Context: an optimization exercise on an open-source flow, tuned for small area. The choices shown serve that exercise and are no tape-out recipe. Only simulation tests tie the RTL to the original design; equivalence was not proved. Not every run is shown, and edits may drop behaviour that the tests do not exercise. Power and IR drop assume default switching activity.

Fig. 1: run 1, where the registers sit
Other sequential cells in the stronger grey, the rest of the logic in the fainter grey.
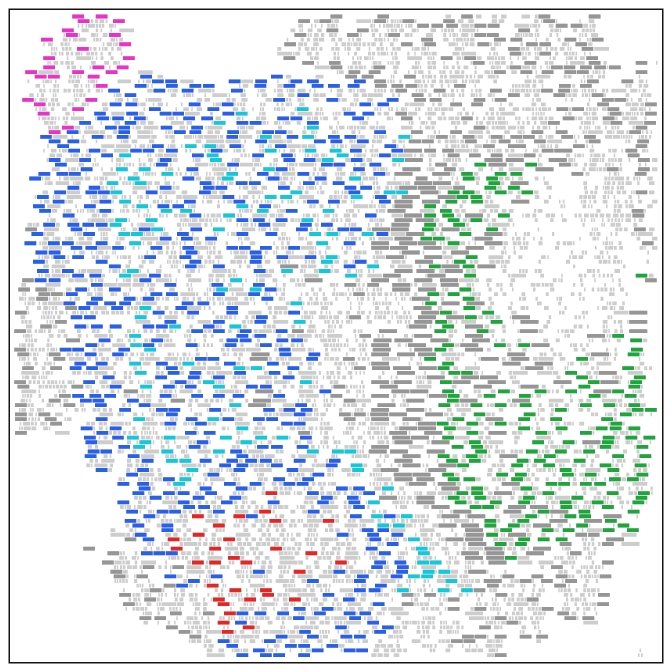
Fig. 2: run 1, layout detail
Region (262, 262) to (312, 312) um. Cells in grey, sequential cells in the stronger grey; small squares are vias.
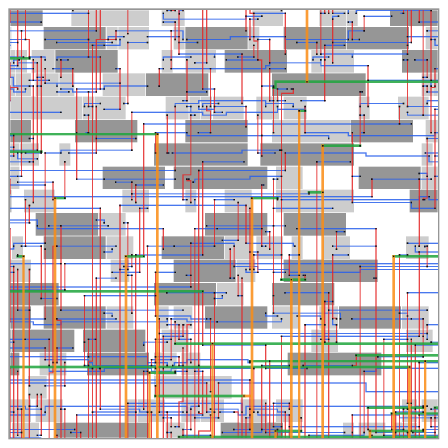
Fig. 3: run 1, critical path on the layout
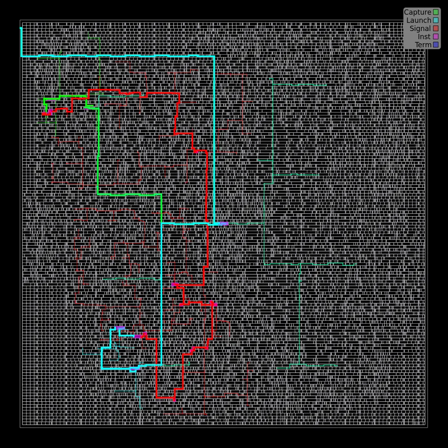
Fig. 4: run 1, hierarchy map of the flops
Other sequential cells in the stronger grey, the rest of the logic in the fainter grey.
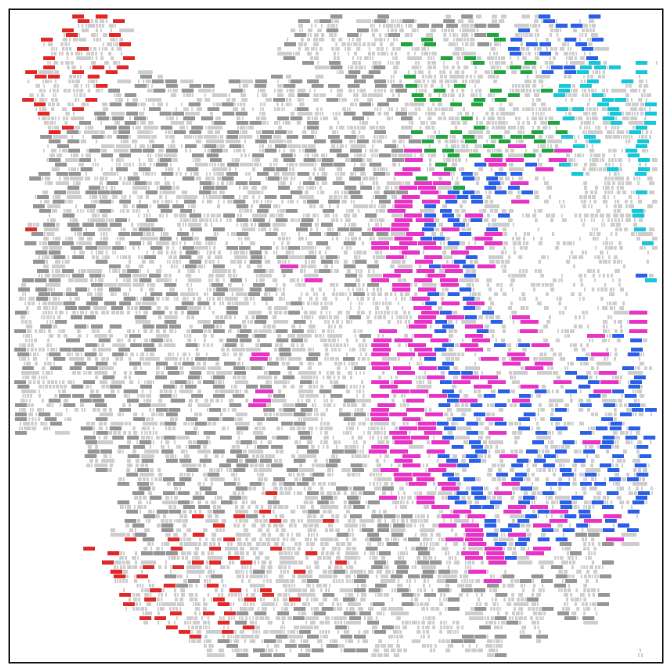
==> flow/design.v <==
module DivFreq(clk, rst, tick, con);
input clk;
input rst;
input [28:0]con;
output reg tick;
reg newCLK;
reg [28:0] contador;
always @(posedge clk) begin
	if(rst) begin
		contador <= 0;
		newCLK   <= 0;
		tick     <= 0;
	end else begin
		if(contador + 1'b1 == con) begin
			contador <= 0;
			newCLK   <= !newCLK;
			tick     <= !newCLK;
		end else begin
			contador <= contador + 1'b1;
			tick     <= 0;
		end
	end
end
endmodule
module Cronometro(clk, rst, en, tiempo);
input clk;
input rst;
input en; 
output reg [23:0] tiempo;
reg [3:0] seg1;
reg [3:0] seg2;
reg [3:0] min1;
reg [3:0] min2;
reg [3:0] hora1;
reg [3:0] hora2;
reg [3:0] dia1;
reg [3:0] dia2;
reg [13:0] contador;
always @(posedge clk) begin
if(rst) begin
	seg1 = 0; seg2 = 0; min1 = 0; min2 = 0;
	hora1 = 0; hora2 = 0; dia1 = 0; dia2 = 0;
	contador = 0;
	tiempo <= 0;
end else if(en) begin
tiempo <= {dia2, dia1, hora2, hora1, min2, min1};
contador = contador+1;
if(contador == 'd10)begin
		seg1 = seg1+1;
		contador = 0;
	end 
	if(seg1 == 4'b1010)begin
		seg1 = 0;
		seg2 = seg2+1;
	end 
	if(seg2 == 4'b0110)begin
		seg2 = 0;
		min1 = min1+1;
	end 
	if(min1 == 4'b1010)begin
		min1 = 0;
		min2 = min2+1;
	end 
	if(min2 == 4'b0110)begin
		min2 = 0;
		hora1 = hora1+1;
	end 
	if(hora1 == 4'b1010)begin
		hora1 = 0;
		hora2 = hora2+1;
	end 
	if(hora1 == 4'b0100 && hora2 == 4'b0010)begin
	hora1 = 0;
	hora2 = 0;
	dia1 = dia1 + 1;
	end
	if(dia1 == 4'b1010)begin
		dia1 = 0;
		dia2 = dia2+1;
	end 
end
end
endmodule
module Barrido(clk, rst, en, columnas);
input clk;
input rst;
input en;
output reg [3:0] columnas;
reg [1:0]selector;
always @(posedge clk)
begin
if(rst) begin
columnas <= 0;
selector = 0;
end else if(en) begin
selector = selector + 1; 
	case (selector)
		2'b00: begin columnas <= 4'b0001; end
		2'b01: begin columnas <= 4'b0010; end
		2'b10: begin columnas <= 4'b0100; end
		2'b11: begin columnas <= 4'b1000; end
		default:
		begin columnas <= 4'b0000; end
	endcase
end
end
endmodule
module Comparador(clk, rst, en, filas, columnas, numeros);
input [3:0]columnas;
input [3:0]filas;
input clk;
input rst;
input en;
output reg [4:0]numeros;
reg [4:0]num;
reg [4:0]shift_num;
reg env;
reg [13:0]delay;
always @(posedge clk)
begin
if(rst) begin
num = 0;
shift_num = 0;
env = 0;
delay = 0;
numeros <= 0;
end else if(en) begin
if(env == 1) numeros <= shift_num;
else numeros <= 5'h00;
delay = delay + 1;
env = 0;
case(columnas)
	4'b0001:
		case(filas)
		4'b0001: begin num = 5'h11; if(shift_num == num) env = 0; else begin shift_num = num; delay = 0; env = 1; end end
		4'b0010: begin num = 5'h12; if(shift_num == num) env = 0; else begin shift_num = num; delay = 0; env = 1; end end
		4'b0100: begin num = 5'h13; if(shift_num == num) env = 0; else begin shift_num = num; delay = 0; env = 1; end end
		4'b1000: begin num = 5'h1A; if(shift_num == num) env = 0; else begin shift_num = num; delay = 0; env = 1; end end
		endcase
	4'b0010:
		case(filas)
		4'b0001: begin num = 5'h14; if(shift_num == num) env = 0; else begin shift_num = num; delay = 0; env = 1; end end
		4'b0010: begin num = 5'h15; if(shift_num == num) env = 0; else begin shift_num = num; delay = 0; env = 1; end end
		4'b0100: begin num = 5'h16; if(shift_num == num) env = 0; else begin shift_num = num; delay = 0; env = 1; end end
		4'b1000: begin num = 5'h1B; if(shift_num == num) env = 0; else begin shift_num = num; delay = 0; env = 1; end end
		endcase
	4'b0100:
		case(filas)
		4'b0001: begin num = 5'h17; if(shift_num == num) env = 0; else begin shift_num = num; delay = 0; env = 1; end end
		4'b0010: begin num = 5'h18; if(shift_num == num) env = 0; else begin shift_num = num; delay = 0; env = 1; end end
		4'b0100: begin num = 5'h19; if(shift_num == num) env = 0; else begin shift_num = num; delay = 0; env = 1; end end
		4'b1000: begin num = 5'h1C; if(shift_num == num) env = 0; else begin shift_num = num; delay = 0; env = 1; end end
		endcase
	4'b1000:
		case(filas)
		4'b0001: begin num = 5'h1F; if(shift_num == num) env = 0; else begin shift_num = num; delay = 0; env = 1; end end
		4'b0010: begin num = 5'h10; if(shift_num == num) env = 0; else begin shift_num = num; delay = 0; env = 1; end end
		4'b0100: begin num = 5'h1E; if(shift_num == num) env = 0; else begin shift_num = num; delay = 0; env = 1; end end
		4'b1000: begin num = 5'h1D; if(shift_num == num) env = 0; else begin shift_num = num; delay = 0; env = 1; end end 
		endcase	
endcase	
if(delay == 'd100) shift_num = 5'h00;
end
end
endmodule
module UART(clk, rst, RX, TX, RST, tag, done);
input clk;
input rst;
input RX;
input RST;
output reg TX;
output reg done;
output reg [0:31]tag;
reg TX_v;
reg done_v;
reg [0:31]tag_v;
reg [4:0]contador;
reg [4:0]delayTX;
reg [5:0]espacio;
reg lector;
reg empezar;
wire baud;
DivFreq div1(clk, rst, baud, 'd2);
always@(posedge clk)begin
TX_v = TX;
done_v = done;
tag_v = tag;
if(rst) begin
	tag_v = 0;
	contador = 0;
	delayTX = 0;
	espacio = 0;
	lector = 0;
	empezar = 0;
	TX_v = 0;
	done_v = 0;
end else if(baud) begin
contador = contador + 1;
delayTX = delayTX + 1;
	if(RST == 0 && lector == 0)begin
	lector = 1;
	delayTX = 0;
	TX_v = 1;
	done_v = 0;
	end
	if(delayTX == 'd31 && lector == 1)begin 
	TX_v = 0;
	end
	if(RX == 0 && empezar == 0)begin
		empezar = 1;
		contador = 'd0;
	end
	if(lector == 1 && empezar == 1 && contador == 'd25)begin
	contador='d0;
	if(espacio < 'd32) tag_v[espacio[4:0]]= RX;
	espacio = espacio + 1;
		if(espacio == 'd33) begin
		espacio = 0;
		empezar = 0;
		lector = 0;
		done_v = 1;
		end
	end
end
TX <= TX_v;
done <= done_v;
tag <= tag_v;
end
endmodule
module PWM(clk, rst, servo1, servo2, med);
input clk;
input rst;
input [3:0]med;
output reg servo1;
output servo2;
reg [21:0]contador;
assign servo2 = 1'b0;
always@(posedge clk)begin
	if(rst) begin
	contador = 0;
	servo1 <= 0;
	end else begin
	contador = contador + 1;
	if(contador =='d10_000) begin
	contador = 0;
	end
	case(med)
	4'h7: servo1 <= (contador < 'd1042) ? 1:0;
	4'h8: servo1 <= (contador < 'd486) ? 1:0;
	4'h9: servo1 <= (contador < 'd833) ? 1:0;
	4'hC: servo1 <= (contador < 'd1042) ? 1:0;
	default: servo1 <= (contador < 'd625) ? 1:0;
	endcase
	end
end
endmodule
module BCDSSeg(bcd, seg);
input [3:0] bcd;
output reg [6:0] seg;
always @(*) begin
	case(bcd)
		4'h0: seg = 7'b1000000;
		4'h1: seg = 7'b1111001;
		4'h2: seg = 7'b0100100;
		4'h3: seg = 7'b0110000;
		4'h4: seg = 7'b0011001;
		4'h5: seg = 7'b0010010;
		4'h6: seg = 7'b0000010;
		4'h7: seg = 7'b1111000;
		4'h8: seg = 7'b0000000;
		4'h9: seg = 7'b0010000;
		4'hA: seg = 7'b0001000;
		4'hB: seg = 7'b0000011;
		4'hC: seg = 7'b1000110;
		4'hD: seg = 7'b0100001;
		4'hE: seg = 7'b0000110;
		default: seg = 7'b0001110;
	endcase
end
endmodule
module LCD_Controller ( 
                        iDATA,iRS,
                        iStart,oDone,
                        iCLK,iRST_N,
                        LCD_DATA,
                        LCD_RW,
                        LCD_EN,
                        LCD_RS);
parameter CLK_Divide = 1;
input [7:0] iDATA;
input       iRS,iStart;
input       iCLK,iRST_N;
output reg  oDone;
output [7:0] LCD_DATA;
output reg   LCD_EN;
output       LCD_RW;
output       LCD_RS;
reg [4:0]    Cont;
reg [1:0]    ST;
reg preStart,mStart;
assign LCD_DATA= iDATA;
assign LCD_RW= 1'b0;
assign LCD_RS= iRS;
reg oDone_v, LCD_EN_v;
always@(posedge iCLK)
begin
    oDone_v  = oDone;
    LCD_EN_v = LCD_EN;
    if(!iRST_N)
    begin
        oDone_v = 1'b0;
        LCD_EN_v= 1'b0;
        preStart<= 1'b0;
        mStart  = 1'b0;
        Cont    = 0;
        ST      = 0;
    end
    else
    begin
        preStart <= iStart;
        if({preStart,iStart}==2'b01)   
        begin
            mStart   =    1'b1;
            oDone_v  =    1'b0;
        end
        if(mStart)   
        begin
            case(ST)
            0:    ST = 1;  
            1:    begin
                    LCD_EN_v = 1'b1;
                    ST     = 2;
                end
            2:    begin                   
                    if(Cont<CLK_Divide)
                    Cont  = Cont+1;
                    else
                    ST    = 3;
                end
            3:    begin
                    LCD_EN_v  =    1'b0;
                    mStart  =    1'b0;
                    oDone_v =    1'b1;
                    Cont    =    0;
                    ST      =    0;
                end
            endcase
        end
    end
    oDone  <= oDone_v;
    LCD_EN <= LCD_EN_v;
end
endmodule
module    LCD_TEXT (  
                    iCLK,iRST_N,
                    LCD_DATA,LCD_RW,LCD_EN,LCD_RS,
						  DATOS, DONE);
input [719:0]DATOS;
input  iCLK,iRST_N;
output [7:0] LCD_DATA;
output LCD_RW,LCD_EN,LCD_RS;
output reg DONE;
reg [6:0]  LUT_INDEX;
reg [8:0]  LUT_DATA;
reg [5:0]  mLCD_ST;
reg [17:0] mDLY;
reg        mLCD_Start;
reg [7:0]  mLCD_DATA;
reg        mLCD_RS;
wire       mLCD_Done;
reg [6:0]  LUT_INDEX_v;
reg [5:0]  mLCD_ST_v;
reg [17:0] mDLY_v;
reg        mLCD_Start_v;
reg [7:0]  mLCD_DATA_v;
reg        mLCD_RS_v;
reg        DONE_v;
parameter    LCD_INTIAL  = 0;
parameter    LCD_LINE1   = 5;
parameter    LCD_LINE2   = LCD_LINE1+20;
parameter    LCD_LINE3   = LCD_LINE1+40;
parameter    LCD_LINE4   = LCD_LINE1+60;
parameter    LUT_SIZE    = LCD_LINE1+80;
always@(posedge iCLK)
begin
    LUT_INDEX_v  = LUT_INDEX;
    mLCD_ST_v    = mLCD_ST;
    mDLY_v       = mDLY;
    mLCD_Start_v = mLCD_Start;
    mLCD_DATA_v  = mLCD_DATA;
    mLCD_RS_v    = mLCD_RS;
    DONE_v       = DONE;
    if(!iRST_N)
    begin
        LUT_INDEX_v  = 0;
        mLCD_ST_v    = 0;
        mDLY_v       = 0;
        mLCD_Start_v = 0;
        mLCD_DATA_v  = 0;
        mLCD_RS_v    = 0;
        DONE_v = 0;
    end
    else
    begin
        if(LUT_INDEX_v<LUT_SIZE)
        begin
            case(mLCD_ST_v)
            0:    begin
                    mLCD_DATA_v  = LUT_DATA[7:0];
                    mLCD_RS_v    = LUT_DATA[8];
                    mLCD_Start_v = 1;
                    mLCD_ST_v    = 1;
                end
            1:    begin
                    if(mLCD_Done)
                    begin
                    mLCD_Start_v = 0;
                    mLCD_ST_v    = 2;                   
                    end
                end
            2:    begin
                    if(mDLY_v < 18'h0003E)  
                    mDLY_v = mDLY_v+1;
                    else
                    begin
                       mDLY_v    = 0;
                       mLCD_ST_v = 3;
                    end
                end
            3:    begin
                    LUT_INDEX_v  = LUT_INDEX_v+1;
                    mLCD_ST_v    = 0;
                end
            endcase
        end
		  else DONE_v = 1;
    end
    LUT_INDEX  <= LUT_INDEX_v;
    mLCD_ST    <= mLCD_ST_v;
    mDLY       <= mDLY_v;
    mLCD_Start <= mLCD_Start_v;
    mLCD_DATA  <= mLCD_DATA_v;
    mLCD_RS    <= mLCD_RS_v;
    DONE       <= DONE_v;
end
always @(*)
begin
    case(LUT_INDEX)
    LCD_INTIAL+0:    LUT_DATA    =    9'h038;  
    LCD_INTIAL+1:    LUT_DATA    =    9'h00C;  
    LCD_INTIAL+2:    LUT_DATA    =    9'h001;  
    LCD_INTIAL+3:    LUT_DATA    =    9'h006;  
    LCD_INTIAL+4:    LUT_DATA    =    9'h080;  
    LCD_LINE1+0:     LUT_DATA    =    DATOS[8:0];	    
    LCD_LINE1+1:     LUT_DATA    =    DATOS[17:9];   
    LCD_LINE1+2:     LUT_DATA    =    DATOS[26:18];   
    LCD_LINE1+3:     LUT_DATA    =    DATOS[35:27];   
    LCD_LINE1+4:     LUT_DATA    =    DATOS[44:36];   
    LCD_LINE1+5:     LUT_DATA    =    DATOS[53:45];  
    LCD_LINE1+6:     LUT_DATA    =    DATOS[62:54];  
    LCD_LINE1+7:     LUT_DATA    =    DATOS[71:63];   
    LCD_LINE1+8:     LUT_DATA    =    DATOS[80:72];   
    LCD_LINE1+9:     LUT_DATA    =    DATOS[89:81];   
    LCD_LINE1+10:    LUT_DATA    =    DATOS[98:90];  
    LCD_LINE1+11:    LUT_DATA    =    DATOS[109:99];
    LCD_LINE1+12:    LUT_DATA    =    DATOS[116:108];
    LCD_LINE1+13:    LUT_DATA    =    DATOS[125:117];
    LCD_LINE1+14:    LUT_DATA    =    DATOS[134:126];
    LCD_LINE1+15:    LUT_DATA    =    DATOS[143:135];
	 LCD_LINE1+16:    LUT_DATA    =    DATOS[152:144];
	 LCD_LINE1+17:    LUT_DATA    =    DATOS[161:153];
    LCD_LINE1+18:    LUT_DATA    =    DATOS[170:162];
    LCD_LINE1+19:    LUT_DATA    =    DATOS[179:171]; 
    LCD_LINE3+0:     LUT_DATA    =    DATOS[188:180];  
    LCD_LINE3+1:     LUT_DATA    =    DATOS[197:189];  
    LCD_LINE3+2:     LUT_DATA    =    DATOS[206:198];  
    LCD_LINE3+3:     LUT_DATA    =    DATOS[215:207];  
    LCD_LINE3+4:     LUT_DATA    =    DATOS[224:216];  
    LCD_LINE3+5:     LUT_DATA    =    DATOS[233:225];  
    LCD_LINE3+6:     LUT_DATA    =    DATOS[242:234];  
    LCD_LINE3+7:     LUT_DATA    =    DATOS[251:243];  
    LCD_LINE3+8:     LUT_DATA    =    DATOS[260:252];  
    LCD_LINE3+9:    LUT_DATA    =    DATOS[269:261];  
    LCD_LINE3+10:    LUT_DATA    =    DATOS[278:270];  
    LCD_LINE3+11:    LUT_DATA    =    DATOS[287:279];  
    LCD_LINE3+12:    LUT_DATA    =    DATOS[296:288];  
    LCD_LINE3+13:    LUT_DATA    =    DATOS[305:297];  
    LCD_LINE3+14:    LUT_DATA    =    DATOS[314:306];
    LCD_LINE3+15:    LUT_DATA    =    DATOS[323:315];
	 LCD_LINE3+16:    LUT_DATA    =    DATOS[332:324]; 
	 LCD_LINE3+17:    LUT_DATA    =    DATOS[341:333];  
    LCD_LINE3+18:    LUT_DATA    =    DATOS[350:342];  
    LCD_LINE3+19:     LUT_DATA    =    DATOS[359:351];  
    LCD_LINE2+0:     LUT_DATA    =    DATOS[368:360];  
    LCD_LINE2+1:     LUT_DATA    =    DATOS[377:369];  
    LCD_LINE2+2:     LUT_DATA    =    DATOS[386:378];  
    LCD_LINE2+3:     LUT_DATA    =    DATOS[395:387];  
    LCD_LINE2+4:     LUT_DATA    =    DATOS[404:396];  
    LCD_LINE2+5:     LUT_DATA    =    DATOS[413:405];  
    LCD_LINE2+6:     LUT_DATA    =    DATOS[422:414];  
    LCD_LINE2+7:     LUT_DATA    =    DATOS[431:423];  
    LCD_LINE2+8:     LUT_DATA    =    DATOS[440:432];  
    LCD_LINE2+9:     LUT_DATA    =    DATOS[449:441];  
    LCD_LINE2+10:    LUT_DATA    =    DATOS[458:450];  
    LCD_LINE2+11:    LUT_DATA    =    DATOS[467:459];  
    LCD_LINE2+12:    LUT_DATA    =    DATOS[476:468];  
    LCD_LINE2+13:    LUT_DATA    =    DATOS[485:477];  
    LCD_LINE2+14:    LUT_DATA    =    DATOS[494:486];
    LCD_LINE2+15:    LUT_DATA    =    DATOS[503:495];
	 LCD_LINE2+16:    LUT_DATA    =    DATOS[512:504]; 
	 LCD_LINE2+17:    LUT_DATA    =    DATOS[521:513];  
    LCD_LINE2+18:    LUT_DATA    =    DATOS[530:522];  
    LCD_LINE2+19:    LUT_DATA    =    DATOS[539:531];  
    LCD_LINE4+0:     LUT_DATA    =    DATOS[548:540];  
    LCD_LINE4+1:     LUT_DATA    =    DATOS[557:549];  
    LCD_LINE4+2:     LUT_DATA    =    DATOS[566:558];  
    LCD_LINE4+3:     LUT_DATA    =    DATOS[575:567];  
    LCD_LINE4+4:     LUT_DATA    =    DATOS[584:576];  
    LCD_LINE4+5:     LUT_DATA    =    DATOS[593:585];  
    LCD_LINE4+6:     LUT_DATA    =    DATOS[602:594];  
    LCD_LINE4+7:     LUT_DATA    =    DATOS[611:603];  
    LCD_LINE4+8:     LUT_DATA    =    DATOS[620:612];  
    LCD_LINE4+9:     LUT_DATA    =    DATOS[629:621];  
    LCD_LINE4+10:    LUT_DATA    =    DATOS[638:630];  
    LCD_LINE4+11:    LUT_DATA    =    DATOS[647:639];  
    LCD_LINE4+12:    LUT_DATA    =    DATOS[656:648];  
    LCD_LINE4+13:    LUT_DATA    =    DATOS[665:657];  
    LCD_LINE4+14:    LUT_DATA    =    DATOS[674:666];
    LCD_LINE4+15:    LUT_DATA    =    DATOS[683:675];
	 LCD_LINE4+16:    LUT_DATA    =    DATOS[692:684]; 
	 LCD_LINE4+17:    LUT_DATA    =    DATOS[701:693];  
    LCD_LINE4+18:    LUT_DATA    =    DATOS[710:702];  
    LCD_LINE4+19:    LUT_DATA    =    DATOS[719:711];  
    default:         LUT_DATA    =    9'h000;
    endcase
end
LCD_Controller u0 (  
                   .iDATA(mLCD_DATA),
                   .iRS(mLCD_RS),
                   .iStart(mLCD_Start),
                   .oDone(mLCD_Done),
                   .iCLK(iCLK),
                   .iRST_N(iRST_N),
                   .LCD_DATA(LCD_DATA),
                   .LCD_RW(LCD_RW),
                   .LCD_EN(LCD_EN),
                   .LCD_RS(LCD_RS));
endmodule
module    Reset_Delay(iCLK, rst, oRESET, DONE, DATOS);
input        iCLK;
input        rst;
input DONE;
output reg    oRESET;
input [719:0] DATOS;
reg [719:0] shift_DATA;
reg [19:0]Cont;
reg oRESET_v;
always@(posedge iCLK)
begin
    oRESET_v = oRESET;
    if(rst) begin
        Cont = 0;
        oRESET_v = 1'b0;
    end else begin
    if(Cont!=20'h000FF)
    begin
        Cont    =    Cont+1;
        oRESET_v    =    1'b0;
    end
    else begin
	 oRESET_v    =    1'b1;
	 end
	 if(DONE==1 && shift_DATA!=DATOS) Cont = 0;
    end
	 shift_DATA = DATOS;
    oRESET <= oRESET_v;
end
endmodule
module Pantallas(clk, en, DATOS, state, Usuarios, user, posi, posiH, in, validate, tiempo);
input clk;
input en;
input [2:0]state;
input [128:0]Usuarios;
input [3:0]user;
output reg [719:0]DATOS;
input validate;
input [1:0]posi;
input [2:0]posiH;
input in;
input [15:0]tiempo;
reg [3:0]x;
reg [3:0]shift;
reg [719:0]DATOS_v;
parameter MenuPrin = 0;
parameter NewUser1 = 1;
parameter NewUser2 = 2;
parameter RFID1    = 3; 
parameter RFID2    = 4;
always@(posedge clk)begin
DATOS_v = DATOS;
if(en) begin
case(state)
	MenuPrin:	begin
						DATOS_v[8:0]    =9'h120;
						DATOS_v[17:9]   =9'h120;
						DATOS_v[26:18]  =9'h120;
						DATOS_v[35:27]  =9'h120;
						DATOS_v[44:36]  =9'h120;
						DATOS_v[53:45]  =9'h120;
						DATOS_v[62:54]  =9'h150; 
						DATOS_v[71:63]  =9'h149; 
						DATOS_v[80:72]  =9'h14C; 
						DATOS_v[89:81]  =9'h14C; 
						DATOS_v[98:90]  =9'h120;
						DATOS_v[109:99] =9'h14F; 
						DATOS_v[116:108]=9'h155; 
						DATOS_v[125:117]=9'h154; 
						DATOS_v[134:126]=9'h120;
						DATOS_v[143:135]=9'h120;
						DATOS_v[152:144]=9'h120;
						DATOS_v[161:153]=9'h120;
						DATOS_v[170:162]=9'h120;
						DATOS_v[179:171]=9'h120;
						DATOS_v[188:180]=9'h120;
						DATOS_v[197:189]=9'h131; 
						DATOS_v[206:198]=9'h12E; 
						DATOS_v[215:207]=9'h14E; 
						DATOS_v[224:216]=9'h175; 
						DATOS_v[233:225]=9'h165; 
						DATOS_v[242:234]=9'h176; 
						DATOS_v[251:243]=9'h16F; 
						DATOS_v[260:252]=9'h120;
						DATOS_v[269:261]=9'h120;				
						DATOS_v[278:270]=9'h120;
						DATOS_v[287:279]=9'h132; 
						DATOS_v[296:288]=9'h12E; 
						DATOS_v[305:297]=9'h145; 
						DATOS_v[314:306]=9'h164; 
						DATOS_v[323:315]=9'h169; 
						DATOS_v[332:324]=9'h174; 
						DATOS_v[341:333]=9'h161; 
						DATOS_v[350:342]=9'h172; 
						DATOS_v[359:351]=9'h120;
						DATOS_v[368:360]=9'h120;
						DATOS_v[377:369]=9'h120;
						DATOS_v[386:378]=9'h175; 
						DATOS_v[395:387]=9'h173; 
						DATOS_v[404:396]=9'h175; 
						DATOS_v[413:405]=9'h161; 
						DATOS_v[422:414]=9'h172; 
						DATOS_v[431:423]=9'h169; 
						DATOS_v[440:432]=9'h16F; 
						DATOS_v[449:441]=9'h120;
						DATOS_v[458:450]=9'h120;
						DATOS_v[467:459]=9'h120;
						DATOS_v[476:468]=9'h120;
						DATOS_v[485:477]=9'h120;
						DATOS_v[494:486]=9'h120;
						DATOS_v[503:495]=9'h120;
						DATOS_v[512:504]=9'h120;
						DATOS_v[521:513]=9'h120;
						DATOS_v[530:522]=9'h120;
						DATOS_v[539:531]=9'h120;
						DATOS_v[548:540]=9'h120;
						DATOS_v[557:549]=9'h120;
						DATOS_v[566:558]=9'h120;
						DATOS_v[575:567]=9'h120;
						DATOS_v[584:576]=9'h120;
						DATOS_v[593:585]=9'h148;
						DATOS_v[602:594]=9'h16F;
						DATOS_v[611:603]=9'h172;
						DATOS_v[620:612]=9'h161;
						DATOS_v[629:621]=9'h120;
						DATOS_v[638:630]={5'h13, tiempo[15:12]}; 
						DATOS_v[647:639]={5'h13, tiempo[11:8]}; 
						DATOS_v[656:648]=9'h13A; 
						DATOS_v[665:657]={5'h13, tiempo[7:4]}; 
						DATOS_v[674:666]={5'h13, tiempo[3:0]}; 
						DATOS_v[683:675]=9'h120;
						DATOS_v[692:684]=9'h120;
						DATOS_v[701:693]=9'h120;
						DATOS_v[710:702]=9'h120;
						DATOS_v[719:711]=9'h120;
				end
	NewUser1:begin
						DATOS_v[8:0]    =9'h155; 
						DATOS_v[17:9]   =9'h173; 
						DATOS_v[26:18]  =9'h175; 
						DATOS_v[35:27]  =9'h161; 
						DATOS_v[44:36]  =9'h172; 
						DATOS_v[53:45]  =9'h169; 
						DATOS_v[62:54]  =9'h16F; 
						DATOS_v[71:63]  =9'h120;
						DATOS_v[80:72]  ={5'h13, user[3:0]}; 
						DATOS_v[89:81]  =9'h120;
						DATOS_v[98:90]  =9'h120;
						DATOS_v[125:117]=9'h120;
						DATOS_v[152:144]=9'h120;
						DATOS_v[179:171]=9'h120;
						DATOS_v[109:99] =9'h144;
						DATOS_v[116:108]=9'h144;
						DATOS_v[134:126]=9'h148;
						DATOS_v[143:135]=9'h148;
						DATOS_v[161:153]=9'h14D;
						DATOS_v[170:162]=9'h14D;	
						DATOS_v[188:180]=9'h120;
						DATOS_v[197:189]=9'h14D; 
						DATOS_v[206:198]=9'h165; 
						DATOS_v[215:207]=9'h164; 
						DATOS_v[224:216]=9'h12E; 
						DATOS_v[233:225]=9'h131; 
						DATOS_v[242:234]=9'h120;
						DATOS_v[251:243]=9'h120;
						DATOS_v[260:252]=9'h120;
						DATOS_v[269:261]=9'h120;				
						DATOS_v[278:270]=9'h120;
						DATOS_v[287:279]={5'h13, Usuarios[4:1]};
						DATOS_v[296:288]={5'h13, Usuarios[8:5]};
						DATOS_v[305:297]=9'h13A;  
						DATOS_v[314:306]={5'h13, Usuarios[12:9]};
						DATOS_v[323:315]={5'h13, Usuarios[16:13]};
						DATOS_v[332:324]=9'h13A;  
						DATOS_v[341:333]={5'h13, Usuarios[20:17]};
						DATOS_v[350:342]={5'h13, Usuarios[24:21]};
						DATOS_v[359:351]=9'h120; 
						DATOS_v[368:360]=9'h120;
						DATOS_v[377:369]=9'h14D; 
						DATOS_v[386:378]=9'h165; 
						DATOS_v[395:387]=9'h164; 
						DATOS_v[404:396]=9'h12E; 
						DATOS_v[413:405]=9'h132; 
						DATOS_v[422:414]=9'h120;
						DATOS_v[431:423]=9'h120;
						DATOS_v[440:432]=9'h120;
						DATOS_v[449:441]=9'h120;
						DATOS_v[458:450]=9'h120;
						DATOS_v[467:459]={5'h13, Usuarios[28:25]};
						DATOS_v[476:468]={5'h13, Usuarios[32:29]};
						DATOS_v[485:477]=9'h13A;  
						DATOS_v[494:486]={5'h13, Usuarios[36:33]};
						DATOS_v[503:495]={5'h13, Usuarios[40:37]};
						DATOS_v[512:504]=9'h13A;  
						DATOS_v[521:513]={5'h13, Usuarios[44:41]};
						DATOS_v[530:522]={5'h13, Usuarios[48:45]};
						DATOS_v[539:531]=9'h120; 
						DATOS_v[548:540]=9'h120;
						DATOS_v[557:549]=9'h153; 
						DATOS_v[566:558]=9'h169; 
						DATOS_v[575:567]=9'h167; 
						DATOS_v[584:576]=9'h12E; 
						DATOS_v[593:585]=9'h150; 
						DATOS_v[602:594]=9'h161; 
						DATOS_v[611:603]=9'h167; 
						DATOS_v[620:612]=9'h120;
						DATOS_v[629:621]=9'h120;
						DATOS_v[638:630]=9'h120;
						DATOS_v[647:639]=9'h143; 
						DATOS_v[656:648]=9'h161; 
						DATOS_v[665:657]=9'h16E; 
						DATOS_v[674:666]=9'h163; 
						DATOS_v[683:675]=9'h165; 
						DATOS_v[692:684]=9'h16C; 
						DATOS_v[701:693]=9'h161; 
						DATOS_v[710:702]=9'h172; 
						DATOS_v[719:711]=9'h120;
					if(posi == 2'b01)DATOS_v[188:180]=9'h12A;
					if(posi == 2'b10)DATOS_v[368:360]=9'h12A;
					if(posi == 2'b11)DATOS_v[548:540]=9'h12A;
					if(in)begin
						if(posiH == 3'b000) DATOS_v[109:99] =9'h121; 
						if(posiH == 3'b001) DATOS_v[116:108]=9'h121; 
						if(posiH == 3'b010) DATOS_v[134:126]=9'h121; 
						if(posiH == 3'b011) DATOS_v[143:135]=9'h121; 
						if(posiH == 3'b100) DATOS_v[161:153]=9'h121; 
						if(posiH == 3'b101) DATOS_v[170:162]=9'h121; 
					end		
					if(validate == 1)begin
						DATOS_v[647:639]=9'h120;
						DATOS_v[656:648]=9'h147; 
						DATOS_v[665:657]=9'h175; 
						DATOS_v[674:666]=9'h161; 
						DATOS_v[683:675]=9'h172; 
						DATOS_v[692:684]=9'h164; 
						DATOS_v[701:693]=9'h161; 
						DATOS_v[710:702]=9'h172; 
						DATOS_v[719:711]=9'h120;
					end
				end
	NewUser2:begin
						DATOS_v[8:0]    =9'h120;
						DATOS_v[17:9]   =9'h150; 
						DATOS_v[26:18]  =9'h161; 
						DATOS_v[35:27]  =9'h167; 
						DATOS_v[44:36]  =9'h12E; 
						DATOS_v[53:45]  =9'h161; 
						DATOS_v[62:54]  =9'h16E; 
						DATOS_v[71:63]  =9'h174; 
						DATOS_v[80:72]  =9'h120;
						DATOS_v[89:81]  =9'h120;
						DATOS_v[98:90]  =9'h120;
						DATOS_v[125:117]=9'h120;
						DATOS_v[152:144]=9'h120;
						DATOS_v[179:171]=9'h120;
						DATOS_v[109:99] =9'h144;
						DATOS_v[116:108]=9'h144;
						DATOS_v[134:126]=9'h148;
						DATOS_v[143:135]=9'h148;
						DATOS_v[161:153]=9'h14D;
						DATOS_v[170:162]=9'h14D;	
						DATOS_v[188:180]=9'h120;
						DATOS_v[197:189]=9'h14D; 
						DATOS_v[206:198]=9'h165; 
						DATOS_v[215:207]=9'h164; 
						DATOS_v[224:216]=9'h12E; 
						DATOS_v[233:225]=9'h133; 
						DATOS_v[242:234]=9'h120;
						DATOS_v[251:243]=9'h120;
						DATOS_v[260:252]=9'h120;
						DATOS_v[269:261]=9'h120;				
						DATOS_v[278:270]=9'h120;
						DATOS_v[287:279]={5'h13, Usuarios[52:49]};
						DATOS_v[296:288]={5'h13, Usuarios[56:53]};
						DATOS_v[305:297]=9'h13A;  
						DATOS_v[314:306]={5'h13, Usuarios[60:57]};
						DATOS_v[323:315]={5'h13, Usuarios[64:61]};
						DATOS_v[332:324]=9'h13A;  
						DATOS_v[341:333]={5'h13, Usuarios[68:65]};
						DATOS_v[350:342]={5'h13, Usuarios[72:69]};
						DATOS_v[359:351]=9'h120; 
						DATOS_v[368:360]=9'h120;
						DATOS_v[377:369]=9'h14D; 
						DATOS_v[386:378]=9'h165; 
						DATOS_v[395:387]=9'h164; 
						DATOS_v[404:396]=9'h12E; 
						DATOS_v[413:405]=9'h134; 
						DATOS_v[422:414]=9'h120;
						DATOS_v[431:423]=9'h120;
						DATOS_v[440:432]=9'h120;
						DATOS_v[449:441]=9'h120;
						DATOS_v[458:450]=9'h120;
						DATOS_v[467:459]={5'h13, Usuarios[76:73]};
						DATOS_v[476:468]={5'h13, Usuarios[80:77]};
						DATOS_v[485:477]=9'h13A;  
						DATOS_v[494:486]={5'h13, Usuarios[84:81]};
						DATOS_v[503:495]={5'h13, Usuarios[88:85]};
						DATOS_v[512:504]=9'h13A;  
						DATOS_v[521:513]={5'h13, Usuarios[92:89]};
						DATOS_v[530:522]={5'h13, Usuarios[96:93]};
						DATOS_v[539:531]=9'h120; 
						DATOS_v[548:540]=9'h120;
						DATOS_v[557:549]=9'h143; 
						DATOS_v[566:558]=9'h16F; 
						DATOS_v[575:567]=9'h16E; 
						DATOS_v[584:576]=9'h166; 
						DATOS_v[593:585]=9'h169; 
						DATOS_v[602:594]=9'h172; 
						DATOS_v[611:603]=9'h16D; 
						DATOS_v[620:612]=9'h161; 
						DATOS_v[629:621]=9'h172; 
						DATOS_v[638:630]=9'h120;
						DATOS_v[647:639]=9'h143; 
						DATOS_v[656:648]=9'h161; 
						DATOS_v[665:657]=9'h16E; 
						DATOS_v[674:666]=9'h163; 
						DATOS_v[683:675]=9'h165; 
						DATOS_v[692:684]=9'h16C; 
						DATOS_v[701:693]=9'h161; 
						DATOS_v[710:702]=9'h172; 
						DATOS_v[719:711]=9'h120;
					if(posi == 2'b00)DATOS_v[8:0]=9'h12A;
					if(posi == 2'b01)DATOS_v[188:180]=9'h12A;
					if(posi == 2'b10)DATOS_v[368:360]=9'h12A;
					if(posi == 2'b11)DATOS_v[548:540]=9'h12A;
					if(in)begin
						if(posiH == 3'b000) DATOS_v[109:99] =9'h121; 
						if(posiH == 3'b001) DATOS_v[116:108]=9'h121; 
						if(posiH == 3'b010) DATOS_v[134:126]=9'h121; 
						if(posiH == 3'b011) DATOS_v[143:135]=9'h121; 
						if(posiH == 3'b100) DATOS_v[161:153]=9'h121; 
						if(posiH == 3'b101) DATOS_v[170:162]=9'h121; 
					end
					if(validate == 1)begin
						DATOS_v[548:540]=9'h120;
						DATOS_v[557:549]=9'h120;
						DATOS_v[566:558]=9'h120;
						DATOS_v[575:567]=9'h120;
						DATOS_v[584:576]=9'h120;
						DATOS_v[593:585]=9'h120;
						DATOS_v[602:594]=9'h120;
						DATOS_v[611:603]=9'h120;
						DATOS_v[620:612]=9'h120;
						DATOS_v[629:621]=9'h120;
						DATOS_v[638:630]=9'h120;
						DATOS_v[647:639]=9'h120;
						DATOS_v[656:648]=9'h147; 
						DATOS_v[665:657]=9'h175; 
						DATOS_v[674:666]=9'h161; 
						DATOS_v[683:675]=9'h172; 
						DATOS_v[692:684]=9'h164; 
						DATOS_v[701:693]=9'h161; 
						DATOS_v[710:702]=9'h172; 
						DATOS_v[719:711]=9'h120;
					end
				end
	RFID1:begin
						DATOS_v[8:0]    =9'h155; 
						DATOS_v[17:9]   =9'h173; 
						DATOS_v[26:18]  =9'h175; 
						DATOS_v[35:27]  =9'h161; 
						DATOS_v[44:36]  =9'h172; 
						DATOS_v[53:45]  =9'h169; 
						DATOS_v[62:54]  =9'h16F; 
						DATOS_v[71:63]  =9'h120;
						DATOS_v[80:72]  ={5'h13, user[3:0]}; 
						DATOS_v[89:81]  =9'h120;
						DATOS_v[98:90]  =9'h120;
						DATOS_v[109:99] =9'h120;
						DATOS_v[116:108]=9'h120;
						DATOS_v[125:117]=9'h156; 
						DATOS_v[134:126]=9'h16F; 
						DATOS_v[143:135]=9'h16C; 
						DATOS_v[152:144]=9'h176; 
						DATOS_v[161:153]=9'h165; 
						DATOS_v[170:162]=9'h172; 
						DATOS_v[179:171]=9'h120; 
						DATOS_v[188:180]=9'h120;
						DATOS_v[197:189]=9'h150; 
						DATOS_v[206:198]=9'h161; 
						DATOS_v[215:207]=9'h173; 
						DATOS_v[224:216]=9'h165; 
						DATOS_v[233:225]=9'h120;
						DATOS_v[242:234]=9'h16C; 
						DATOS_v[251:243]=9'h161; 
						DATOS_v[260:252]=9'h120;
						DATOS_v[269:261]=9'h174; 
						DATOS_v[278:270]=9'h161; 
						DATOS_v[287:279]=9'h172; 
						DATOS_v[296:288]=9'h16A; 
						DATOS_v[305:297]=9'h165; 
						DATOS_v[314:306]=9'h174; 
						DATOS_v[323:315]=9'h161; 
						DATOS_v[332:324]=9'h120;
						DATOS_v[341:333]=9'h120;
						DATOS_v[350:342]=9'h120;
						DATOS_v[359:351]=9'h120;
						DATOS_v[368:360]=9'h120;
						DATOS_v[377:369]=9'h120;
						DATOS_v[386:378]=9'h120;
						DATOS_v[395:387]=9'h120;
						DATOS_v[404:396]=9'h120;
						DATOS_v[413:405]=9'h128; 
						DATOS_v[422:414]=9'h128; 
						DATOS_v[431:423]=9'h128; 
						DATOS_v[440:432]=9'h128; 
						DATOS_v[449:441]=9'h12D; 
						DATOS_v[458:450]=9'h12D; 
						DATOS_v[467:459]=9'h129; 
						DATOS_v[476:468]=9'h129; 
						DATOS_v[485:477]=9'h129; 
						DATOS_v[494:486]=9'h129; 
						DATOS_v[503:495]=9'h120;
						DATOS_v[512:504]=9'h120;
						DATOS_v[521:513]=9'h120;
						DATOS_v[530:522]=9'h120;
						DATOS_v[539:531]=9'h120;
						DATOS_v[548:540]=9'h120;
						DATOS_v[557:549]=9'h149; 
						DATOS_v[566:558]=9'h144; 
						DATOS_v[575:567]=9'h13A; 
						DATOS_v[584:576]=9'h120;
						DATOS_v[593:585]=9'h120;
						DATOS_v[602:594]=9'h120;
						DATOS_v[611:603]=9'h120;
						DATOS_v[620:612]=9'h120;
						DATOS_v[629:621]=9'h120;
						DATOS_v[638:630]=9'h120;
						DATOS_v[647:639]=9'h120;
						DATOS_v[656:648]=9'h120;
						DATOS_v[665:657]=9'h120;
						DATOS_v[674:666]=9'h120;
						DATOS_v[683:675]=9'h120;
						DATOS_v[692:684]=9'h120;
						DATOS_v[701:693]=9'h120;
						DATOS_v[710:702]=9'h120;
						DATOS_v[719:711]=9'h120;	
						if(in == 1)begin
						DATOS_v[197:189]=9'h147; 
						DATOS_v[206:198]=9'h172; 
						DATOS_v[215:207]=9'h161; 
						DATOS_v[224:216]=9'h163; 
						DATOS_v[233:225]=9'h169; 
						DATOS_v[242:234]=9'h161; 
						DATOS_v[251:243]=9'h173; 
						DATOS_v[260:252]=9'h121; 
						DATOS_v[269:261]=9'h120;
						DATOS_v[278:270]=9'h120;
						DATOS_v[287:279]=9'h120;
						DATOS_v[296:288]=9'h120;
						DATOS_v[305:297]=9'h120;
						DATOS_v[314:306]=9'h120;
						DATOS_v[323:315]=9'h120;
						if(Usuarios[100:97] > 4'h9)  begin x = 4'h4; shift = Usuarios[100:97]  - 9; end else begin x=4'h3; shift = Usuarios[100:97];  end	
						DATOS_v[584:576]={1'h1, x, shift};
						if(Usuarios[104:101] > 4'h9) begin x = 4'h4; shift = Usuarios[104:101] - 9; end else begin x=4'h3; shift = Usuarios[104:101]; end
						DATOS_v[593:585]={1'h1, x, shift}; 
						if(Usuarios[108:105] > 4'h9) begin x = 4'h4; shift = Usuarios[108:105] - 9; end else begin x=4'h3; shift = Usuarios[108:105]; end
						DATOS_v[602:594]={1'h1, x, shift};
						if(Usuarios[112:109] > 4'h9) begin x = 4'h4; shift = Usuarios[112:109] - 9; end else begin x=4'h3; shift = Usuarios[112:109]; end
						DATOS_v[611:603]={1'h1, x, shift}; 
						if(Usuarios[116:113] > 4'h9) begin x = 4'h4; shift = Usuarios[116:113] - 9; end else begin x=4'h3; shift = Usuarios[116:113]; end
						DATOS_v[620:612]={1'h1, x, shift};
						if(Usuarios[120:117] > 4'h9) begin x = 4'h4; shift = Usuarios[120:117] - 9; end else begin x=4'h3; shift = Usuarios[120:117]; end
						DATOS_v[629:621]={1'h1, x, shift};
						if(Usuarios[124:121] > 4'h9) begin x = 4'h4; shift = Usuarios[124:121] - 9; end else begin x=4'h3; shift = Usuarios[124:121]; end
						DATOS_v[638:630]={1'h1, x, shift};
						if(Usuarios[128:125] > 4'h9) begin x = 4'h4; shift = Usuarios[128:125] - 9; end else begin x=4'h3; shift = Usuarios[128:125]; end
						DATOS_v[647:639]={1'h1, x, shift}; 
						end
			end
	RFID2:begin
				DATOS_v[8:0]    =9'h120;
				DATOS_v[17:9]   =9'h120; 
				DATOS_v[26:18]  =9'h120; 
				DATOS_v[35:27]  =9'h120; 
				DATOS_v[44:36]  =9'h120; 
				DATOS_v[53:45]  =9'h120; 
				DATOS_v[62:54]  =9'h120; 
				DATOS_v[71:63]  =9'h120; 
				DATOS_v[80:72]  =9'h120;
				DATOS_v[89:81]  =9'h120;
				DATOS_v[98:90]  =9'h120;
				DATOS_v[109:99] =9'h120;
				DATOS_v[116:108]=9'h120;
				DATOS_v[125:117]=9'h156; 
				DATOS_v[134:126]=9'h16F; 
				DATOS_v[143:135]=9'h16C; 
				DATOS_v[152:144]=9'h176; 
				DATOS_v[161:153]=9'h165; 
				DATOS_v[170:162]=9'h172; 
				DATOS_v[179:171]=9'h120; 
				DATOS_v[188:180]=9'h120;
				DATOS_v[197:189]=9'h150; 
				DATOS_v[206:198]=9'h161; 
				DATOS_v[215:207]=9'h173; 
				DATOS_v[224:216]=9'h165; 
				DATOS_v[233:225]=9'h120;
				DATOS_v[242:234]=9'h16C; 
				DATOS_v[251:243]=9'h161; 
				DATOS_v[260:252]=9'h120;
				DATOS_v[269:261]=9'h174; 
				DATOS_v[278:270]=9'h161; 
				DATOS_v[287:279]=9'h172; 
				DATOS_v[296:288]=9'h16A; 
				DATOS_v[305:297]=9'h165; 
				DATOS_v[314:306]=9'h174; 
				DATOS_v[323:315]=9'h161; 
				DATOS_v[332:324]=9'h120;
				DATOS_v[341:333]=9'h120;
				DATOS_v[350:342]=9'h120;
				DATOS_v[359:351]=9'h120;
				DATOS_v[368:360]=9'h120;
				DATOS_v[377:369]=9'h120;
				DATOS_v[386:378]=9'h120;
				DATOS_v[395:387]=9'h120;
				DATOS_v[404:396]=9'h120;
				DATOS_v[413:405]=9'h128; 
				DATOS_v[422:414]=9'h128; 
				DATOS_v[431:423]=9'h128; 
				DATOS_v[440:432]=9'h128; 
				DATOS_v[449:441]=9'h12D; 
				DATOS_v[458:450]=9'h12D; 
				DATOS_v[467:459]=9'h129; 
				DATOS_v[476:468]=9'h129; 
				DATOS_v[485:477]=9'h129; 
				DATOS_v[494:486]=9'h129; 
				DATOS_v[503:495]=9'h120;
				DATOS_v[512:504]=9'h120;
				DATOS_v[521:513]=9'h120;
				DATOS_v[530:522]=9'h120;
				DATOS_v[539:531]=9'h120;
				DATOS_v[548:540]=9'h120;
				DATOS_v[557:549]=9'h120;
				DATOS_v[566:558]=9'h120;
				DATOS_v[575:567]=9'h120;
				DATOS_v[584:576]=9'h120;
				DATOS_v[593:585]=9'h120;
				DATOS_v[602:594]=9'h120;
				DATOS_v[611:603]=9'h120;
				DATOS_v[620:612]=9'h120;
				DATOS_v[629:621]=9'h120;
				DATOS_v[638:630]=9'h120;
				DATOS_v[647:639]=9'h120;
				DATOS_v[656:648]=9'h120;
				DATOS_v[665:657]=9'h120;
				DATOS_v[674:666]=9'h120;
				DATOS_v[683:675]=9'h120;
				DATOS_v[692:684]=9'h120;
				DATOS_v[701:693]=9'h120;
				DATOS_v[710:702]=9'h120;
				DATOS_v[719:711]=9'h120;	
				if(in == 1)begin
				DATOS_v[17:9]   =9'h145; 
				DATOS_v[26:18]  =9'h172; 
				DATOS_v[35:27]  =9'h172; 
				DATOS_v[44:36]  =9'h16F; 
				DATOS_v[53:45]  =9'h172; 
				DATOS_v[62:54]  =9'h121; 
				DATOS_v[71:63]  =9'h121; 
				end
			end
endcase
end
DATOS <= DATOS_v;
end
endmodule
module PILLOUT(clk,
					rst,
					filas,
					columnas,
					RX,
					TX,
					Servo1,
					Servo2,
					Bocina,
					HEX0,
					dis,
					LCD_RW, 
					LCD_EN, 
					LCD_RS, 
					LCD_DATA);
input	clk;
input	rst;
input  [3:0]filas;
output [3:0]columnas;
input RX;
output TX;
output Servo1;
output Servo2;
output Bocina;
output dis;
output [6:0] HEX0;
output  [7:0] LCD_DATA;
output LCD_RW;
output LCD_EN;
output LCD_RS;
wire  [719:0] DATOS;  
wire [4:0]num;
wire Done;
wire [23:0]tiempo;
wire DLY_RST;
wire clk_10k;
wire [31:0]tag;
wire done;
reg [2:0]state_q;
reg [1:0]posi_q;
reg [2:0]posiH_q;
reg in_q;
reg [15:0]contador_q;
reg RST_q;
reg [3:0]med_q;
reg [514:0]Usuarios_q;
reg [128:0]info_q;
reg [3:0]user_q;
reg validate_q;
reg [2:0]state;
reg [1:0]posi;
reg [2:0]posiH;
reg in;
reg [15:0]contador;
reg RST;
reg [3:0]med;
reg [514:0]Usuarios;
reg [128:0]info;
reg [3:0]user;
reg validate;
assign Bocina = 1'b0;
assign dis    = 1'b0;
DivFreq 		div0 (clk, rst, clk_10k, 'd4);
Cronometro cronometro1(clk, rst, clk_10k, tiempo);
LCD_TEXT    LCD1(clk, DLY_RST & ~rst, LCD_DATA, LCD_RW, LCD_EN, LCD_RS, DATOS, Done);
Reset_Delay r0 (clk, rst, DLY_RST, Done, DATOS);
Pantallas   dis1(clk, clk_10k, DATOS, state_q, info_q, user_q, posi_q, posiH_q, in_q, validate_q, tiempo[15:0]);
Barrido 		bar  (clk, rst, clk_10k, columnas);
Comparador  comp (clk, rst, clk_10k, filas, columnas, num);
UART RFID(clk, rst, RX, TX, RST_q, tag, done);
PWM servos(clk, rst, Servo1, Servo2, med_q);
BCDSSeg sseg(num[3:0], HEX0);
parameter MenuPrin 	 = 0;
parameter NewUser1 	 = 1;
parameter NewUser2 	 = 2;
parameter RFID1    	 = 3; 
parameter RFID2    	 = 4;
parameter Medicamento = 5;
always@(posedge clk)begin
state = state_q;
posi = posi_q;
posiH = posiH_q;
in = in_q;
contador = contador_q;
RST = RST_q;
med = med_q;
Usuarios = Usuarios_q;
info = info_q;
user = user_q;
validate = validate_q;
if(rst) begin
state = 0;
posi = 0;
posiH = 0;
in = 0;
contador = 0;
RST = 1;
med = 0;
Usuarios = 0;
info = 0;
user = 0;
validate = 0;
end else if(clk_10k) begin
if(state == 0) med = num;
info = 0;
case(user)
		4'h0:   info = Usuarios[128:0];  
		4'h1:   info = Usuarios[257:129];
		4'h2:   info = Usuarios[386:258];
		4'h3:   info = Usuarios[514:387];
endcase
case(state)
	MenuPrin:begin
					if(num == 5'h11) begin
						state = 1;
						info[0] = 1;  
					if(Usuarios[0]   == 0) begin user=4'h0; end
					else if(Usuarios[129] == 0) begin user=4'h1; end
					else if(Usuarios[258] == 0) begin user=4'h2; end
					else if(Usuarios[387] == 0) begin user=4'h3; end
					else state = 0;
					end
					if(num == 5'h12) begin state = 4; RST = 0; end
			end
	NewUser1:begin
				if(in == 0 && num == 5'h1B) begin
					state = 0; 
					posi = 0; 
					posiH = 0; 
					if( validate == 0)info = 0;
					else validate = 0;
				end
				if(in == 0)begin
					if(posi == 0 || (num == 5'h1C && posi == 2'b10)) posi = 2'b01;
					else if((num == 5'h1D && posi == 2'b01) || (num == 5'h1c && posi == 2'b11)) posi = 2'b10;
					else if(num == 5'h1D && posi == 2'b10) posi = 2'b11;
				end
				if((num == 5'h1A && (posi == 2'b01 || posi == 2'b10))|| in == 1)begin
				in = 1;
					if((num == 5'h1E && posiH == 3'b000) || (num == 5'h1F && posiH == 3'b010)) posiH = 3'b001;
					else if((num == 5'h1E && posiH == 3'b001) || (num == 5'h1F && posiH == 3'b011)) posiH = 3'b010;
					else if((num == 5'h1E && posiH == 3'b010) || (num == 5'h1F && posiH == 3'b100)) posiH = 3'b011;
					else if((num == 5'h1E && posiH == 3'b011) || (num == 5'h1F && posiH == 3'b101)) posiH = 3'b100;
					else if((num == 5'h1E && posiH == 3'b100)) posiH = 3'b101;			
					else if(num == 5'h1F && posiH == 3'b001) posiH = 3'b000;		
					if(posi == 2'b01 && num[4]==1'b1 && num[3:0] <= 4'h9)begin
						case(posiH)
							3'b000: info[4:1] = num[3:0];
							3'b001: info[8:5] = num[3:0];
							3'b010: if(num[3:0] < 4'h3 && info[16:13] < 4'h4)info[12:9] = num[3:0];
							3'b011: begin 
									  if(info[12:9] != 4'h2) info[16:13] = num[3:0];
										else if(num[3:0] < 4'h4) info[16:13] = num[3:0];
									  end
							3'b100: if(num[3:0] < 4'h6)info[20:17] = num[3:0];		
							3'b101: info[24:21] = num[3:0];				
						endcase						
					end
					if(posi == 2'b10 && num[4]==1'b1 && num[3:0] <= 4'h9)begin
					case(posiH)
						3'b000: info[28:25] = num[3:0];
						3'b001: info[32:29] = num[3:0];
						3'b010: if(num[3:0] < 4'h3 && info[40:37] < 4'h4)info[36:33] = num[3:0];
						3'b011: begin 
									if(info[36:33] != 4'h2) info[40:37] = num[3:0];
									else if(num[3:0] < 4'h4)info[40:37] = num[3:0];
								  end
						3'b100: if(num[3:0] < 4'h6)info[44:41] = num[3:0];
						3'b101: info[48:45] = num[3:0];				
					endcase
					end
					if(num == 5'h1B)begin in=0; posiH = 3'b000; end
				end	
				if(in == 0 && posi==2'b11 && num == 5'h1A)  begin state = 2; posi = 0; posiH = 0;end	
				end
	NewUser2:begin
				if(in == 0 && num == 5'h1B) begin
					state = 0; 
					posi = 0; 
					posiH = 0; 
					if( validate == 0)begin
					info = 0;
					end else validate = 0;
				end
				if(in ==	0)begin
					if(num == 5'h1C && posi == 2'b01) posi = 2'b00;
					if((num == 5'h1D && posi == 2'b00) || (num == 5'h1C && posi == 2'b10)) posi = 2'b01;
					else if((num == 5'h1D && posi == 2'b01) || (num == 5'h1c && posi == 2'b11)) posi = 2'b10;
					else if(num == 5'h1D && posi == 2'b10 && validate == 0) posi = 2'b11;
				end
				if((num == 5'h1A && (posi == 2'b01 || posi == 2'b10)) || in == 1)begin
				in = 1;
					if((num == 5'h1E && posiH == 3'b000) || (num == 5'h1F && posiH == 3'b010)) posiH = 3'b001;
					else if((num == 5'h1E && posiH == 3'b001) || (num == 5'h1F && posiH == 3'b011)) posiH = 3'b010;
					else if((num == 5'h1E && posiH == 3'b010) || (num == 5'h1F && posiH == 3'b100)) posiH = 3'b011;
					else if((num == 5'h1E && posiH == 3'b011) || (num == 5'h1F && posiH == 3'b101)) posiH = 3'b100;
					else if((num == 5'h1E && posiH == 3'b100)) posiH = 3'b101;			
					else if(num == 5'h1F && posiH == 3'b001) posiH = 3'b000;		
					if(posi == 2'b01 && num[4]==1'b1 && num[3:0] <= 4'h9)begin
						case(posiH)
							3'b000: info[52:49] = num[3:0];
							3'b001: info[56:53] = num[3:0];
							3'b010: if(num[3:0] < 4'h3 && info[64:61] < 4'h4)info[60:57] = num[3:0];
							3'b011: begin 
									  if(info[60:57] != 4'h2) info[64:61] = num[3:0];
										else if(num[3:0] < 4'h4) info[64:61] = num[3:0];
									  end
							3'b100: if(num[3:0] < 4'h6)info[68:65] = num[3:0];		
							3'b101: info[72:69] = num[3:0];				
						endcase
					end
					if(posi == 2'b10 && num[4]==1'b1 && num[3:0] <= 4'h9)begin
					case(posiH)
						3'b000: info[76:73] = num[3:0];
						3'b001: info[80:77] = num[3:0];
						3'b010: if(num[3:0] < 4'h3 && info[88:85] < 4'h4)info[84:81] = num[3:0];
						3'b011: begin 
									if(info[84:81] != 4'h2) info[88:85] = num[3:0];
									else if(num[3:0] < 4'h4)info[88:85] = num[3:0];
								  end
						3'b100: if(num[3:0] < 4'h6)info[92:89] = num[3:0];
						3'b101: info[96:93] = num[3:0];				
					endcase
					end
				end
				if(num == 5'h1B)begin in=0; posiH = 3'b000; end
				if(in == 0 && num == 5'h1A)begin
					if(posi==2'b11)begin
					state = 3; 
					RST = 0;
					end else if(posi == 2'b00) state = 1;
					posi = 0; posiH = 0;
				end
				end
	RFID1: 	begin
					RST = 1;
					if(num == 5'h1b) state = 2;					
					info[128:97] = tag[31:0];
					in = done;
						if(in == 1)begin
						contador = contador + 1;
							if(contador == 'd500) begin 
							state = 0; 
							contador = 0;
							in = 0;
							end
						end
				end
	RFID2:	begin
					RST = 1;
					if(num == 5'h1b) state = 0;	
					if(done)begin
						case(tag)
							Usuarios[128:97]:  begin user = 4'h0; state = 1; in = 0; validate = 1; info[128:97] = tag[31:0];end
							Usuarios[257:226]: begin user = 4'h1; state = 1; in = 0; validate = 1; info[128:97] = tag[31:0];end
							Usuarios[386:355]: begin user = 4'h2; state = 1; in = 0; validate = 1; info[128:97] = tag[31:0];end
							Usuarios[514:483]: begin user = 4'h3; state = 1; in = 0; validate = 1; info[128:97] = tag[31:0];end
							default: begin
								in = 1;
								RST = 0;
							end
						endcase
					end
				end
endcase
case(user)
	4'h0: Usuarios[128:0]   = info;
	4'h1: Usuarios[257:129] = info;
	4'h2: Usuarios[386:258] = info;
	4'h3: Usuarios[514:387] = info;
endcase
end	
state_q <= state;
posi_q <= posi;
posiH_q <= posiH;
in_q <= in;
contador_q <= contador;
RST_q <= RST;
med_q <= med;
Usuarios_q <= Usuarios;
info_q <= info;
user_q <= user;
validate_q <= validate;
end
endmodule
==> flow/run.sh <==
#!/bin/bash
# synth_recipe.tcl (not shown) runs the flow's synth.tcl, then flattens the netlist and writes it again
# the make line also repeats each setting of config.mk as NAME=value (left out here)
make -C /OpenROAD-flow-scripts/flow DESIGN_CONFIG=/design/flow/config.mk WORK_HOME=/design/flow/orfs CLKGATE_MAP_FILE= SYNTH_SCRIPT=/design/flow/synth_recipe.tcl finish
==> flow/config.mk <==
export PLATFORM = sky130hd
export DESIGN_NAME = PILLOUT
export DESIGN_NICKNAME = PILLOUT
export VERILOG_FILES = /design/flow/design.v
export SDC_FILE = /design/flow/constraint.sdc
export NUM_CORES = 4
export LEC_CHECK = 0
export CAP_MARGIN = 20
export CORE_MARGIN = 2
export CORE_UTILIZATION = 45
export SLEW_MARGIN = 20
==> flow/constraint.sdc <==
create_clock -name core_clock -period 10.0 [get_ports {clk}]
set_input_delay 2.0000 -clock core_clock [delete_from_list [all_inputs] [get_ports {clk}]]
set_output_delay 2.0000 -clock core_clock [all_outputs]
set_load 0.01 [all_outputs]
==> impl_metrics.tcl, run 1 <==
set metrics [dict create \
    status "timing/DRC/antenna clean" \
    synth_top_family_by_area "simple AND/OR/NAND/NOR gates" \
    clk_latency_ps 830 \
    drc 0 \
    synth_fa_ha_area_share_pct 1.31 \
    initial_core_util_pct 45.2 \
    ys_warn_count 12 \
    post_cts_resized 0 \
    leakagePower_uw 0.0251 \
    hp-start "dis1.DATOS[321]" \
    finalHoldViolCount 0 \
    detail-route-antenna-nets 0 \
    drv_cap 0 \
    finalInstanceArea_mm2 0.0717 \
    r2r_slack_ps 4240 \
    cp-start-kind "flip-flop" \
    synth_area_mm2 0.0647 \
    fillCellCount 13300 \
    fin_crit_sh_pct 57.6 \
    rsz0062_at_grt "no" \
    yosys.area.top_type "dfxtp_1" \
    clockBufferDepth 3 \
    reg2reg_from "RFID.tag[30]" \
    area_growth_pct 10.8 \
    postCtsSetupBuffers 0 \
    h-tree-depth 4 \
    arrival_ps 6420 \
    powerDensity_mw_per_mm2 165 \
    yosysMostFrequentCell "dfxtp_1" \
    whs_endpoint "r0.shift_DATA[321]" \
    core_mm2 0.143 \
    cts_sinks 1401 \
    placed_area_mm2 0.0664 \
    holdPathStages 0 \
    routed_wl_mm 222 \
    ys_ff_latch 1401 \
    grt_pass1_vias 50400 \
    postCtsHoldBufs 0 \
    crit_fanout 92 \
    grt.total_usage_pct 29.6 \
    yosysSeqAreaShare_pct 46.6 \
    dp.cells 8536 \
    power.switching_uw 2650 \
    drive_gt1_share_pct 7.67 \
    synth_compound_area_share_pct 16.2 \
    cts_buffers 156 \
    combPwrFrac_pct 1.5 \
    synth_cell_type_count 88 \
    startpoint "RFID.tag[30]" \
    synth_xor_area_share_pct 5.59 \
    place.port_buffers 29 \
    p_int_uw 9200 \
    r2r_end "Usuarios_q[139]" \
    setup_viol 0 \
    avgSynthCellArea_um2 9.22 \
    ys_top_cells_by_area "dfxtp_1, edfxtp_1, nor2_1" \
    fin_nets 6868 \
    netSwitchingFraction_pct 22.4 \
    critPathKind "reg -> reg" \
]
## Picture notes: Fig. 1
- magenta: `RFID.div1.contador` (placed flops 29; where top left)
- cyan: `info_q` (placed flops 128)
- blue: `Usuarios_q` (placed flops 515)
- green: `r0.shift_DATA` (placed flops 212)
- red: `RFID.tag` (placed flops 32)
- not coloured: 485
Seq/total area: 42.1%
FF/Latch Area: 0.0302 mm2
Final Util: 50.1%
sequential power: 5750 uW

## Picture notes: Fig. 2
- orange: met4
- red: met2
- green: met3
- blue: met1
- sequential cells in the window: 38
- netlist names of flops here include: `r0.shift_DATA` (17), `cronometro1.tiempo` (9), `dis1.DATOS` (7)
- cells with their middle in the window: 124
- most frequent: dfxtp_1 (31), xor2_1 (17), nor2_1 (10)

## Picture notes: Fig. 3
min Tclk post-route: 5760 ps
TNS Setup: 0 ps
worst path setup slack after routing: 4240 ps
final cell count without fillers: 8830

## Picture notes: Fig. 4
- cyan: `LCD1` (placed flops 49; where top right)
- magenta: `dis1` (placed flops 212)
- blue: `r0` (placed flops 233)
- red: `RFID` (placed flops 83)
- green: `cronometro1` (placed flops 54)
- not coloured: 770
die footprint: 0.147 mm2

[run 1: cell usage in the layout, fill, tap and decap left out, drive strengths merged, types with 15 or more instances in the layout]
cell type,Yosys,routed
dfxtp,1189,1189
nor2,1062,1062
nand2,444,444
mux2i,351,351
a211oi,330,330
a21oi,310,310
o21ai,288,288
xnor2,239,239
inv,226,237
clkbuf,444,229
edfxtp,212,212
xor2,174,174
a31oi,166,166
nand3,152,152
nor3,138,138
a22oi,116,116
mux4,101,101
nand4,101,101
buf,71,95
o22ai,89,89
nor4,74,74
and3,74,74
ha,68,68
a22o,56,56
and2,49,49
nor2b,42,42
clkinv,6,41
or3,38,38
a221oi,34,34
nand4b,28,28
clkdlybuf4s50,0,28
nand2b,25,25
o21a,22,22
o2bb2ai,21,21
mux2,21,21
a221o,19,19
or2,18,18
a32oi,17,17
nor4b,17,17
nor3b,15,15
[run 1: critical path, cell delays in order, from the launching register on]
cell     delay (ps)
dfxtp_1         380
xnor2_1         390
nand4_1         260
nor4_1          390
a21oi_1         130
o21ai_0         350
a31oi_1         190
o21ai_4         510
buf_4           950
nand3_4         920
buf_4           720
mux2i_1         290
nor2_1           50
[run 1: power groups by stage]
stage               Clock, uW  Combinational, uW  Sequential, uW
global placement            0                174            5870
global route             6220                195            5750
floorplan                   0                138            5860
finish                   5930                177            5750
detailed placement          0                176            5880
CTS                      6000                176            5750
[run 1: cell type report]
| type | count | area share (%) |
|---|---|---|
| multi-input cells | 4879 | 44.5 |
| clock buffers | 229 | 6.29 |
| inverters | 232 | 1.22 |
| clock inverters | 62 | 1.11 |
| well taps | 1903 | 3.32 |
| diodes | 1 | 0.00349 |
| repair buffers | 123 | 1.52 |
| flip-flops and latches | 1401 | 42.1 |
[run 1: per-layer routing]
| layer | track usage, % | routed length (um) | vias to the layer above |
|---|---|---|---|
| met3 | 5.30 | 18300 | 567 |
| met5 | 0 | 0 | - |
| met4 | 15.7 | 13000 | 0 |
| met1 | 40.0 | 94000 | 25900 |
| met2 | 44.8 | 97000 | 2443 |
| li1 | - | - | 24800 |
[run 1: flip-flops by register name, indices dropped and copies added, names as in the netlist, 18 cells and up]
signal and cells:
RFID.div1.contador 29, r0.Cont 20, r0.shift_DATA 212, LCD1.mDLY 18, servos.contador 22, Usuarios_q 515, RFID.tag 32, info_q 128
dis1.DATOS 212, div0.contador 29
==> run 2: a larger rewrite; changed files in full <==
==> flow/design.v <==
module DivFreq(clk, rst, cnt, tick, baud);
input clk;
input rst;
output reg [2:0] cnt;
output tick;
output baud;
always @(posedge clk) begin
	if(rst) cnt <= 3'd0;
	else    cnt <= cnt + 3'd1;
end
assign tick = (cnt == 3'd4);
assign baud = (cnt[1:0] == 2'd2);
endmodule
module Cronometro(clk, rst, en, tiempo, carry);
input clk;
input rst;
input en;
output [15:0] tiempo;
output carry;
reg [9:0] ticks;
reg [3:0] min1;
reg [2:0] min2;
reg [3:0] hora1;
reg [1:0] hora2;
assign carry  = en && (ticks == 10'd601);
assign tiempo = {2'b00, hora2, hora1, 1'b0, min2, min1};
always @(posedge clk) begin
if(rst) begin
	ticks <= 10'd0;
	min1 <= 4'd0; min2 <= 3'd0; hora1 <= 4'd0; hora2 <= 2'd0;
end else if(en) begin
	if(ticks == 10'd601) begin
		ticks <= 10'd2;
		if(min1 != 4'd9) min1 <= min1 + 4'd1;
		else begin
			min1 <= 4'd0;
			if(min2 != 3'd5) min2 <= min2 + 3'd1;
			else begin
				min2 <= 3'd0;
				if(hora2 == 2'd2 && hora1 == 4'd3) begin
					hora1 <= 4'd0; hora2 <= 2'd0;
				end else if(hora1 == 4'd9) begin
					hora1 <= 4'd0; hora2 <= hora2 + 2'd1;
				end else hora1 <= hora1 + 4'd1;
			end
		end
	end else
		ticks <= ticks + 10'd1;
end
end
endmodule
module Barrido(clk, rst, en, columnas);
input clk;
input rst;
input en;
output [3:0] columnas;
reg [1:0] selector;
reg       started;
always @(posedge clk)
begin
if(rst) begin
	selector <= 2'd0;
	started  <= 1'b0;
end else if(en) begin
	selector <= selector + 2'd1;
	started  <= 1'b1;
end
end
assign columnas = started ? (4'b0001 << selector) : 4'b0000;
endmodule
module Comparador(clk, rst, en, filas, columnas, numeros);
input [3:0]columnas;
input [3:0]filas;
input clk;
input rst;
input en;
output reg [4:0]numeros;
reg [4:0]shift_num;
reg env;
reg [6:0]delay;
reg [4:0] num;
reg       hit;
reg [4:0] sn;
reg [6:0] d;
reg       e;
always @(*) begin
	hit = 1'b1;
	num = 5'h00;
	case(columnas)
	4'b0001:
		case(filas)
		4'b0001: num = 5'h11;
		4'b0010: num = 5'h12;
		4'b0100: num = 5'h13;
		4'b1000: num = 5'h1A;
		default: hit = 1'b0;
		endcase
	4'b0010:
		case(filas)
		4'b0001: num = 5'h14;
		4'b0010: num = 5'h15;
		4'b0100: num = 5'h16;
		4'b1000: num = 5'h1B;
		default: hit = 1'b0;
		endcase
	4'b0100:
		case(filas)
		4'b0001: num = 5'h17;
		4'b0010: num = 5'h18;
		4'b0100: num = 5'h19;
		4'b1000: num = 5'h1C;
		default: hit = 1'b0;
		endcase
	4'b1000:
		case(filas)
		4'b0001: num = 5'h1F;
		4'b0010: num = 5'h10;
		4'b0100: num = 5'h1E;
		4'b1000: num = 5'h1D;
		default: hit = 1'b0;
		endcase
	default: hit = 1'b0;
	endcase
	sn = shift_num;
	d  = (delay == 7'd101) ? delay : delay + 7'd1;
	e  = 1'b0;
	if(hit && shift_num != num) begin
		sn = num;
		d  = 7'd0;
		e  = 1'b1;
	end
	if(d == 7'd100) sn = 5'h00;
end
always @(posedge clk)
begin
if(rst) begin
	shift_num <= 5'h00;
	env       <= 1'b0;
	delay     <= 7'd0;
	numeros   <= 5'h00;
end else if(en) begin
	numeros   <= env ? shift_num : 5'h00;
	shift_num <= sn;
	env       <= e;
	delay     <= d;
end
end
endmodule
module UART(clk, rst, baud, en, RX, TX, RST, tag, done);
input clk;
input rst;
input baud;
input en;
input RX;
input RST;
output TX;
output reg done;
output reg [31:0]tag;
reg [4:0]contador;
reg [4:0]delayTX;
reg [5:0]espacio;
reg lector;
reg empezar;
reg pend;
reg pbit;
assign TX = lector && (delayTX != 5'd31);
reg [4:0] c_v, d_v;
reg [5:0] e_v;
reg l_v, s_v, done_v, pend_v, pbit_v;
always @(*) begin
	c_v = contador; d_v = delayTX; e_v = espacio; l_v = lector; s_v = empezar;
	done_v = done; pend_v = pend; pbit_v = pbit;
	if(baud) begin
		c_v = contador + 5'd1;
		if(delayTX != 5'd31) d_v = delayTX + 5'd1;
		if(RST == 1'b0 && lector == 1'b0) begin
			l_v = 1'b1;
			d_v = 5'd0;
			done_v = 1'b0;
		end
		if(RX == 1'b0 && empezar == 1'b0) begin
			s_v = 1'b1;
			c_v = 5'd0;
		end
		if(l_v && s_v && c_v == 5'd25) begin
			c_v = 5'd0;
			if(espacio < 6'd32) begin pend_v = 1'b1; pbit_v = RX; end
			e_v = espacio + 6'd1;
			if(e_v == 6'd33) begin
				e_v = 6'd0;
				s_v = 1'b0;
				l_v = 1'b0;
				done_v = 1'b1;
			end
		end
	end
	if(en) pend_v = 1'b0;
end
always@(posedge clk)begin
	if(rst) begin
		tag <= 32'd0;
		contador <= 5'd0;
		delayTX <= 5'd0;
		espacio <= 6'd0;
		lector <= 1'b0;
		empezar <= 1'b0;
		done <= 1'b0;
		pend <= 1'b0;
		pbit <= 1'b0;
	end else begin
		contador <= c_v;
		delayTX <= d_v;
		espacio <= e_v;
		lector <= l_v;
		empezar <= s_v;
		done <= done_v;
		pend <= pend_v;
		pbit <= pbit_v;
		if(en && pend) tag[5'd31 - (espacio[4:0] - 5'd1)] <= pbit;
	end
end
endmodule
module PWM(clk, rst, cnt, servo1, servo2, med);
input clk;
input rst;
input [2:0] cnt;
input [3:0]med;
output reg servo1;
output servo2;
reg [10:0] hi;
assign servo2 = 1'b0;
wire wrap = (hi == 11'd1249) && (cnt == 3'd7);
wire [13:0] cur = {hi, cnt};
reg lt;
always @(*) begin
	case(med)
	4'h7:    lt = (cur < 14'd1041);
	4'h8:    lt = (cur < 14'd485);
	4'h9:    lt = (cur < 14'd832);
	4'hC:    lt = (cur < 14'd1041);
	default: lt = (cur < 14'd624);
	endcase
end
always@(posedge clk)begin
	if(rst) begin
		hi     <= 11'd0;
		servo1 <= 1'b0;
	end else begin
		if(cnt == 3'd7) hi <= wrap ? 11'd0 : hi + 11'd1;
		servo1 <= lt | wrap;
	end
end
endmodule
module BCDSSeg(bcd, seg);
input [3:0] bcd;
output reg [6:0] seg;
always @(*) begin
	case(bcd)
		4'h0: seg = 7'b1000000;
		4'h1: seg = 7'b1111001;
		4'h2: seg = 7'b0100100;
		4'h3: seg = 7'b0110000;
		4'h4: seg = 7'b0011001;
		4'h5: seg = 7'b0010010;
		4'h6: seg = 7'b0000010;
		4'h7: seg = 7'b1111000;
		4'h8: seg = 7'b0000000;
		4'h9: seg = 7'b0010000;
		4'hA: seg = 7'b0001000;
		4'hB: seg = 7'b0000011;
		4'hC: seg = 7'b1000110;
		4'hD: seg = 7'b0100001;
		4'hE: seg = 7'b0000110;
		default: seg = 7'b0001110;
	endcase
end
endmodule
module LCD_Controller (iDATA,iRS,iStart,oDone,iCLK,iRST_N,LCD_DATA,LCD_RW,LCD_EN,LCD_RS);
input [7:0] iDATA;
input       iRS,iStart;
input       iCLK,iRST_N;
output reg  oDone;
output [7:0] LCD_DATA;
output reg   LCD_EN;
output       LCD_RW;
output       LCD_RS;
reg          Cont;
reg [1:0]    ST;
reg preStart,mStart;
assign LCD_DATA= iDATA;
assign LCD_RW= 1'b0;
assign LCD_RS= iRS;
reg oDone_v, LCD_EN_v, mStart_v, Cont_v;
reg [1:0] ST_v;
always@(posedge iCLK)
begin
    oDone_v  = oDone;
    LCD_EN_v = LCD_EN;
    mStart_v = mStart;
    Cont_v   = Cont;
    ST_v     = ST;
    if(!iRST_N)
    begin
        oDone_v = 1'b0;
        LCD_EN_v= 1'b0;
        preStart<= 1'b0;
        mStart_v  = 1'b0;
        Cont_v    = 1'b0;
        ST_v      = 2'd0;
    end
    else
    begin
        preStart <= iStart;
        if({preStart,iStart}==2'b01)
        begin
            mStart_v =    1'b1;
            oDone_v  =    1'b0;
        end
        if(mStart_v)
        begin
            case(ST_v)
            2'd0:    ST_v = 2'd1;
            2'd1:    begin
                    LCD_EN_v = 1'b1;
                    ST_v     = 2'd2;
                end
            2'd2:    begin
                    if(!Cont_v)
                    Cont_v  = 1'b1;
                    else
                    ST_v    = 2'd3;
                end
            2'd3:    begin
                    LCD_EN_v  =    1'b0;
                    mStart_v  =    1'b0;
                    oDone_v   =    1'b1;
                    Cont_v    =    1'b0;
                    ST_v      =    2'd0;
                end
            endcase
        end
    end
    oDone  <= oDone_v;
    LCD_EN <= LCD_EN_v;
    mStart <= mStart_v;
    Cont   <= Cont_v;
    ST     <= ST_v;
end
endmodule
module    LCD_TEXT (  
                    iCLK,iRST_N,
                    LCD_DATA,LCD_RW,LCD_EN,LCD_RS,
						  DATOS, DONE);
input [719:0]DATOS;
input  iCLK,iRST_N;
output [7:0] LCD_DATA;
output LCD_RW,LCD_EN,LCD_RS;
output reg DONE;
reg [6:0]  LUT_INDEX;
reg [8:0]  LUT_DATA;
reg [1:0]  mLCD_ST;
reg [5:0]  mDLY;
reg        mLCD_Start;
reg [7:0]  mLCD_DATA;
reg        mLCD_RS;
wire       mLCD_Done;
reg [6:0]  LUT_INDEX_v;
reg [1:0]  mLCD_ST_v;
reg [5:0]  mDLY_v;
reg        mLCD_Start_v;
reg [7:0]  mLCD_DATA_v;
reg        mLCD_RS_v;
reg        DONE_v;
parameter    LCD_INTIAL  = 0;
parameter    LCD_LINE1   = 5;
parameter    LCD_LINE2   = LCD_LINE1+20;
parameter    LCD_LINE3   = LCD_LINE1+40;
parameter    LCD_LINE4   = LCD_LINE1+60;
parameter    LUT_SIZE    = LCD_LINE1+80;
always@(posedge iCLK)
begin
    LUT_INDEX_v  = LUT_INDEX;
    mLCD_ST_v    = mLCD_ST;
    mDLY_v       = mDLY;
    mLCD_Start_v = mLCD_Start;
    mLCD_DATA_v  = mLCD_DATA;
    mLCD_RS_v    = mLCD_RS;
    DONE_v       = DONE;
    if(!iRST_N)
    begin
        LUT_INDEX_v  = 0;
        mLCD_ST_v    = 0;
        mDLY_v       = 0;
        mLCD_Start_v = 0;
        mLCD_DATA_v  = 0;
        mLCD_RS_v    = 0;
        DONE_v = 0;
    end
    else
    begin
        if(LUT_INDEX_v<LUT_SIZE)
        begin
            case(mLCD_ST_v)
            0:    begin
                    mLCD_DATA_v  = LUT_DATA[7:0];
                    mLCD_RS_v    = LUT_DATA[8];
                    mLCD_Start_v = 1;
                    mLCD_ST_v    = 1;
                end
            1:    begin
                    if(mLCD_Done)
                    begin
                    mLCD_Start_v = 0;
                    mLCD_ST_v    = 2;                   
                    end
                end
            2:    begin
                    if(mDLY_v < 6'h3E)  
                    mDLY_v = mDLY_v+1;
                    else
                    begin
                       mDLY_v    = 0;
                       mLCD_ST_v = 3;
                    end
                end
            3:    begin
                    LUT_INDEX_v  = LUT_INDEX_v+1;
                    mLCD_ST_v    = 0;
                end
            endcase
        end
		  else DONE_v = 1;
    end
    LUT_INDEX  <= LUT_INDEX_v;
    mLCD_ST    <= mLCD_ST_v;
    mDLY       <= mDLY_v;
    mLCD_Start <= mLCD_Start_v;
    mLCD_DATA  <= mLCD_DATA_v;
    mLCD_RS    <= mLCD_RS_v;
    DONE       <= DONE_v;
end
always @(*)
begin
    case(LUT_INDEX)
    LCD_INTIAL+0:    LUT_DATA    =    9'h038;  
    LCD_INTIAL+1:    LUT_DATA    =    9'h00C;  
    LCD_INTIAL+2:    LUT_DATA    =    9'h001;  
    LCD_INTIAL+3:    LUT_DATA    =    9'h006;  
    LCD_INTIAL+4:    LUT_DATA    =    9'h080;  
    LCD_LINE1+0:     LUT_DATA    =    DATOS[8:0];	    
    LCD_LINE1+1:     LUT_DATA    =    DATOS[17:9];   
    LCD_LINE1+2:     LUT_DATA    =    DATOS[26:18];   
    LCD_LINE1+3:     LUT_DATA    =    DATOS[35:27];   
    LCD_LINE1+4:     LUT_DATA    =    DATOS[44:36];   
    LCD_LINE1+5:     LUT_DATA    =    DATOS[53:45];  
    LCD_LINE1+6:     LUT_DATA    =    DATOS[62:54];  
    LCD_LINE1+7:     LUT_DATA    =    DATOS[71:63];   
    LCD_LINE1+8:     LUT_DATA    =    DATOS[80:72];   
    LCD_LINE1+9:     LUT_DATA    =    DATOS[89:81];   
    LCD_LINE1+10:    LUT_DATA    =    DATOS[98:90];  
    LCD_LINE1+11:    LUT_DATA    =    DATOS[109:99];
    LCD_LINE1+12:    LUT_DATA    =    DATOS[116:108];
    LCD_LINE1+13:    LUT_DATA    =    DATOS[125:117];
    LCD_LINE1+14:    LUT_DATA    =    DATOS[134:126];
    LCD_LINE1+15:    LUT_DATA    =    DATOS[143:135];
	 LCD_LINE1+16:    LUT_DATA    =    DATOS[152:144];
	 LCD_LINE1+17:    LUT_DATA    =    DATOS[161:153];
    LCD_LINE1+18:    LUT_DATA    =    DATOS[170:162];
    LCD_LINE1+19:    LUT_DATA    =    DATOS[179:171]; 
    LCD_LINE3+0:     LUT_DATA    =    DATOS[188:180];  
    LCD_LINE3+1:     LUT_DATA    =    DATOS[197:189];  
    LCD_LINE3+2:     LUT_DATA    =    DATOS[206:198];  
    LCD_LINE3+3:     LUT_DATA    =    DATOS[215:207];  
    LCD_LINE3+4:     LUT_DATA    =    DATOS[224:216];  
    LCD_LINE3+5:     LUT_DATA    =    DATOS[233:225];  
    LCD_LINE3+6:     LUT_DATA    =    DATOS[242:234];  
    LCD_LINE3+7:     LUT_DATA    =    DATOS[251:243];  
    LCD_LINE3+8:     LUT_DATA    =    DATOS[260:252];  
    LCD_LINE3+9:    LUT_DATA    =    DATOS[269:261];  
    LCD_LINE3+10:    LUT_DATA    =    DATOS[278:270];  
    LCD_LINE3+11:    LUT_DATA    =    DATOS[287:279];  
    LCD_LINE3+12:    LUT_DATA    =    DATOS[296:288];  
    LCD_LINE3+13:    LUT_DATA    =    DATOS[305:297];  
    LCD_LINE3+14:    LUT_DATA    =    DATOS[314:306];
    LCD_LINE3+15:    LUT_DATA    =    DATOS[323:315];
	 LCD_LINE3+16:    LUT_DATA    =    DATOS[332:324]; 
	 LCD_LINE3+17:    LUT_DATA    =    DATOS[341:333];  
    LCD_LINE3+18:    LUT_DATA    =    DATOS[350:342];  
    LCD_LINE3+19:     LUT_DATA    =    DATOS[359:351];  
    LCD_LINE2+0:     LUT_DATA    =    DATOS[368:360];  
    LCD_LINE2+1:     LUT_DATA    =    DATOS[377:369];  
    LCD_LINE2+2:     LUT_DATA    =    DATOS[386:378];  
    LCD_LINE2+3:     LUT_DATA    =    DATOS[395:387];  
    LCD_LINE2+4:     LUT_DATA    =    DATOS[404:396];  
    LCD_LINE2+5:     LUT_DATA    =    DATOS[413:405];  
    LCD_LINE2+6:     LUT_DATA    =    DATOS[422:414];  
    LCD_LINE2+7:     LUT_DATA    =    DATOS[431:423];  
    LCD_LINE2+8:     LUT_DATA    =    DATOS[440:432];  
    LCD_LINE2+9:     LUT_DATA    =    DATOS[449:441];  
    LCD_LINE2+10:    LUT_DATA    =    DATOS[458:450];  
    LCD_LINE2+11:    LUT_DATA    =    DATOS[467:459];  
    LCD_LINE2+12:    LUT_DATA    =    DATOS[476:468];  
    LCD_LINE2+13:    LUT_DATA    =    DATOS[485:477];  
    LCD_LINE2+14:    LUT_DATA    =    DATOS[494:486];
    LCD_LINE2+15:    LUT_DATA    =    DATOS[503:495];
	 LCD_LINE2+16:    LUT_DATA    =    DATOS[512:504]; 
	 LCD_LINE2+17:    LUT_DATA    =    DATOS[521:513];  
    LCD_LINE2+18:    LUT_DATA    =    DATOS[530:522];  
    LCD_LINE2+19:    LUT_DATA    =    DATOS[539:531];  
    LCD_LINE4+0:     LUT_DATA    =    DATOS[548:540];  
    LCD_LINE4+1:     LUT_DATA    =    DATOS[557:549];  
    LCD_LINE4+2:     LUT_DATA    =    DATOS[566:558];  
    LCD_LINE4+3:     LUT_DATA    =    DATOS[575:567];  
    LCD_LINE4+4:     LUT_DATA    =    DATOS[584:576];  
    LCD_LINE4+5:     LUT_DATA    =    DATOS[593:585];  
    LCD_LINE4+6:     LUT_DATA    =    DATOS[602:594];  
    LCD_LINE4+7:     LUT_DATA    =    DATOS[611:603];  
    LCD_LINE4+8:     LUT_DATA    =    DATOS[620:612];  
    LCD_LINE4+9:     LUT_DATA    =    DATOS[629:621];  
    LCD_LINE4+10:    LUT_DATA    =    DATOS[638:630];  
    LCD_LINE4+11:    LUT_DATA    =    DATOS[647:639];  
    LCD_LINE4+12:    LUT_DATA    =    DATOS[656:648];  
    LCD_LINE4+13:    LUT_DATA    =    DATOS[665:657];  
    LCD_LINE4+14:    LUT_DATA    =    DATOS[674:666];
    LCD_LINE4+15:    LUT_DATA    =    DATOS[683:675];
	 LCD_LINE4+16:    LUT_DATA    =    DATOS[692:684]; 
	 LCD_LINE4+17:    LUT_DATA    =    DATOS[701:693];  
    LCD_LINE4+18:    LUT_DATA    =    DATOS[710:702];  
    LCD_LINE4+19:    LUT_DATA    =    DATOS[719:711];  
    default:         LUT_DATA    =    9'h000;
    endcase
end
LCD_Controller u0 (  
                   .iDATA(mLCD_DATA),
                   .iRS(mLCD_RS),
                   .iStart(mLCD_Start),
                   .oDone(mLCD_Done),
                   .iCLK(iCLK),
                   .iRST_N(iRST_N),
                   .LCD_DATA(LCD_DATA),
                   .LCD_RW(LCD_RW),
                   .LCD_EN(LCD_EN),
                   .LCD_RS(LCD_RS));
endmodule
module    Reset_Delay(iCLK, rst, oRESET, DONE, chg);
input        iCLK;
input        rst;
input        DONE;
input        chg;
output reg   oRESET;
reg [7:0] Cont;
always@(posedge iCLK)
begin
    if(rst) begin
        Cont   <= 8'd0;
        oRESET <= 1'b0;
    end else begin
        oRESET <= (Cont == 8'hFF);
        if(DONE && chg) Cont <= 8'd0;
        else if(Cont != 8'hFF) Cont <= Cont + 8'd1;
    end
end
endmodule
module Pantallas(DATOS, state, Usuarios, user, posi, posiH, in, validate, tiempo);
input [2:0]state;
input [128:0]Usuarios;
input [3:0]user;
output reg [719:0]DATOS;
input validate;
input [1:0]posi;
input [2:0]posiH;
input in;
input [15:0]tiempo;
reg [3:0]x;
reg [3:0]shift;
reg [719:0]DATOS_v;
parameter MenuPrin = 0;
parameter NewUser1 = 1;
parameter NewUser2 = 2;
parameter RFID1    = 3; 
parameter RFID2    = 4;
always@(*)begin
DATOS_v = 720'd0;
x = 4'd0; shift = 4'd0;
begin
case(state)
	MenuPrin:	begin
						DATOS_v[8:0]    =9'h120;
						DATOS_v[17:9]   =9'h120;
						DATOS_v[26:18]  =9'h120;
						DATOS_v[35:27]  =9'h120;
						DATOS_v[44:36]  =9'h120;
						DATOS_v[53:45]  =9'h120;
						DATOS_v[62:54]  =9'h150; 
						DATOS_v[71:63]  =9'h149; 
						DATOS_v[80:72]  =9'h14C; 
						DATOS_v[89:81]  =9'h14C; 
						DATOS_v[98:90]  =9'h120;
						DATOS_v[109:99] =9'h14F; 
						DATOS_v[116:108]=9'h155; 
						DATOS_v[125:117]=9'h154; 
						DATOS_v[134:126]=9'h120;
						DATOS_v[143:135]=9'h120;
						DATOS_v[152:144]=9'h120;
						DATOS_v[161:153]=9'h120;
						DATOS_v[170:162]=9'h120;
						DATOS_v[179:171]=9'h120;
						DATOS_v[188:180]=9'h120;
						DATOS_v[197:189]=9'h131; 
						DATOS_v[206:198]=9'h12E; 
						DATOS_v[215:207]=9'h14E; 
						DATOS_v[224:216]=9'h175; 
						DATOS_v[233:225]=9'h165; 
						DATOS_v[242:234]=9'h176; 
						DATOS_v[251:243]=9'h16F; 
						DATOS_v[260:252]=9'h120;
						DATOS_v[269:261]=9'h120;				
						DATOS_v[278:270]=9'h120;
						DATOS_v[287:279]=9'h132; 
						DATOS_v[296:288]=9'h12E; 
						DATOS_v[305:297]=9'h145; 
						DATOS_v[314:306]=9'h164; 
						DATOS_v[323:315]=9'h169; 
						DATOS_v[332:324]=9'h174; 
						DATOS_v[341:333]=9'h161; 
						DATOS_v[350:342]=9'h172; 
						DATOS_v[359:351]=9'h120;
						DATOS_v[368:360]=9'h120;
						DATOS_v[377:369]=9'h120;
						DATOS_v[386:378]=9'h175; 
						DATOS_v[395:387]=9'h173; 
						DATOS_v[404:396]=9'h175; 
						DATOS_v[413:405]=9'h161; 
						DATOS_v[422:414]=9'h172; 
						DATOS_v[431:423]=9'h169; 
						DATOS_v[440:432]=9'h16F; 
						DATOS_v[449:441]=9'h120;
						DATOS_v[458:450]=9'h120;
						DATOS_v[467:459]=9'h120;
						DATOS_v[476:468]=9'h120;
						DATOS_v[485:477]=9'h120;
						DATOS_v[494:486]=9'h120;
						DATOS_v[503:495]=9'h120;
						DATOS_v[512:504]=9'h120;
						DATOS_v[521:513]=9'h120;
						DATOS_v[530:522]=9'h120;
						DATOS_v[539:531]=9'h120;
						DATOS_v[548:540]=9'h120;
						DATOS_v[557:549]=9'h120;
						DATOS_v[566:558]=9'h120;
						DATOS_v[575:567]=9'h120;
						DATOS_v[584:576]=9'h120;
						DATOS_v[593:585]=9'h148;
						DATOS_v[602:594]=9'h16F;
						DATOS_v[611:603]=9'h172;
						DATOS_v[620:612]=9'h161;
						DATOS_v[629:621]=9'h120;
						DATOS_v[638:630]={5'h13, tiempo[15:12]}; 
						DATOS_v[647:639]={5'h13, tiempo[11:8]}; 
						DATOS_v[656:648]=9'h13A; 
						DATOS_v[665:657]={5'h13, tiempo[7:4]}; 
						DATOS_v[674:666]={5'h13, tiempo[3:0]}; 
						DATOS_v[683:675]=9'h120;
						DATOS_v[692:684]=9'h120;
						DATOS_v[701:693]=9'h120;
						DATOS_v[710:702]=9'h120;
						DATOS_v[719:711]=9'h120;
				end
	NewUser1:begin
						DATOS_v[8:0]    =9'h155; 
						DATOS_v[17:9]   =9'h173; 
						DATOS_v[26:18]  =9'h175; 
						DATOS_v[35:27]  =9'h161; 
						DATOS_v[44:36]  =9'h172; 
						DATOS_v[53:45]  =9'h169; 
						DATOS_v[62:54]  =9'h16F; 
						DATOS_v[71:63]  =9'h120;
						DATOS_v[80:72]  ={5'h13, user[3:0]}; 
						DATOS_v[89:81]  =9'h120;
						DATOS_v[98:90]  =9'h120;
						DATOS_v[125:117]=9'h120;
						DATOS_v[152:144]=9'h120;
						DATOS_v[179:171]=9'h120;
						DATOS_v[109:99] =9'h144;
						DATOS_v[116:108]=9'h144;
						DATOS_v[134:126]=9'h148;
						DATOS_v[143:135]=9'h148;
						DATOS_v[161:153]=9'h14D;
						DATOS_v[170:162]=9'h14D;	
						DATOS_v[188:180]=9'h120;
						DATOS_v[197:189]=9'h14D; 
						DATOS_v[206:198]=9'h165; 
						DATOS_v[215:207]=9'h164; 
						DATOS_v[224:216]=9'h12E; 
						DATOS_v[233:225]=9'h131; 
						DATOS_v[242:234]=9'h120;
						DATOS_v[251:243]=9'h120;
						DATOS_v[260:252]=9'h120;
						DATOS_v[269:261]=9'h120;				
						DATOS_v[278:270]=9'h120;
						DATOS_v[287:279]={5'h13, Usuarios[4:1]};
						DATOS_v[296:288]={5'h13, Usuarios[8:5]};
						DATOS_v[305:297]=9'h13A;  
						DATOS_v[314:306]={5'h13, Usuarios[12:9]};
						DATOS_v[323:315]={5'h13, Usuarios[16:13]};
						DATOS_v[332:324]=9'h13A;  
						DATOS_v[341:333]={5'h13, Usuarios[20:17]};
						DATOS_v[350:342]={5'h13, Usuarios[24:21]};
						DATOS_v[359:351]=9'h120; 
						DATOS_v[368:360]=9'h120;
						DATOS_v[377:369]=9'h14D; 
						DATOS_v[386:378]=9'h165; 
						DATOS_v[395:387]=9'h164; 
						DATOS_v[404:396]=9'h12E; 
						DATOS_v[413:405]=9'h132; 
						DATOS_v[422:414]=9'h120;
						DATOS_v[431:423]=9'h120;
						DATOS_v[440:432]=9'h120;
						DATOS_v[449:441]=9'h120;
						DATOS_v[458:450]=9'h120;
						DATOS_v[467:459]={5'h13, Usuarios[28:25]};
						DATOS_v[476:468]={5'h13, Usuarios[32:29]};
						DATOS_v[485:477]=9'h13A;  
						DATOS_v[494:486]={5'h13, Usuarios[36:33]};
						DATOS_v[503:495]={5'h13, Usuarios[40:37]};
						DATOS_v[512:504]=9'h13A;  
						DATOS_v[521:513]={5'h13, Usuarios[44:41]};
						DATOS_v[530:522]={5'h13, Usuarios[48:45]};
						DATOS_v[539:531]=9'h120; 
						DATOS_v[548:540]=9'h120;
						DATOS_v[557:549]=9'h153; 
						DATOS_v[566:558]=9'h169; 
						DATOS_v[575:567]=9'h167; 
						DATOS_v[584:576]=9'h12E; 
						DATOS_v[593:585]=9'h150; 
						DATOS_v[602:594]=9'h161; 
						DATOS_v[611:603]=9'h167; 
						DATOS_v[620:612]=9'h120;
						DATOS_v[629:621]=9'h120;
						DATOS_v[638:630]=9'h120;
						DATOS_v[647:639]=9'h143; 
						DATOS_v[656:648]=9'h161; 
						DATOS_v[665:657]=9'h16E; 
						DATOS_v[674:666]=9'h163; 
						DATOS_v[683:675]=9'h165; 
						DATOS_v[692:684]=9'h16C; 
						DATOS_v[701:693]=9'h161; 
						DATOS_v[710:702]=9'h172; 
						DATOS_v[719:711]=9'h120;
					if(posi == 2'b01)DATOS_v[188:180]=9'h12A;
					if(posi == 2'b10)DATOS_v[368:360]=9'h12A;
					if(posi == 2'b11)DATOS_v[548:540]=9'h12A;
					if(in)begin
						if(posiH == 3'b000) DATOS_v[109:99] =9'h121; 
						if(posiH == 3'b001) DATOS_v[116:108]=9'h121; 
						if(posiH == 3'b010) DATOS_v[134:126]=9'h121; 
						if(posiH == 3'b011) DATOS_v[143:135]=9'h121; 
						if(posiH == 3'b100) DATOS_v[161:153]=9'h121; 
						if(posiH == 3'b101) DATOS_v[170:162]=9'h121; 
					end		
					if(validate == 1)begin
						DATOS_v[647:639]=9'h120;
						DATOS_v[656:648]=9'h147; 
						DATOS_v[665:657]=9'h175; 
						DATOS_v[674:666]=9'h161; 
						DATOS_v[683:675]=9'h172; 
						DATOS_v[692:684]=9'h164; 
						DATOS_v[701:693]=9'h161; 
						DATOS_v[710:702]=9'h172; 
						DATOS_v[719:711]=9'h120;
					end
				end
	NewUser2:begin
						DATOS_v[8:0]    =9'h120;
						DATOS_v[17:9]   =9'h150; 
						DATOS_v[26:18]  =9'h161; 
						DATOS_v[35:27]  =9'h167; 
						DATOS_v[44:36]  =9'h12E; 
						DATOS_v[53:45]  =9'h161; 
						DATOS_v[62:54]  =9'h16E; 
						DATOS_v[71:63]  =9'h174; 
						DATOS_v[80:72]  =9'h120;
						DATOS_v[89:81]  =9'h120;
						DATOS_v[98:90]  =9'h120;
						DATOS_v[125:117]=9'h120;
						DATOS_v[152:144]=9'h120;
						DATOS_v[179:171]=9'h120;
						DATOS_v[109:99] =9'h144;
						DATOS_v[116:108]=9'h144;
						DATOS_v[134:126]=9'h148;
						DATOS_v[143:135]=9'h148;
						DATOS_v[161:153]=9'h14D;
						DATOS_v[170:162]=9'h14D;	
						DATOS_v[188:180]=9'h120;
						DATOS_v[197:189]=9'h14D; 
						DATOS_v[206:198]=9'h165; 
						DATOS_v[215:207]=9'h164; 
						DATOS_v[224:216]=9'h12E; 
						DATOS_v[233:225]=9'h133; 
						DATOS_v[242:234]=9'h120;
						DATOS_v[251:243]=9'h120;
						DATOS_v[260:252]=9'h120;
						DATOS_v[269:261]=9'h120;				
						DATOS_v[278:270]=9'h120;
						DATOS_v[287:279]={5'h13, Usuarios[52:49]};
						DATOS_v[296:288]={5'h13, Usuarios[56:53]};
						DATOS_v[305:297]=9'h13A;  
						DATOS_v[314:306]={5'h13, Usuarios[60:57]};
						DATOS_v[323:315]={5'h13, Usuarios[64:61]};
						DATOS_v[332:324]=9'h13A;  
						DATOS_v[341:333]={5'h13, Usuarios[68:65]};
						DATOS_v[350:342]={5'h13, Usuarios[72:69]};
						DATOS_v[359:351]=9'h120; 
						DATOS_v[368:360]=9'h120;
						DATOS_v[377:369]=9'h14D; 
						DATOS_v[386:378]=9'h165; 
						DATOS_v[395:387]=9'h164; 
						DATOS_v[404:396]=9'h12E; 
						DATOS_v[413:405]=9'h134; 
						DATOS_v[422:414]=9'h120;
						DATOS_v[431:423]=9'h120;
						DATOS_v[440:432]=9'h120;
						DATOS_v[449:441]=9'h120;
						DATOS_v[458:450]=9'h120;
						DATOS_v[467:459]={5'h13, Usuarios[76:73]};
						DATOS_v[476:468]={5'h13, Usuarios[80:77]};
						DATOS_v[485:477]=9'h13A;  
						DATOS_v[494:486]={5'h13, Usuarios[84:81]};
						DATOS_v[503:495]={5'h13, Usuarios[88:85]};
						DATOS_v[512:504]=9'h13A;  
						DATOS_v[521:513]={5'h13, Usuarios[92:89]};
						DATOS_v[530:522]={5'h13, Usuarios[96:93]};
						DATOS_v[539:531]=9'h120; 
						DATOS_v[548:540]=9'h120;
						DATOS_v[557:549]=9'h143; 
						DATOS_v[566:558]=9'h16F; 
						DATOS_v[575:567]=9'h16E; 
						DATOS_v[584:576]=9'h166; 
						DATOS_v[593:585]=9'h169; 
						DATOS_v[602:594]=9'h172; 
						DATOS_v[611:603]=9'h16D; 
						DATOS_v[620:612]=9'h161; 
						DATOS_v[629:621]=9'h172; 
						DATOS_v[638:630]=9'h120;
						DATOS_v[647:639]=9'h143; 
						DATOS_v[656:648]=9'h161; 
						DATOS_v[665:657]=9'h16E; 
						DATOS_v[674:666]=9'h163; 
						DATOS_v[683:675]=9'h165; 
						DATOS_v[692:684]=9'h16C; 
						DATOS_v[701:693]=9'h161; 
						DATOS_v[710:702]=9'h172; 
						DATOS_v[719:711]=9'h120;
					if(posi == 2'b00)DATOS_v[8:0]=9'h12A;
					if(posi == 2'b01)DATOS_v[188:180]=9'h12A;
					if(posi == 2'b10)DATOS_v[368:360]=9'h12A;
					if(posi == 2'b11)DATOS_v[548:540]=9'h12A;
					if(in)begin
						if(posiH == 3'b000) DATOS_v[109:99] =9'h121; 
						if(posiH == 3'b001) DATOS_v[116:108]=9'h121; 
						if(posiH == 3'b010) DATOS_v[134:126]=9'h121; 
						if(posiH == 3'b011) DATOS_v[143:135]=9'h121; 
						if(posiH == 3'b100) DATOS_v[161:153]=9'h121; 
						if(posiH == 3'b101) DATOS_v[170:162]=9'h121; 
					end
					if(validate == 1)begin
						DATOS_v[548:540]=9'h120;
						DATOS_v[557:549]=9'h120;
						DATOS_v[566:558]=9'h120;
						DATOS_v[575:567]=9'h120;
						DATOS_v[584:576]=9'h120;
						DATOS_v[593:585]=9'h120;
						DATOS_v[602:594]=9'h120;
						DATOS_v[611:603]=9'h120;
						DATOS_v[620:612]=9'h120;
						DATOS_v[629:621]=9'h120;
						DATOS_v[638:630]=9'h120;
						DATOS_v[647:639]=9'h120;
						DATOS_v[656:648]=9'h147; 
						DATOS_v[665:657]=9'h175; 
						DATOS_v[674:666]=9'h161; 
						DATOS_v[683:675]=9'h172; 
						DATOS_v[692:684]=9'h164; 
						DATOS_v[701:693]=9'h161; 
						DATOS_v[710:702]=9'h172; 
						DATOS_v[719:711]=9'h120;
					end
				end
	RFID1:begin
						DATOS_v[8:0]    =9'h155; 
						DATOS_v[17:9]   =9'h173; 
						DATOS_v[26:18]  =9'h175; 
						DATOS_v[35:27]  =9'h161; 
						DATOS_v[44:36]  =9'h172; 
						DATOS_v[53:45]  =9'h169; 
						DATOS_v[62:54]  =9'h16F; 
						DATOS_v[71:63]  =9'h120;
						DATOS_v[80:72]  ={5'h13, user[3:0]}; 
						DATOS_v[89:81]  =9'h120;
						DATOS_v[98:90]  =9'h120;
						DATOS_v[109:99] =9'h120;
						DATOS_v[116:108]=9'h120;
						DATOS_v[125:117]=9'h156; 
						DATOS_v[134:126]=9'h16F; 
						DATOS_v[143:135]=9'h16C; 
						DATOS_v[152:144]=9'h176; 
						DATOS_v[161:153]=9'h165; 
						DATOS_v[170:162]=9'h172; 
						DATOS_v[179:171]=9'h120; 
						DATOS_v[188:180]=9'h120;
						DATOS_v[197:189]=9'h150; 
						DATOS_v[206:198]=9'h161; 
						DATOS_v[215:207]=9'h173; 
						DATOS_v[224:216]=9'h165; 
						DATOS_v[233:225]=9'h120;
						DATOS_v[242:234]=9'h16C; 
						DATOS_v[251:243]=9'h161; 
						DATOS_v[260:252]=9'h120;
						DATOS_v[269:261]=9'h174; 
						DATOS_v[278:270]=9'h161; 
						DATOS_v[287:279]=9'h172; 
						DATOS_v[296:288]=9'h16A; 
						DATOS_v[305:297]=9'h165; 
						DATOS_v[314:306]=9'h174; 
						DATOS_v[323:315]=9'h161; 
						DATOS_v[332:324]=9'h120;
						DATOS_v[341:333]=9'h120;
						DATOS_v[350:342]=9'h120;
						DATOS_v[359:351]=9'h120;
						DATOS_v[368:360]=9'h120;
						DATOS_v[377:369]=9'h120;
						DATOS_v[386:378]=9'h120;
						DATOS_v[395:387]=9'h120;
						DATOS_v[404:396]=9'h120;
						DATOS_v[413:405]=9'h128; 
						DATOS_v[422:414]=9'h128; 
						DATOS_v[431:423]=9'h128; 
						DATOS_v[440:432]=9'h128; 
						DATOS_v[449:441]=9'h12D; 
						DATOS_v[458:450]=9'h12D; 
						DATOS_v[467:459]=9'h129; 
						DATOS_v[476:468]=9'h129; 
						DATOS_v[485:477]=9'h129; 
						DATOS_v[494:486]=9'h129; 
						DATOS_v[503:495]=9'h120;
						DATOS_v[512:504]=9'h120;
						DATOS_v[521:513]=9'h120;
						DATOS_v[530:522]=9'h120;
						DATOS_v[539:531]=9'h120;
						DATOS_v[548:540]=9'h120;
						DATOS_v[557:549]=9'h149; 
						DATOS_v[566:558]=9'h144; 
						DATOS_v[575:567]=9'h13A; 
						DATOS_v[584:576]=9'h120;
						DATOS_v[593:585]=9'h120;
						DATOS_v[602:594]=9'h120;
						DATOS_v[611:603]=9'h120;
						DATOS_v[620:612]=9'h120;
						DATOS_v[629:621]=9'h120;
						DATOS_v[638:630]=9'h120;
						DATOS_v[647:639]=9'h120;
						DATOS_v[656:648]=9'h120;
						DATOS_v[665:657]=9'h120;
						DATOS_v[674:666]=9'h120;
						DATOS_v[683:675]=9'h120;
						DATOS_v[692:684]=9'h120;
						DATOS_v[701:693]=9'h120;
						DATOS_v[710:702]=9'h120;
						DATOS_v[719:711]=9'h120;	
						if(in == 1)begin
						DATOS_v[197:189]=9'h147; 
						DATOS_v[206:198]=9'h172; 
						DATOS_v[215:207]=9'h161; 
						DATOS_v[224:216]=9'h163; 
						DATOS_v[233:225]=9'h169; 
						DATOS_v[242:234]=9'h161; 
						DATOS_v[251:243]=9'h173; 
						DATOS_v[260:252]=9'h121; 
						DATOS_v[269:261]=9'h120;
						DATOS_v[278:270]=9'h120;
						DATOS_v[287:279]=9'h120;
						DATOS_v[296:288]=9'h120;
						DATOS_v[305:297]=9'h120;
						DATOS_v[314:306]=9'h120;
						DATOS_v[323:315]=9'h120;
						if(Usuarios[100:97] > 4'h9)  begin x = 4'h4; shift = Usuarios[100:97]  - 9; end else begin x=4'h3; shift = Usuarios[100:97];  end	
						DATOS_v[584:576]={1'h1, x, shift};
						if(Usuarios[104:101] > 4'h9) begin x = 4'h4; shift = Usuarios[104:101] - 9; end else begin x=4'h3; shift = Usuarios[104:101]; end
						DATOS_v[593:585]={1'h1, x, shift}; 
						if(Usuarios[108:105] > 4'h9) begin x = 4'h4; shift = Usuarios[108:105] - 9; end else begin x=4'h3; shift = Usuarios[108:105]; end
						DATOS_v[602:594]={1'h1, x, shift};
						if(Usuarios[112:109] > 4'h9) begin x = 4'h4; shift = Usuarios[112:109] - 9; end else begin x=4'h3; shift = Usuarios[112:109]; end
						DATOS_v[611:603]={1'h1, x, shift}; 
						if(Usuarios[116:113] > 4'h9) begin x = 4'h4; shift = Usuarios[116:113] - 9; end else begin x=4'h3; shift = Usuarios[116:113]; end
						DATOS_v[620:612]={1'h1, x, shift};
						if(Usuarios[120:117] > 4'h9) begin x = 4'h4; shift = Usuarios[120:117] - 9; end else begin x=4'h3; shift = Usuarios[120:117]; end
						DATOS_v[629:621]={1'h1, x, shift};
						if(Usuarios[124:121] > 4'h9) begin x = 4'h4; shift = Usuarios[124:121] - 9; end else begin x=4'h3; shift = Usuarios[124:121]; end
						DATOS_v[638:630]={1'h1, x, shift};
						if(Usuarios[128:125] > 4'h9) begin x = 4'h4; shift = Usuarios[128:125] - 9; end else begin x=4'h3; shift = Usuarios[128:125]; end
						DATOS_v[647:639]={1'h1, x, shift}; 
						end
			end
	RFID2:begin
				DATOS_v[8:0]    =9'h120;
				DATOS_v[17:9]   =9'h120; 
				DATOS_v[26:18]  =9'h120; 
				DATOS_v[35:27]  =9'h120; 
				DATOS_v[44:36]  =9'h120; 
				DATOS_v[53:45]  =9'h120; 
				DATOS_v[62:54]  =9'h120; 
				DATOS_v[71:63]  =9'h120; 
				DATOS_v[80:72]  =9'h120;
				DATOS_v[89:81]  =9'h120;
				DATOS_v[98:90]  =9'h120;
				DATOS_v[109:99] =9'h120;
				DATOS_v[116:108]=9'h120;
				DATOS_v[125:117]=9'h156; 
				DATOS_v[134:126]=9'h16F; 
				DATOS_v[143:135]=9'h16C; 
				DATOS_v[152:144]=9'h176; 
				DATOS_v[161:153]=9'h165; 
				DATOS_v[170:162]=9'h172; 
				DATOS_v[179:171]=9'h120; 
				DATOS_v[188:180]=9'h120;
				DATOS_v[197:189]=9'h150; 
				DATOS_v[206:198]=9'h161; 
				DATOS_v[215:207]=9'h173; 
				DATOS_v[224:216]=9'h165; 
				DATOS_v[233:225]=9'h120;
				DATOS_v[242:234]=9'h16C; 
				DATOS_v[251:243]=9'h161; 
				DATOS_v[260:252]=9'h120;
				DATOS_v[269:261]=9'h174; 
				DATOS_v[278:270]=9'h161; 
				DATOS_v[287:279]=9'h172; 
				DATOS_v[296:288]=9'h16A; 
				DATOS_v[305:297]=9'h165; 
				DATOS_v[314:306]=9'h174; 
				DATOS_v[323:315]=9'h161; 
				DATOS_v[332:324]=9'h120;
				DATOS_v[341:333]=9'h120;
				DATOS_v[350:342]=9'h120;
				DATOS_v[359:351]=9'h120;
				DATOS_v[368:360]=9'h120;
				DATOS_v[377:369]=9'h120;
				DATOS_v[386:378]=9'h120;
				DATOS_v[395:387]=9'h120;
				DATOS_v[404:396]=9'h120;
				DATOS_v[413:405]=9'h128; 
				DATOS_v[422:414]=9'h128; 
				DATOS_v[431:423]=9'h128; 
				DATOS_v[440:432]=9'h128; 
				DATOS_v[449:441]=9'h12D; 
				DATOS_v[458:450]=9'h12D; 
				DATOS_v[467:459]=9'h129; 
				DATOS_v[476:468]=9'h129; 
				DATOS_v[485:477]=9'h129; 
				DATOS_v[494:486]=9'h129; 
				DATOS_v[503:495]=9'h120;
				DATOS_v[512:504]=9'h120;
				DATOS_v[521:513]=9'h120;
				DATOS_v[530:522]=9'h120;
				DATOS_v[539:531]=9'h120;
				DATOS_v[548:540]=9'h120;
				DATOS_v[557:549]=9'h120;
				DATOS_v[566:558]=9'h120;
				DATOS_v[575:567]=9'h120;
				DATOS_v[584:576]=9'h120;
				DATOS_v[593:585]=9'h120;
				DATOS_v[602:594]=9'h120;
				DATOS_v[611:603]=9'h120;
				DATOS_v[620:612]=9'h120;
				DATOS_v[629:621]=9'h120;
				DATOS_v[638:630]=9'h120;
				DATOS_v[647:639]=9'h120;
				DATOS_v[656:648]=9'h120;
				DATOS_v[665:657]=9'h120;
				DATOS_v[674:666]=9'h120;
				DATOS_v[683:675]=9'h120;
				DATOS_v[692:684]=9'h120;
				DATOS_v[701:693]=9'h120;
				DATOS_v[710:702]=9'h120;
				DATOS_v[719:711]=9'h120;	
				if(in == 1)begin
				DATOS_v[17:9]   =9'h145; 
				DATOS_v[26:18]  =9'h172; 
				DATOS_v[35:27]  =9'h172; 
				DATOS_v[44:36]  =9'h16F; 
				DATOS_v[53:45]  =9'h172; 
				DATOS_v[62:54]  =9'h121; 
				DATOS_v[71:63]  =9'h121; 
				end
			end
endcase
end
DATOS = DATOS_v;
end
endmodule
module Cambio(chg, st_s, info_s, user_s, posi_s, posiH_s, in_s, val_s, tcarry,
              st_l, info_l, user_l, posi_l, posiH_l, in_l, val_l);
output chg;
input [2:0] st_s, st_l;
input [128:0] info_s, info_l;
input [1:0] user_s, user_l;
input [1:0] posi_s, posi_l;
input [2:0] posiH_s, posiH_l;
input in_s, in_l, val_s, val_l, tcarry;
wire [2:0] mark_s = (in_s && posiH_s < 3'd6) ? posiH_s : 3'd7;
wire [2:0] mark_l = (in_l && posiH_l < 3'd6) ? posiH_l : 3'd7;
wire d_user = user_s != user_l;
wire d_form = (posi_s != posi_l) || (mark_s != mark_l) || (val_s != val_l);
wire d_in   = in_s != in_l;
reg c;
always @(*) begin
	case(st_s)
	3'd0: c = tcarry;
	3'd1: c = d_user || d_form || (info_s[48:1] != info_l[48:1]);
	3'd2: c = d_form || (info_s[96:49] != info_l[96:49]);
	3'd3: c = d_user || d_in || (in_s && info_s[128:97] != info_l[128:97]);
	3'd4: c = d_in;
	default: c = 1'b0;
	endcase
end
assign chg = (st_s != st_l) || c;
endmodule
module PILLOUT(clk,
					rst,
					filas,
					columnas,
					RX,
					TX,
					Servo1,
					Servo2,
					Bocina,
					HEX0,
					dis,
					LCD_RW, 
					LCD_EN, 
					LCD_RS, 
					LCD_DATA);
input	clk;
input	rst;
input  [3:0]filas;
output [3:0]columnas;
input RX;
output TX;
output Servo1;
output Servo2;
output Bocina;
output dis;
output [6:0] HEX0;
output  [7:0] LCD_DATA;
output LCD_RW;
output LCD_EN;
output LCD_RS;
wire [4:0]num;
wire Done;
wire [15:0]tiempo;
wire tcarry;
wire DLY_RST;
wire clk_10k;
wire baud;
wire [2:0]cnt;
wire [31:0]tag;
wire done;
wire [719:0] DATOS;
wire chg;
assign Bocina = 1'b0;
assign dis    = 1'b0;
parameter MenuPrin 	 = 0;
parameter NewUser1 	 = 1;
parameter NewUser2 	 = 2;
parameter RFID1    	 = 3; 
parameter RFID2    	 = 4;
parameter Medicamento = 5;
function [116:0] pack(input [128:0] i);
	pack = {i[128:93], i[91:85], i[82:69], i[67:61], i[58:45], i[43:37], i[34:21], i[19:13], i[10:0]};
endfunction
function [128:0] unpack(input [116:0] p);
	unpack = {p[116:81], 1'b0, p[80:74], 2'b00, p[73:60], 1'b0, p[59:53], 2'b00,
	          p[52:39], 1'b0, p[38:32], 2'b00, p[31:18], 1'b0, p[17:11], 2'b00, p[10:0]};
endfunction
reg [2:0]state_s;
reg [1:0]posi_s;
reg [2:0]posiH_s;
reg in_s;
reg [8:0]contador_s;
reg RST_s;
reg [3:0]med_s;
reg [1:0]user_s;
reg validate_s;
reg info128_s;       
reg [116:0] U0_s, U1_s, U2_s;
reg [115:0] U3_s;
reg [4:0] num_i;
reg done_i;
reg rstd;
wire [128:0] U3_full = unpack({1'b0, U3_s});
wire [514:0] Usuarios = {U3_full[127:0], unpack(U2_s), unpack(U1_s), unpack(U0_s)};
reg [128:0] info_rd;
always @(*) begin
	case(user_s)
		2'h0: info_rd = Usuarios[128:0];
		2'h1: info_rd = Usuarios[257:129];
		2'h2: info_rd = Usuarios[386:258];
		default: info_rd = {1'b0, Usuarios[514:387]};
	endcase
end
wire [128:0] info_show = {info128_s, info_rd[127:0]};
reg [2:0]state;
reg [1:0]posi;
reg [2:0]posiH;
reg in;
reg [8:0]contador;
reg RST;
reg [3:0]med;
reg [128:0]info;
reg [1:0]user;
reg validate;
always @(*) begin
state = state_s;
posi = posi_s;
posiH = posiH_s;
in = in_s;
contador = contador_s;
RST = RST_s;
med = med_s;
user = user_s;
validate = validate_s;
if(state == 0) med = num_i;
info = info_rd;
case(state)
	MenuPrin:begin
					if(num_i == 5'h11) begin
						state = 1;
						info[0] = 1;  
					if(Usuarios[0]   == 0) begin user=2'h0; end
					else if(Usuarios[129] == 0) begin user=2'h1; end
					else if(Usuarios[258] == 0) begin user=2'h2; end
					else if(Usuarios[387] == 0) begin user=2'h3; end
					else state = 0;
					end
					if(num_i == 5'h12) begin state = 4; RST = 0; end
			end
	NewUser1:begin
				if(in == 0 && num_i == 5'h1B) begin
					state = 0; 
					posi = 0; 
					posiH = 0; 
					if( validate == 0)info = 0;
					else validate = 0;
				end
				if(in == 0)begin
					if(posi == 0 || (num_i == 5'h1C && posi == 2'b10)) posi = 2'b01;
					else if((num_i == 5'h1D && posi == 2'b01) || (num_i == 5'h1c && posi == 2'b11)) posi = 2'b10;
					else if(num_i == 5'h1D && posi == 2'b10) posi = 2'b11;
				end
				if((num_i == 5'h1A && (posi == 2'b01 || posi == 2'b10))|| in == 1)begin
				in = 1;
					if((num_i == 5'h1E && posiH == 3'b000) || (num_i == 5'h1F && posiH == 3'b010)) posiH = 3'b001;
					else if((num_i == 5'h1E && posiH == 3'b001) || (num_i == 5'h1F && posiH == 3'b011)) posiH = 3'b010;
					else if((num_i == 5'h1E && posiH == 3'b010) || (num_i == 5'h1F && posiH == 3'b100)) posiH = 3'b011;
					else if((num_i == 5'h1E && posiH == 3'b011) || (num_i == 5'h1F && posiH == 3'b101)) posiH = 3'b100;
					else if((num_i == 5'h1E && posiH == 3'b100)) posiH = 3'b101;			
					else if(num_i == 5'h1F && posiH == 3'b001) posiH = 3'b000;		
					if(posi == 2'b01 && num_i[4]==1'b1 && num_i[3:0] <= 4'h9)begin
						case(posiH)
							3'b000: info[4:1] = num_i[3:0];
							3'b001: info[8:5] = num_i[3:0];
							3'b010: if(num_i[3:0] < 4'h3 && info[16:13] < 4'h4)info[12:9] = num_i[3:0];
							3'b011: begin 
									  if(info[12:9] != 4'h2) info[16:13] = num_i[3:0];
										else if(num_i[3:0] < 4'h4) info[16:13] = num_i[3:0];
									  end
							3'b100: if(num_i[3:0] < 4'h6)info[20:17] = num_i[3:0];		
							3'b101: info[24:21] = num_i[3:0];				
						endcase						
					end
					if(posi == 2'b10 && num_i[4]==1'b1 && num_i[3:0] <= 4'h9)begin
					case(posiH)
						3'b000: info[28:25] = num_i[3:0];
						3'b001: info[32:29] = num_i[3:0];
						3'b010: if(num_i[3:0] < 4'h3 && info[40:37] < 4'h4)info[36:33] = num_i[3:0];
						3'b011: begin 
									if(info[36:33] != 4'h2) info[40:37] = num_i[3:0];
									else if(num_i[3:0] < 4'h4)info[40:37] = num_i[3:0];
								  end
						3'b100: if(num_i[3:0] < 4'h6)info[44:41] = num_i[3:0];
						3'b101: info[48:45] = num_i[3:0];				
					endcase
					end
					if(num_i == 5'h1B)begin in=0; posiH = 3'b000; end
				end	
				if(in == 0 && posi==2'b11 && num_i == 5'h1A)  begin state = 2; posi = 0; posiH = 0;end	
				end
	NewUser2:begin
				if(in == 0 && num_i == 5'h1B) begin
					state = 0; 
					posi = 0; 
					posiH = 0; 
					if( validate == 0)begin
					info = 0;
					end else validate = 0;
				end
				if(in ==	0)begin
					if(num_i == 5'h1C && posi == 2'b01) posi = 2'b00;
					if((num_i == 5'h1D && posi == 2'b00) || (num_i == 5'h1C && posi == 2'b10)) posi = 2'b01;
					else if((num_i == 5'h1D && posi == 2'b01) || (num_i == 5'h1c && posi == 2'b11)) posi = 2'b10;
					else if(num_i == 5'h1D && posi == 2'b10 && validate == 0) posi = 2'b11;
				end
				if((num_i == 5'h1A && (posi == 2'b01 || posi == 2'b10)) || in == 1)begin
				in = 1;
					if((num_i == 5'h1E && posiH == 3'b000) || (num_i == 5'h1F && posiH == 3'b010)) posiH = 3'b001;
					else if((num_i == 5'h1E && posiH == 3'b001) || (num_i == 5'h1F && posiH == 3'b011)) posiH = 3'b010;
					else if((num_i == 5'h1E && posiH == 3'b010) || (num_i == 5'h1F && posiH == 3'b100)) posiH = 3'b011;
					else if((num_i == 5'h1E && posiH == 3'b011) || (num_i == 5'h1F && posiH == 3'b101)) posiH = 3'b100;
					else if((num_i == 5'h1E && posiH == 3'b100)) posiH = 3'b101;			
					else if(num_i == 5'h1F && posiH == 3'b001) posiH = 3'b000;		
					if(posi == 2'b01 && num_i[4]==1'b1 && num_i[3:0] <= 4'h9)begin
						case(posiH)
							3'b000: info[52:49] = num_i[3:0];
							3'b001: info[56:53] = num_i[3:0];
							3'b010: if(num_i[3:0] < 4'h3 && info[64:61] < 4'h4)info[60:57] = num_i[3:0];
							3'b011: begin 
									  if(info[60:57] != 4'h2) info[64:61] = num_i[3:0];
										else if(num_i[3:0] < 4'h4) info[64:61] = num_i[3:0];
									  end
							3'b100: if(num_i[3:0] < 4'h6)info[68:65] = num_i[3:0];		
							3'b101: info[72:69] = num_i[3:0];				
						endcase
					end
					if(posi == 2'b10 && num_i[4]==1'b1 && num_i[3:0] <= 4'h9)begin
					case(posiH)
						3'b000: info[76:73] = num_i[3:0];
						3'b001: info[80:77] = num_i[3:0];
						3'b010: if(num_i[3:0] < 4'h3 && info[88:85] < 4'h4)info[84:81] = num_i[3:0];
						3'b011: begin 
									if(info[84:81] != 4'h2) info[88:85] = num_i[3:0];
									else if(num_i[3:0] < 4'h4)info[88:85] = num_i[3:0];
								  end
						3'b100: if(num_i[3:0] < 4'h6)info[92:89] = num_i[3:0];
						3'b101: info[96:93] = num_i[3:0];				
					endcase
					end
				end
				if(num_i == 5'h1B)begin in=0; posiH = 3'b000; end
				if(in == 0 && num_i == 5'h1A)begin
					if(posi==2'b11)begin
					state = 3; 
					RST = 0;
					end else if(posi == 2'b00) state = 1;
					posi = 0; posiH = 0;
				end
				end
	RFID1: 	begin
					RST = 1;
					if(num_i == 5'h1b) state = 2;					
					info[128:97] = tag[31:0];
					in = done_i;
						if(in == 1)begin
						contador = contador + 1;
							if(contador == 'd500) begin 
							state = 0; 
							contador = 0;
							in = 0;
							end
						end
				end
	RFID2:	begin
					RST = 1;
					if(num_i == 5'h1b) state = 0;	
					if(done_i)begin
						case(tag)
							Usuarios[128:97]:  begin user = 2'h0; state = 1; in = 0; validate = 1; info[128:97] = tag[31:0];end
							Usuarios[257:226]: begin user = 2'h1; state = 1; in = 0; validate = 1; info[128:97] = tag[31:0];end
							Usuarios[386:355]: begin user = 2'h2; state = 1; in = 0; validate = 1; info[128:97] = tag[31:0];end
							Usuarios[514:483]: begin user = 2'h3; state = 1; in = 0; validate = 1; info[128:97] = tag[31:0];end
							default: begin
								in = 1;
								RST = 0;
							end
						endcase
					end
				end
endcase
if(rstd) begin
state = 0;
posi = 0;
posiH = 0;
in = 0;
contador = 0;
RST = 1;
med = 0;
info = 0;
user = 0;
validate = 0;
end
end
wire [116:0] info_pk = pack(info);
wire chg_now;
always @(posedge clk) begin
	if(rst) rstd <= 1'b1;
	else if(clk_10k) rstd <= 1'b0;
	if(clk_10k) begin
		state_s <= state;
		posi_s <= posi;
		posiH_s <= posiH;
		in_s <= in;
		contador_s <= contador;
		RST_s <= RST;
		med_s <= med;
		user_s <= user;
		validate_s <= validate;
		info128_s <= info[128];
		num_i <= num;
		done_i <= done;
		if(rstd || user == 2'h0) U0_s <= pack(info);
		if(rstd || user == 2'h1) U1_s <= pack(info);
		if(rstd || user == 2'h2) U2_s <= pack(info);
		if(rstd || user == 2'h3) U3_s <= info_pk[115:0];
	end
end
DivFreq 	div0 (clk, rst, cnt, clk_10k, baud);
Cronometro cronometro1(clk, rst, clk_10k, tiempo, tcarry);
Pantallas  dis1(DATOS, state_s, info_show, {2'b00, user_s}, posi_s, posiH_s, in_s, validate_s, tiempo);
Cambio     cmb (chg_now, state_s, info_show, user_s, posi_s, posiH_s, in_s, validate_s, tcarry,
                state, info, user, posi, posiH, in, validate);
reg chg_q;
always @(posedge clk) chg_q <= clk_10k & chg_now;
assign chg = chg_q;
LCD_TEXT    LCD1(clk, DLY_RST & ~rst, LCD_DATA, LCD_RW, LCD_EN, LCD_RS, DATOS, Done);
Reset_Delay r0 (clk, rst, DLY_RST, Done, chg);
Barrido 	bar  (clk, rst, clk_10k, columnas);
Comparador  comp (clk, rst, clk_10k, filas, columnas, num);
UART RFID(clk, rst, baud, clk_10k, RX, TX, RST, tag, done);
PWM servos(clk, rst, cnt, Servo1, Servo2, med);
BCDSSeg sseg(num[3:0], HEX0);
endmodule
Fig. 5: run 2, drive-strength map
Bar = 100 um.
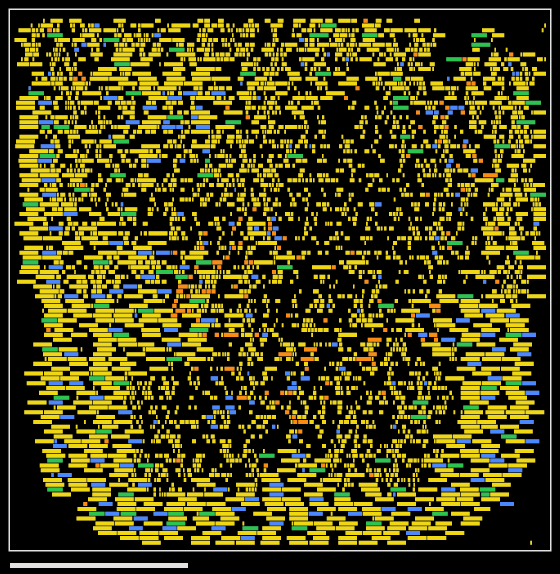
- orange: drive 3 to 4 (cells 121; share 3.0%)
- blue: drive 2 (cells 186; share 4.6%)
- yellow: drive 1 or less (cells 3618; share 90%)
- green: drive 6 and up (cells 90; share 2.2%)
Area Overhead vs Synth: 8.68%
final instance area: 0.0440 mm2
worst path setup slack after routing: 3710 ps
non-clock buffer total of the final layout: 126

==> run 2 against run 1 <==
Net effect: flip-flop and latch count is 738 lower; fmax is 8.3% lower; final area is 39% lower; global-route usage is 4.6 points higher; non-clock buffer count is 3 higher.
==> impl_metrics.tcl, run 2 <==
set metrics [dict create \
    yosysMostFrequentCell "edfxtp_1" \
    crit_slowest_cell "edfxtp_1" \
    h-tree-depth 3 \
    arrival_ps 6790 \
    synth_cell_type_count 111 \
    cts_sinks 663 \
    cts_buffers 75 \
    ys_top_cells_by_area "edfxtp_1, dfxtp_1, mux4_2" \
    crit_chain "nand4bb_1, nor2_1, o311ai_1, ha_1, nor2b_1, a21oi_1, o22ai_1, a32o_1, a21boi_1, or4_1, a2111oi_0, o311ai_1, nor3_1, o311ai_1" \
    place.port_buffers 29 \
    ys_warn_count 13 \
    yosys.area.top_type "edfxtp_1" \
    crit_buf_inv 0 \
    ys_ff_latch 663 \
    fin_nets 4039 \
    avgSynthCellArea_um2 9.94 \
    clockBufferDepth 3 \
    drv_cap 0 \
    clk_latency_ps 670 \
    leakagePower_uw 0.0144 \
    core_mm2 0.0888 \
    postCtsHoldBufs 0 \
    detail-route-antenna-nets 0 \
    powerDensity_mw_per_mm2 139 \
    cp-start-kind "flip-flop" \
    synth_area_mm2 0.0405 \
    crit_top_cell "o311ai_1" \
    crit_family "simple AND/OR/NAND/NOR gates" \
    postCtsSetupBuffers 0 \
    critPathKind "reg -> reg" \
    status "timing/DRC/antenna clean" \
]
Fig. 6: run 2, critical path on the layout
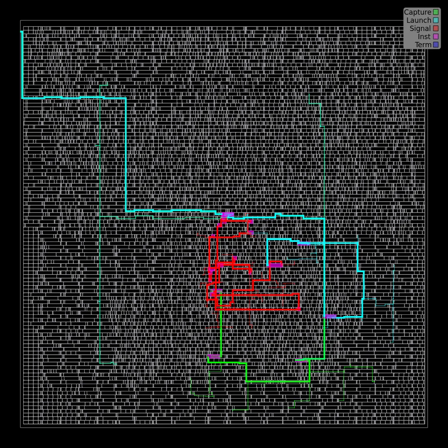
final cell count without fillers: 5180
Final Util: 49.5%
min Tclk post-route: 6290 ps

[run 2: cell count changes in the layout (fill, tap and decap cells not counted), moves of 83 or more]
cell	previous run	this run
a211oi_1	330	42
a31oi_1	166	50
clkbuf_16	159	76
dfxtp_1	1185	162
edfxtp_1	212	500
inv_1	222	120
mux2i_1	351	39
nand2_1	444	325
nor2_1	1059	403
xnor2_1	239	74
[run 2: path summary, 6_finish.rpt]
path / depth (start not counted) / from / endpoint
hold reg to reg: 0 / comp.numeros[1] / num_i[1]
setup / recovery: 14 / num_i[3] / chg_q
setup reg to reg: 14 / num_i[3] / chg_q
hold / removal: 0 / comp.numeros[1] / num_i[1]
[run 2: power by group]
group	switching, uW	total, uW	internal (uW)	leakage, uW
combinational	282	391	109	0.00721
clock	1140	2700	1560	0.00115
sequential	29.0	3030	3000	0.00605
total	1450	6110	4660	0.0144
[run 2: per-layer routing]
metal | track usage [%] | up-vias | part of all wire [%]
li1 | - | 15400 | -
met4 | 18.1 | 6 | 6.2
met1 | 47.9 | 17600 | 41
met2 | 48.8 | 2359 | 41
met5 | 0 | - | 0.024
met3 | 8.04 | 551 | 11
[run 2: stage by stage]
stage	util, %	power (uW)	instance area [um2]
2_1_floorplan	-	3330	40500
3_3_place_gp	46.8	3460	41600
3_5_place_dp	46.9	3460	41600
4_1_cts	49.5	6160	44000
5_1_grt	49.5	6300	44000
6_report	49.5	6110	44000
[run 2: layout make-up]
| type | count | area [um2] |
|---|---|---|
| timing repair buffer | 126 | 1050 |
| inverter | 127 | 477 |
| tap | 1165 | 1460 |
| clock buffer | 96 | 2020 |
| fill | 8132 | 44800 |
| clock inverter | 36 | 337 |
| sequential | 663 | 18300 |
| multi-input combinational | 2967 | 20400 |
[run 2: cells by family after synthesis]
group	after synthesis	share of synthesized area, %
xor+xnor	198	4.29
other cells	1	0.00927
fa+ha+maj	72	2.23
compound gates	1170	18.8
simple gates	1360	16.8
flops	663	45.2
mux	163	7.85
buf+inv	442	4.77
Fig. 7: run 2, placement by cell class
Bar = 100 um.
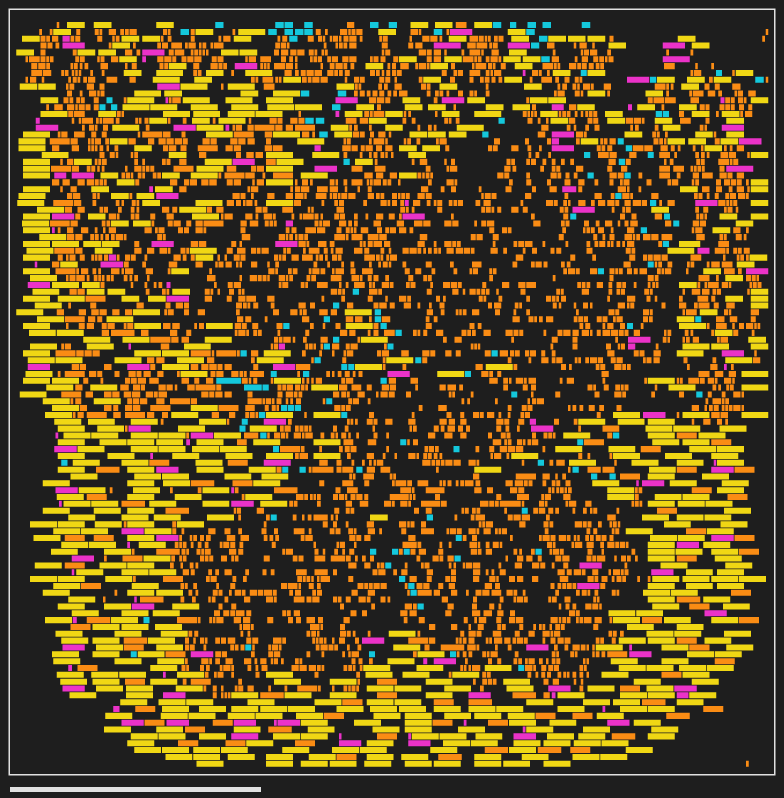

==> inputs of run 3 (changes only) <==
--- a/flow/design.v
+++ b/flow/design.v
@@ -1190,24 +1190,26 @@
 reg [3:0]med_s;
 reg [1:0]user_s;
 reg validate_s;
-reg info128_s;       
-reg [116:0] U0_s, U1_s, U2_s;
-reg [115:0] U3_s;
+reg [116:0] rec_s;
+reg [3:0] used_s;
+reg [31:0] tag0_s, tag1_s, tag2_s, tag3_s;
 reg [4:0] num_i;
 reg done_i;
 reg rstd;
-wire [128:0] U3_full = unpack({1'b0, U3_s});
-wire [514:0] Usuarios = {U3_full[127:0], unpack(U2_s), unpack(U1_s), unpack(U0_s)};
-reg [128:0] info_rd;
+wire [128:0] info_show = unpack(rec_s);
+wire [128:0] info_rd = {info_show[128] & (user_s != 2'h3), info_show[127:0]};
+reg [514:0] Usuarios;
 always @(*) begin
-	case(user_s)
-		2'h0: info_rd = Usuarios[128:0];
-		2'h1: info_rd = Usuarios[257:129];
-		2'h2: info_rd = Usuarios[386:258];
-		default: info_rd = {1'b0, Usuarios[514:387]};
-	endcase
+	Usuarios = 515'd0;
+	Usuarios[0]       = used_s[0];
+	Usuarios[128:97]  = tag0_s;
+	Usuarios[129]     = used_s[1];
+	Usuarios[257:226] = tag1_s;
+	Usuarios[258]     = used_s[2];
+	Usuarios[386:355] = tag2_s;
+	Usuarios[387]     = used_s[3];
+	Usuarios[514:483] = tag3_s;
 end
-wire [128:0] info_show = {info128_s, info_rd[127:0]};
 reg [2:0]state;
 reg [1:0]posi;
 reg [2:0]posiH;
@@ -1397,7 +1399,6 @@
 validate = 0;
 end
 end
-wire [116:0] info_pk = pack(info);
 wire chg_now;
 always @(posedge clk) begin
 	if(rst) rstd <= 1'b1;
@@ -1412,13 +1413,13 @@
 		med_s <= med;
 		user_s <= user;
 		validate_s <= validate;
-		info128_s <= info[128];
 		num_i <= num;
 		done_i <= done;
-		if(rstd || user == 2'h0) U0_s <= pack(info);
-		if(rstd || user == 2'h1) U1_s <= pack(info);
-		if(rstd || user == 2'h2) U2_s <= pack(info);
-		if(rstd || user == 2'h3) U3_s <= info_pk[115:0];
+		rec_s <= pack(info);
+		if(rstd || user == 2'h0) begin used_s[0] <= info[0]; tag0_s <= info[128:97]; end
+		if(rstd || user == 2'h1) begin used_s[1] <= info[0]; tag1_s <= info[128:97]; end
+		if(rstd || user == 2'h2) begin used_s[2] <= info[0]; tag2_s <= info[128:97]; end
+		if(rstd || user == 2'h3) begin used_s[3] <= info[0]; tag3_s <= info[127:96]; end
 	end
 end
 DivFreq 	div0 (clk, rst, cnt, clk_10k, baud);
--- a/flow/config.mk
+++ b/flow/config.mk
@@ -8,4 +8,5 @@
 export CAP_MARGIN = 20
 export CORE_MARGIN = 2
 export CORE_UTILIZATION = 45
+export CTS_BUF_LIST = sky130_fd_sc_hd__clkbuf_2 sky130_fd_sc_hd__clkbuf_4
 export SLEW_MARGIN = 20
Fig. 8: run 3, placement by cell class
Bar = 100 um.
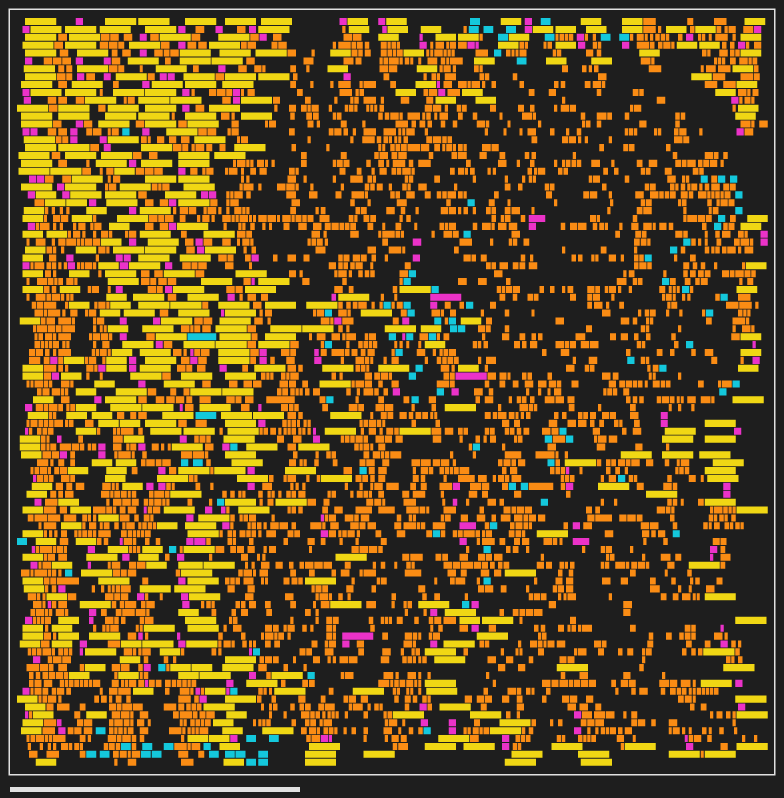
- magenta: clock drivers and dummy loads (cells 219)
- cyan: other buffers and delay cells (cells 102)
- yellow: flip-flops (cells 444)
- orange: all other logic (cells 2935)
Final Util: 49.2%
std cell rows: 95
placeable core area: 0.0670 mm2
Seq/total area: 35.5%
final instance area: 0.0330 mm2

==> run 3 against run 2 <==
Net effect: cell count decreased by 11%; critical endpoint unchanged; flip-flop and latch count decreased by 219; critical path depth increased by 2; highest routed layer unchanged; synthesized cell count decreased by 10%; critical path type unchanged; clock power decreased by 36%; worst hold slack about the same.
==> impl_metrics.tcl, run 3 <==
set metrics [dict create \
    status "timing/DRC/antenna clean" \
    detail-route-antenna-nets 0 \
    postCtsSetupBuffers 0 \
    final_common_cell "nand2_1" \
    placed_area_mm2 0.0313 \
    final_max_slew_viol_count 0 \
    finalHoldViolCount 0 \
    arrival_ps 6790 \
    initial_core_util_pct 45.3 \
    place.port_buffers 29 \
    clockBufferDepth 3 \
    wire_per_inst_um 30.9 \
    yosys.area.top_type "edfxtp_1" \
    powerDensity_mw_per_mm2 121 \
    crit_slowest_cell "nor4_1" \
    cp-start-kind "flip-flop" \
    postCtsHoldBufs 0 \
    ys_top_cells_by_area "edfxtp_1, dfxtp_1, nor2_1" \
    syn_inst 3654 \
    fp.dieH_um 264 \
    grt.total_usage_pct 39.3 \
    fin_nets 3678 \
    rsz0062_at_grt "no" \
    stdcell_count 4586 \
    largest_reg_flops 117 \
    tightest_slew_ps 1220 \
    synth_area_mm2 0.0304 \
    synth_cell_type_count 100 \
    min_period_ps 5940 \
    crit_path_max_incr_delay_ps 950 \
    fin_crit_sh_pct 59.4 \
    drc 0 \
    crit_fanout 21 \
    crit_chain "nand3_1, nor2_1, a21o_1, a21boi_0, or2_2, ha_1, a31oi_1, nor4_1, nand3_1, a22oi_1, o21ai_1, nand4b_1, nor4_1, and3_1, a41oi_1, o31a_1" \
    h-tree-depth 3 \
    yosysMostFrequentCell "nor2_1" \
    maxSlewHeadroom_pct 18.4 \
    clk_latency_ps 1000 \
    max-vdd-ir-drop_v 0.000136 \
    critPathKind "reg -> reg" \
    ys_warn_count 13 \
    cp-end-kind "flip-flop" \
    drv_cap 0 \
    synth_top_cell_area_share_pct 27.8 \
    yosysSeqAreaShare_pct 38.5 \
    leakagePower_uw 0.0114 \
    fmax_mhz 168 \
    async_reset_ff_share_pct 0 \
    cts_sinks 444 \
    avgSynthCellArea_um2 8.31 \
    routabilityCongestion 1.06 \
    ys_ff_latch 444 \
    area_growth_pct 8.62 \
    cts_buffers 116 \
]
Fig. 9: run 3, layout detail
Region (173, 173) to (223, 223) um. Cells in grey, sequential cells in the stronger grey; small squares are vias.
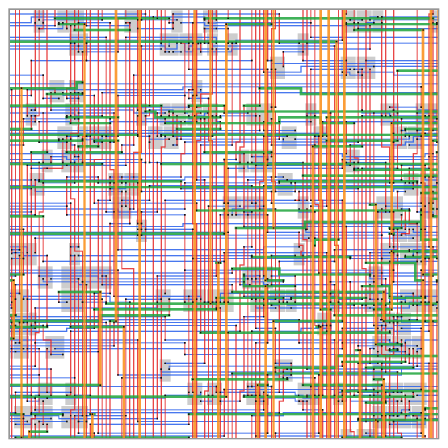
- orange: met4
- red: met2
- green: met3
- blue: met1
- most frequent: o21ai_0 (19), nor2_1 (17), nand2_1 (16)
- cells with their middle in the window: 114
- sequential cells in the window: 0

-- run 3: changes by cell type in the layout (fill, tap and decap cells not counted), sizes merged, moves of 22 or more --
cell    change
xor2       +41
clkbuf     +74
xnor2      -38
mux4      -115
a21oi      -31
o21ai      -37
nand2      +74
edfxtp    -219
buf        -24
inv        -22
a22oi      +37
-- run 3: power by group --
part	leakage, uW	internal, uW	switching (uW)	total, uW
combinational	0.00649	64.4	171	235
sequential	0.00398	1970	44.8	2020
clock	0.000950	876	851	1730
total	0.0114	2910	1070	3980
-- run 3: area by class of cell --
cell class / instances / area [um2]
clock buffers: 170 / 1280
inverters: 105 / 399
repair buffers: 102 / 868
clock inverters: 49 / 330
well taps: 873 / 1090
fillers: 6515 / 34100
diodes: 13 / 32.5
flip-flops and latches: 444 / 11700
multi-input cells: 2830 / 17300
-- run 3: metrics by stage --
stage               hold slack (ps)  setup slack (ps)  total power [uW]
floorplan                       402              2360              2180
global placement                412              4320              2270
detailed placement              428              4220              2280
CTS                             444              4210              3990
global route                    472              3800              4100
finish                          438              4060              3980
-- run 3: cell families after synthesis --
kind of cell,after synthesis,synth area share (%)
AOI/OAI and AO/OA,1134,24.8
xor gates and xnor gates,201,5.80
adders and majority gates,73,3.00
buffers and inverters,383,5.01
DFF,444,38.5
muxes,25,0.841
other,1,0.0124
and+or+nand+nor,1393,22.0
-- run 3: path summary, 6_finish.rpt --
path	to	slack (ps)	start	depth (start not counted)
max	chg_q	4060	num_i[2]	16
min	div0.cnt[0]	440	div0.cnt[0]	1
max reg2reg	chg_q	4060	num_i[2]	16
min reg2reg	div0.cnt[0]	440	div0.cnt[0]	1
-- run 3: metal layers --
| metal | track usage, % | part of all wire (%) | vias up |
|---|---|---|---|
| met1 | 51.9 | 39 | 15400 |
| met3 | 10.6 | 12 | 566 |
| met4 | 21.2 | 6.6 | 4 |
| met5 | 0 | 0.041 | - |
| met2 | 58.7 | 43 | 2400 |
| li1 | - | - | 13700 |
-- run 3: critical path, delay by kind of cell, from the launching register on --
family,cells,cell delay (ps)
flip-flops,1,910
adder cells (fa/ha/maj),1,380
AND/OR/NAND/NOR,8,3250
AO/OA/AOI/OAI,7,1320
Fig. 10: run 3, hierarchy map of the flops
Other sequential cells in the stronger grey, the rest of the logic in the fainter grey.
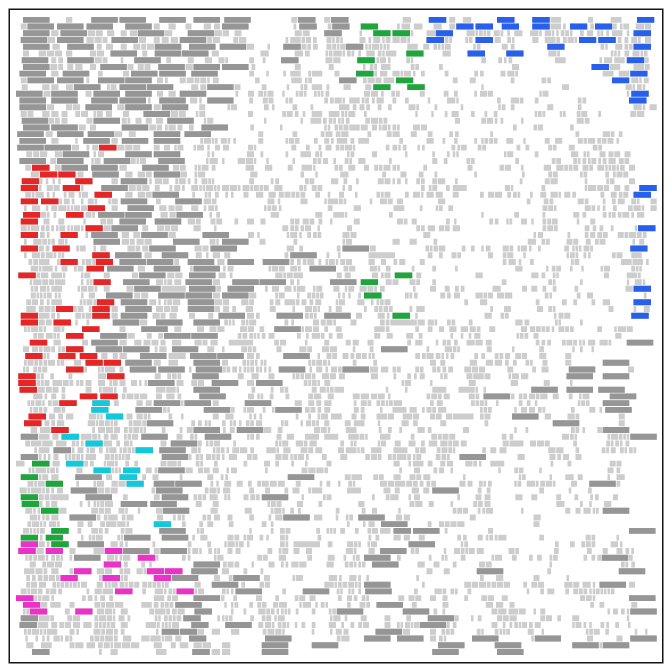

==> inputs of run 4 (changes only) <==
--- a/flow/config.mk
+++ b/flow/config.mk
@@ -8,5 +8,4 @@
 export CAP_MARGIN = 20
 export CORE_MARGIN = 2
 export CORE_UTILIZATION = 45
-export CTS_BUF_LIST = sky130_fd_sc_hd__clkbuf_2 sky130_fd_sc_hd__clkbuf_4
 export SLEW_MARGIN = 20
Fig. 11: run 4, hierarchy map of the flops
Other sequential cells in the stronger grey, the rest of the logic in the fainter grey.
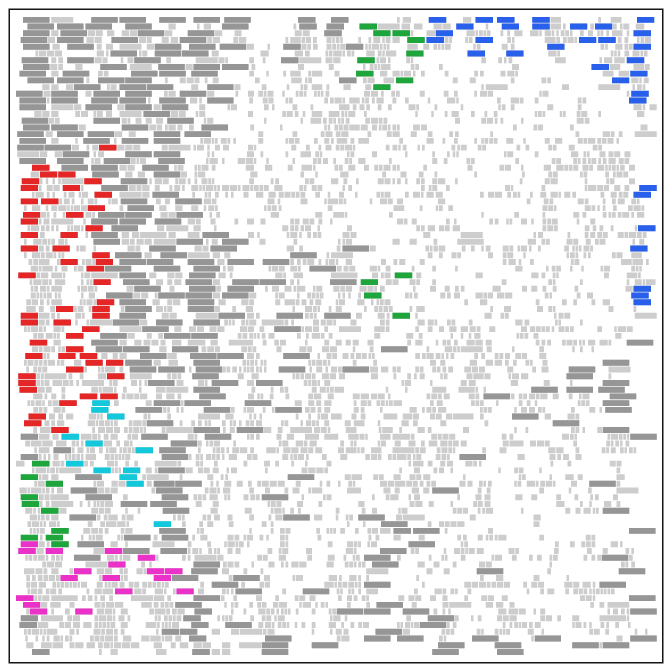
- cyan: `servos` (placed flops 12)
- red: `RFID` (placed flops 53; where left middle)
- magenta: `comp` (placed flops 18; where bottom left)
- green: `cronometro1` (placed flops 23)
- blue: `LCD1` (placed flops 33)
final cell count without fillers: 4450
Final Util: 49.3%
die footprint: 0.0696 mm2

Fig. 12: run 4, critical path on the layout
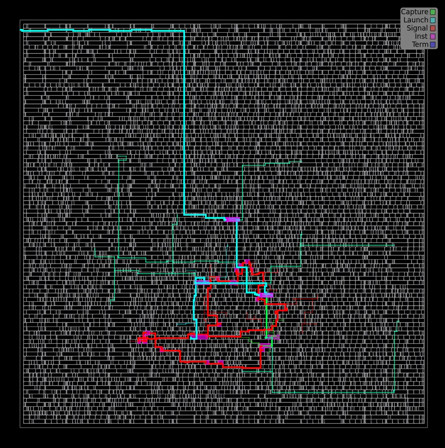
min Tclk post-route: 5960 ps
worst path setup slack after routing: 4040 ps

==> run 4 against run 3 <==
Net effect: still clean on timing, DRC and antenna; clock skew down 27 ps; critical path depth is the same; wire length shrank 0.33%; clock-buffer cell count fell by 106; final area grew 0.23%; critical endpoint unchanged; highest routed layer is now met4.
==> impl_metrics.tcl, run 4 <==
set metrics [dict create \
    rsz0062_at_grt "no" \
    leakagePower_uw 0.0113 \
    reg2reg_from "num_i[2]" \
    r2r_end "chg_q" \
    grt.total_usage_pct 39.1 \
    wire_per_inst_um 31.7 \
    detail-route-antenna-nets 0 \
    finalInstanceArea_mm2 0.0331 \
    finalHoldViolCount 0 \
    final_common_cell "nand2_1" \
    status "timing/DRC/antenna clean" \
    initial_core_util_pct 45.3 \
    area_growth_pct 8.87 \
    cp-start-kind "flip-flop" \
    routabilityCongestion 1.06 \
    whs_ps 436 \
    fin_crit_sh_pct 59.6 \
    cts_buffers 51 \
    largest_reg_flops 117 \
    ys_warn_count 13 \
    final_max_slew_viol_count 0 \
    ys_ff_latch 444 \
    crit_fanout 21 \
    m1WireLength_mm 55.9 \
    tightest_slew_ps 1270 \
    async_reset_ff_share_pct 0 \
    syn_inst 3654 \
    maxSlewHeadroom_pct 15.2 \
    place.port_buffers 29 \
    cp-end-kind "flip-flop" \
]
## run 4: cell counts after synthesis
No cell type changed its count.
## run 4: how the worst max path moves through the flow
stage / to / startpoint
6_report: chg_q / num_i[2]
5_1_grt: chg_q / num_i[2]
4_1_cts: chg_q / num_i[2]
3_5_place_dp: chg_q / num_i[2]
3_3_place_gp: chg_q / num_i[2]
2_1_floorplan: tag2_s[0] / div0.cnt[0]
## run 4: cell type report
| type | instances | area [um2] |
|---|---|---|
| diodes | 1 | 2.50 |
| clock buffers | 64 | 1370 |
| clock inverters | 32 | 374 |
| fillers | 6431 | 34000 |
| inverters | 105 | 399 |
| multi-input cells | 2830 | 17300 |
| flip-flops and latches | 444 | 11700 |
| well taps | 873 | 1090 |
| repair buffers | 101 | 841 |
## run 4: per-stage QoR
step                      setup WS, ps  power [uW]  std cells  utilization, %
after floorplan                   2360        2180       3657               -
after global placement            4320        2270       4352            46.6
after detailed placement          4220        2280       4352            46.6
after CTS                         4200        4220       4448            49.2
after global routing              3850        4310       4449            49.3
final                             4040        4200       4450            49.3
## run 4: logic make-up (layout without fill, tap and decap cells)
kind of cell               Yosys count  count (layout)  share of synthesized area (%)
and+or+nand+nor                   1393            1393                           22.0
AOI/OAI and AO/OA                 1134            1134                           24.8
buffers and inverters              383             302                           5.01
DFF                                444             444                           38.5
other                                1               5                         0.0124
muxes                               25              25                          0.841
xor gates and xnor gates           201             201                           5.80
adders and majority gates           73              73                           3.00
## run 4: routing by layer
| metal | GRT usage (%) | up-vias |
|---|---|---|
| met5 | 0 | - |
| met4 | 20.5 | 0 |
| met3 | 9.70 | 523 |
| met2 | 58.5 | 2264 |
| met1 | 52.3 | 15300 |
| li1 | - | 13500 |
## run 4: critical path: stages, from the launching register on
cell and delay (ps):
edfxtp_1 910, nand3_1 470, nor2_1 370, a21o_1 160
a21boi_0 110, or2_2 360, ha_1 390, a31oi_1 270
nor4_1 950, nand3_1 210, a22oi_1 230, o21ai_1 70
nand4b_1 200, nor4_1 420, and3_1 230, a41oi_1 170
o31a_1 290
## run 4: power breakdown
group	total (uW)	internal (uW)	switching (uW)	leakage, uW
clock	1950	1110	840	0.000845
sequential	2020	1970	44.8	0.00398
combinational	235	63.6	171	0.00648
## Run 5: files that changed since run 4, shown whole
==> flow/design.v <==
module DivFreq(clk, rst, cnt, tick, baud);
input clk;
input rst;
output reg [2:0] cnt;
output tick;
output baud;
always @(posedge clk) begin
	if(rst) cnt <= 3'd0;
	else    cnt <= cnt + 3'd1;
end
assign tick = (cnt == 3'd4);
assign baud = (cnt[1:0] == 2'd2);
endmodule
module Cronometro(clk, rst, en, tiempo, carry);
input clk;
input rst;
input en;
output [15:0] tiempo;
output carry;
reg [9:0] ticks;
reg [3:0] min1;
reg [2:0] min2;
reg [3:0] hora1;
reg [1:0] hora2;
assign carry  = en && (ticks == 10'd601);
assign tiempo = {2'b00, hora2, hora1, 1'b0, min2, min1};
always @(posedge clk) begin
if(rst) begin
	ticks <= 10'd0;
	min1 <= 4'd0; min2 <= 3'd0; hora1 <= 4'd0; hora2 <= 2'd0;
end else if(en) begin
	if(ticks == 10'd601) begin
		ticks <= 10'd2;
		if(min1 != 4'd9) min1 <= min1 + 4'd1;
		else begin
			min1 <= 4'd0;
			if(min2 != 3'd5) min2 <= min2 + 3'd1;
			else begin
				min2 <= 3'd0;
				if(hora2 == 2'd2 && hora1 == 4'd3) begin
					hora1 <= 4'd0; hora2 <= 2'd0;
				end else if(hora1 == 4'd9) begin
					hora1 <= 4'd0; hora2 <= hora2 + 2'd1;
				end else hora1 <= hora1 + 4'd1;
			end
		end
	end else
		ticks <= ticks + 10'd1;
end
end
endmodule
module Barrido(clk, rst, en, columnas);
input clk;
input rst;
input en;
output [3:0] columnas;
reg [1:0] selector;
reg       started;
always @(posedge clk)
begin
if(rst) begin
	selector <= 2'd0;
	started  <= 1'b0;
end else if(en) begin
	selector <= selector + 2'd1;
	started  <= 1'b1;
end
end
assign columnas = started ? (4'b0001 << selector) : 4'b0000;
endmodule
module Comparador(clk, rst, en, filas, columnas, numeros);
input [3:0]columnas;
input [3:0]filas;
input clk;
input rst;
input en;
output reg [4:0]numeros;
reg [4:0]shift_num;
reg env;
reg [6:0]delay;
reg [4:0] num;
reg       hit;
reg [4:0] sn;
reg [6:0] d;
reg       e;
always @(*) begin
	hit = 1'b1;
	num = 5'h00;
	case(columnas)
	4'b0001:
		case(filas)
		4'b0001: num = 5'h11;
		4'b0010: num = 5'h12;
		4'b0100: num = 5'h13;
		4'b1000: num = 5'h1A;
		default: hit = 1'b0;
		endcase
	4'b0010:
		case(filas)
		4'b0001: num = 5'h14;
		4'b0010: num = 5'h15;
		4'b0100: num = 5'h16;
		4'b1000: num = 5'h1B;
		default: hit = 1'b0;
		endcase
	4'b0100:
		case(filas)
		4'b0001: num = 5'h17;
		4'b0010: num = 5'h18;
		4'b0100: num = 5'h19;
		4'b1000: num = 5'h1C;
		default: hit = 1'b0;
		endcase
	4'b1000:
		case(filas)
		4'b0001: num = 5'h1F;
		4'b0010: num = 5'h10;
		4'b0100: num = 5'h1E;
		4'b1000: num = 5'h1D;
		default: hit = 1'b0;
		endcase
	default: hit = 1'b0;
	endcase
	sn = shift_num;
	d  = (delay == 7'd101) ? delay : delay + 7'd1;
	e  = 1'b0;
	if(hit && shift_num != num) begin
		sn = num;
		d  = 7'd0;
		e  = 1'b1;
	end
	if(d == 7'd100) sn = 5'h00;
end
always @(posedge clk)
begin
if(rst) begin
	shift_num <= 5'h00;
	env       <= 1'b0;
	delay     <= 7'd0;
	numeros   <= 5'h00;
end else if(en) begin
	numeros   <= env ? shift_num : 5'h00;
	shift_num <= sn;
	env       <= e;
	delay     <= d;
end
end
endmodule
module UART(clk, rst, baud, en, RX, TX, RST, tag, done);
input clk;
input rst;
input baud;
input en;
input RX;
input RST;
output TX;
output reg done;
output reg [31:0]tag;
reg [4:0]contador;
reg [4:0]delayTX;
reg [5:0]espacio;
reg lector;
reg empezar;
reg pend;
reg pbit;
assign TX = lector && (delayTX != 5'd31);
reg [4:0] c_v, d_v;
reg [5:0] e_v;
reg l_v, s_v, done_v, pend_v, pbit_v;
always @(*) begin
	c_v = contador; d_v = delayTX; e_v = espacio; l_v = lector; s_v = empezar;
	done_v = done; pend_v = pend; pbit_v = pbit;
	if(baud) begin
		c_v = contador + 5'd1;
		if(delayTX != 5'd31) d_v = delayTX + 5'd1;
		if(RST == 1'b0 && lector == 1'b0) begin
			l_v = 1'b1;
			d_v = 5'd0;
			done_v = 1'b0;
		end
		if(RX == 1'b0 && empezar == 1'b0) begin
			s_v = 1'b1;
			c_v = 5'd0;
		end
		if(l_v && s_v && c_v == 5'd25) begin
			c_v = 5'd0;
			if(espacio < 6'd32) begin pend_v = 1'b1; pbit_v = RX; end
			e_v = espacio + 6'd1;
			if(e_v == 6'd33) begin
				e_v = 6'd0;
				s_v = 1'b0;
				l_v = 1'b0;
				done_v = 1'b1;
			end
		end
	end
	if(en) pend_v = 1'b0;
end
always@(posedge clk)begin
	if(rst) begin
		tag <= 32'd0;
		contador <= 5'd0;
		delayTX <= 5'd0;
		espacio <= 6'd0;
		lector <= 1'b0;
		empezar <= 1'b0;
		done <= 1'b0;
		pend <= 1'b0;
		pbit <= 1'b0;
	end else begin
		contador <= c_v;
		delayTX <= d_v;
		espacio <= e_v;
		lector <= l_v;
		empezar <= s_v;
		done <= done_v;
		pend <= pend_v;
		pbit <= pbit_v;
		if(en && pend) tag[5'd31 - (espacio[4:0] - 5'd1)] <= pbit;
	end
end
endmodule
module PWM(clk, rst, cnt, servo1, servo2, med);
input clk;
input rst;
input [2:0] cnt;
input [3:0]med;
output reg servo1;
output servo2;
reg [10:0] hi;
assign servo2 = 1'b0;
wire wrap = (hi == 11'd1249) && (cnt == 3'd7);
wire [13:0] cur = {hi, cnt};
reg lt;
always @(*) begin
	case(med)
	4'h7:    lt = (cur < 14'd1041);
	4'h8:    lt = (cur < 14'd485);
	4'h9:    lt = (cur < 14'd832);
	4'hC:    lt = (cur < 14'd1041);
	default: lt = (cur < 14'd624);
	endcase
end
always@(posedge clk)begin
	if(rst) begin
		hi     <= 11'd0;
		servo1 <= 1'b0;
	end else begin
		if(cnt == 3'd7) hi <= wrap ? 11'd0 : hi + 11'd1;
		servo1 <= lt | wrap;
	end
end
endmodule
module BCDSSeg(bcd, seg);
input [3:0] bcd;
output reg [6:0] seg;
always @(*) begin
	case(bcd)
		4'h0: seg = 7'b1000000;
		4'h1: seg = 7'b1111001;
		4'h2: seg = 7'b0100100;
		4'h3: seg = 7'b0110000;
		4'h4: seg = 7'b0011001;
		4'h5: seg = 7'b0010010;
		4'h6: seg = 7'b0000010;
		4'h7: seg = 7'b1111000;
		4'h8: seg = 7'b0000000;
		4'h9: seg = 7'b0010000;
		4'hA: seg = 7'b0001000;
		4'hB: seg = 7'b0000011;
		4'hC: seg = 7'b1000110;
		4'hD: seg = 7'b0100001;
		4'hE: seg = 7'b0000110;
		default: seg = 7'b0001110;
	endcase
end
endmodule
module LCD_Controller (iDATA,iRS,iStart,oDone,iCLK,iRST_N,LCD_DATA,LCD_RW,LCD_EN,LCD_RS);
input [7:0] iDATA;
input       iRS,iStart;
input       iCLK,iRST_N;
output reg  oDone;
output [7:0] LCD_DATA;
output reg   LCD_EN;
output       LCD_RW;
output       LCD_RS;
reg          Cont;
reg [1:0]    ST;
reg preStart,mStart;
assign LCD_DATA= iDATA;
assign LCD_RW= 1'b0;
assign LCD_RS= iRS;
reg oDone_v, LCD_EN_v, mStart_v, Cont_v;
reg [1:0] ST_v;
always@(posedge iCLK)
begin
    oDone_v  = oDone;
    LCD_EN_v = LCD_EN;
    mStart_v = mStart;
    Cont_v   = Cont;
    ST_v     = ST;
    if(!iRST_N)
    begin
        oDone_v = 1'b0;
        LCD_EN_v= 1'b0;
        preStart<= 1'b0;
        mStart_v  = 1'b0;
        Cont_v    = 1'b0;
        ST_v      = 2'd0;
    end
    else
    begin
        preStart <= iStart;
        if({preStart,iStart}==2'b01)
        begin
            mStart_v =    1'b1;
            oDone_v  =    1'b0;
        end
        if(mStart_v)
        begin
            case(ST_v)
            2'd0:    ST_v = 2'd1;
            2'd1:    begin
                    LCD_EN_v = 1'b1;
                    ST_v     = 2'd2;
                end
            2'd2:    begin
                    if(!Cont_v)
                    Cont_v  = 1'b1;
                    else
                    ST_v    = 2'd3;
                end
            2'd3:    begin
                    LCD_EN_v  =    1'b0;
                    mStart_v  =    1'b0;
                    oDone_v   =    1'b1;
                    Cont_v    =    1'b0;
                    ST_v      =    2'd0;
                end
            endcase
        end
    end
    oDone  <= oDone_v;
    LCD_EN <= LCD_EN_v;
    mStart <= mStart_v;
    Cont   <= Cont_v;
    ST     <= ST_v;
end
endmodule
module    LCD_TEXT (  
                    iCLK,iRST_N,
                    LCD_DATA,LCD_RW,LCD_EN,LCD_RS,
						  LUT_LINE, LUT_COL, LUT_DATA, DONE);
output reg [1:0] LUT_LINE;
output reg [4:0] LUT_COL;
input [8:0] LUT_DATA;
input  iCLK,iRST_N;
output [7:0] LCD_DATA;
output LCD_RW,LCD_EN,LCD_RS;
output reg DONE;
reg [1:0]  mLCD_ST;
reg [5:0]  mDLY;
reg        mLCD_Start;
reg [7:0]  mLCD_DATA;
reg        mLCD_RS;
wire       mLCD_Done;
reg [1:0]  LUT_LINE_v;
reg [4:0]  LUT_COL_v;
reg [1:0]  mLCD_ST_v;
reg [5:0]  mDLY_v;
reg        mLCD_Start_v;
reg [7:0]  mLCD_DATA_v;
reg        mLCD_RS_v;
reg        DONE_v;
always@(posedge iCLK)
begin
    LUT_LINE_v   = LUT_LINE;
    LUT_COL_v    = LUT_COL;
    mLCD_ST_v    = mLCD_ST;
    mDLY_v       = mDLY;
    mLCD_Start_v = mLCD_Start;
    mLCD_DATA_v  = mLCD_DATA;
    mLCD_RS_v    = mLCD_RS;
    DONE_v       = DONE;
    if(!iRST_N)
    begin
        LUT_LINE_v   = 2'd3;
        LUT_COL_v    = 5'd20;
        mLCD_ST_v    = 0;
        mDLY_v       = 0;
        mLCD_Start_v = 0;
        mLCD_DATA_v  = 0;
        mLCD_RS_v    = 0;
        DONE_v = 0;
    end
    else
    begin
        if(LUT_COL_v != 5'd25)
        begin
            case(mLCD_ST_v)
            0:    begin
                    mLCD_DATA_v  = LUT_DATA[7:0];
                    mLCD_RS_v    = LUT_DATA[8];
                    mLCD_Start_v = 1;
                    mLCD_ST_v    = 1;
                end
            1:    begin
                    if(mLCD_Done)
                    begin
                    mLCD_Start_v = 0;
                    mLCD_ST_v    = 2;                   
                    end
                end
            2:    begin
                    if(mDLY_v < 6'h3E)  
                    mDLY_v = mDLY_v+1;
                    else
                    begin
                       mDLY_v    = 0;
                       mLCD_ST_v = 3;
                    end
                end
            3:    begin
                    if(LUT_COL_v == 5'd19 && LUT_LINE_v == 2'd3) LUT_COL_v = 5'd25;
                    else if(LUT_COL_v == 5'd19 || LUT_COL_v == 5'd24) begin
                        LUT_COL_v  = 5'd0;
                        LUT_LINE_v = LUT_LINE_v + 2'd1;
                    end
                    else LUT_COL_v = LUT_COL_v + 5'd1;
                    mLCD_ST_v    = 0;
                end
            endcase
        end
		  else DONE_v = 1;
    end
    LUT_LINE   <= LUT_LINE_v;
    LUT_COL    <= LUT_COL_v;
    mLCD_ST    <= mLCD_ST_v;
    mDLY       <= mDLY_v;
    mLCD_Start <= mLCD_Start_v;
    mLCD_DATA  <= mLCD_DATA_v;
    mLCD_RS    <= mLCD_RS_v;
    DONE       <= DONE_v;
end
LCD_Controller u0 (  
                   .iDATA(mLCD_DATA),
                   .iRS(mLCD_RS),
                   .iStart(mLCD_Start),
                   .oDone(mLCD_Done),
                   .iCLK(iCLK),
                   .iRST_N(iRST_N),
                   .LCD_DATA(LCD_DATA),
                   .LCD_RW(LCD_RW),
                   .LCD_EN(LCD_EN),
                   .LCD_RS(LCD_RS));
endmodule
module    Reset_Delay(iCLK, rst, oRESET, DONE, chg);
input        iCLK;
input        rst;
input        DONE;
input        chg;
output reg   oRESET;
reg [7:0] Cont;
always@(posedge iCLK)
begin
    if(rst) begin
        Cont   <= 8'd0;
        oRESET <= 1'b0;
    end else begin
        oRESET <= (Cont == 8'hFF);
        if(DONE && chg) Cont <= 8'd0;
        else if(Cont != 8'hFF) Cont <= Cont + 8'd1;
    end
end
endmodule
module Pantalla(line, col, state, info, user, posi, posiH, in, validate, tiempo, c);
input [1:0] line;
input [4:0] col;
input [2:0] state;
input [128:1] info;
input [1:0] user;
input [1:0] posi;
input [2:0] posiH;
input in, validate;
input [15:0] tiempo;
output reg [8:0] c;
wire v = (state == 3'd1 || state == 3'd2) ? validate : in;
wire l_0 = (~line[0] & line[1]) |
		(line[1] & state[0] & state[1]) |
		(line[1] & state[2]) |
		(~line[0] & v & state[2]) |
		(line[0] & ~line[1] & ~state[1] & ~state[2]) |
		(line[0] & ~line[1] & ~state[0] & state[1]) |
		(line[1] & ~v & state[1]);
wire l_1 = (~line[0] & line[1] & ~state[0] & ~state[1] & ~state[2]) |
		(line[0] & line[1] & state[2]) |
		(~line[0] & ~line[1] & state[0]) |
		(line[0] & line[1] & state[0] & ~state[1]) |
		(~line[0] & ~line[1] & state[1]) |
		(line[0] & line[1] & v & ~state[0] & state[1]) |
		(~line[0] & v & state[0] & state[1]);
wire l_2 = (line[0] & ~state[0]) |
		(line[0] & ~line[1]) |
		(~line[0] & line[1] & state[0] & ~state[1]) |
		(~state[0] & state[1]) |
		(line[1] & state[2]) |
		(line[0] & ~v & ~state[1]) |
		(~line[0] & line[1] & ~v & state[0]);
wire l_3 = (~line[0] & ~line[1] & ~state[1] & ~state[2]) |
		(~line[0] & state[0] & ~state[1]) |
		(line[0] & state[1]) |
		(line[1] & ~state[0] & state[1]) |
		(line[0] & ~line[1] & state[2]) |
		(line[1] & v & state[0]) |
		(~line[1] & state[0] & ~state[1]);
wire l_4 = (line[1] & ~state[0] & ~state[1] & ~state[2]) |
		(~line[0] & ~line[1] & state[0]) |
		(~line[0] & ~line[1] & state[1]) |
		(~v & state[0] & state[1]) |
		(line[0] & state[0] & state[1]) |
		(line[0] & ~line[1] & state[2]) |
		(~line[0] & ~v & state[2]) |
		(~line[0] & line[1] & state[2]) |
		(line[0] & line[1] & ~v & state[1]);
wire [4:0] lid = {l_4, l_3, l_2, l_1, l_0};
wire r_0, r_1, r_2, r_3, r_4, r_5, r_6, r_7, r_8, r_9;
PantallaRom rom(col[0], col[1], col[2], col[3], col[4], lid[0], lid[1], lid[2], lid[3], lid[4],
                r_0, r_1, r_2, r_3, r_4, r_5, r_6, r_7, r_8, r_9);
wire [7:0] ch = {r_7, r_6, r_5, r_4, r_3, r_2, r_1, r_0};
wire dig = r_8 & ~r_9;
wire hex = r_9 & ~r_8;
wire med = r_9 & r_8;
reg [2:0] pos;
always @(*) begin
	case(col)
	5'd11: pos = 3'd0;
	5'd12: pos = 3'd1;
	5'd14: pos = 3'd2;
	5'd15: pos = 3'd3;
	5'd17: pos = 3'd4;
	5'd18: pos = 3'd5;
	default: pos = 3'd7;
	endcase
end
wire [1:0] grp = {state == 3'd2, line == 2'd1};
reg [23:0] g;
always @(*) begin
	case(grp)
	2'd0: g = info[24:1];
	2'd1: g = info[48:25];
	2'd2: g = info[72:49];
	default: g = info[96:73];
	endcase
end
reg [3:0] nmed;
always @(*) begin
	case(pos)
	3'd0: nmed = g[3:0];
	3'd1: nmed = g[7:4];
	3'd2: nmed = g[11:8];
	3'd3: nmed = g[15:12];
	3'd4: nmed = g[19:16];
	default: nmed = g[23:20];
	endcase
end
reg [3:0] ntag;
wire [2:0] tcol = col[2:0] - 3'd4;
always @(*) begin
	case(tcol)
	3'd0: ntag = info[100:97];
	3'd1: ntag = info[104:101];
	3'd2: ntag = info[108:105];
	3'd3: ntag = info[112:109];
	3'd4: ntag = info[116:113];
	3'd5: ntag = info[120:117];
	3'd6: ntag = info[124:121];
	default: ntag = info[128:125];
	endcase
end
reg [3:0] ntime;
always @(*) begin
	case(col[2:0])
	3'd2: ntime = tiempo[15:12];
	3'd3: ntime = tiempo[11:8];
	3'd5: ntime = tiempo[7:4];
	default: ntime = tiempo[3:0];
	endcase
end
wire [3:0] nd = (state == 3'd0) ? ntime : (line == 2'd0) ? {2'b00, user} : nmed;
wire [3:0] h9 = ntag - 4'd9;
wire form = (state == 3'd1 || state == 3'd2);
reg sline;
always @(*) begin
	case(posi)
	2'd0: sline = (state == 3'd2) && (line == 2'd0);
	2'd1: sline = form && (line == 2'd2);
	2'd2: sline = form && (line == 2'd1);
	default: sline = form && (line == 2'd3) && !(state == 3'd2 && validate);
	endcase
end
wire star = sline && (col == 5'd0);
wire mark = form && in && (line == 2'd0) && (pos == posiH) && (pos != 3'd7);
always @(*) begin
	if(col >= 5'd20) begin
		case(col[2:0])
		3'd4: c = 9'h038;
		3'd5: c = 9'h00C;
		3'd6: c = 9'h001;
		3'd7: c = 9'h006;
		default: c = 9'h080;
		endcase
	end
	else if(mark) c = 9'h121;
	else if(star) c = 9'h12A;
	else if(hex) c = !in ? 9'h120 : (ntag > 4'h9) ? {5'h14, h9} : {5'h13, ntag};
	else if(med) c = {7'b1001100, grp} + 9'd1;
	else if(dig) c = {5'h13, nd};
	else c = {1'b1, ch};
end
endmodule
module PantallaRom ( 
    c0, c1, c2, c3, c4, l0, l1, l2, l3, l4,
    r0, r1, r2, r3, r4, r5, r6, r7, r8, r9  );
  input  c0, c1, c2, c3, c4, l0, l1, l2, l3, l4;
  output r0, r1, r2, r3, r4, r5, r6, r7, r8, r9;
  wire new_n22, new_n23, new_n24, new_n25, new_n26, new_n27, new_n28,
    new_n29, new_n30, new_n31, new_n32, new_n33, new_n34, new_n35, new_n36,
    new_n37, new_n38, new_n39, new_n40, new_n41, new_n42, new_n43, new_n44,
    new_n45, new_n46, new_n47, new_n48, new_n49, new_n50, new_n51, new_n52,
    new_n53, new_n54, new_n55, new_n56, new_n57, new_n58, new_n59, new_n60,
    new_n61, new_n62, new_n63, new_n64, new_n65, new_n66, new_n67, new_n68,
    new_n69, new_n70, new_n71, new_n72, new_n73, new_n74, new_n75, new_n76,
    new_n77, new_n78, new_n79, new_n80, new_n81, new_n82, new_n83, new_n84,
    new_n85, new_n86, new_n87, new_n88, new_n89, new_n90, new_n91, new_n92,
    new_n93, new_n94, new_n95, new_n96, new_n97, new_n98, new_n99,
    new_n100, new_n101, new_n102, new_n103, new_n104, new_n105, new_n106,
    new_n107, new_n108, new_n109, new_n110, new_n111, new_n112, new_n113,
    new_n114, new_n115, new_n116, new_n117, new_n118, new_n119, new_n120,
    new_n121, new_n122, new_n123, new_n124, new_n125, new_n126, new_n127,
    new_n128, new_n129, new_n130, new_n131, new_n132, new_n133, new_n134,
    new_n135, new_n136, new_n137, new_n138, new_n139, new_n140, new_n141,
    new_n142, new_n143, new_n144, new_n145, new_n146, new_n147, new_n148,
    new_n149, new_n150, new_n151, new_n152, new_n153, new_n154, new_n155,
    new_n156, new_n157, new_n158, new_n159, new_n160, new_n161, new_n162,
    new_n163, new_n164, new_n165, new_n167, new_n168, new_n169, new_n170,
    new_n171, new_n172, new_n173, new_n174, new_n175, new_n176, new_n177,
    new_n178, new_n179, new_n180, new_n181, new_n182, new_n183, new_n184,
    new_n185, new_n186, new_n187, new_n188, new_n189, new_n190, new_n191,
    new_n192, new_n193, new_n194, new_n195, new_n196, new_n197, new_n198,
    new_n199, new_n200, new_n201, new_n202, new_n203, new_n204, new_n205,
    new_n206, new_n207, new_n208, new_n209, new_n210, new_n211, new_n212,
    new_n213, new_n214, new_n215, new_n216, new_n217, new_n218, new_n219,
    new_n220, new_n221, new_n222, new_n223, new_n224, new_n225, new_n226,
    new_n227, new_n228, new_n229, new_n230, new_n231, new_n232, new_n233,
    new_n234, new_n235, new_n236, new_n237, new_n238, new_n239, new_n240,
    new_n242, new_n243, new_n244, new_n245, new_n246, new_n247, new_n248,
    new_n249, new_n250, new_n251, new_n252, new_n253, new_n254, new_n255,
    new_n256, new_n257, new_n258, new_n259, new_n260, new_n261, new_n262,
    new_n263, new_n264, new_n265, new_n266, new_n267, new_n268, new_n269,
    new_n270, new_n271, new_n272, new_n273, new_n274, new_n275, new_n276,
    new_n277, new_n278, new_n279, new_n280, new_n281, new_n282, new_n283,
    new_n284, new_n285, new_n286, new_n287, new_n288, new_n289, new_n290,
    new_n291, new_n292, new_n293, new_n294, new_n295, new_n296, new_n297,
    new_n298, new_n299, new_n300, new_n301, new_n302, new_n303, new_n304,
    new_n305, new_n306, new_n307, new_n308, new_n309, new_n310, new_n311,
    new_n312, new_n313, new_n314, new_n315, new_n316, new_n317, new_n318,
    new_n319, new_n321, new_n322, new_n323, new_n324, new_n325, new_n326,
    new_n327, new_n328, new_n329, new_n330, new_n331, new_n332, new_n333,
    new_n334, new_n335, new_n336, new_n337, new_n338, new_n339, new_n340,
    new_n341, new_n342, new_n343, new_n344, new_n345, new_n346, new_n347,
    new_n348, new_n349, new_n350, new_n351, new_n352, new_n353, new_n354,
    new_n355, new_n356, new_n357, new_n358, new_n359, new_n360, new_n361,
    new_n362, new_n363, new_n364, new_n365, new_n366, new_n367, new_n368,
    new_n369, new_n370, new_n371, new_n372, new_n373, new_n374, new_n375,
    new_n376, new_n377, new_n378, new_n379, new_n381, new_n382, new_n383,
    new_n384, new_n385, new_n386, new_n387, new_n388, new_n389, new_n390,
    new_n391, new_n392, new_n393, new_n394, new_n395, new_n396, new_n397,
    new_n398, new_n399, new_n400, new_n401, new_n402, new_n403, new_n404,
    new_n405, new_n406, new_n407, new_n408, new_n409, new_n410, new_n411,
    new_n412, new_n413, new_n415, new_n416, new_n417, new_n418, new_n419,
    new_n420, new_n421, new_n422, new_n423, new_n424, new_n425, new_n426,
    new_n427, new_n428, new_n429, new_n430, new_n431, new_n432, new_n433,
    new_n434, new_n435, new_n436, new_n437, new_n438, new_n439, new_n440,
    new_n441, new_n442, new_n443, new_n444, new_n445, new_n446, new_n447,
    new_n448, new_n449, new_n450, new_n451, new_n452, new_n453, new_n454,
    new_n455, new_n456, new_n457, new_n458, new_n460, new_n461, new_n462,
    new_n463, new_n464, new_n465, new_n466, new_n467, new_n468, new_n469,
    new_n470, new_n471, new_n472, new_n473, new_n474, new_n475, new_n476,
    new_n477, new_n478, new_n479, new_n480, new_n481, new_n482, new_n483,
    new_n484, new_n485, new_n486, new_n487, new_n488, new_n489, new_n490,
    new_n491, new_n492, new_n493, new_n494, new_n495, new_n496, new_n497,
    new_n498, new_n499, new_n500, new_n501, new_n503, new_n504, new_n505,
    new_n506, new_n507, new_n508, new_n509, new_n510, new_n511, new_n512,
    new_n513, new_n514, new_n515, new_n516, new_n517, new_n519, new_n520;
  assign new_n22 = ~c2 & c3;
  assign new_n23 = ~l1 & l3;
  assign new_n24 = new_n22 & new_n23;
  assign new_n25 = ~l0 & new_n24;
  assign new_n26 = c0 & ~new_n25;
  assign new_n27 = ~l2 & ~l3;
  assign new_n28 = c0 & ~new_n27;
  assign new_n29 = ~l1 & l2;
  assign new_n30 = new_n22 & ~new_n29;
  assign new_n31 = new_n28 & new_n30;
  assign new_n32 = ~new_n26 & ~new_n31;
  assign new_n33 = ~l3 & ~l4;
  assign new_n34 = ~l0 & new_n33;
  assign new_n35 = ~c3 & new_n34;
  assign new_n36 = ~c2 & new_n35;
  assign new_n37 = c2 & ~l4;
  assign new_n38 = ~c3 & new_n37;
  assign new_n39 = new_n29 & new_n38;
  assign new_n40 = ~new_n36 & ~new_n39;
  assign new_n41 = c2 & l4;
  assign new_n42 = l0 & new_n41;
  assign new_n43 = ~l3 & new_n42;
  assign new_n44 = c3 & new_n43;
  assign new_n45 = ~c1 & ~new_n44;
  assign new_n46 = c4 & new_n27;
  assign new_n47 = ~c3 & ~c4;
  assign new_n48 = l0 & l3;
  assign new_n49 = new_n47 & new_n48;
  assign new_n50 = ~new_n46 & ~new_n49;
  assign new_n51 = ~c2 & ~l3;
  assign new_n52 = ~c3 & l0;
  assign new_n53 = ~l2 & new_n52;
  assign new_n54 = new_n51 & new_n53;
  assign new_n55 = c4 & l2;
  assign new_n56 = new_n48 & new_n55;
  assign new_n57 = ~new_n54 & ~new_n56;
  assign new_n58 = new_n50 & new_n57;
  assign new_n59 = new_n45 & new_n58;
  assign new_n60 = new_n40 & new_n59;
  assign new_n61 = ~l1 & ~l3;
  assign new_n62 = l2 & ~new_n61;
  assign new_n63 = new_n52 & ~new_n62;
  assign new_n64 = l2 & new_n63;
  assign new_n65 = ~new_n34 & ~new_n64;
  assign new_n66 = ~c4 & ~new_n65;
  assign new_n67 = ~l2 & l3;
  assign new_n68 = new_n42 & ~new_n67;
  assign new_n69 = c1 & ~new_n68;
  assign new_n70 = c2 & ~c3;
  assign new_n71 = ~l2 & ~l4;
  assign new_n72 = new_n70 & new_n71;
  assign new_n73 = ~new_n24 & ~new_n72;
  assign new_n74 = new_n69 & new_n73;
  assign new_n75 = ~new_n66 & new_n74;
  assign new_n76 = ~new_n60 & ~new_n75;
  assign new_n77 = ~new_n32 & ~new_n76;
  assign new_n78 = c3 & l2;
  assign new_n79 = l2 & ~l3;
  assign new_n80 = ~l0 & new_n79;
  assign new_n81 = new_n70 & new_n80;
  assign new_n82 = c1 & new_n81;
  assign new_n83 = ~c1 & new_n48;
  assign new_n84 = new_n22 & new_n83;
  assign new_n85 = ~new_n82 & ~new_n84;
  assign new_n86 = l4 & ~new_n85;
  assign new_n87 = ~l0 & ~l1;
  assign new_n88 = ~c1 & ~new_n51;
  assign new_n89 = new_n87 & ~new_n88;
  assign new_n90 = ~new_n86 & ~new_n89;
  assign new_n91 = new_n78 & ~new_n90;
  assign new_n92 = new_n22 & new_n29;
  assign new_n93 = new_n33 & new_n92;
  assign new_n94 = ~c1 & new_n93;
  assign new_n95 = ~new_n91 & ~new_n94;
  assign new_n96 = ~c4 & l0;
  assign new_n97 = l2 & l4;
  assign new_n98 = new_n96 & new_n97;
  assign new_n99 = new_n51 & new_n98;
  assign new_n100 = ~c2 & l1;
  assign new_n101 = ~l0 & ~l4;
  assign new_n102 = c3 & new_n101;
  assign new_n103 = ~new_n100 & new_n102;
  assign new_n104 = l1 & l3;
  assign new_n105 = new_n103 & new_n104;
  assign new_n106 = ~new_n99 & ~new_n105;
  assign new_n107 = ~c2 & ~c4;
  assign new_n108 = new_n52 & new_n107;
  assign new_n109 = new_n29 & new_n108;
  assign new_n110 = new_n106 & ~new_n109;
  assign new_n111 = c1 & ~new_n110;
  assign new_n112 = c2 & c3;
  assign new_n113 = new_n27 & new_n112;
  assign new_n114 = new_n69 & new_n113;
  assign new_n115 = ~c0 & ~new_n114;
  assign new_n116 = ~new_n63 & ~new_n102;
  assign new_n117 = ~c1 & c2;
  assign new_n118 = ~new_n72 & ~new_n117;
  assign new_n119 = ~new_n116 & ~new_n118;
  assign new_n120 = ~l1 & new_n82;
  assign new_n121 = l2 & l3;
  assign new_n122 = new_n112 & new_n121;
  assign new_n123 = ~new_n120 & ~new_n122;
  assign new_n124 = ~new_n119 & new_n123;
  assign new_n125 = new_n115 & new_n124;
  assign new_n126 = ~new_n111 & new_n125;
  assign new_n127 = new_n95 & new_n126;
  assign new_n128 = ~new_n77 & ~new_n127;
  assign new_n129 = ~l2 & new_n103;
  assign new_n130 = ~c3 & l3;
  assign new_n131 = ~new_n55 & ~new_n130;
  assign new_n132 = l4 & ~new_n131;
  assign new_n133 = ~l2 & new_n47;
  assign new_n134 = ~l0 & new_n133;
  assign new_n135 = ~new_n132 & ~new_n134;
  assign new_n136 = c1 & new_n135;
  assign new_n137 = ~c3 & new_n41;
  assign new_n138 = c4 & ~l0;
  assign new_n139 = c0 & ~new_n138;
  assign new_n140 = ~new_n137 & new_n139;
  assign new_n141 = ~new_n136 & ~new_n140;
  assign new_n142 = ~new_n129 & ~new_n141;
  assign new_n143 = c0 & c1;
  assign new_n144 = ~c0 & ~c1;
  assign new_n145 = ~new_n143 & ~new_n144;
  assign new_n146 = new_n22 & new_n48;
  assign new_n147 = ~new_n145 & ~new_n146;
  assign new_n148 = l1 & ~new_n147;
  assign new_n149 = ~new_n142 & new_n148;
  assign new_n150 = c3 & l3;
  assign new_n151 = new_n117 & new_n150;
  assign new_n152 = ~c3 & new_n107;
  assign new_n153 = c1 & ~l3;
  assign new_n154 = new_n152 & new_n153;
  assign new_n155 = ~new_n151 & ~new_n154;
  assign new_n156 = new_n62 & ~new_n155;
  assign new_n157 = new_n37 & new_n153;
  assign new_n158 = ~new_n156 & ~new_n157;
  assign new_n159 = ~l0 & ~new_n158;
  assign new_n160 = new_n100 & new_n133;
  assign new_n161 = ~l0 & l4;
  assign new_n162 = ~new_n28 & ~new_n161;
  assign new_n163 = new_n160 & ~new_n162;
  assign new_n164 = ~new_n159 & ~new_n163;
  assign new_n165 = ~new_n149 & new_n164;
  assign r0 = new_n128 | ~new_n165;
  assign new_n167 = l0 & new_n121;
  assign new_n168 = ~c1 & ~new_n167;
  assign new_n169 = ~c3 & ~l4;
  assign new_n170 = new_n61 & new_n169;
  assign new_n171 = ~c3 & l1;
  assign new_n172 = new_n97 & new_n171;
  assign new_n173 = l0 & l4;
  assign new_n174 = ~new_n172 & ~new_n173;
  assign new_n175 = ~new_n170 & new_n174;
  assign new_n176 = ~new_n168 & ~new_n175;
  assign new_n177 = new_n40 & ~new_n176;
  assign new_n178 = new_n107 & ~new_n177;
  assign new_n179 = ~new_n34 & ~new_n167;
  assign new_n180 = new_n112 & ~new_n179;
  assign new_n181 = ~l0 & new_n112;
  assign new_n182 = ~new_n37 & ~new_n181;
  assign new_n183 = new_n27 & ~new_n182;
  assign new_n184 = ~c1 & ~new_n183;
  assign new_n185 = ~new_n180 & new_n184;
  assign new_n186 = ~new_n115 & new_n185;
  assign new_n187 = ~new_n163 & new_n186;
  assign new_n188 = ~l0 & l1;
  assign new_n189 = new_n71 & new_n188;
  assign new_n190 = ~new_n35 & ~new_n189;
  assign new_n191 = c2 & ~new_n190;
  assign new_n192 = ~l4 & new_n122;
  assign new_n193 = ~new_n191 & ~new_n192;
  assign new_n194 = new_n47 & ~new_n190;
  assign new_n195 = ~l0 & new_n22;
  assign new_n196 = ~l4 & ~new_n104;
  assign new_n197 = new_n195 & new_n196;
  assign new_n198 = new_n48 & new_n70;
  assign new_n199 = ~l2 & new_n198;
  assign new_n200 = new_n143 & ~new_n199;
  assign new_n201 = ~new_n197 & new_n200;
  assign new_n202 = ~new_n194 & new_n201;
  assign new_n203 = new_n193 & new_n202;
  assign new_n204 = ~new_n187 & ~new_n203;
  assign new_n205 = ~new_n178 & ~new_n204;
  assign new_n206 = c4 & new_n188;
  assign new_n207 = ~l4 & new_n206;
  assign new_n208 = c1 & ~new_n54;
  assign new_n209 = ~new_n207 & new_n208;
  assign new_n210 = ~new_n180 & new_n209;
  assign new_n211 = ~new_n53 & ~new_n170;
  assign new_n212 = c2 & ~new_n211;
  assign new_n213 = ~new_n71 & new_n212;
  assign new_n214 = new_n97 & new_n130;
  assign new_n215 = ~new_n160 & ~new_n214;
  assign new_n216 = l0 & ~new_n215;
  assign new_n217 = ~new_n213 & ~new_n216;
  assign new_n218 = new_n210 & new_n217;
  assign new_n219 = new_n45 & ~new_n93;
  assign new_n220 = new_n193 & ~new_n198;
  assign new_n221 = new_n219 & new_n220;
  assign new_n222 = ~new_n218 & ~new_n221;
  assign new_n223 = new_n29 & new_n181;
  assign new_n224 = ~l3 & new_n223;
  assign new_n225 = c4 & ~l1;
  assign new_n226 = ~l4 & new_n48;
  assign new_n227 = new_n225 & new_n226;
  assign new_n228 = ~new_n224 & ~new_n227;
  assign new_n229 = ~new_n46 & new_n228;
  assign new_n230 = ~new_n173 & ~new_n229;
  assign new_n231 = new_n137 & new_n188;
  assign new_n232 = new_n115 & ~new_n231;
  assign new_n233 = ~new_n230 & new_n232;
  assign new_n234 = ~new_n222 & new_n233;
  assign new_n235 = ~new_n205 & ~new_n234;
  assign new_n236 = ~l2 & new_n42;
  assign new_n237 = c1 & ~new_n236;
  assign new_n238 = ~c3 & ~new_n237;
  assign new_n239 = ~new_n120 & ~new_n238;
  assign new_n240 = ~new_n184 & ~new_n239;
  assign r1 = new_n235 | new_n240;
  assign new_n242 = ~l4 & new_n152;
  assign new_n243 = ~new_n195 & ~new_n242;
  assign new_n244 = new_n29 & ~new_n243;
  assign new_n245 = l1 & l4;
  assign new_n246 = ~new_n135 & new_n245;
  assign new_n247 = ~new_n43 & ~new_n246;
  assign new_n248 = ~new_n244 & new_n247;
  assign new_n249 = ~new_n86 & new_n248;
  assign new_n250 = ~c0 & ~new_n249;
  assign new_n251 = ~c4 & new_n171;
  assign new_n252 = ~c0 & new_n133;
  assign new_n253 = ~new_n251 & ~new_n252;
  assign new_n254 = l0 & ~new_n253;
  assign new_n255 = c0 & c2;
  assign new_n256 = new_n167 & new_n255;
  assign new_n257 = ~new_n31 & ~new_n256;
  assign new_n258 = ~new_n254 & new_n257;
  assign new_n259 = l4 & ~new_n258;
  assign new_n260 = ~new_n71 & ~new_n80;
  assign new_n261 = new_n251 & ~new_n260;
  assign new_n262 = ~new_n113 & ~new_n261;
  assign new_n263 = l0 & l1;
  assign new_n264 = ~c0 & ~c3;
  assign new_n265 = ~new_n263 & ~new_n264;
  assign new_n266 = ~new_n262 & new_n265;
  assign new_n267 = new_n152 & new_n167;
  assign new_n268 = c1 & ~new_n267;
  assign new_n269 = ~new_n266 & new_n268;
  assign new_n270 = ~new_n259 & new_n269;
  assign new_n271 = ~new_n250 & new_n270;
  assign new_n272 = c3 & l0;
  assign new_n273 = new_n61 & new_n272;
  assign new_n274 = ~new_n29 & new_n138;
  assign new_n275 = ~new_n273 & ~new_n274;
  assign new_n276 = ~new_n180 & new_n275;
  assign new_n277 = l4 & ~new_n276;
  assign new_n278 = new_n27 & new_n169;
  assign new_n279 = new_n50 & ~new_n278;
  assign new_n280 = ~c2 & new_n169;
  assign new_n281 = ~new_n279 & new_n280;
  assign new_n282 = new_n26 & ~new_n113;
  assign new_n283 = ~new_n281 & new_n282;
  assign new_n284 = ~new_n277 & new_n283;
  assign new_n285 = new_n150 & new_n245;
  assign new_n286 = ~new_n93 & ~new_n285;
  assign new_n287 = ~c0 & ~new_n46;
  assign new_n288 = ~new_n207 & new_n287;
  assign new_n289 = l4 & new_n56;
  assign new_n290 = ~l1 & new_n70;
  assign new_n291 = l0 & new_n290;
  assign new_n292 = ~new_n289 & ~new_n291;
  assign new_n293 = new_n288 & new_n292;
  assign new_n294 = new_n286 & new_n293;
  assign new_n295 = ~new_n191 & new_n294;
  assign new_n296 = ~new_n284 & ~new_n295;
  assign new_n297 = ~c1 & ~new_n103;
  assign new_n298 = l1 & new_n180;
  assign new_n299 = ~new_n297 & ~new_n298;
  assign new_n300 = c0 & ~l0;
  assign new_n301 = l2 & new_n300;
  assign new_n302 = ~l1 & new_n41;
  assign new_n303 = ~new_n301 & ~new_n302;
  assign new_n304 = ~l0 & ~l2;
  assign new_n305 = new_n41 & ~new_n304;
  assign new_n306 = new_n303 & new_n305;
  assign new_n307 = ~new_n299 & ~new_n306;
  assign new_n308 = ~new_n296 & new_n307;
  assign new_n309 = ~new_n271 & ~new_n308;
  assign new_n310 = ~new_n47 & ~new_n70;
  assign new_n311 = ~new_n29 & ~new_n188;
  assign new_n312 = ~new_n310 & ~new_n311;
  assign new_n313 = ~l2 & l4;
  assign new_n314 = new_n312 & new_n313;
  assign new_n315 = ~c0 & ~new_n314;
  assign new_n316 = c0 & ~new_n103;
  assign new_n317 = c2 & ~new_n34;
  assign new_n318 = ~new_n316 & ~new_n317;
  assign new_n319 = ~new_n315 & new_n318;
  assign r2 = new_n309 | new_n319;
  assign new_n321 = ~new_n23 & new_n40;
  assign new_n322 = ~new_n48 & new_n70;
  assign new_n323 = c1 & new_n322;
  assign new_n324 = ~c2 & ~l2;
  assign new_n325 = new_n96 & new_n324;
  assign new_n326 = ~new_n137 & ~new_n195;
  assign new_n327 = ~new_n325 & new_n326;
  assign new_n328 = ~new_n323 & new_n327;
  assign new_n329 = ~new_n321 & ~new_n328;
  assign new_n330 = c0 & ~new_n329;
  assign new_n331 = ~new_n27 & ~new_n188;
  assign new_n332 = new_n70 & ~new_n331;
  assign new_n333 = ~new_n260 & new_n332;
  assign new_n334 = c4 & ~new_n179;
  assign new_n335 = ~new_n333 & ~new_n334;
  assign new_n336 = new_n219 & new_n335;
  assign new_n337 = ~c2 & new_n194;
  assign new_n338 = new_n97 & new_n322;
  assign new_n339 = c1 & ~new_n338;
  assign new_n340 = ~new_n337 & new_n339;
  assign new_n341 = ~new_n336 & ~new_n340;
  assign new_n342 = new_n24 & new_n161;
  assign new_n343 = ~c0 & ~new_n223;
  assign new_n344 = ~new_n342 & new_n343;
  assign new_n345 = ~new_n341 & new_n344;
  assign new_n346 = ~new_n330 & ~new_n345;
  assign new_n347 = ~new_n152 & ~new_n255;
  assign new_n348 = l1 & ~new_n347;
  assign new_n349 = c0 & new_n133;
  assign new_n350 = ~new_n267 & ~new_n349;
  assign new_n351 = ~new_n348 & new_n350;
  assign new_n352 = new_n173 & ~new_n351;
  assign new_n353 = new_n181 & new_n245;
  assign new_n354 = ~l1 & new_n113;
  assign new_n355 = c1 & ~new_n354;
  assign new_n356 = ~new_n353 & new_n355;
  assign new_n357 = ~new_n352 & new_n356;
  assign new_n358 = ~l0 & new_n255;
  assign new_n359 = ~new_n29 & ~new_n180;
  assign new_n360 = new_n358 & ~new_n359;
  assign new_n361 = ~c2 & ~new_n169;
  assign new_n362 = l3 & new_n29;
  assign new_n363 = ~new_n361 & new_n362;
  assign new_n364 = ~new_n198 & ~new_n363;
  assign new_n365 = c0 & ~new_n364;
  assign new_n366 = new_n37 & new_n167;
  assign new_n367 = ~l1 & ~l4;
  assign new_n368 = new_n195 & new_n367;
  assign new_n369 = ~c1 & ~new_n368;
  assign new_n370 = ~new_n366 & new_n369;
  assign new_n371 = ~new_n365 & new_n370;
  assign new_n372 = ~new_n360 & new_n371;
  assign new_n373 = ~new_n357 & ~new_n372;
  assign new_n374 = c4 & ~new_n27;
  assign new_n375 = new_n70 & new_n304;
  assign new_n376 = ~new_n374 & ~new_n375;
  assign new_n377 = new_n145 & new_n245;
  assign new_n378 = ~new_n376 & new_n377;
  assign new_n379 = ~new_n373 & ~new_n378;
  assign r3 = new_n346 | ~new_n379;
  assign new_n381 = ~new_n155 & new_n367;
  assign new_n382 = new_n107 & new_n263;
  assign new_n383 = ~new_n42 & ~new_n382;
  assign new_n384 = c3 & new_n79;
  assign new_n385 = ~l1 & new_n384;
  assign new_n386 = ~new_n130 & ~new_n385;
  assign new_n387 = ~new_n383 & ~new_n386;
  assign new_n388 = new_n67 & new_n290;
  assign new_n389 = ~new_n56 & ~new_n207;
  assign new_n390 = ~new_n388 & new_n389;
  assign new_n391 = ~new_n387 & new_n390;
  assign new_n392 = c1 & ~new_n391;
  assign new_n393 = ~new_n213 & new_n287;
  assign new_n394 = c1 & c2;
  assign new_n395 = new_n314 & ~new_n394;
  assign new_n396 = new_n228 & ~new_n395;
  assign new_n397 = new_n393 & new_n396;
  assign new_n398 = ~new_n392 & new_n397;
  assign new_n399 = c1 & ~new_n199;
  assign new_n400 = ~c3 & ~l1;
  assign new_n401 = new_n325 & new_n400;
  assign new_n402 = l4 & new_n22;
  assign new_n403 = new_n263 & new_n402;
  assign new_n404 = ~new_n401 & ~new_n403;
  assign new_n405 = new_n399 & new_n404;
  assign new_n406 = new_n152 & new_n245;
  assign new_n407 = new_n184 & ~new_n406;
  assign new_n408 = ~new_n194 & new_n407;
  assign new_n409 = ~new_n405 & ~new_n408;
  assign new_n410 = c0 & new_n106;
  assign new_n411 = ~new_n86 & new_n410;
  assign new_n412 = ~new_n409 & new_n411;
  assign new_n413 = ~new_n398 & ~new_n412;
  assign r4 = new_n381 | new_n413;
  assign new_n415 = ~c0 & c2;
  assign new_n416 = ~new_n143 & ~new_n415;
  assign new_n417 = c2 & ~l1;
  assign new_n418 = ~new_n27 & ~new_n417;
  assign new_n419 = ~new_n416 & new_n418;
  assign new_n420 = c3 & ~new_n419;
  assign new_n421 = ~l4 & new_n104;
  assign new_n422 = ~new_n46 & ~new_n61;
  assign new_n423 = ~new_n421 & new_n422;
  assign new_n424 = ~new_n312 & new_n423;
  assign new_n425 = c1 & ~new_n424;
  assign new_n426 = ~new_n420 & ~new_n425;
  assign new_n427 = ~l3 & ~new_n255;
  assign new_n428 = ~c1 & ~l2;
  assign new_n429 = ~new_n104 & new_n428;
  assign new_n430 = ~new_n427 & new_n429;
  assign new_n431 = ~new_n426 & ~new_n430;
  assign new_n432 = new_n145 & new_n161;
  assign new_n433 = new_n417 & new_n432;
  assign new_n434 = c2 & ~new_n101;
  assign new_n435 = ~new_n87 & ~new_n434;
  assign new_n436 = ~new_n394 & ~new_n435;
  assign new_n437 = ~new_n433 & new_n436;
  assign new_n438 = c0 & ~new_n313;
  assign new_n439 = ~c1 & ~new_n438;
  assign new_n440 = ~new_n48 & ~new_n439;
  assign new_n441 = ~c0 & new_n313;
  assign new_n442 = ~new_n83 & ~new_n374;
  assign new_n443 = ~new_n441 & new_n442;
  assign new_n444 = ~new_n440 & new_n443;
  assign new_n445 = ~new_n437 & ~new_n444;
  assign new_n446 = ~c3 & ~new_n445;
  assign new_n447 = l3 & ~new_n303;
  assign new_n448 = c0 & ~new_n394;
  assign new_n449 = ~new_n33 & ~new_n263;
  assign new_n450 = ~new_n448 & ~new_n449;
  assign new_n451 = ~new_n447 & ~new_n450;
  assign new_n452 = l2 & new_n33;
  assign new_n453 = ~new_n144 & ~new_n452;
  assign new_n454 = l0 & ~new_n453;
  assign new_n455 = c4 & ~new_n432;
  assign new_n456 = ~new_n454 & ~new_n455;
  assign new_n457 = new_n451 & new_n456;
  assign new_n458 = ~new_n446 & new_n457;
  assign r5 = new_n431 | ~new_n458;
  assign new_n460 = new_n161 & new_n171;
  assign new_n461 = new_n279 & ~new_n460;
  assign new_n462 = ~c1 & ~new_n461;
  assign new_n463 = c0 & ~new_n81;
  assign new_n464 = ~new_n70 & new_n98;
  assign new_n465 = ~new_n368 & ~new_n464;
  assign new_n466 = new_n463 & new_n465;
  assign new_n467 = new_n262 & new_n466;
  assign new_n468 = ~new_n462 & new_n467;
  assign new_n469 = new_n51 & ~new_n95;
  assign new_n470 = new_n181 & new_n418;
  assign new_n471 = ~new_n52 & ~new_n104;
  assign new_n472 = new_n41 & ~new_n471;
  assign new_n473 = new_n287 & ~new_n472;
  assign new_n474 = ~new_n470 & new_n473;
  assign new_n475 = ~new_n314 & new_n474;
  assign new_n476 = ~new_n469 & new_n475;
  assign new_n477 = ~new_n468 & ~new_n476;
  assign new_n478 = new_n188 & new_n384;
  assign new_n479 = ~new_n160 & ~new_n285;
  assign new_n480 = ~new_n478 & new_n479;
  assign new_n481 = c0 & ~new_n480;
  assign new_n482 = ~new_n79 & ~new_n101;
  assign new_n483 = new_n290 & ~new_n482;
  assign new_n484 = new_n69 & ~new_n483;
  assign new_n485 = new_n106 & new_n484;
  assign new_n486 = ~c4 & ~l4;
  assign new_n487 = c0 & ~new_n486;
  assign new_n488 = ~l1 & new_n108;
  assign new_n489 = ~new_n56 & ~new_n206;
  assign new_n490 = ~new_n488 & new_n489;
  assign new_n491 = ~new_n487 & ~new_n490;
  assign new_n492 = new_n262 & ~new_n491;
  assign new_n493 = new_n485 & new_n492;
  assign new_n494 = ~new_n481 & new_n493;
  assign new_n495 = ~new_n47 & new_n176;
  assign new_n496 = new_n42 & new_n78;
  assign new_n497 = ~new_n207 & ~new_n496;
  assign new_n498 = ~new_n212 & new_n497;
  assign new_n499 = new_n297 & new_n498;
  assign new_n500 = ~new_n495 & new_n499;
  assign new_n501 = ~new_n494 & ~new_n500;
  assign r6 = new_n477 | new_n501;
  assign new_n503 = ~new_n188 & ~new_n358;
  assign new_n504 = c1 & new_n91;
  assign new_n505 = new_n503 & ~new_n504;
  assign new_n506 = c1 & ~new_n503;
  assign new_n507 = new_n22 & new_n441;
  assign new_n508 = ~new_n385 & ~new_n507;
  assign new_n509 = ~new_n506 & ~new_n508;
  assign new_n510 = ~new_n505 & new_n509;
  assign new_n511 = new_n186 & new_n366;
  assign new_n512 = new_n272 & ~new_n416;
  assign new_n513 = new_n145 & new_n225;
  assign new_n514 = ~new_n512 & ~new_n513;
  assign new_n515 = ~l4 & new_n121;
  assign new_n516 = ~new_n514 & new_n515;
  assign new_n517 = ~new_n511 & ~new_n516;
  assign r8 = new_n510 | ~new_n517;
  assign new_n519 = ~new_n24 & ~new_n291;
  assign new_n520 = new_n313 & ~new_n519;
  assign r9 = new_n511 | new_n520;
  assign r7 = 1'b0;
endmodule
module Cambio(chg, st_s, info_s, user_s, posi_s, posiH_s, in_s, val_s, tcarry,
              st_l, info_l, user_l, posi_l, posiH_l, in_l, val_l);
output chg;
input [2:0] st_s, st_l;
input [128:0] info_s, info_l;
input [1:0] user_s, user_l;
input [1:0] posi_s, posi_l;
input [2:0] posiH_s, posiH_l;
input in_s, in_l, val_s, val_l, tcarry;
wire [2:0] mark_s = in_s ? posiH_s : 3'd7;    
wire [2:0] mark_l = in_l ? posiH_l : 3'd7;
wire d_form = (posi_s != posi_l) || (mark_s != mark_l) || (val_s != val_l);
wire d_in   = in_s != in_l;
reg c;
always @(*) begin
	case(st_s)
	3'd0: c = tcarry;
	3'd1: c = d_form || (info_s[48:1] != info_l[48:1]);
	3'd2: c = d_form || (info_s[96:49] != info_l[96:49]);
	3'd3: c = d_in;
	3'd4: c = d_in;
	default: c = 1'b0;
	endcase
end
assign chg = (st_s != st_l) || c;
endmodule
module PILLOUT(clk,
					rst,
					filas,
					columnas,
					RX,
					TX,
					Servo1,
					Servo2,
					Bocina,
					HEX0,
					dis,
					LCD_RW, 
					LCD_EN, 
					LCD_RS, 
					LCD_DATA);
input	clk;
input	rst;
input  [3:0]filas;
output [3:0]columnas;
input RX;
output TX;
output Servo1;
output Servo2;
output Bocina;
output dis;
output [6:0] HEX0;
output  [7:0] LCD_DATA;
output LCD_RW;
output LCD_EN;
output LCD_RS;
wire [4:0]num;
wire Done;
wire [15:0]tiempo;
wire tcarry;
wire DLY_RST;
wire clk_10k;
wire baud;
wire [2:0]cnt;
wire [31:0]tag;
wire done;
wire [1:0] LUT_LINE;
wire [4:0] LUT_COL;
wire [8:0] LUT_DATA;
wire chg;
assign Bocina = 1'b0;
assign dis    = 1'b0;
parameter MenuPrin 	 = 0;
parameter NewUser1 	 = 1;
parameter NewUser2 	 = 2;
parameter RFID1    	 = 3; 
parameter RFID2    	 = 4;
parameter Medicamento = 5;
function [116:0] pack(input [128:0] i);
	pack = {i[128:93], i[91:85], i[82:69], i[67:61], i[58:45], i[43:37], i[34:21], i[19:13], i[10:0]};
endfunction
function [128:0] unpack(input [116:0] p);
	unpack = {p[116:81], 1'b0, p[80:74], 2'b00, p[73:60], 1'b0, p[59:53], 2'b00,
	          p[52:39], 1'b0, p[38:32], 2'b00, p[31:18], 1'b0, p[17:11], 2'b00, p[10:0]};
endfunction
reg [2:0]state_s;
reg [1:0]posi_s;
reg [2:0]posiH_s;
reg in_s;
reg [8:0]contador_s;
reg RST_s;
reg [3:0]med_s;
reg [1:0]user_s;
reg validate_s;
reg [116:0] rec_s;
reg [3:0] used_s;
reg [31:0] tag0_s, tag1_s, tag2_s, tag3_s;
reg [4:0] num_i;
reg done_i;
reg rstd;
wire [128:0] info_show = unpack(rec_s);
wire [128:0] info_rd = {info_show[128] & (user_s != 2'h3), info_show[127:0]};
reg [514:0] Usuarios;
always @(*) begin
	Usuarios = 515'd0;
	Usuarios[0]       = used_s[0];
	Usuarios[128:97]  = tag0_s;
	Usuarios[129]     = used_s[1];
	Usuarios[257:226] = tag1_s;
	Usuarios[258]     = used_s[2];
	Usuarios[386:355] = tag2_s;
	Usuarios[387]     = used_s[3];
	Usuarios[514:483] = tag3_s;
end
reg [2:0]state;
reg [1:0]posi;
reg [2:0]posiH;
reg in;
reg [8:0]contador;
reg RST;
reg [3:0]med;
reg [128:0]info;
reg [1:0]user;
reg validate;
always @(*) begin
state = state_s;
posi = posi_s;
posiH = posiH_s;
in = in_s;
contador = contador_s;
RST = RST_s;
med = med_s;
user = user_s;
validate = validate_s;
if(state == 0) med = num_i;
info = info_rd;
case(state)
	MenuPrin:begin
					if(num_i == 5'h11) begin
						state = 1;
						info[0] = 1;  
					if(Usuarios[0]   == 0) begin user=2'h0; end
					else if(Usuarios[129] == 0) begin user=2'h1; end
					else if(Usuarios[258] == 0) begin user=2'h2; end
					else if(Usuarios[387] == 0) begin user=2'h3; end
					else state = 0;
					end
					if(num_i == 5'h12) begin state = 4; RST = 0; end
			end
	NewUser1:begin
				if(in == 0 && num_i == 5'h1B) begin
					state = 0; 
					posi = 0; 
					posiH = 0; 
					if( validate == 0)info = 0;
					else validate = 0;
				end
				if(in == 0)begin
					if(posi == 0 || (num_i == 5'h1C && posi == 2'b10)) posi = 2'b01;
					else if((num_i == 5'h1D && posi == 2'b01) || (num_i == 5'h1c && posi == 2'b11)) posi = 2'b10;
					else if(num_i == 5'h1D && posi == 2'b10) posi = 2'b11;
				end
				if((num_i == 5'h1A && (posi == 2'b01 || posi == 2'b10))|| in == 1)begin
				in = 1;
					if((num_i == 5'h1E && posiH == 3'b000) || (num_i == 5'h1F && posiH == 3'b010)) posiH = 3'b001;
					else if((num_i == 5'h1E && posiH == 3'b001) || (num_i == 5'h1F && posiH == 3'b011)) posiH = 3'b010;
					else if((num_i == 5'h1E && posiH == 3'b010) || (num_i == 5'h1F && posiH == 3'b100)) posiH = 3'b011;
					else if((num_i == 5'h1E && posiH == 3'b011) || (num_i == 5'h1F && posiH == 3'b101)) posiH = 3'b100;
					else if((num_i == 5'h1E && posiH == 3'b100)) posiH = 3'b101;			
					else if(num_i == 5'h1F && posiH == 3'b001) posiH = 3'b000;		
					if(posi == 2'b01 && num_i[4]==1'b1 && num_i[3:0] <= 4'h9)begin
						case(posiH)
							3'b000: info[4:1] = num_i[3:0];
							3'b001: info[8:5] = num_i[3:0];
							3'b010: if(num_i[3:0] < 4'h3 && info[16:13] < 4'h4)info[12:9] = num_i[3:0];
							3'b011: begin 
									  if(info[12:9] != 4'h2) info[16:13] = num_i[3:0];
										else if(num_i[3:0] < 4'h4) info[16:13] = num_i[3:0];
									  end
							3'b100: if(num_i[3:0] < 4'h6)info[20:17] = num_i[3:0];		
							3'b101: info[24:21] = num_i[3:0];				
						endcase						
					end
					if(posi == 2'b10 && num_i[4]==1'b1 && num_i[3:0] <= 4'h9)begin
					case(posiH)
						3'b000: info[28:25] = num_i[3:0];
						3'b001: info[32:29] = num_i[3:0];
						3'b010: if(num_i[3:0] < 4'h3 && info[40:37] < 4'h4)info[36:33] = num_i[3:0];
						3'b011: begin 
									if(info[36:33] != 4'h2) info[40:37] = num_i[3:0];
									else if(num_i[3:0] < 4'h4)info[40:37] = num_i[3:0];
								  end
						3'b100: if(num_i[3:0] < 4'h6)info[44:41] = num_i[3:0];
						3'b101: info[48:45] = num_i[3:0];				
					endcase
					end
					if(num_i == 5'h1B)begin in=0; posiH = 3'b000; end
				end	
				if(in == 0 && posi==2'b11 && num_i == 5'h1A)  begin state = 2; posi = 0; posiH = 0;end	
				end
	NewUser2:begin
				if(in == 0 && num_i == 5'h1B) begin
					state = 0; 
					posi = 0; 
					posiH = 0; 
					if( validate == 0)begin
					info = 0;
					end else validate = 0;
				end
				if(in ==	0)begin
					if(num_i == 5'h1C && posi == 2'b01) posi = 2'b00;
					if((num_i == 5'h1D && posi == 2'b00) || (num_i == 5'h1C && posi == 2'b10)) posi = 2'b01;
					else if((num_i == 5'h1D && posi == 2'b01) || (num_i == 5'h1c && posi == 2'b11)) posi = 2'b10;
					else if(num_i == 5'h1D && posi == 2'b10 && validate == 0) posi = 2'b11;
				end
				if((num_i == 5'h1A && (posi == 2'b01 || posi == 2'b10)) || in == 1)begin
				in = 1;
					if((num_i == 5'h1E && posiH == 3'b000) || (num_i == 5'h1F && posiH == 3'b010)) posiH = 3'b001;
					else if((num_i == 5'h1E && posiH == 3'b001) || (num_i == 5'h1F && posiH == 3'b011)) posiH = 3'b010;
					else if((num_i == 5'h1E && posiH == 3'b010) || (num_i == 5'h1F && posiH == 3'b100)) posiH = 3'b011;
					else if((num_i == 5'h1E && posiH == 3'b011) || (num_i == 5'h1F && posiH == 3'b101)) posiH = 3'b100;
					else if((num_i == 5'h1E && posiH == 3'b100)) posiH = 3'b101;			
					else if(num_i == 5'h1F && posiH == 3'b001) posiH = 3'b000;		
					if(posi == 2'b01 && num_i[4]==1'b1 && num_i[3:0] <= 4'h9)begin
						case(posiH)
							3'b000: info[52:49] = num_i[3:0];
							3'b001: info[56:53] = num_i[3:0];
							3'b010: if(num_i[3:0] < 4'h3 && info[64:61] < 4'h4)info[60:57] = num_i[3:0];
							3'b011: begin 
									  if(info[60:57] != 4'h2) info[64:61] = num_i[3:0];
										else if(num_i[3:0] < 4'h4) info[64:61] = num_i[3:0];
									  end
							3'b100: if(num_i[3:0] < 4'h6)info[68:65] = num_i[3:0];		
							3'b101: info[72:69] = num_i[3:0];				
						endcase
					end
					if(posi == 2'b10 && num_i[4]==1'b1 && num_i[3:0] <= 4'h9)begin
					case(posiH)
						3'b000: info[76:73] = num_i[3:0];
						3'b001: info[80:77] = num_i[3:0];
						3'b010: if(num_i[3:0] < 4'h3 && info[88:85] < 4'h4)info[84:81] = num_i[3:0];
						3'b011: begin 
									if(info[84:81] != 4'h2) info[88:85] = num_i[3:0];
									else if(num_i[3:0] < 4'h4)info[88:85] = num_i[3:0];
								  end
						3'b100: if(num_i[3:0] < 4'h6)info[92:89] = num_i[3:0];
						3'b101: info[96:93] = num_i[3:0];				
					endcase
					end
				end
				if(num_i == 5'h1B)begin in=0; posiH = 3'b000; end
				if(in == 0 && num_i == 5'h1A)begin
					if(posi==2'b11)begin
					state = 3; 
					RST = 0;
					end else if(posi == 2'b00) state = 1;
					posi = 0; posiH = 0;
				end
				end
	RFID1: 	begin
					RST = 1;
					if(num_i == 5'h1b) state = 2;					
					info[128:97] = tag[31:0];
					in = done_i;
						if(in == 1)begin
						contador = contador + 1;
							if(contador == 'd500) begin 
							state = 0; 
							contador = 0;
							in = 0;
							end
						end
				end
	RFID2:	begin
					RST = 1;
					if(num_i == 5'h1b) state = 0;	
					if(done_i)begin
						case(tag)
							Usuarios[128:97]:  begin user = 2'h0; state = 1; in = 0; validate = 1; info[128:97] = tag[31:0];end
							Usuarios[257:226]: begin user = 2'h1; state = 1; in = 0; validate = 1; info[128:97] = tag[31:0];end
							Usuarios[386:355]: begin user = 2'h2; state = 1; in = 0; validate = 1; info[128:97] = tag[31:0];end
							Usuarios[514:483]: begin user = 2'h3; state = 1; in = 0; validate = 1; info[128:97] = tag[31:0];end
							default: begin
								in = 1;
								RST = 0;
							end
						endcase
					end
				end
endcase
if(rstd) begin
state = 0;
posi = 0;
posiH = 0;
in = 0;
contador = 0;
RST = 1;
med = 0;
info = 0;
user = 0;
validate = 0;
end
end
wire chg_now;
always @(posedge clk) begin
	if(rst) rstd <= 1'b1;
	else if(clk_10k) rstd <= 1'b0;
	if(clk_10k) begin
		state_s <= state;
		posi_s <= posi;
		posiH_s <= posiH;
		in_s <= in;
		contador_s <= contador;
		RST_s <= RST;
		med_s <= med;
		user_s <= user;
		validate_s <= validate;
		num_i <= num;
		done_i <= done;
		rec_s <= pack(info);
		if(rstd || user == 2'h0) begin used_s[0] <= info[0]; tag0_s <= info[128:97]; end
		if(rstd || user == 2'h1) begin used_s[1] <= info[0]; tag1_s <= info[128:97]; end
		if(rstd || user == 2'h2) begin used_s[2] <= info[0]; tag2_s <= info[128:97]; end
		if(rstd || user == 2'h3) begin used_s[3] <= info[0]; tag3_s <= info[127:96]; end
	end
end
DivFreq 	div0 (clk, rst, cnt, clk_10k, baud);
Cronometro cronometro1(clk, rst, clk_10k, tiempo, tcarry);
Pantalla   dis1(LUT_LINE, LUT_COL, state_s, info_show[128:1], user_s, posi_s, posiH_s, in_s, validate_s, tiempo, LUT_DATA);
Cambio     cmb (chg_now, state_s, info_show, user_s, posi_s, posiH_s, in_s, validate_s, tcarry,
                state, info, user, posi, posiH, in, validate);
reg chg_q;
always @(posedge clk) chg_q <= clk_10k & chg_now;
assign chg = chg_q;
LCD_TEXT    LCD1(clk, DLY_RST & ~rst, LCD_DATA, LCD_RW, LCD_EN, LCD_RS, LUT_LINE, LUT_COL, LUT_DATA, Done);
Reset_Delay r0 (clk, rst, DLY_RST, Done, chg);
Barrido 	bar  (clk, rst, clk_10k, columnas);
Comparador  comp (clk, rst, clk_10k, filas, columnas, num);
UART RFID(clk, rst, baud, clk_10k, RX, TX, RST, tag, done);
PWM servos(clk, rst, cnt, Servo1, Servo2, med);
BCDSSeg sseg(num[3:0], HEX0);
endmodule
==> flow/config.mk <==
export PLATFORM = sky130hd
export DESIGN_NAME = PILLOUT
export DESIGN_NICKNAME = PILLOUT
export VERILOG_FILES = /design/flow/design.v
export SDC_FILE = /design/flow/constraint.sdc
export NUM_CORES = 4
export LEC_CHECK = 0
export CAP_MARGIN = 20
export CORE_MARGIN = 2
export CORE_UTILIZATION = 45
export CTS_BUF_LIST = sky130_fd_sc_hd__clkbuf_16
export CTS_CLUSTER_DIAMETER = 100
export CTS_CLUSTER_SIZE = 20
export SLEW_MARGIN = 20
Fig. 13: run 5, hierarchy map of the flops
Other sequential cells in the stronger grey, the rest of the logic in the fainter grey.
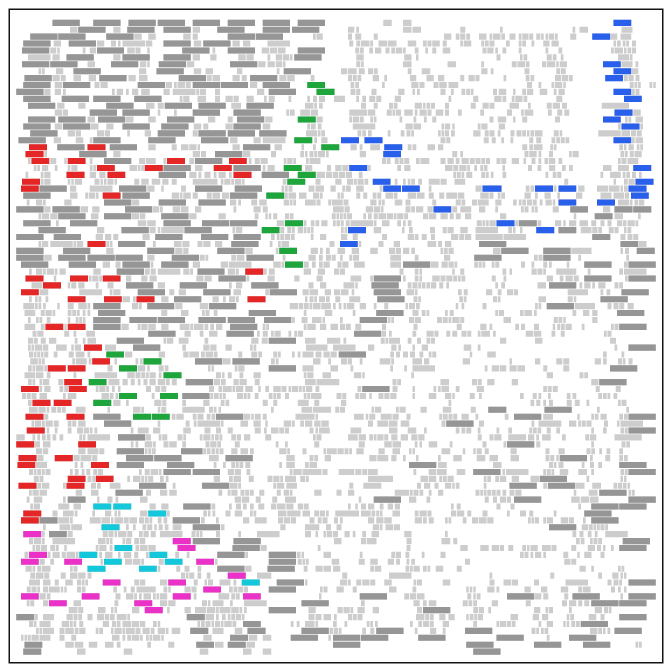
- blue: `LCD1` (placed flops 33; where top right)
- green: `cronometro1` (placed flops 23)
- magenta: `comp` (placed flops 18; where bottom left)
- cyan: `servos` (placed flops 12; where bottom left)
- red: `RFID` (placed flops 53)
- not coloured: 305
final cell count without fillers: 4063
die footprint: 0.0659 mm2
Final Util: 48.8%

Fig. 14: run 5, where the registers sit
Other sequential cells in the stronger grey, the rest of the logic in the fainter grey.
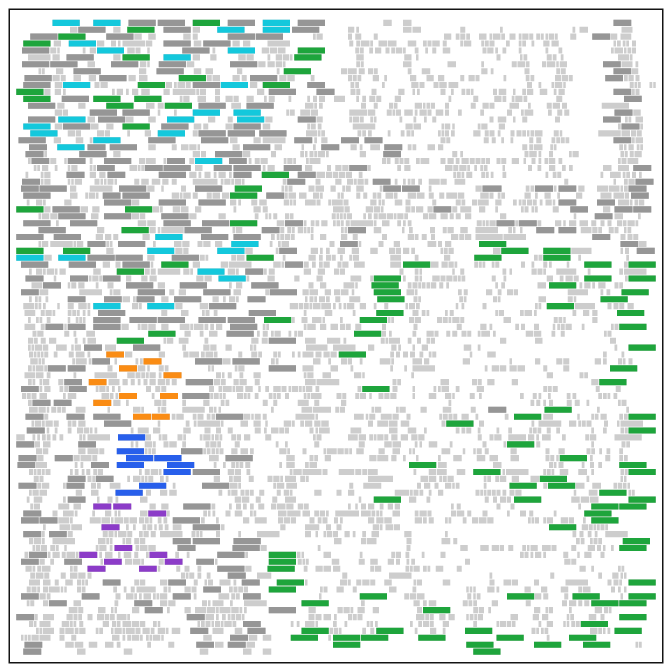
- green: `rec_s` (placed flops 117; where spread over the die)
- purple: `servos.hi` (placed flops 11; where bottom left)
- cyan: `tag2_s` (placed flops 32; where top left)
- orange: `cronometro1.ticks` (placed flops 10; where left middle)
- blue: `contador_s` (placed flops 9)
- not coloured: 265
FF/Latch Area: 0.0117 mm2
Seq/total area: 38.0%
sequential power: 2000 uW

==> run 5 against run 4 <==
Net effect: critical endpoint unchanged; die area down 5.3%; non-clock buffer count down 6; total power down 12%; largest cell class unchanged; flip-flop and latch count unchanged; still clean; critical path depth down 2; worst setup slack worse by 120 ps; area after synthesis down 5.4%; synthesized cell count down 9.6%; clock power down 25%.
==> impl_metrics.tcl, run 5 <==
set metrics [dict create \
    r2r_end "chg_q" \
    crit_slowest_cell "edfxtp_1" \
    m1WireLength_mm 47.3 \
    synth_area_mm2 0.0287 \
    fin_nets 3270 \
    p_int_uw 2740 \
    reg2reg_from "num_i[3]" \
    cts_sinks 444 \
    fin_crit_sh_pct 60.7 \
    rsz0062_at_grt "no" \
    crit_fanout 21 \
    final_common_cell "nor2_1" \
    drive_gt1_share_pct 6.41 \
    clkTransAtPathRegs_ps 80 \
    wl_met2_mm 48.8 \
    cp-end-kind "flip-flop" \
    cp-start-kind "flip-flop" \
    initial_core_util_pct 45.5 \
    crit_top_cell "a31oi_1" \
    async_reset_ff_share_pct 0 \
    ys_ff_latch 444 \
    min_period_ps 6070 \
    power.switching_uw 965 \
    clkPwrFrac_pct 39.4 \
    netSwitchingFraction_pct 26.0 \
    final_max_slew_viol_count 0 \
    status "timing/DRC/antenna clean" \
    syn_inst 3305 \
    wire_per_inst_um 27.7 \
    seqPwrFrac_pct 53.9 \
    detail-route-antenna-nets 0 \
    place.port_buffers 29 \
    combPwrFrac_pct 6.7 \
    leakagePower_uw 0.0102 \
    routabilityCongestion 1.00 \
    yosysSeqAreaShare_pct 40.7 \
    setup_tns_ps 0 \
    finalHoldViolCount 0 \
    startpoint "num_i[3]" \
    routed_wl_mm 112 \
    viasPerCell 6.74 \
    clockBufferDepth 3 \
    fmax_mhz 165 \
    area_growth_pct 7.15 \
    cts_buffers 34 \
    tightest_slew_ps 1130 \
    ys_warn_count 13 \
    maxSlewHeadroom_pct 24.6 \
    crit_family "simple AND/OR/NAND/NOR gates" \
    crit_path_max_incr_delay_ps 970 \
    crit_buf_inv 0 \
    grt.total_usage_pct 33.0 \
    synth_edf_count 281 \
    largest_reg_flops 117 \
    crit_chain "nand3b_1, nor2_1, o41ai_1, a31oi_1, ha_1, a31oi_4, nor4_1, a31oi_1, a2111oi_0, nand4_1, nor4_1, nand4_1, a221oi_1, a31oi_1" \
]
## run 5: power groups by stage
stage          Combinational, uW  Sequential, uW  Clock [uW]
2_1_floorplan                161            2030           0
3_3_place_gp                 239            2040           0
3_5_place_dp                 240            2040           0
4_1_cts                      240            2000        1490
5_1_grt                      264            2000        1560
6_report                     248            2000        1460
## run 5: cell families after synthesis
family          synth area share (%)
compound gates                  23.2
buf+inv                         4.78
simple gates                    20.8
fa+ha+maj                       3.18
xor+xnor                        5.76
flops                           40.7
mux                             1.51
other cells                   0.0131
## run 5: layer usage
metal / global-route usage [%] / up-vias
met5: 0 / -
met4: 11.9 / 0
met3: 6.94 / 285
met2: 50.1 / 1566
met1: 46.2 / 13400
li1: - / 12100
## run 5: worst max-delay path by stage
stage / end / cells after the start / slack [ps]
6_report: chg_q / 14 / 3930
5_1_grt: chg_q / 14 / 3770
4_1_cts: chg_q / 16 / 4220
3_5_place_dp: chg_q / 14 / 4280
3_3_place_gp: chg_q / 14 / 4470
2_1_floorplan: tag2_s[0] / 8 / 2150
## run 5: metrics by stage
step / hold WS [ps] / power [uW] / area [um2] / setup WS, ps / std cells
global placement: 415 / 2280 / 29600 / 4470 / 3999
detailed placement: 416 / 2280 / 29600 / 4280 / 3999
finish: 437 / 3710 / 30800 / 3930 / 4063
floorplan: 402 / 2190 / 28700 / 2150 / 3308
global route: 467 / 3820 / 30800 / 3770 / 4062
CTS: 437 / 3730 / 30700 / 4220 / 4061
## run 5: area by class of cell
cell class | instances | area (um2)
fill | 6096 | 32300
multi-input combinational | 2523 | 15700
sequential | 444 | 11700
tap | 846 | 1060
clock buffer | 34 | 851
timing repair buffer | 95 | 803
inverter | 92 | 350
clock inverter | 28 | 279
antenna | 1 | 2.50
==> inputs of run 6 (changes only) <==
--- a/flow/design.v
+++ b/flow/design.v
@@ -1194,15 +1194,13 @@
   assign r9 = new_n511 | new_n520;
   assign r7 = 1'b0;
 endmodule
-module Cambio(chg, st_s, info_s, user_s, posi_s, posiH_s, in_s, val_s, tcarry,
-              st_l, info_l, user_l, posi_l, posiH_l, in_l, val_l);
+module Cambio(chg, st_s, posi_s, posiH_s, in_s, val_s, tcarry, dchg,
+              st_l, posi_l, posiH_l, in_l, val_l);
 output chg;
 input [2:0] st_s, st_l;
-input [128:0] info_s, info_l;
-input [1:0] user_s, user_l;
 input [1:0] posi_s, posi_l;
 input [2:0] posiH_s, posiH_l;
-input in_s, in_l, val_s, val_l, tcarry;
+input in_s, in_l, val_s, val_l, tcarry, dchg;
 wire [2:0] mark_s = in_s ? posiH_s : 3'd7;    
 wire [2:0] mark_l = in_l ? posiH_l : 3'd7;
 wire d_form = (posi_s != posi_l) || (mark_s != mark_l) || (val_s != val_l);
@@ -1211,8 +1209,8 @@
 always @(*) begin
 	case(st_s)
 	3'd0: c = tcarry;
-	3'd1: c = d_form || (info_s[48:1] != info_l[48:1]);
-	3'd2: c = d_form || (info_s[96:49] != info_l[96:49]);
+	3'd1: c = d_form || dchg;
+	3'd2: c = d_form || dchg;
 	3'd3: c = d_in;
 	3'd4: c = d_in;
 	default: c = 1'b0;
@@ -1308,6 +1306,7 @@
 	Usuarios[387]     = used_s[3];
 	Usuarios[514:483] = tag3_s;
 end
+reg wr;    
 reg [2:0]state;
 reg [1:0]posi;
 reg [2:0]posiH;
@@ -1319,6 +1318,7 @@
 reg [1:0]user;
 reg validate;
 always @(*) begin
+wr = 1'b0;
 state = state_s;
 posi = posi_s;
 posiH = posiH_s;
@@ -1366,28 +1366,28 @@
 					else if(num_i == 5'h1F && posiH == 3'b001) posiH = 3'b000;		
 					if(posi == 2'b01 && num_i[4]==1'b1 && num_i[3:0] <= 4'h9)begin
 						case(posiH)
-							3'b000: info[4:1] = num_i[3:0];
-							3'b001: info[8:5] = num_i[3:0];
-							3'b010: if(num_i[3:0] < 4'h3 && info[16:13] < 4'h4)info[12:9] = num_i[3:0];
+							3'b000: begin info[4:1] = num_i[3:0]; wr = 1'b1; end
+							3'b001: begin info[8:5] = num_i[3:0]; wr = 1'b1; end
+							3'b010: if(num_i[3:0] < 4'h3 && info[16:13] < 4'h4)begin info[12:9] = num_i[3:0]; wr = 1'b1; end
 							3'b011: begin 
-									  if(info[12:9] != 4'h2) info[16:13] = num_i[3:0];
-										else if(num_i[3:0] < 4'h4) info[16:13] = num_i[3:0];
+									  if(info[12:9] != 4'h2) begin info[16:13] = num_i[3:0]; wr = 1'b1; end
+										else if(num_i[3:0] < 4'h4) begin info[16:13] = num_i[3:0]; wr = 1'b1; end
 									  end
-							3'b100: if(num_i[3:0] < 4'h6)info[20:17] = num_i[3:0];		
-							3'b101: info[24:21] = num_i[3:0];				
+							3'b100: if(num_i[3:0] < 4'h6)begin info[20:17] = num_i[3:0]; wr = 1'b1; end		
+							3'b101: begin info[24:21] = num_i[3:0]; wr = 1'b1; end				
 						endcase						
 					end
 					if(posi == 2'b10 && num_i[4]==1'b1 && num_i[3:0] <= 4'h9)begin
 					case(posiH)
-						3'b000: info[28:25] = num_i[3:0];
-						3'b001: info[32:29] = num_i[3:0];
-						3'b010: if(num_i[3:0] < 4'h3 && info[40:37] < 4'h4)info[36:33] = num_i[3:0];
+						3'b000: begin info[28:25] = num_i[3:0]; wr = 1'b1; end
+						3'b001: begin info[32:29] = num_i[3:0]; wr = 1'b1; end
+						3'b010: if(num_i[3:0] < 4'h3 && info[40:37] < 4'h4)begin info[36:33] = num_i[3:0]; wr = 1'b1; end
 						3'b011: begin 
-									if(info[36:33] != 4'h2) info[40:37] = num_i[3:0];
-									else if(num_i[3:0] < 4'h4)info[40:37] = num_i[3:0];
+									if(info[36:33] != 4'h2) begin info[40:37] = num_i[3:0]; wr = 1'b1; end
+									else if(num_i[3:0] < 4'h4)begin info[40:37] = num_i[3:0]; wr = 1'b1; end
 								  end
-						3'b100: if(num_i[3:0] < 4'h6)info[44:41] = num_i[3:0];
-						3'b101: info[48:45] = num_i[3:0];				
+						3'b100: if(num_i[3:0] < 4'h6)begin info[44:41] = num_i[3:0]; wr = 1'b1; end
+						3'b101: begin info[48:45] = num_i[3:0]; wr = 1'b1; end				
 					endcase
 					end
 					if(num_i == 5'h1B)begin in=0; posiH = 3'b000; end
@@ -1419,28 +1419,28 @@
 					else if(num_i == 5'h1F && posiH == 3'b001) posiH = 3'b000;		
 					if(posi == 2'b01 && num_i[4]==1'b1 && num_i[3:0] <= 4'h9)begin
 						case(posiH)
-							3'b000: info[52:49] = num_i[3:0];
-							3'b001: info[56:53] = num_i[3:0];
-							3'b010: if(num_i[3:0] < 4'h3 && info[64:61] < 4'h4)info[60:57] = num_i[3:0];
+							3'b000: begin info[52:49] = num_i[3:0]; wr = 1'b1; end
+							3'b001: begin info[56:53] = num_i[3:0]; wr = 1'b1; end
+							3'b010: if(num_i[3:0] < 4'h3 && info[64:61] < 4'h4)begin info[60:57] = num_i[3:0]; wr = 1'b1; end
 							3'b011: begin 
-									  if(info[60:57] != 4'h2) info[64:61] = num_i[3:0];
-										else if(num_i[3:0] < 4'h4) info[64:61] = num_i[3:0];
+									  if(info[60:57] != 4'h2) begin info[64:61] = num_i[3:0]; wr = 1'b1; end
+										else if(num_i[3:0] < 4'h4) begin info[64:61] = num_i[3:0]; wr = 1'b1; end
 									  end
-							3'b100: if(num_i[3:0] < 4'h6)info[68:65] = num_i[3:0];		
-							3'b101: info[72:69] = num_i[3:0];				
+							3'b100: if(num_i[3:0] < 4'h6)begin info[68:65] = num_i[3:0]; wr = 1'b1; end		
+							3'b101: begin info[72:69] = num_i[3:0]; wr = 1'b1; end				
 						endcase
 					end
 					if(posi == 2'b10 && num_i[4]==1'b1 && num_i[3:0] <= 4'h9)begin
 					case(posiH)
-						3'b000: info[76:73] = num_i[3:0];
-						3'b001: info[80:77] = num_i[3:0];
-						3'b010: if(num_i[3:0] < 4'h3 && info[88:85] < 4'h4)info[84:81] = num_i[3:0];
+						3'b000: begin info[76:73] = num_i[3:0]; wr = 1'b1; end
+						3'b001: begin info[80:77] = num_i[3:0]; wr = 1'b1; end
+						3'b010: if(num_i[3:0] < 4'h3 && info[88:85] < 4'h4)begin info[84:81] = num_i[3:0]; wr = 1'b1; end
 						3'b011: begin 
-									if(info[84:81] != 4'h2) info[88:85] = num_i[3:0];
-									else if(num_i[3:0] < 4'h4)info[88:85] = num_i[3:0];
+									if(info[84:81] != 4'h2) begin info[88:85] = num_i[3:0]; wr = 1'b1; end
+									else if(num_i[3:0] < 4'h4)begin info[88:85] = num_i[3:0]; wr = 1'b1; end
 								  end
-						3'b100: if(num_i[3:0] < 4'h6)info[92:89] = num_i[3:0];
-						3'b101: info[96:93] = num_i[3:0];				
+						3'b100: if(num_i[3:0] < 4'h6)begin info[92:89] = num_i[3:0]; wr = 1'b1; end
+						3'b101: begin info[96:93] = num_i[3:0]; wr = 1'b1; end				
 					endcase
 					end
 				end
@@ -1498,6 +1498,38 @@
 end
 end
 wire chg_now;
+wire [4:0] fk = (state_s == 3'd2 ? 5'd12 : 5'd0) + (posi_s == 2'd2 ? 5'd6 : 5'd0) + {2'b00, posiH_s};
+reg [3:0] old_dig;
+always @(*) begin
+	case(fk)
+	5'd0: old_dig = info_rd[4:1];
+	5'd1: old_dig = info_rd[8:5];
+	5'd2: old_dig = info_rd[12:9];
+	5'd3: old_dig = info_rd[16:13];
+	5'd4: old_dig = info_rd[20:17];
+	5'd5: old_dig = info_rd[24:21];
+	5'd6: old_dig = info_rd[28:25];
+	5'd7: old_dig = info_rd[32:29];
+	5'd8: old_dig = info_rd[36:33];
+	5'd9: old_dig = info_rd[40:37];
+	5'd10: old_dig = info_rd[44:41];
+	5'd11: old_dig = info_rd[48:45];
+	5'd12: old_dig = info_rd[52:49];
+	5'd13: old_dig = info_rd[56:53];
+	5'd14: old_dig = info_rd[60:57];
+	5'd15: old_dig = info_rd[64:61];
+	5'd16: old_dig = info_rd[68:65];
+	5'd17: old_dig = info_rd[72:69];
+	5'd18: old_dig = info_rd[76:73];
+	5'd19: old_dig = info_rd[80:77];
+	5'd20: old_dig = info_rd[84:81];
+	5'd21: old_dig = info_rd[88:85];
+	5'd22: old_dig = info_rd[92:89];
+	5'd23: old_dig = info_rd[96:93];
+	default: old_dig = 4'd0;
+	endcase
+end
+wire dchg = wr && (old_dig != num_i[3:0]);
 always @(posedge clk) begin
 	if(rst) rstd <= 1'b1;
 	else if(clk_10k) rstd <= 1'b0;
@@ -1523,8 +1555,8 @@
 DivFreq 	div0 (clk, rst, cnt, clk_10k, baud);
 Cronometro cronometro1(clk, rst, clk_10k, tiempo, tcarry);
 Pantalla   dis1(LUT_LINE, LUT_COL, state_s, info_show[128:1], user_s, posi_s, posiH_s, in_s, validate_s, tiempo, LUT_DATA);
-Cambio     cmb (chg_now, state_s, info_show, user_s, posi_s, posiH_s, in_s, validate_s, tcarry,
-                state, info, user, posi, posiH, in, validate);
+Cambio     cmb (chg_now, state_s, posi_s, posiH_s, in_s, validate_s, tcarry, dchg,
+                state, posi, posiH, in, validate);
 reg chg_q;
 always @(posedge clk) chg_q <= clk_10k & chg_now;
 assign chg = chg_q;
Fig. 15: run 6, placement by cell class
Bar = 100 um.
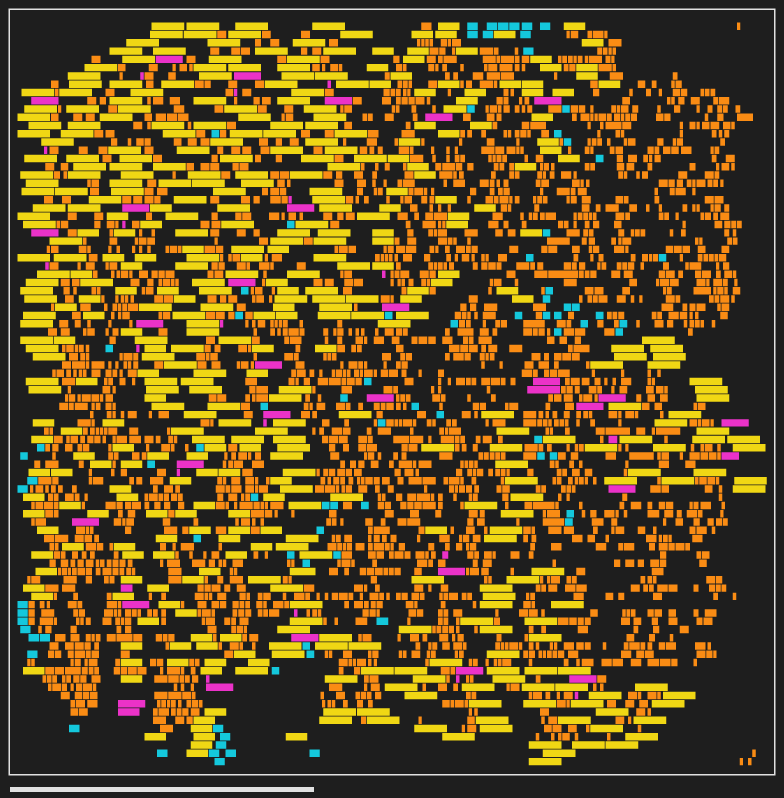
- yellow: flip-flops (cells 444)
- orange: all other logic (cells 2381)
- cyan: other buffers and delay cells (cells 83)
- magenta: clock drivers and dummy loads (cells 51)
final instance area: 0.0292 mm2
std cell rows: 90
placeable core area: 0.0605 mm2

Fig. 16: run 6, where the registers sit
Other sequential cells in the stronger grey, the rest of the logic in the fainter grey.
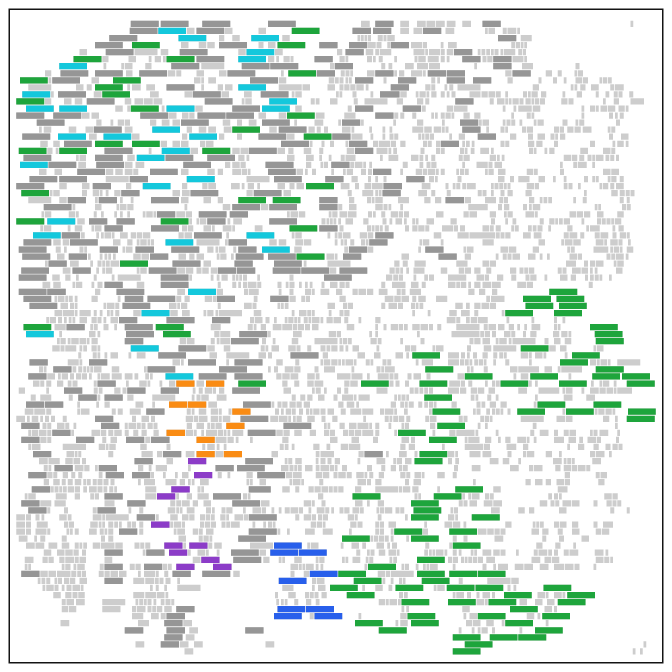
- blue: `contador_s` (placed flops 9; where bottom middle)
- green: `rec_s` (placed flops 117; where spread over the die)
- cyan: `tag2_s` (placed flops 32)
- orange: `cronometro1.ticks` (placed flops 10)
- purple: `servos.hi` (placed flops 11; where bottom left)
- not coloured: 265
Seq/total area: 40.1%
sequential power: 1990 uW
Final Util: 48.2%

==> run 6 against run 5 <==
Net effect: still clean; sequential share of layout area is 2.1 points higher; critical path depth is 1 higher; non-clock buffer count shrank 12; worst setup slack got worse by 220 ps; area after synthesis fell by 4.0%; combinational power decreased by 11%; clock skew up 7.1 ps; clock-buffer cell count shrank 5; final area is 5.3% lower; register-to-register slack worse by 220 ps; global-route usage down 4.7 points; critical path type unchanged; largest power group unchanged.
==> impl_metrics.tcl, run 6 <==
set metrics [dict create \
    initial_core_util_pct 45.6 \
    grt.total_usage_pct 28.3 \
    die_area_mm2 0.0633 \
    synth_area_mm2 0.0276 \
    p_int_uw 2570 \
    fin_crit_sh_pct 63.0 \
    largest_reg_flops 117 \
    synth_edf_count 281 \
    combPwrFrac_pct 6.4 \
    whs_ps 438 \
    routed_wl_mm 91.9 \
    clockBufferDepth 3 \
    final_common_cell "nor2_1" \
    leakagePower_uw 0.00975 \
    cp-end-kind "flip-flop" \
    place.port_buffers 29 \
    fmax_mhz 159 \
    final_max_slew_viol_count 0 \
    cts_buffers 28 \
    routabilityCongestion 0.944 \
    min_period_ps 6300 \
    startpoint "state_s[1]" \
    power.switching_uw 861 \
    finalHoldViolCount 0 \
    cts_sinks 444 \
    status "timing/DRC/antenna clean" \
    ys_ff_latch 444 \
    cp-start-kind "flip-flop" \
]
[run 6: changes by cell type after synthesis, moves of 15 or more]
| cell | delta |
|---|---|
| nor2_1 | +19 |
| mux2i_1 | +15 |
| a22oi_1 | +24 |
| xnor2_1 | -33 |
| nand2_1 | -86 |
| clkbuf_1 | -36 |
| o31ai_1 | -17 |
| nor4_1 | -22 |
| buf_2 | +40 |
| xor2_1 | +36 |
| nand4_1 | -16 |
| o21ai_0 | -71 |
| a32oi_1 | +33 |
[run 6: cells by family after synthesis]
group           after synthesis  synth area share (%)
other cells                   1                0.0136
xor+xnor                    192                  6.10
flops                       444                  42.4
simple gates               1119                  19.8
buf+inv                     324                  4.86
mux                          53                  2.12
fa+ha+maj                    77                  3.55
compound gates              856                  21.1
[run 6: final cells by class]
type	count	area (um2)	area share, %
tap	782	978	3.36
timing repair buffer	83	697	2.39
sequential	444	11700	40.1
inverter	80	302	1.03
clock inverter	22	153	0.523
multi-input combinational	2301	14600	50.1
clock buffer	29	726	2.49
[run 6: worst max-delay path: stages (launching register included)]
cell and delay (ps):
edfxtp_1 840, or3b_2 820, inv_1 650, fa_1 530
ha_1 210, inv_1 60, fa_1 700, nor2_1 360
a221oi_1 370, a21oi_1 70, a311o_1 280, a211oi_1 360
xor2_1 190, nand4_1 240, a221oi_1 350, o22ai_1 130
[run 6: metrics by stage]
step	area, um2	worst slack (ps)	instances	utilization [%]
finish	29200	3700	3741	48.2
CTS	29200	3880	3741	48.2
floorplan	27600	4430	3069	-
global placement	28300	3960	3690	46.8
global route	29200	3400	3741	48.2
detailed placement	28300	3890	3690	46.8
[run 6: routing by layer]
layer | GRT usage [%] | routed length, um | up-vias | share of wire [%]
met3 | 3.33 | 8640 | 178 | 9.4
li1 | - | - | 11200 | -
met2 | 45.9 | 42400 | 1366 | 46
met1 | 39.6 | 37900 | 12000 | 41
met4 | 8.28 | 2980 | 0 | 3.2
met5 | 0 | 0 | - | 0
[run 6: power by group through the flow]
stage | sequential [uW] | clock (uW) | combinational, uW
floorplan | 2020 | 0 | 155
global placement | 2030 | 0 | 214
detailed placement | 2040 | 0 | 216
CTS | 1990 | 1240 | 217
global route | 2000 | 1300 | 239
finish | 1990 | 1220 | 221
[run 6: path summary, 6_finish.rpt]
check | end | depth (start not counted)
min reg2reg | num_i[4] | 0
max | chg_q | 15
max reg2reg | chg_q | 15
min | num_i[4] | 0
--- run 7: outline of the changes from run 6 ---
flow/design.v: 1570 -> 1405 lines; modules unchanged: 9
  Comparador: edited, 78 -> 32 lines
  LCD_TEXT: edited, 107 -> 54 lines
  PILLOUT: edited, 350 -> 375 lines
  removed: Barrido, LCD_Controller
==> module Comparador as of run 7 <==
module Comparador(clk, rst, en, filas, columnas, numeros);
input clk, rst, en; input [3:0] filas; output [3:0] columnas; output reg [4:0] numeros;
reg [1:0] selector; reg started;
assign columnas = started ? (4'b0001 << selector) : 4'b0000;
reg [4:0] shift_num; reg env; reg [6:0] delay;
wire one = (filas == 4'b0001) | (filas == 4'b0010) | (filas == 4'b0100) | (filas == 4'b1000);
wire [1:0] row = {filas[3] | filas[2], filas[3] | filas[1]};
reg [3:0] code;
always @(*) begin
	case({selector, row})
	4'h0: code = 4'h1; 4'h1: code = 4'h2; 4'h2: code = 4'h3; 4'h3: code = 4'hA;
	4'h4: code = 4'h4; 4'h5: code = 4'h5; 4'h6: code = 4'h6; 4'h7: code = 4'hB;
	4'h8: code = 4'h7; 4'h9: code = 4'h8; 4'hA: code = 4'h9; 4'hB: code = 4'hC;
	4'hC: code = 4'hF; 4'hD: code = 4'h0; 4'hE: code = 4'hE; default: code = 4'hD;
	endcase
end
wire hit = started & one;
wire newkey = hit && (shift_num != {1'b1, code});
wire [6:0] d = newkey ? 7'd0 : (delay == 7'd101) ? delay : delay + 7'd1;
always @(posedge clk) begin
	if(rst) begin
		selector <= 2'd0; started <= 1'b0;
		shift_num <= 5'h00; env <= 1'b0; delay <= 7'd0; numeros <= 5'h00;
	end else if(en) begin
		selector <= selector + 2'd1; started <= 1'b1;
		numeros   <= env ? shift_num : 5'h00;
		env       <= newkey;
		delay     <= d;
		shift_num <= (d == 7'd100) ? 5'h00 : newkey ? {1'b1, code} : shift_num;
	end
end
endmodule
==> module LCD_TEXT as of run 7 <==
module    LCD_TEXT (  
                    iCLK,iRST_N,
                    LCD_DATA,LCD_RW,LCD_EN,LCD_RS,
                    LUT_LINE, LUT_COL, LUT_DATA, DONE);
output reg [1:0] LUT_LINE;
output reg [4:0] LUT_COL;
input [8:0] LUT_DATA;
input  iCLK,iRST_N;
output [7:0] LCD_DATA;
output LCD_RW,LCD_EN,LCD_RS;
output reg DONE;
reg [6:0]  t;
reg [7:0]  mLCD_DATA;
reg        mLCD_RS;
wire first = (LUT_LINE == 2'd3) && (LUT_COL == 5'd20);
wire last_clk = first ? (t == 7'd70) : (t == 7'd65);
wire running = (LUT_COL != 5'd25);
assign LCD_DATA = mLCD_DATA;
assign LCD_RS   = mLCD_RS;
assign LCD_RW   = 1'b0;
assign LCD_EN   = (t >= 7'd3) && (t <= 7'd5);
always@(posedge iCLK)
begin
    if(!iRST_N)
    begin
        LUT_LINE  <= 2'd3;
        LUT_COL   <= 5'd20;
        t         <= 7'd0;
        mLCD_DATA <= 8'd0;
        mLCD_RS   <= 1'b0;
        DONE      <= 1'b0;
    end
    else if(!running) DONE <= 1'b1;
    else if(t == 7'd0)
    begin
        mLCD_DATA <= LUT_DATA[7:0];
        mLCD_RS   <= LUT_DATA[8];
        t         <= 7'd1;
    end
    else if(last_clk)
    begin
        t <= 7'd0;
        begin
            if(LUT_COL == 5'd19 && LUT_LINE == 2'd3) LUT_COL <= 5'd25;
            else if(LUT_COL == 5'd19 || LUT_COL == 5'd24) begin
                LUT_COL  <= 5'd0;
                LUT_LINE <= LUT_LINE + 2'd1;
            end
            else LUT_COL <= LUT_COL + 5'd1;
        end
    end
    else t <= t + 7'd1;
end
endmodule
Fig. 17: run 7, layout detail
Region (160, 160) to (210, 210) um. Cells in grey, sequential cells in the stronger grey; small squares are vias.
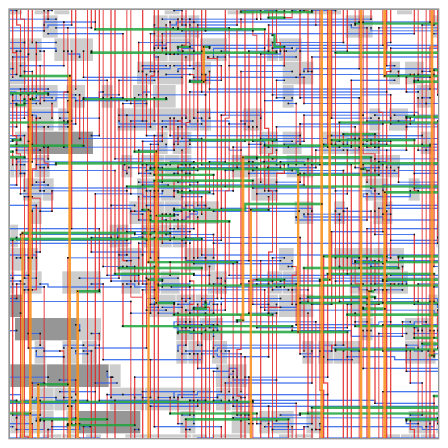
- blue: met1
- red: met2
- green: met3
- orange: met4
- cells with their middle in the window: 144
- netlist names of flops here include: `LCD1.LUT_COL` (4), `LCD1.mLCD_DATA` (1)
- sequential cells in the window: 5
- most frequent: nor2_1 (16), o21ai_0 (15), nand2_1 (15)

==> run 7 against run 6 <==
Net effect: die area decreased by 3.8%; worst hold slack improved by 4.9 ps; critical path depth grew 2; final area decreased by 4.1%; non-clock buffer count shrank 6; first-iteration DRC count decreased by 5.7%; register-to-register slack better by 290 ps; clock-buffer cell count decreased by 2; combinational power shrank 6%; area after synthesis decreased by 3.9%; utilization is 0.058 points higher; flip-flop and latch count is 9 lower; highest routed layer unchanged.
==> impl_metrics.tcl, run 7 <==
set metrics [dict create \
    synth_area_mm2 0.0265 \
    drtIter0Drc 3082 \
    largest_reg_flops 117 \
    rows 88 \
    crit_buf_inv 3 \
    ys_ff_latch 435 \
    startpoint "state_s[0]" \
    critical_path_depth 17 \
    p_int_uw 2490 \
    cts_buffers 26 \
    final_max_slew_viol_count 0 \
    endpoint "chg_q" \
    cts_sinks 435 \
    grt.total_usage_pct 27.8 \
    yosysSeqAreaShare_pct 43.5 \
    crit_slowest_cell "edfxtp_1" \
    clockBufferDepth 3 \
    cp-end-kind "flip-flop" \
    r2r_end "chg_q" \
    whs_ps 443 \
    combPwrFrac_pct 6.3 \
    crit_top_cell "inv_1" \
    initial_core_util_pct 45.8 \
    powerDensity_mw_per_mm2 117 \
    finalHoldViolCount 0 \
    final_common_cell "nor2_1" \
    crit_path_max_incr_delay_ps 990 \
    routabilityCongestion 0.978 \
    post_cts_resized 0 \
    routed_wl_mm 85.3 \
    reg2reg_depth 17 \
    cp-start-kind "flip-flop" \
    fmax_mhz 166 \
    crit_chain "inv_1, nand2_1, inv_1, fa_1, ha_1, inv_1, fa_1, nor2b_1, and2_1, nand2_1, o21ai_0, a22oi_1, o211ai_1, xnor2_1, nand4_1, a211oi_1, a21oi_1" \
    power.switching_uw 793 \
    place.port_buffers 29 \
    ys_dominant_reg_cell "edfxtp_1" \
    status "timing/DRC/antenna clean" \
    min_period_ps 6010 \
    leakagePower_uw 0.00954 \
    synth_edf_count 281 \
]
Fig. 18: run 7, hierarchy map of the flops
Other sequential cells in the stronger grey, the rest of the logic in the fainter grey.
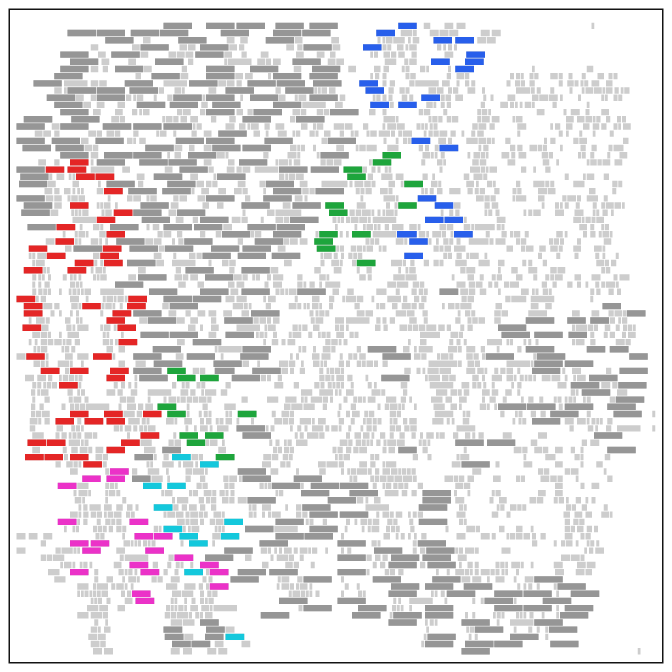
- blue: `LCD1` (placed flops 24)
- red: `RFID` (placed flops 53; where left middle)
- green: `cronometro1` (placed flops 23)
- magenta: `comp` (placed flops 21; where bottom left)
- cyan: `servos` (placed flops 12; where bottom left)
final cell count without fillers: 3579
Final Util: 48.3%
die footprint: 0.0609 mm2

## run 7: power groups by stage
stage | Clock [uW] | Combinational [uW] | Sequential (uW)
2_1_floorplan | 0 | 147 | 1980
3_3_place_gp | 0 | 200 | 1990
3_5_place_dp | 0 | 202 | 2000
4_1_cts | 1150 | 203 | 1950
5_1_grt | 1220 | 226 | 1960
6_report | 1120 | 208 | 1950
## run 7: layout make-up
class	instances	area, um2
clock buffers	27	676
inverters	73	274
well taps	765	957
multi-input cells	2181	13700
clock inverters	21	118
fillers	5524	30000
repair buffers	77	688
flip-flops and latches	435	11500
## run 7: cells by family (layout without fill, tap and decap cells)
logic type | Yosys count | in the layout | synth area share (%)
other cells | 1 | 4 | 0.0141
simple gates | 1110 | 1110 | 20.6
flops | 435 | 435 | 43.5
compound gates | 756 | 756 | 19.3
xor+xnor | 188 | 188 | 6.21
buf+inv | 312 | 198 | 5.03
fa+ha+maj | 74 | 74 | 3.54
mux | 49 | 49 | 1.88
## run 7: worst min path at each step
stage / from / to / slack, ps / depth (start not counted)
final: div0.cnt[0] / div0.cnt[0] / 440 / 1
after global routing: comp.numeros[1] / num_i[1] / 460 / 0
after CTS: comp.numeros[3] / num_i[3] / 450 / 0
after detailed placement: comp.numeros[3] / num_i[3] / 430 / 0
after global placement: div0.cnt[0] / div0.cnt[0] / 410 / 1
after floorplan: div0.cnt[0] / div0.cnt[0] / 400 / 1
## run 7: metal layers
| metal | global-route usage (%) | vias to the layer above | part of all wire, % |
|---|---|---|---|
| met1 | 38.6 | 11000 | 42 |
| met2 | 44.5 | 1195 | 46 |
| met3 | 4.29 | 193 | 8.7 |
| met4 | 9.18 | 0 | 3.7 |
| met5 | 0 | - | 0 |
| li1 | - | 10500 | - |
## run 7: stage by stage
stage / worst slack [ps] / total power (uW) / area (um2) / std cells
2_1_floorplan: 5470 / 2130 / 26500 / 2928
3_3_place_gp: 4270 / 2200 / 27100 / 3529
3_5_place_dp: 4170 / 2200 / 27100 / 3530
4_1_cts: 4110 / 3310 / 27900 / 3578
5_1_grt: 3520 / 3400 / 28000 / 3579
6_report: 3990 / 3280 / 28000 / 3579
==> inputs of run 8 (changes only) <==
--- a/flow/config.mk
+++ b/flow/config.mk
@@ -7,7 +7,7 @@
 export LEC_CHECK = 0
 export CAP_MARGIN = 20
 export CORE_MARGIN = 2
-export CORE_UTILIZATION = 45
+export CORE_UTILIZATION = 60
 export CTS_BUF_LIST = sky130_fd_sc_hd__clkbuf_16
 export CTS_CLUSTER_DIAMETER = 100
 export CTS_CLUSTER_SIZE = 20
Fig. 19: run 8, layout detail
Region (136, 136) to (186, 186) um. Cells in grey, sequential cells in the stronger grey; small squares are vias.
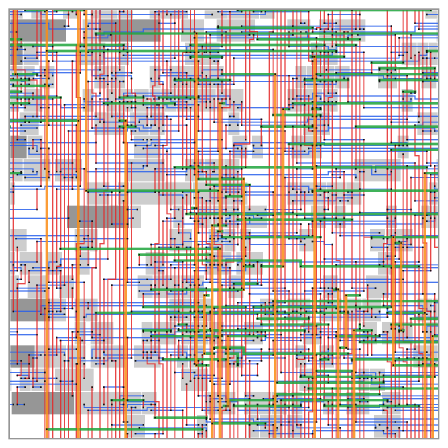
- red: met2
- orange: met4
- green: met3
- blue: met1
- sequential cells in the window: 5
- cells with their middle in the window: 170
- most frequent: o21ai_0 (23), nand2_1 (22), nor2_1 (15)
- netlist names of flops here include: `LCD1.LUT_COL` (3), `LCD1.mLCD_DATA` (2)

Fig. 20: run 8, hierarchy map of the flops
Other sequential cells in the stronger grey, the rest of the logic in the fainter grey.
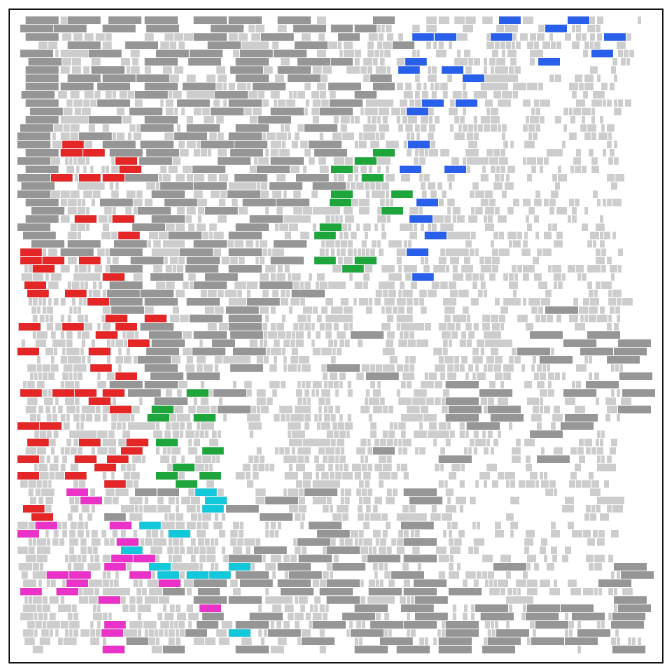
- cyan: `servos` (placed flops 12)
- magenta: `comp` (placed flops 21; where bottom left)
- blue: `LCD1` (placed flops 24)
- green: `cronometro1` (placed flops 23)
- red: `RFID` (placed flops 53; where left middle)
- not coloured: 302
final cell count without fillers: 3399
Final Util: 63.0%
die footprint: 0.0459 mm2

==> run 8 against run 7 <==
Net effect: still clean; wire length fell by 3.4%; fmax increased by 0.90%; clock power barely moved; worst setup slack better by 54 ps; sequential power about the same; first-iteration DRC count grew 18%; die area shrank 25%; cell count down 5.0%; critical path depth is the same; via count grew 2.1%; final area decreased by 1.1%; synthesized cell count unchanged; critical path type unchanged; largest cell class unchanged.
==> impl_metrics.tcl, run 8 <==
set metrics [dict create \
    place.port_buffers 29 \
    grt_pass1_vias 21600 \
    hp-start "comp.numeros[3]" \
    grt_use_met2_pct 55.9 \
    min_period_ps 5960 \
    synth_mux_area_share_pct 1.88 \
    synth_compound_area_share_pct 19.3 \
    grtUsageMet1_pct 48.4 \
    leakagePower_uw 0.00949 \
    r2r_end "chg_q" \
    final_common_cell "nor2_1" \
    powerDensity_mw_per_mm2 118 \
    placed_area_mm2 0.0269 \
    largest_reg_flops 117 \
    fmax_mhz 168 \
    post_cts_resized 0 \
    whs_endpoint "num_i[3]" \
    busiest_layer "met2" \
    status "timing/DRC/antenna clean" \
    met3_usage_pct 5.69 \
    grt.total_usage_pct 35.0 \
    crit_top_cell "inv_1" \
    finalInstanceArea_mm2 0.0277 \
    ys_ff_latch 435 \
    dp.cells 3353 \
    synth_fa_ha_area_share_pct 3.54 \
    cts_sinks 435 \
    rows 77 \
    die_x_um 214 \
    holdPathStages 0 \
    synth_top_family_by_area "simple AND/OR/NAND/NOR gates" \
    reg2reg_depth 17 \
    synth_area_mm2 0.0265 \
    crit_chain "inv_1, nand2_1, inv_1, fa_1, ha_1, inv_1, fa_1, nor2b_1, and2_1, nand2_1, o21ai_0, a22oi_1, o211ai_1, xnor2_1, nand4_1, a211oi_1, a21oi_1" \
    cts_buffers 25 \
    yosysSeqAreaShare_pct 43.5 \
    cp-end-kind "flip-flop" \
    clockBufferDepth 3 \
    whs_ps 453 \
    crit_slowest_cell "edfxtp_1" \
    routed_wl_mm 82.4 \
    finalHoldViolCount 0 \
    initial_core_util_pct 60.3 \
]
run 8: cell types whose count changed in the layout (fill, tap and decap cells not counted), sizes merged:
| cell | change |
|---|---|
| bufinv | +2 |
| buf | -4 |
| inv | -2 |
| clkbuf | -2 |
| clkinv | -1 |
run 8: stage by stage:
step / setup WS [ps] / total power [uW]
2_1_floorplan: 5470 / 2130
3_3_place_gp: 4230 / 2190
3_5_place_dp: 4230 / 2190
4_1_cts: 4170 / 3260
5_1_grt: 3600 / 3340
6_report: 4040 / 3250
run 8: worst register-to-register path: cells and delay by family (launching register included):
family / cells / cell delay (ps)
adder cells (fa/ha/maj): 3 / 1700
AND/OR/NAND/NOR: 5 / 1520
flip-flops: 1 / 980
AO/OA/AOI/OAI: 5 / 830
buffers and inverters: 3 / 630
XOR/XNOR: 1 / 180
run 8: worst max path at each step:
stage / end / slack, ps / depth (start not counted)
after floorplan: tag1_s[0] / 5470 / 10
after global placement: chg_q / 4230 / 17
after detailed placement: chg_q / 4230 / 17
after CTS: chg_q / 4170 / 17
after global routing: chg_q / 3600 / 17
final: chg_q / 4040 / 17
run 8: report_power, final:
group / internal (uW) / switching, uW
Combinational: 63.3 / 143
Sequential: 1930 / 24.7
Clock: 495 / 597
Total: 2490 / 765
run 8: cell families (layout without fill, tap and decap cells):
logic type / count (synthesis) / in the layout
other: 1 / 4
muxes: 49 / 49
buffers and inverters: 312 / 191
adders and majority gates: 74 / 74
DFF: 435 / 435
and+or+nand+nor: 1110 / 1110
AOI/OAI and AO/OA: 756 / 756
xor gates and xnor gates: 188 / 188
run 8: area by class of cell:
cell class	instances	area (um2)
clock buffer	25	626
clock inverter	20	120
fill	3714	16300
inverter	73	274
multi-input combinational	2181	13700
sequential	435	11500
tap	592	741
timing repair buffer	73	631
run 8: layer usage:
layer / part of all wire [%] / wire [um] / up-vias
met4: 4.4 / 3590 / 0
li1: - / - / 10400
met2: 46 / 37600 / 1539
met1: 39 / 32400 / 11100
met3: 11 / 8760 / 255
met5: 0 / 0 / -
==> inputs of run 9 (changes only) <==
--- a/flow/design.v
+++ b/flow/design.v
@@ -1096,14 +1096,13 @@
 reg [3:0]med_s;
 reg [1:0]user_s;
 reg validate_s;
-reg [116:0] rec_s;
+reg [84:0] rec_s;      
 reg [3:0] used_s;
 reg [31:0] tag0_s, tag1_s, tag2_s, tag3_s;
 reg [4:0] num_i;
 reg done_i;
 reg rstd;
-wire [128:0] info_show = unpack(rec_s);
-wire [128:0] info_rd = {info_show[128] & (user_s != 2'h3), info_show[127:0]};
+wire [128:0] info_rd = unpack({32'd0, rec_s});
 reg [514:0] Usuarios;
 always @(*) begin
 	Usuarios = 515'd0;
@@ -1325,15 +1324,12 @@
 		upd_en[4*k+1 +: 4]  = {4{we[k] | clr | rstd}};
 		upd_val[4*k+1 +: 4] = (we[k] & ~rstd) ? num_i[3:0] : 4'd0;
 	end
-	upd_en[128:97]  = {32{twr | clr | rstd}};
-	upd_val[128:97] = (twr & ~rstd) ? tag : 32'd0;
-	upd_en[128]     = twr | clr | rstd | (user_s == 2'h3);
 end
-wire [116:0] rec_en = pack(upd_en), rec_val = pack(upd_val);
+wire [116:0] rec_en = pack(upd_en), rec_val = pack(upd_val);    
 integer j;
 always @(posedge clk)
 	if(clk_10k)
-		for (j = 0; j < 117; j = j + 1)
+		for (j = 0; j < 85; j = j + 1)
 			if(rec_en[j]) rec_s[j] <= rec_val[j];
 wire [4:0] fk = (state_s == 3'd2 ? 5'd12 : 5'd0) + (posi_s == 2'd2 ? 5'd6 : 5'd0) + {2'b00, posiH_s};
 reg [3:0] old_dig;
@@ -1382,15 +1378,19 @@
 		validate_s <= validate;
 		num_i <= num;
 		done_i <= done;
-		if(rstd || user == 2'h0) begin used_s[0] <= info[0]; tag0_s <= info[128:97]; end
-		if(rstd || user == 2'h1) begin used_s[1] <= info[0]; tag1_s <= info[128:97]; end
-		if(rstd || user == 2'h2) begin used_s[2] <= info[0]; tag2_s <= info[128:97]; end
-		if(rstd || user == 2'h3) begin used_s[3] <= info[0]; tag3_s <= info[127:96]; end
+		if(rstd || user == 2'h0) used_s[0] <= info[0];
+		if(rstd || user == 2'h1) used_s[1] <= info[0];
+		if(rstd || user == 2'h2) used_s[2] <= info[0];
+		if(rstd || user == 2'h3) begin used_s[3] <= info[0]; tag3_s[0] <= info[96]; end
+		if(rstd || (user == 2'h0 && (twr || clr))) tag0_s <= (twr && !rstd) ? tag : 32'd0;
+		if(rstd || (user == 2'h1 && (twr || clr))) tag1_s <= (twr && !rstd) ? tag : 32'd0;
+		if(rstd || (user == 2'h2 && (twr || clr))) tag2_s <= (twr && !rstd) ? tag : 32'd0;
+		if(rstd || (user == 2'h3 && (twr || clr))) tag3_s[31:1] <= (twr && !rstd) ? tag[30:0] : 31'd0;
 	end
 end
 DivFreq 	div0 (clk, rst, cnt, clk_10k, baud);
 Cronometro cronometro1(clk, rst, clk_10k, tiempo, tcarry);
-Pantalla   dis1(LUT_LINE, LUT_COL, state_s, info_show[128:1], user_s, posi_s, posiH_s, in_s, validate_s, tiempo, LUT_DATA);
+Pantalla   dis1(LUT_LINE, LUT_COL, state_s, {tag, info_rd[96:1]}, user_s, posi_s, posiH_s, in_s, validate_s, tiempo, LUT_DATA);
 Cambio     cmb (chg_now, state_s, posi_s, posiH_s, in_s, validate_s, tcarry, dchg,
                 state, posi, posiH, in, validate);
 reg chg_q;
Fig. 21: run 9, where the registers sit
Other sequential cells in the stronger grey, the rest of the logic in the fainter grey.
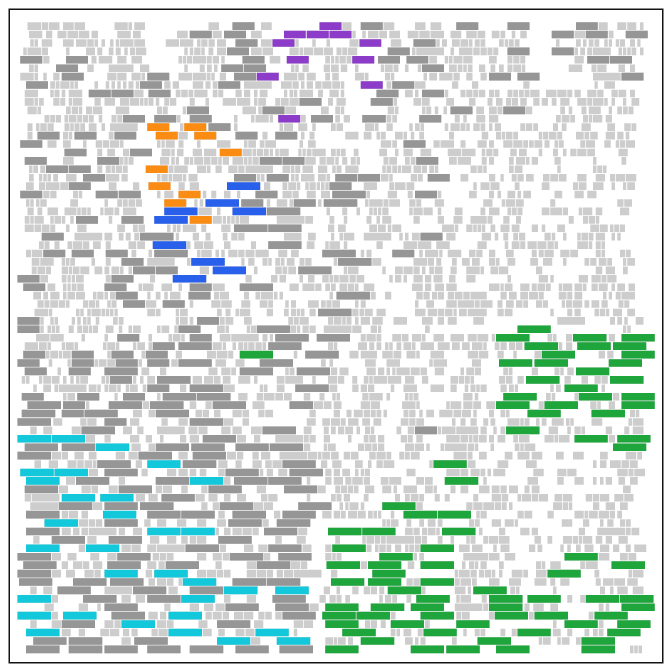
- purple: `servos.hi` (placed flops 11; where top middle)
- orange: `cronometro1.ticks` (placed flops 10; where top left)
- blue: `contador_s` (placed flops 9)
- green: `rec_s` (placed flops 85)
- cyan: `tag2_s` (placed flops 32; where bottom left)
Final Util: 63.4%
Seq/total area: 39.7%
sequential power: 1810 uW
FF/Latch Area: 0.0106 mm2

Fig. 22: run 9, placement by cell class
Bar = 50 um.
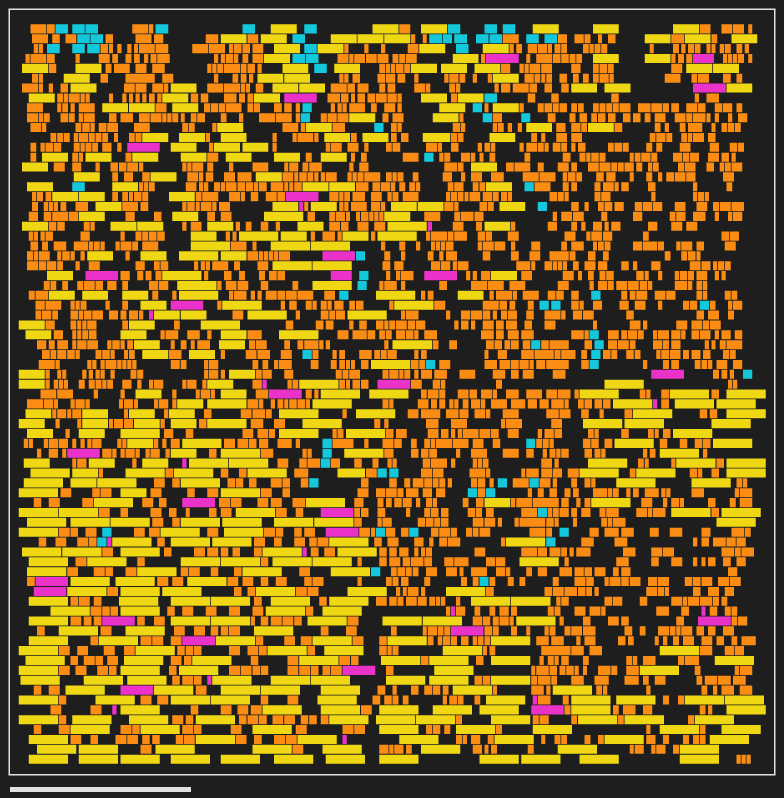
- magenta: clock drivers and dummy loads (cells 41)
- cyan: other buffers and delay cells (cells 74)
- orange: all other logic (cells 2207)
- yellow: flip-flops (cells 403)
placeable core area: 0.0420 mm2
final instance area: 0.0266 mm2

==> run 9 against run 8 <==
Net effect: fmax rose by 13%; combinational power fell by 2%; cell count shrank 4.0%; non-clock buffer count increased by 1; clock-buffer cell count is the same; still clean; largest power group unchanged; first-iteration DRC count down 19%; critical endpoint unchanged; synthesized cell count decreased by 2.6%.
==> impl_metrics.tcl, run 9 <==
set metrics [dict create \
    met3_usage_pct 4.72 \
    largest_reg_flops 85 \
    crit_slowest_cell "ha_1" \
    powerDensity_mw_per_mm2 114 \
    worst_slack_ps 4720 \
    grt_pass1_wl_mm 120 \
    ys_ff_latch 403 \
    status "timing/DRC/antenna clean" \
    m1WireLength_mm 31.4 \
    place.port_buffers 29 \
    whs_endpoint "done_i" \
    die_x_um 211 \
    synth_area_mm2 0.0256 \
    grt_pass1_vias 20700 \
    holdPathStages 0 \
    fmax_mhz 189 \
    clockBufferDepth 3 \
    vias 22400 \
    rows 75 \
    pre_cts_ws_ps 4850 \
    reg2reg_depth 13 \
    grt_use_met2_pct 53.7 \
    wl_met2_mm 34.7 \
    yosysSeqAreaShare_pct 41.2 \
    min_period_ps 5280 \
    initial_core_util_pct 60.9 \
    hp-start "RFID.done" \
    crit_top_cell "a31oi_1" \
    cts_sinks 403 \
    post_cts_resized 0 \
    die_area_mm2 0.0443 \
    busiest_layer "met2" \
    cts_buffers 24 \
    ys_dominant_reg_cell "edfxtp_1" \
    crit_chain "or3b_1, inv_2, fa_1, ha_1, nand2b_1, or4b_2, o2111ai_1, nor4_1, xnor2_1, nor2_1, a31oi_1, a221oi_1, a31oi_1" \
    route.met3.wl_mm 7.31 \
    cp-end-kind "flip-flop" \
    fin_crit_sh_pct 52.8 \
]
run 9: changes by cell type after synthesis, moves of 16 or more:
cell / previous run / this run
nand4_1: 53 / 69
edfxtp_1: 281 / 249
xnor2_1: 95 / 156
nand2_1: 243 / 206
xor2_1: 93 / 26
a21oi_1: 185 / 157
nor2_1: 331 / 276
o21ai_0: 148 / 120
and3_1: 30 / 48
nor3_1: 71 / 100
and2_1: 74 / 102
a22oi_1: 74 / 44
run 9: cell families (layout without fill, tap and decap cells):
kind of cell / after synthesis / count (layout) / share of synthesized area (%)
AOI/OAI and AO/OA: 698 / 698 / 18.8
buffers and inverters: 313 / 187 / 5.08
and+or+nand+nor: 1123 / 1123 / 22.7
other: 1 / 4 / 0.0146
DFF: 403 / 403 / 41.2
adders and majority gates: 73 / 73 / 3.63
muxes: 55 / 55 / 2.30
xor gates and xnor gates: 182 / 182 / 6.23
run 9: area by class of cell:
type	instances	area, um2
Clock buffer	25	626
Clock inverter	16	85.1
Fill cell	3650	15400
Inverter	72	270
Multi-Input combinational cell	2135	13800
Sequential cell	403	10600
Tap cell	539	674
Timing Repair Buffer	74	626
run 9: power by group:
group	leakage, uW	internal [uW]	total (uW)	switching [uW]
Combinational	0.00495	67.5	203	136
Clock	0.000396	457	1010	556
Sequential	0.00347	1780	1810	25.2
Total	0.00882	2310	3020	717
run 9: worst max path at each step:
stage | endpoint | start | slack (ps) | cells past startpoint
final | chg_q | state_s[1] | 4720 | 13
after floorplan | tag2_s[0] | state_s[0] | 5400 | 9
after CTS | chg_q | state_s[1] | 4830 | 13
after global routing | chg_q | state_s[1] | 4420 | 13
after global placement | chg_q | state_s[1] | 4990 | 13
after detailed placement | chg_q | state_s[1] | 4850 | 13
run 9: per-stage QoR:
| step | util [%] | cell area (um2) | power, uW | cells | hold WS (ps) |
|---|---|---|---|---|---|
| finish | 63.4 | 26600 | 3020 | 3264 | 438 |
| global route | 63.4 | 26600 | 3120 | 3264 | 452 |
| CTS | 63.4 | 26600 | 3040 | 3264 | 439 |
| detailed placement | 61.7 | 25900 | 2040 | 3223 | 418 |
| global placement | 61.7 | 25900 | 2040 | 3223 | 411 |
| floorplan | - | 25600 | 1980 | 2851 | 402 |
==> inputs of run 10 (changes only) <==
--- a/flow/design.v
+++ b/flow/design.v
@@ -131,9 +131,14 @@
 	end
 	if(en) pend_v = 1'b0;
 end
+wire [4:0] widx = 5'd31 - (espacio[4:0] - 5'd1);
+wire tag_d = pbit & ~rst;
+integer i;
+always @(posedge clk)
+	for (i = 0; i < 32; i = i + 1)
+		if(rst || (en && pend && widx == i)) tag[i] <= tag_d;
 always@(posedge clk)begin
 	if(rst) begin
-		tag <= 32'd0;
 		contador <= 5'd0;
 		delayTX <= 5'd0;
 		espacio <= 6'd0;
@@ -151,7 +156,6 @@
 		done <= done_v;
 		pend <= pend_v;
 		pbit <= pbit_v;
-		if(en && pend) tag[5'd31 - (espacio[4:0] - 5'd1)] <= pbit;
 	end
 end
 endmodule
@@ -1322,7 +1326,7 @@
 	upd_val[0] = info[0];
 	for (k = 0; k < 24; k = k + 1) begin
 		upd_en[4*k+1 +: 4]  = {4{we[k] | clr | rstd}};
-		upd_val[4*k+1 +: 4] = (we[k] & ~rstd) ? num_i[3:0] : 4'd0;
+		upd_val[4*k+1 +: 4] = (clr | rstd) ? 4'd0 : num_i[3:0];    
 	end
 end
 wire [116:0] rec_en = pack(upd_en), rec_val = pack(upd_val);    
Fig. 23: run 10, layout detail
Region (130, 130) to (180, 180) um. Cells in grey, sequential cells in the stronger grey; small squares are vias.
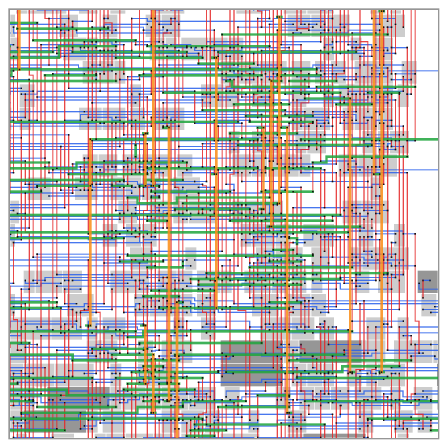
- blue: met1
- orange: met4
- red: met2
- green: met3
- cells with their middle in the window: 194
- netlist names of flops here include: `LCD1.LUT_COL` (3), `LCD1.mLCD_DATA` (2)
- sequential cells in the window: 5
- most frequent: nand2_1 (25), o21ai_0 (19), nor2_1 (18)

==> run 10 against run 9 <==
Net effect: via count shrank 6.2%; still clean on timing, DRC and antenna; sequential share of layout area rose by 2.5 points; critical endpoint unchanged; largest power group unchanged; area after synthesis decreased by 3.5%; combinational power rose by about 10%; cell count shrank 5.2%; synthesized cell count fell by 7.1%; clock-buffer cell count unchanged.
==> impl_metrics.tcl, run 10 <==
set metrics [dict create \
    fp.dieH_um 207 \
    place.port_buffers 29 \
    drive_gt1_share_pct 5.90 \
    vias 21000 \
    status "timing/DRC/antenna clean" \
    post_cts_resized 0 \
    worst_slack_ps 4080 \
    grt_pass1_wl_mm 111 \
    setup_viol 0 \
    cp.required_ps 10450 \
    fin_skew_ps 36.0 \
    cp-end-kind "flip-flop" \
    viasPerCell 6.78 \
    fillCellCount 3398 \
    yosysSeqAreaShare_pct 44.0 \
    min_period_ps 5920 \
    ys_ff_latch 403 \
    pre_cts_ws_ps 4220 \
    die_x_um 207 \
    clockBufferDepth 3 \
    cts_sinks 403 \
    synth_area_mm2 0.0247 \
    startpoint "state_s[0]" \
    root_buffer "clkbuf_16" \
    powerDensity_mw_per_mm2 120 \
    multiInputGateArea_mm2 0.0127 \
    routed_wl_mm 71.6 \
    grt_pass1_vias 19500 \
    cts_buffers 24 \
    leakagePower_uw 0.00913 \
    ys_dominant_reg_cell "edfxtp_1" \
    endpoint "chg_q" \
    yosys.area.top_type "edfxtp_1" \
    fmax_mhz 169 \
    die_area_mm2 0.0428 \
    fin_crit_sh_pct 59.2 \
    initial_core_util_pct 60.7 \
    avgSynthCellArea_um2 9.34 \
    largest_reg_flops 85 \
    seq_area_mm2 0.0109 \
    reg2reg_depth 16 \
    fin_nets 2625 \
]
Fig. 24: run 10, placement by cell class
Bar = 50 um.
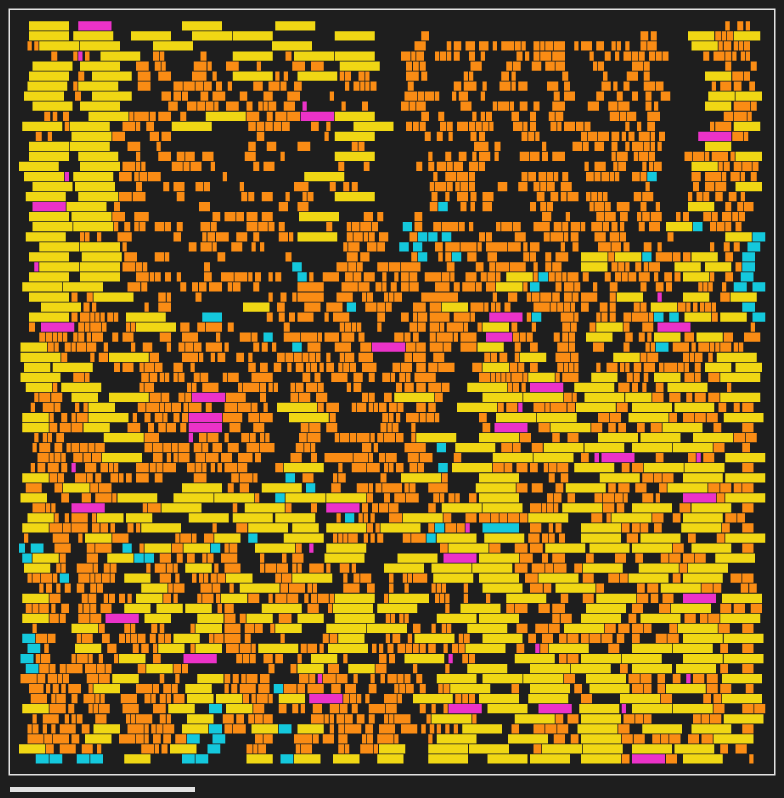
- cyan: other buffers and delay cells (cells 69)
- magenta: clock drivers and dummy loads (cells 43)
- yellow: flip-flops (cells 403)
- orange: all other logic (cells 2046)
placeable core area: 0.0407 mm2
Seq/total area: 42.1%
Final Util: 63.4%
std cell rows: 74

## run 10: worst min path at each step
stage                         start  endpoint  cells past startpoint
floorplan           comp.numeros[1]  num_i[1]                      0
global placement          RFID.done    done_i                      0
detailed placement  comp.numeros[4]  num_i[4]                      0
CTS                 comp.numeros[4]  num_i[4]                      0
global route        comp.numeros[4]  num_i[4]                      0
finish              comp.numeros[4]  num_i[4]                      0
## run 10: layout make-up
class / count / share of cell area [%]
timing repair buffer: 69 / 2.37
clock buffer: 25 / 2.42
tap: 532 / 2.58
inverter: 70 / 1.02
sequential: 403 / 42.1
clock inverter: 18 / 0.324
multi-input combinational: 1976 / 49.2
## run 10: stage by stage
stage | utilization, % | hold WS, ps | instance area [um2] | total power (uW) | std cells
2_1_floorplan | - | 408 | 24700 | 2030 | 2650
3_3_place_gp | 61.6 | 420 | 25100 | 2100 | 3048
3_5_place_dp | 61.6 | 416 | 25100 | 2100 | 3048
4_1_cts | 63.3 | 438 | 25800 | 3100 | 3091
5_1_grt | 63.4 | 446 | 25800 | 3180 | 3093
6_report | 63.4 | 435 | 25800 | 3090 | 3093
## run 10: layer usage
metal,vias to the layer above,routed length (um),GRT usage (%)
li1,9532,-,-
met1,10200,30300,47.0
met4,0,2070,9.55
met3,150,6670,5.81
met5,-,0,0
met2,1142,32600,51.9
## run 10: worst max-delay path, cell delays in order (launching register included)
cell and delay, ps:
edfxtp_1 810, or3b_1 510, inv_2 210, fa_1 570, ha_1 150, inv_1 50, fa_1 960, nand3b_1 290
nor4_1 70, a211o_1 300, a2111oi_0 600, nand3_1 200, xor2_1 190, nor4_1 320, nor3_1 100, o41ai_1 340
a21oi_1 120
## run 10: cells by family (layout without fill, tap and decap cells)
family,after synthesis,after routing,synth area share (%)
buf+inv,271,182,4.81
compound gates,665,665,18.1
simple gates,995,995,20.5
other cells,1,4,0.0152
fa+ha+maj,74,74,3.81
xor+xnor,187,187,6.63
mux,51,51,2.12
flops,403,403,44.0
## run 10: report_power, final
group / switching (uW) / internal, uW
Clock: 557 / 457
Sequential: 42.0 / 1810
Combinational: 148 / 75.8

[what the ideal ports hide]
In the flow no input, the clock included, has a driving cell. The finished layouts below were timed again as built, in two steps.
Step 1: set_driving_cell puts a clkbuf_16 on clk and a buf_2 on each other input, an assumption about the parent block.
Step 2 adds t to the input delays and takes it off the output delays; t is the mean of the earliest and latest rising clock arrival at the registers after step 1. Input paths then give back, and output paths get back, about the clock's delay inside the block.
Slacks: ideal ports / drivers / drivers and shift; pairs: ideal ports / drivers.
run | t (ns) | slack for setup (ns) | worst setup path after step 2
run 1 | 0.885 | 4.235 / 4.235 / 4.235 | register to register
run 2 | 0.721 | 3.714 / 3.714 / 3.714 | register to register
run 3 | 1.020 | 4.062 / 4.062 / 4.062 | register to register
run 4 | 0.706 | 4.044 / 4.044 / 4.044 | register to register
run 5 | 0.649 | 3.926 / 3.926 / 3.926 | register to register
run 6 | 0.677 | 3.703 / 3.703 / 3.703 | register to register
run 7 | 0.663 | 3.989 / 3.989 / 3.989 | register to register
run 8 | 0.639 | 4.042 / 4.042 / 4.042 | register to register
run 9 | 0.617 | 4.718 / 4.718 / 4.718 | register to register
run 10 | 0.618 | 4.076 / 4.076 / 4.076 | register to register
After both steps setup and hold are still met in every run listed.
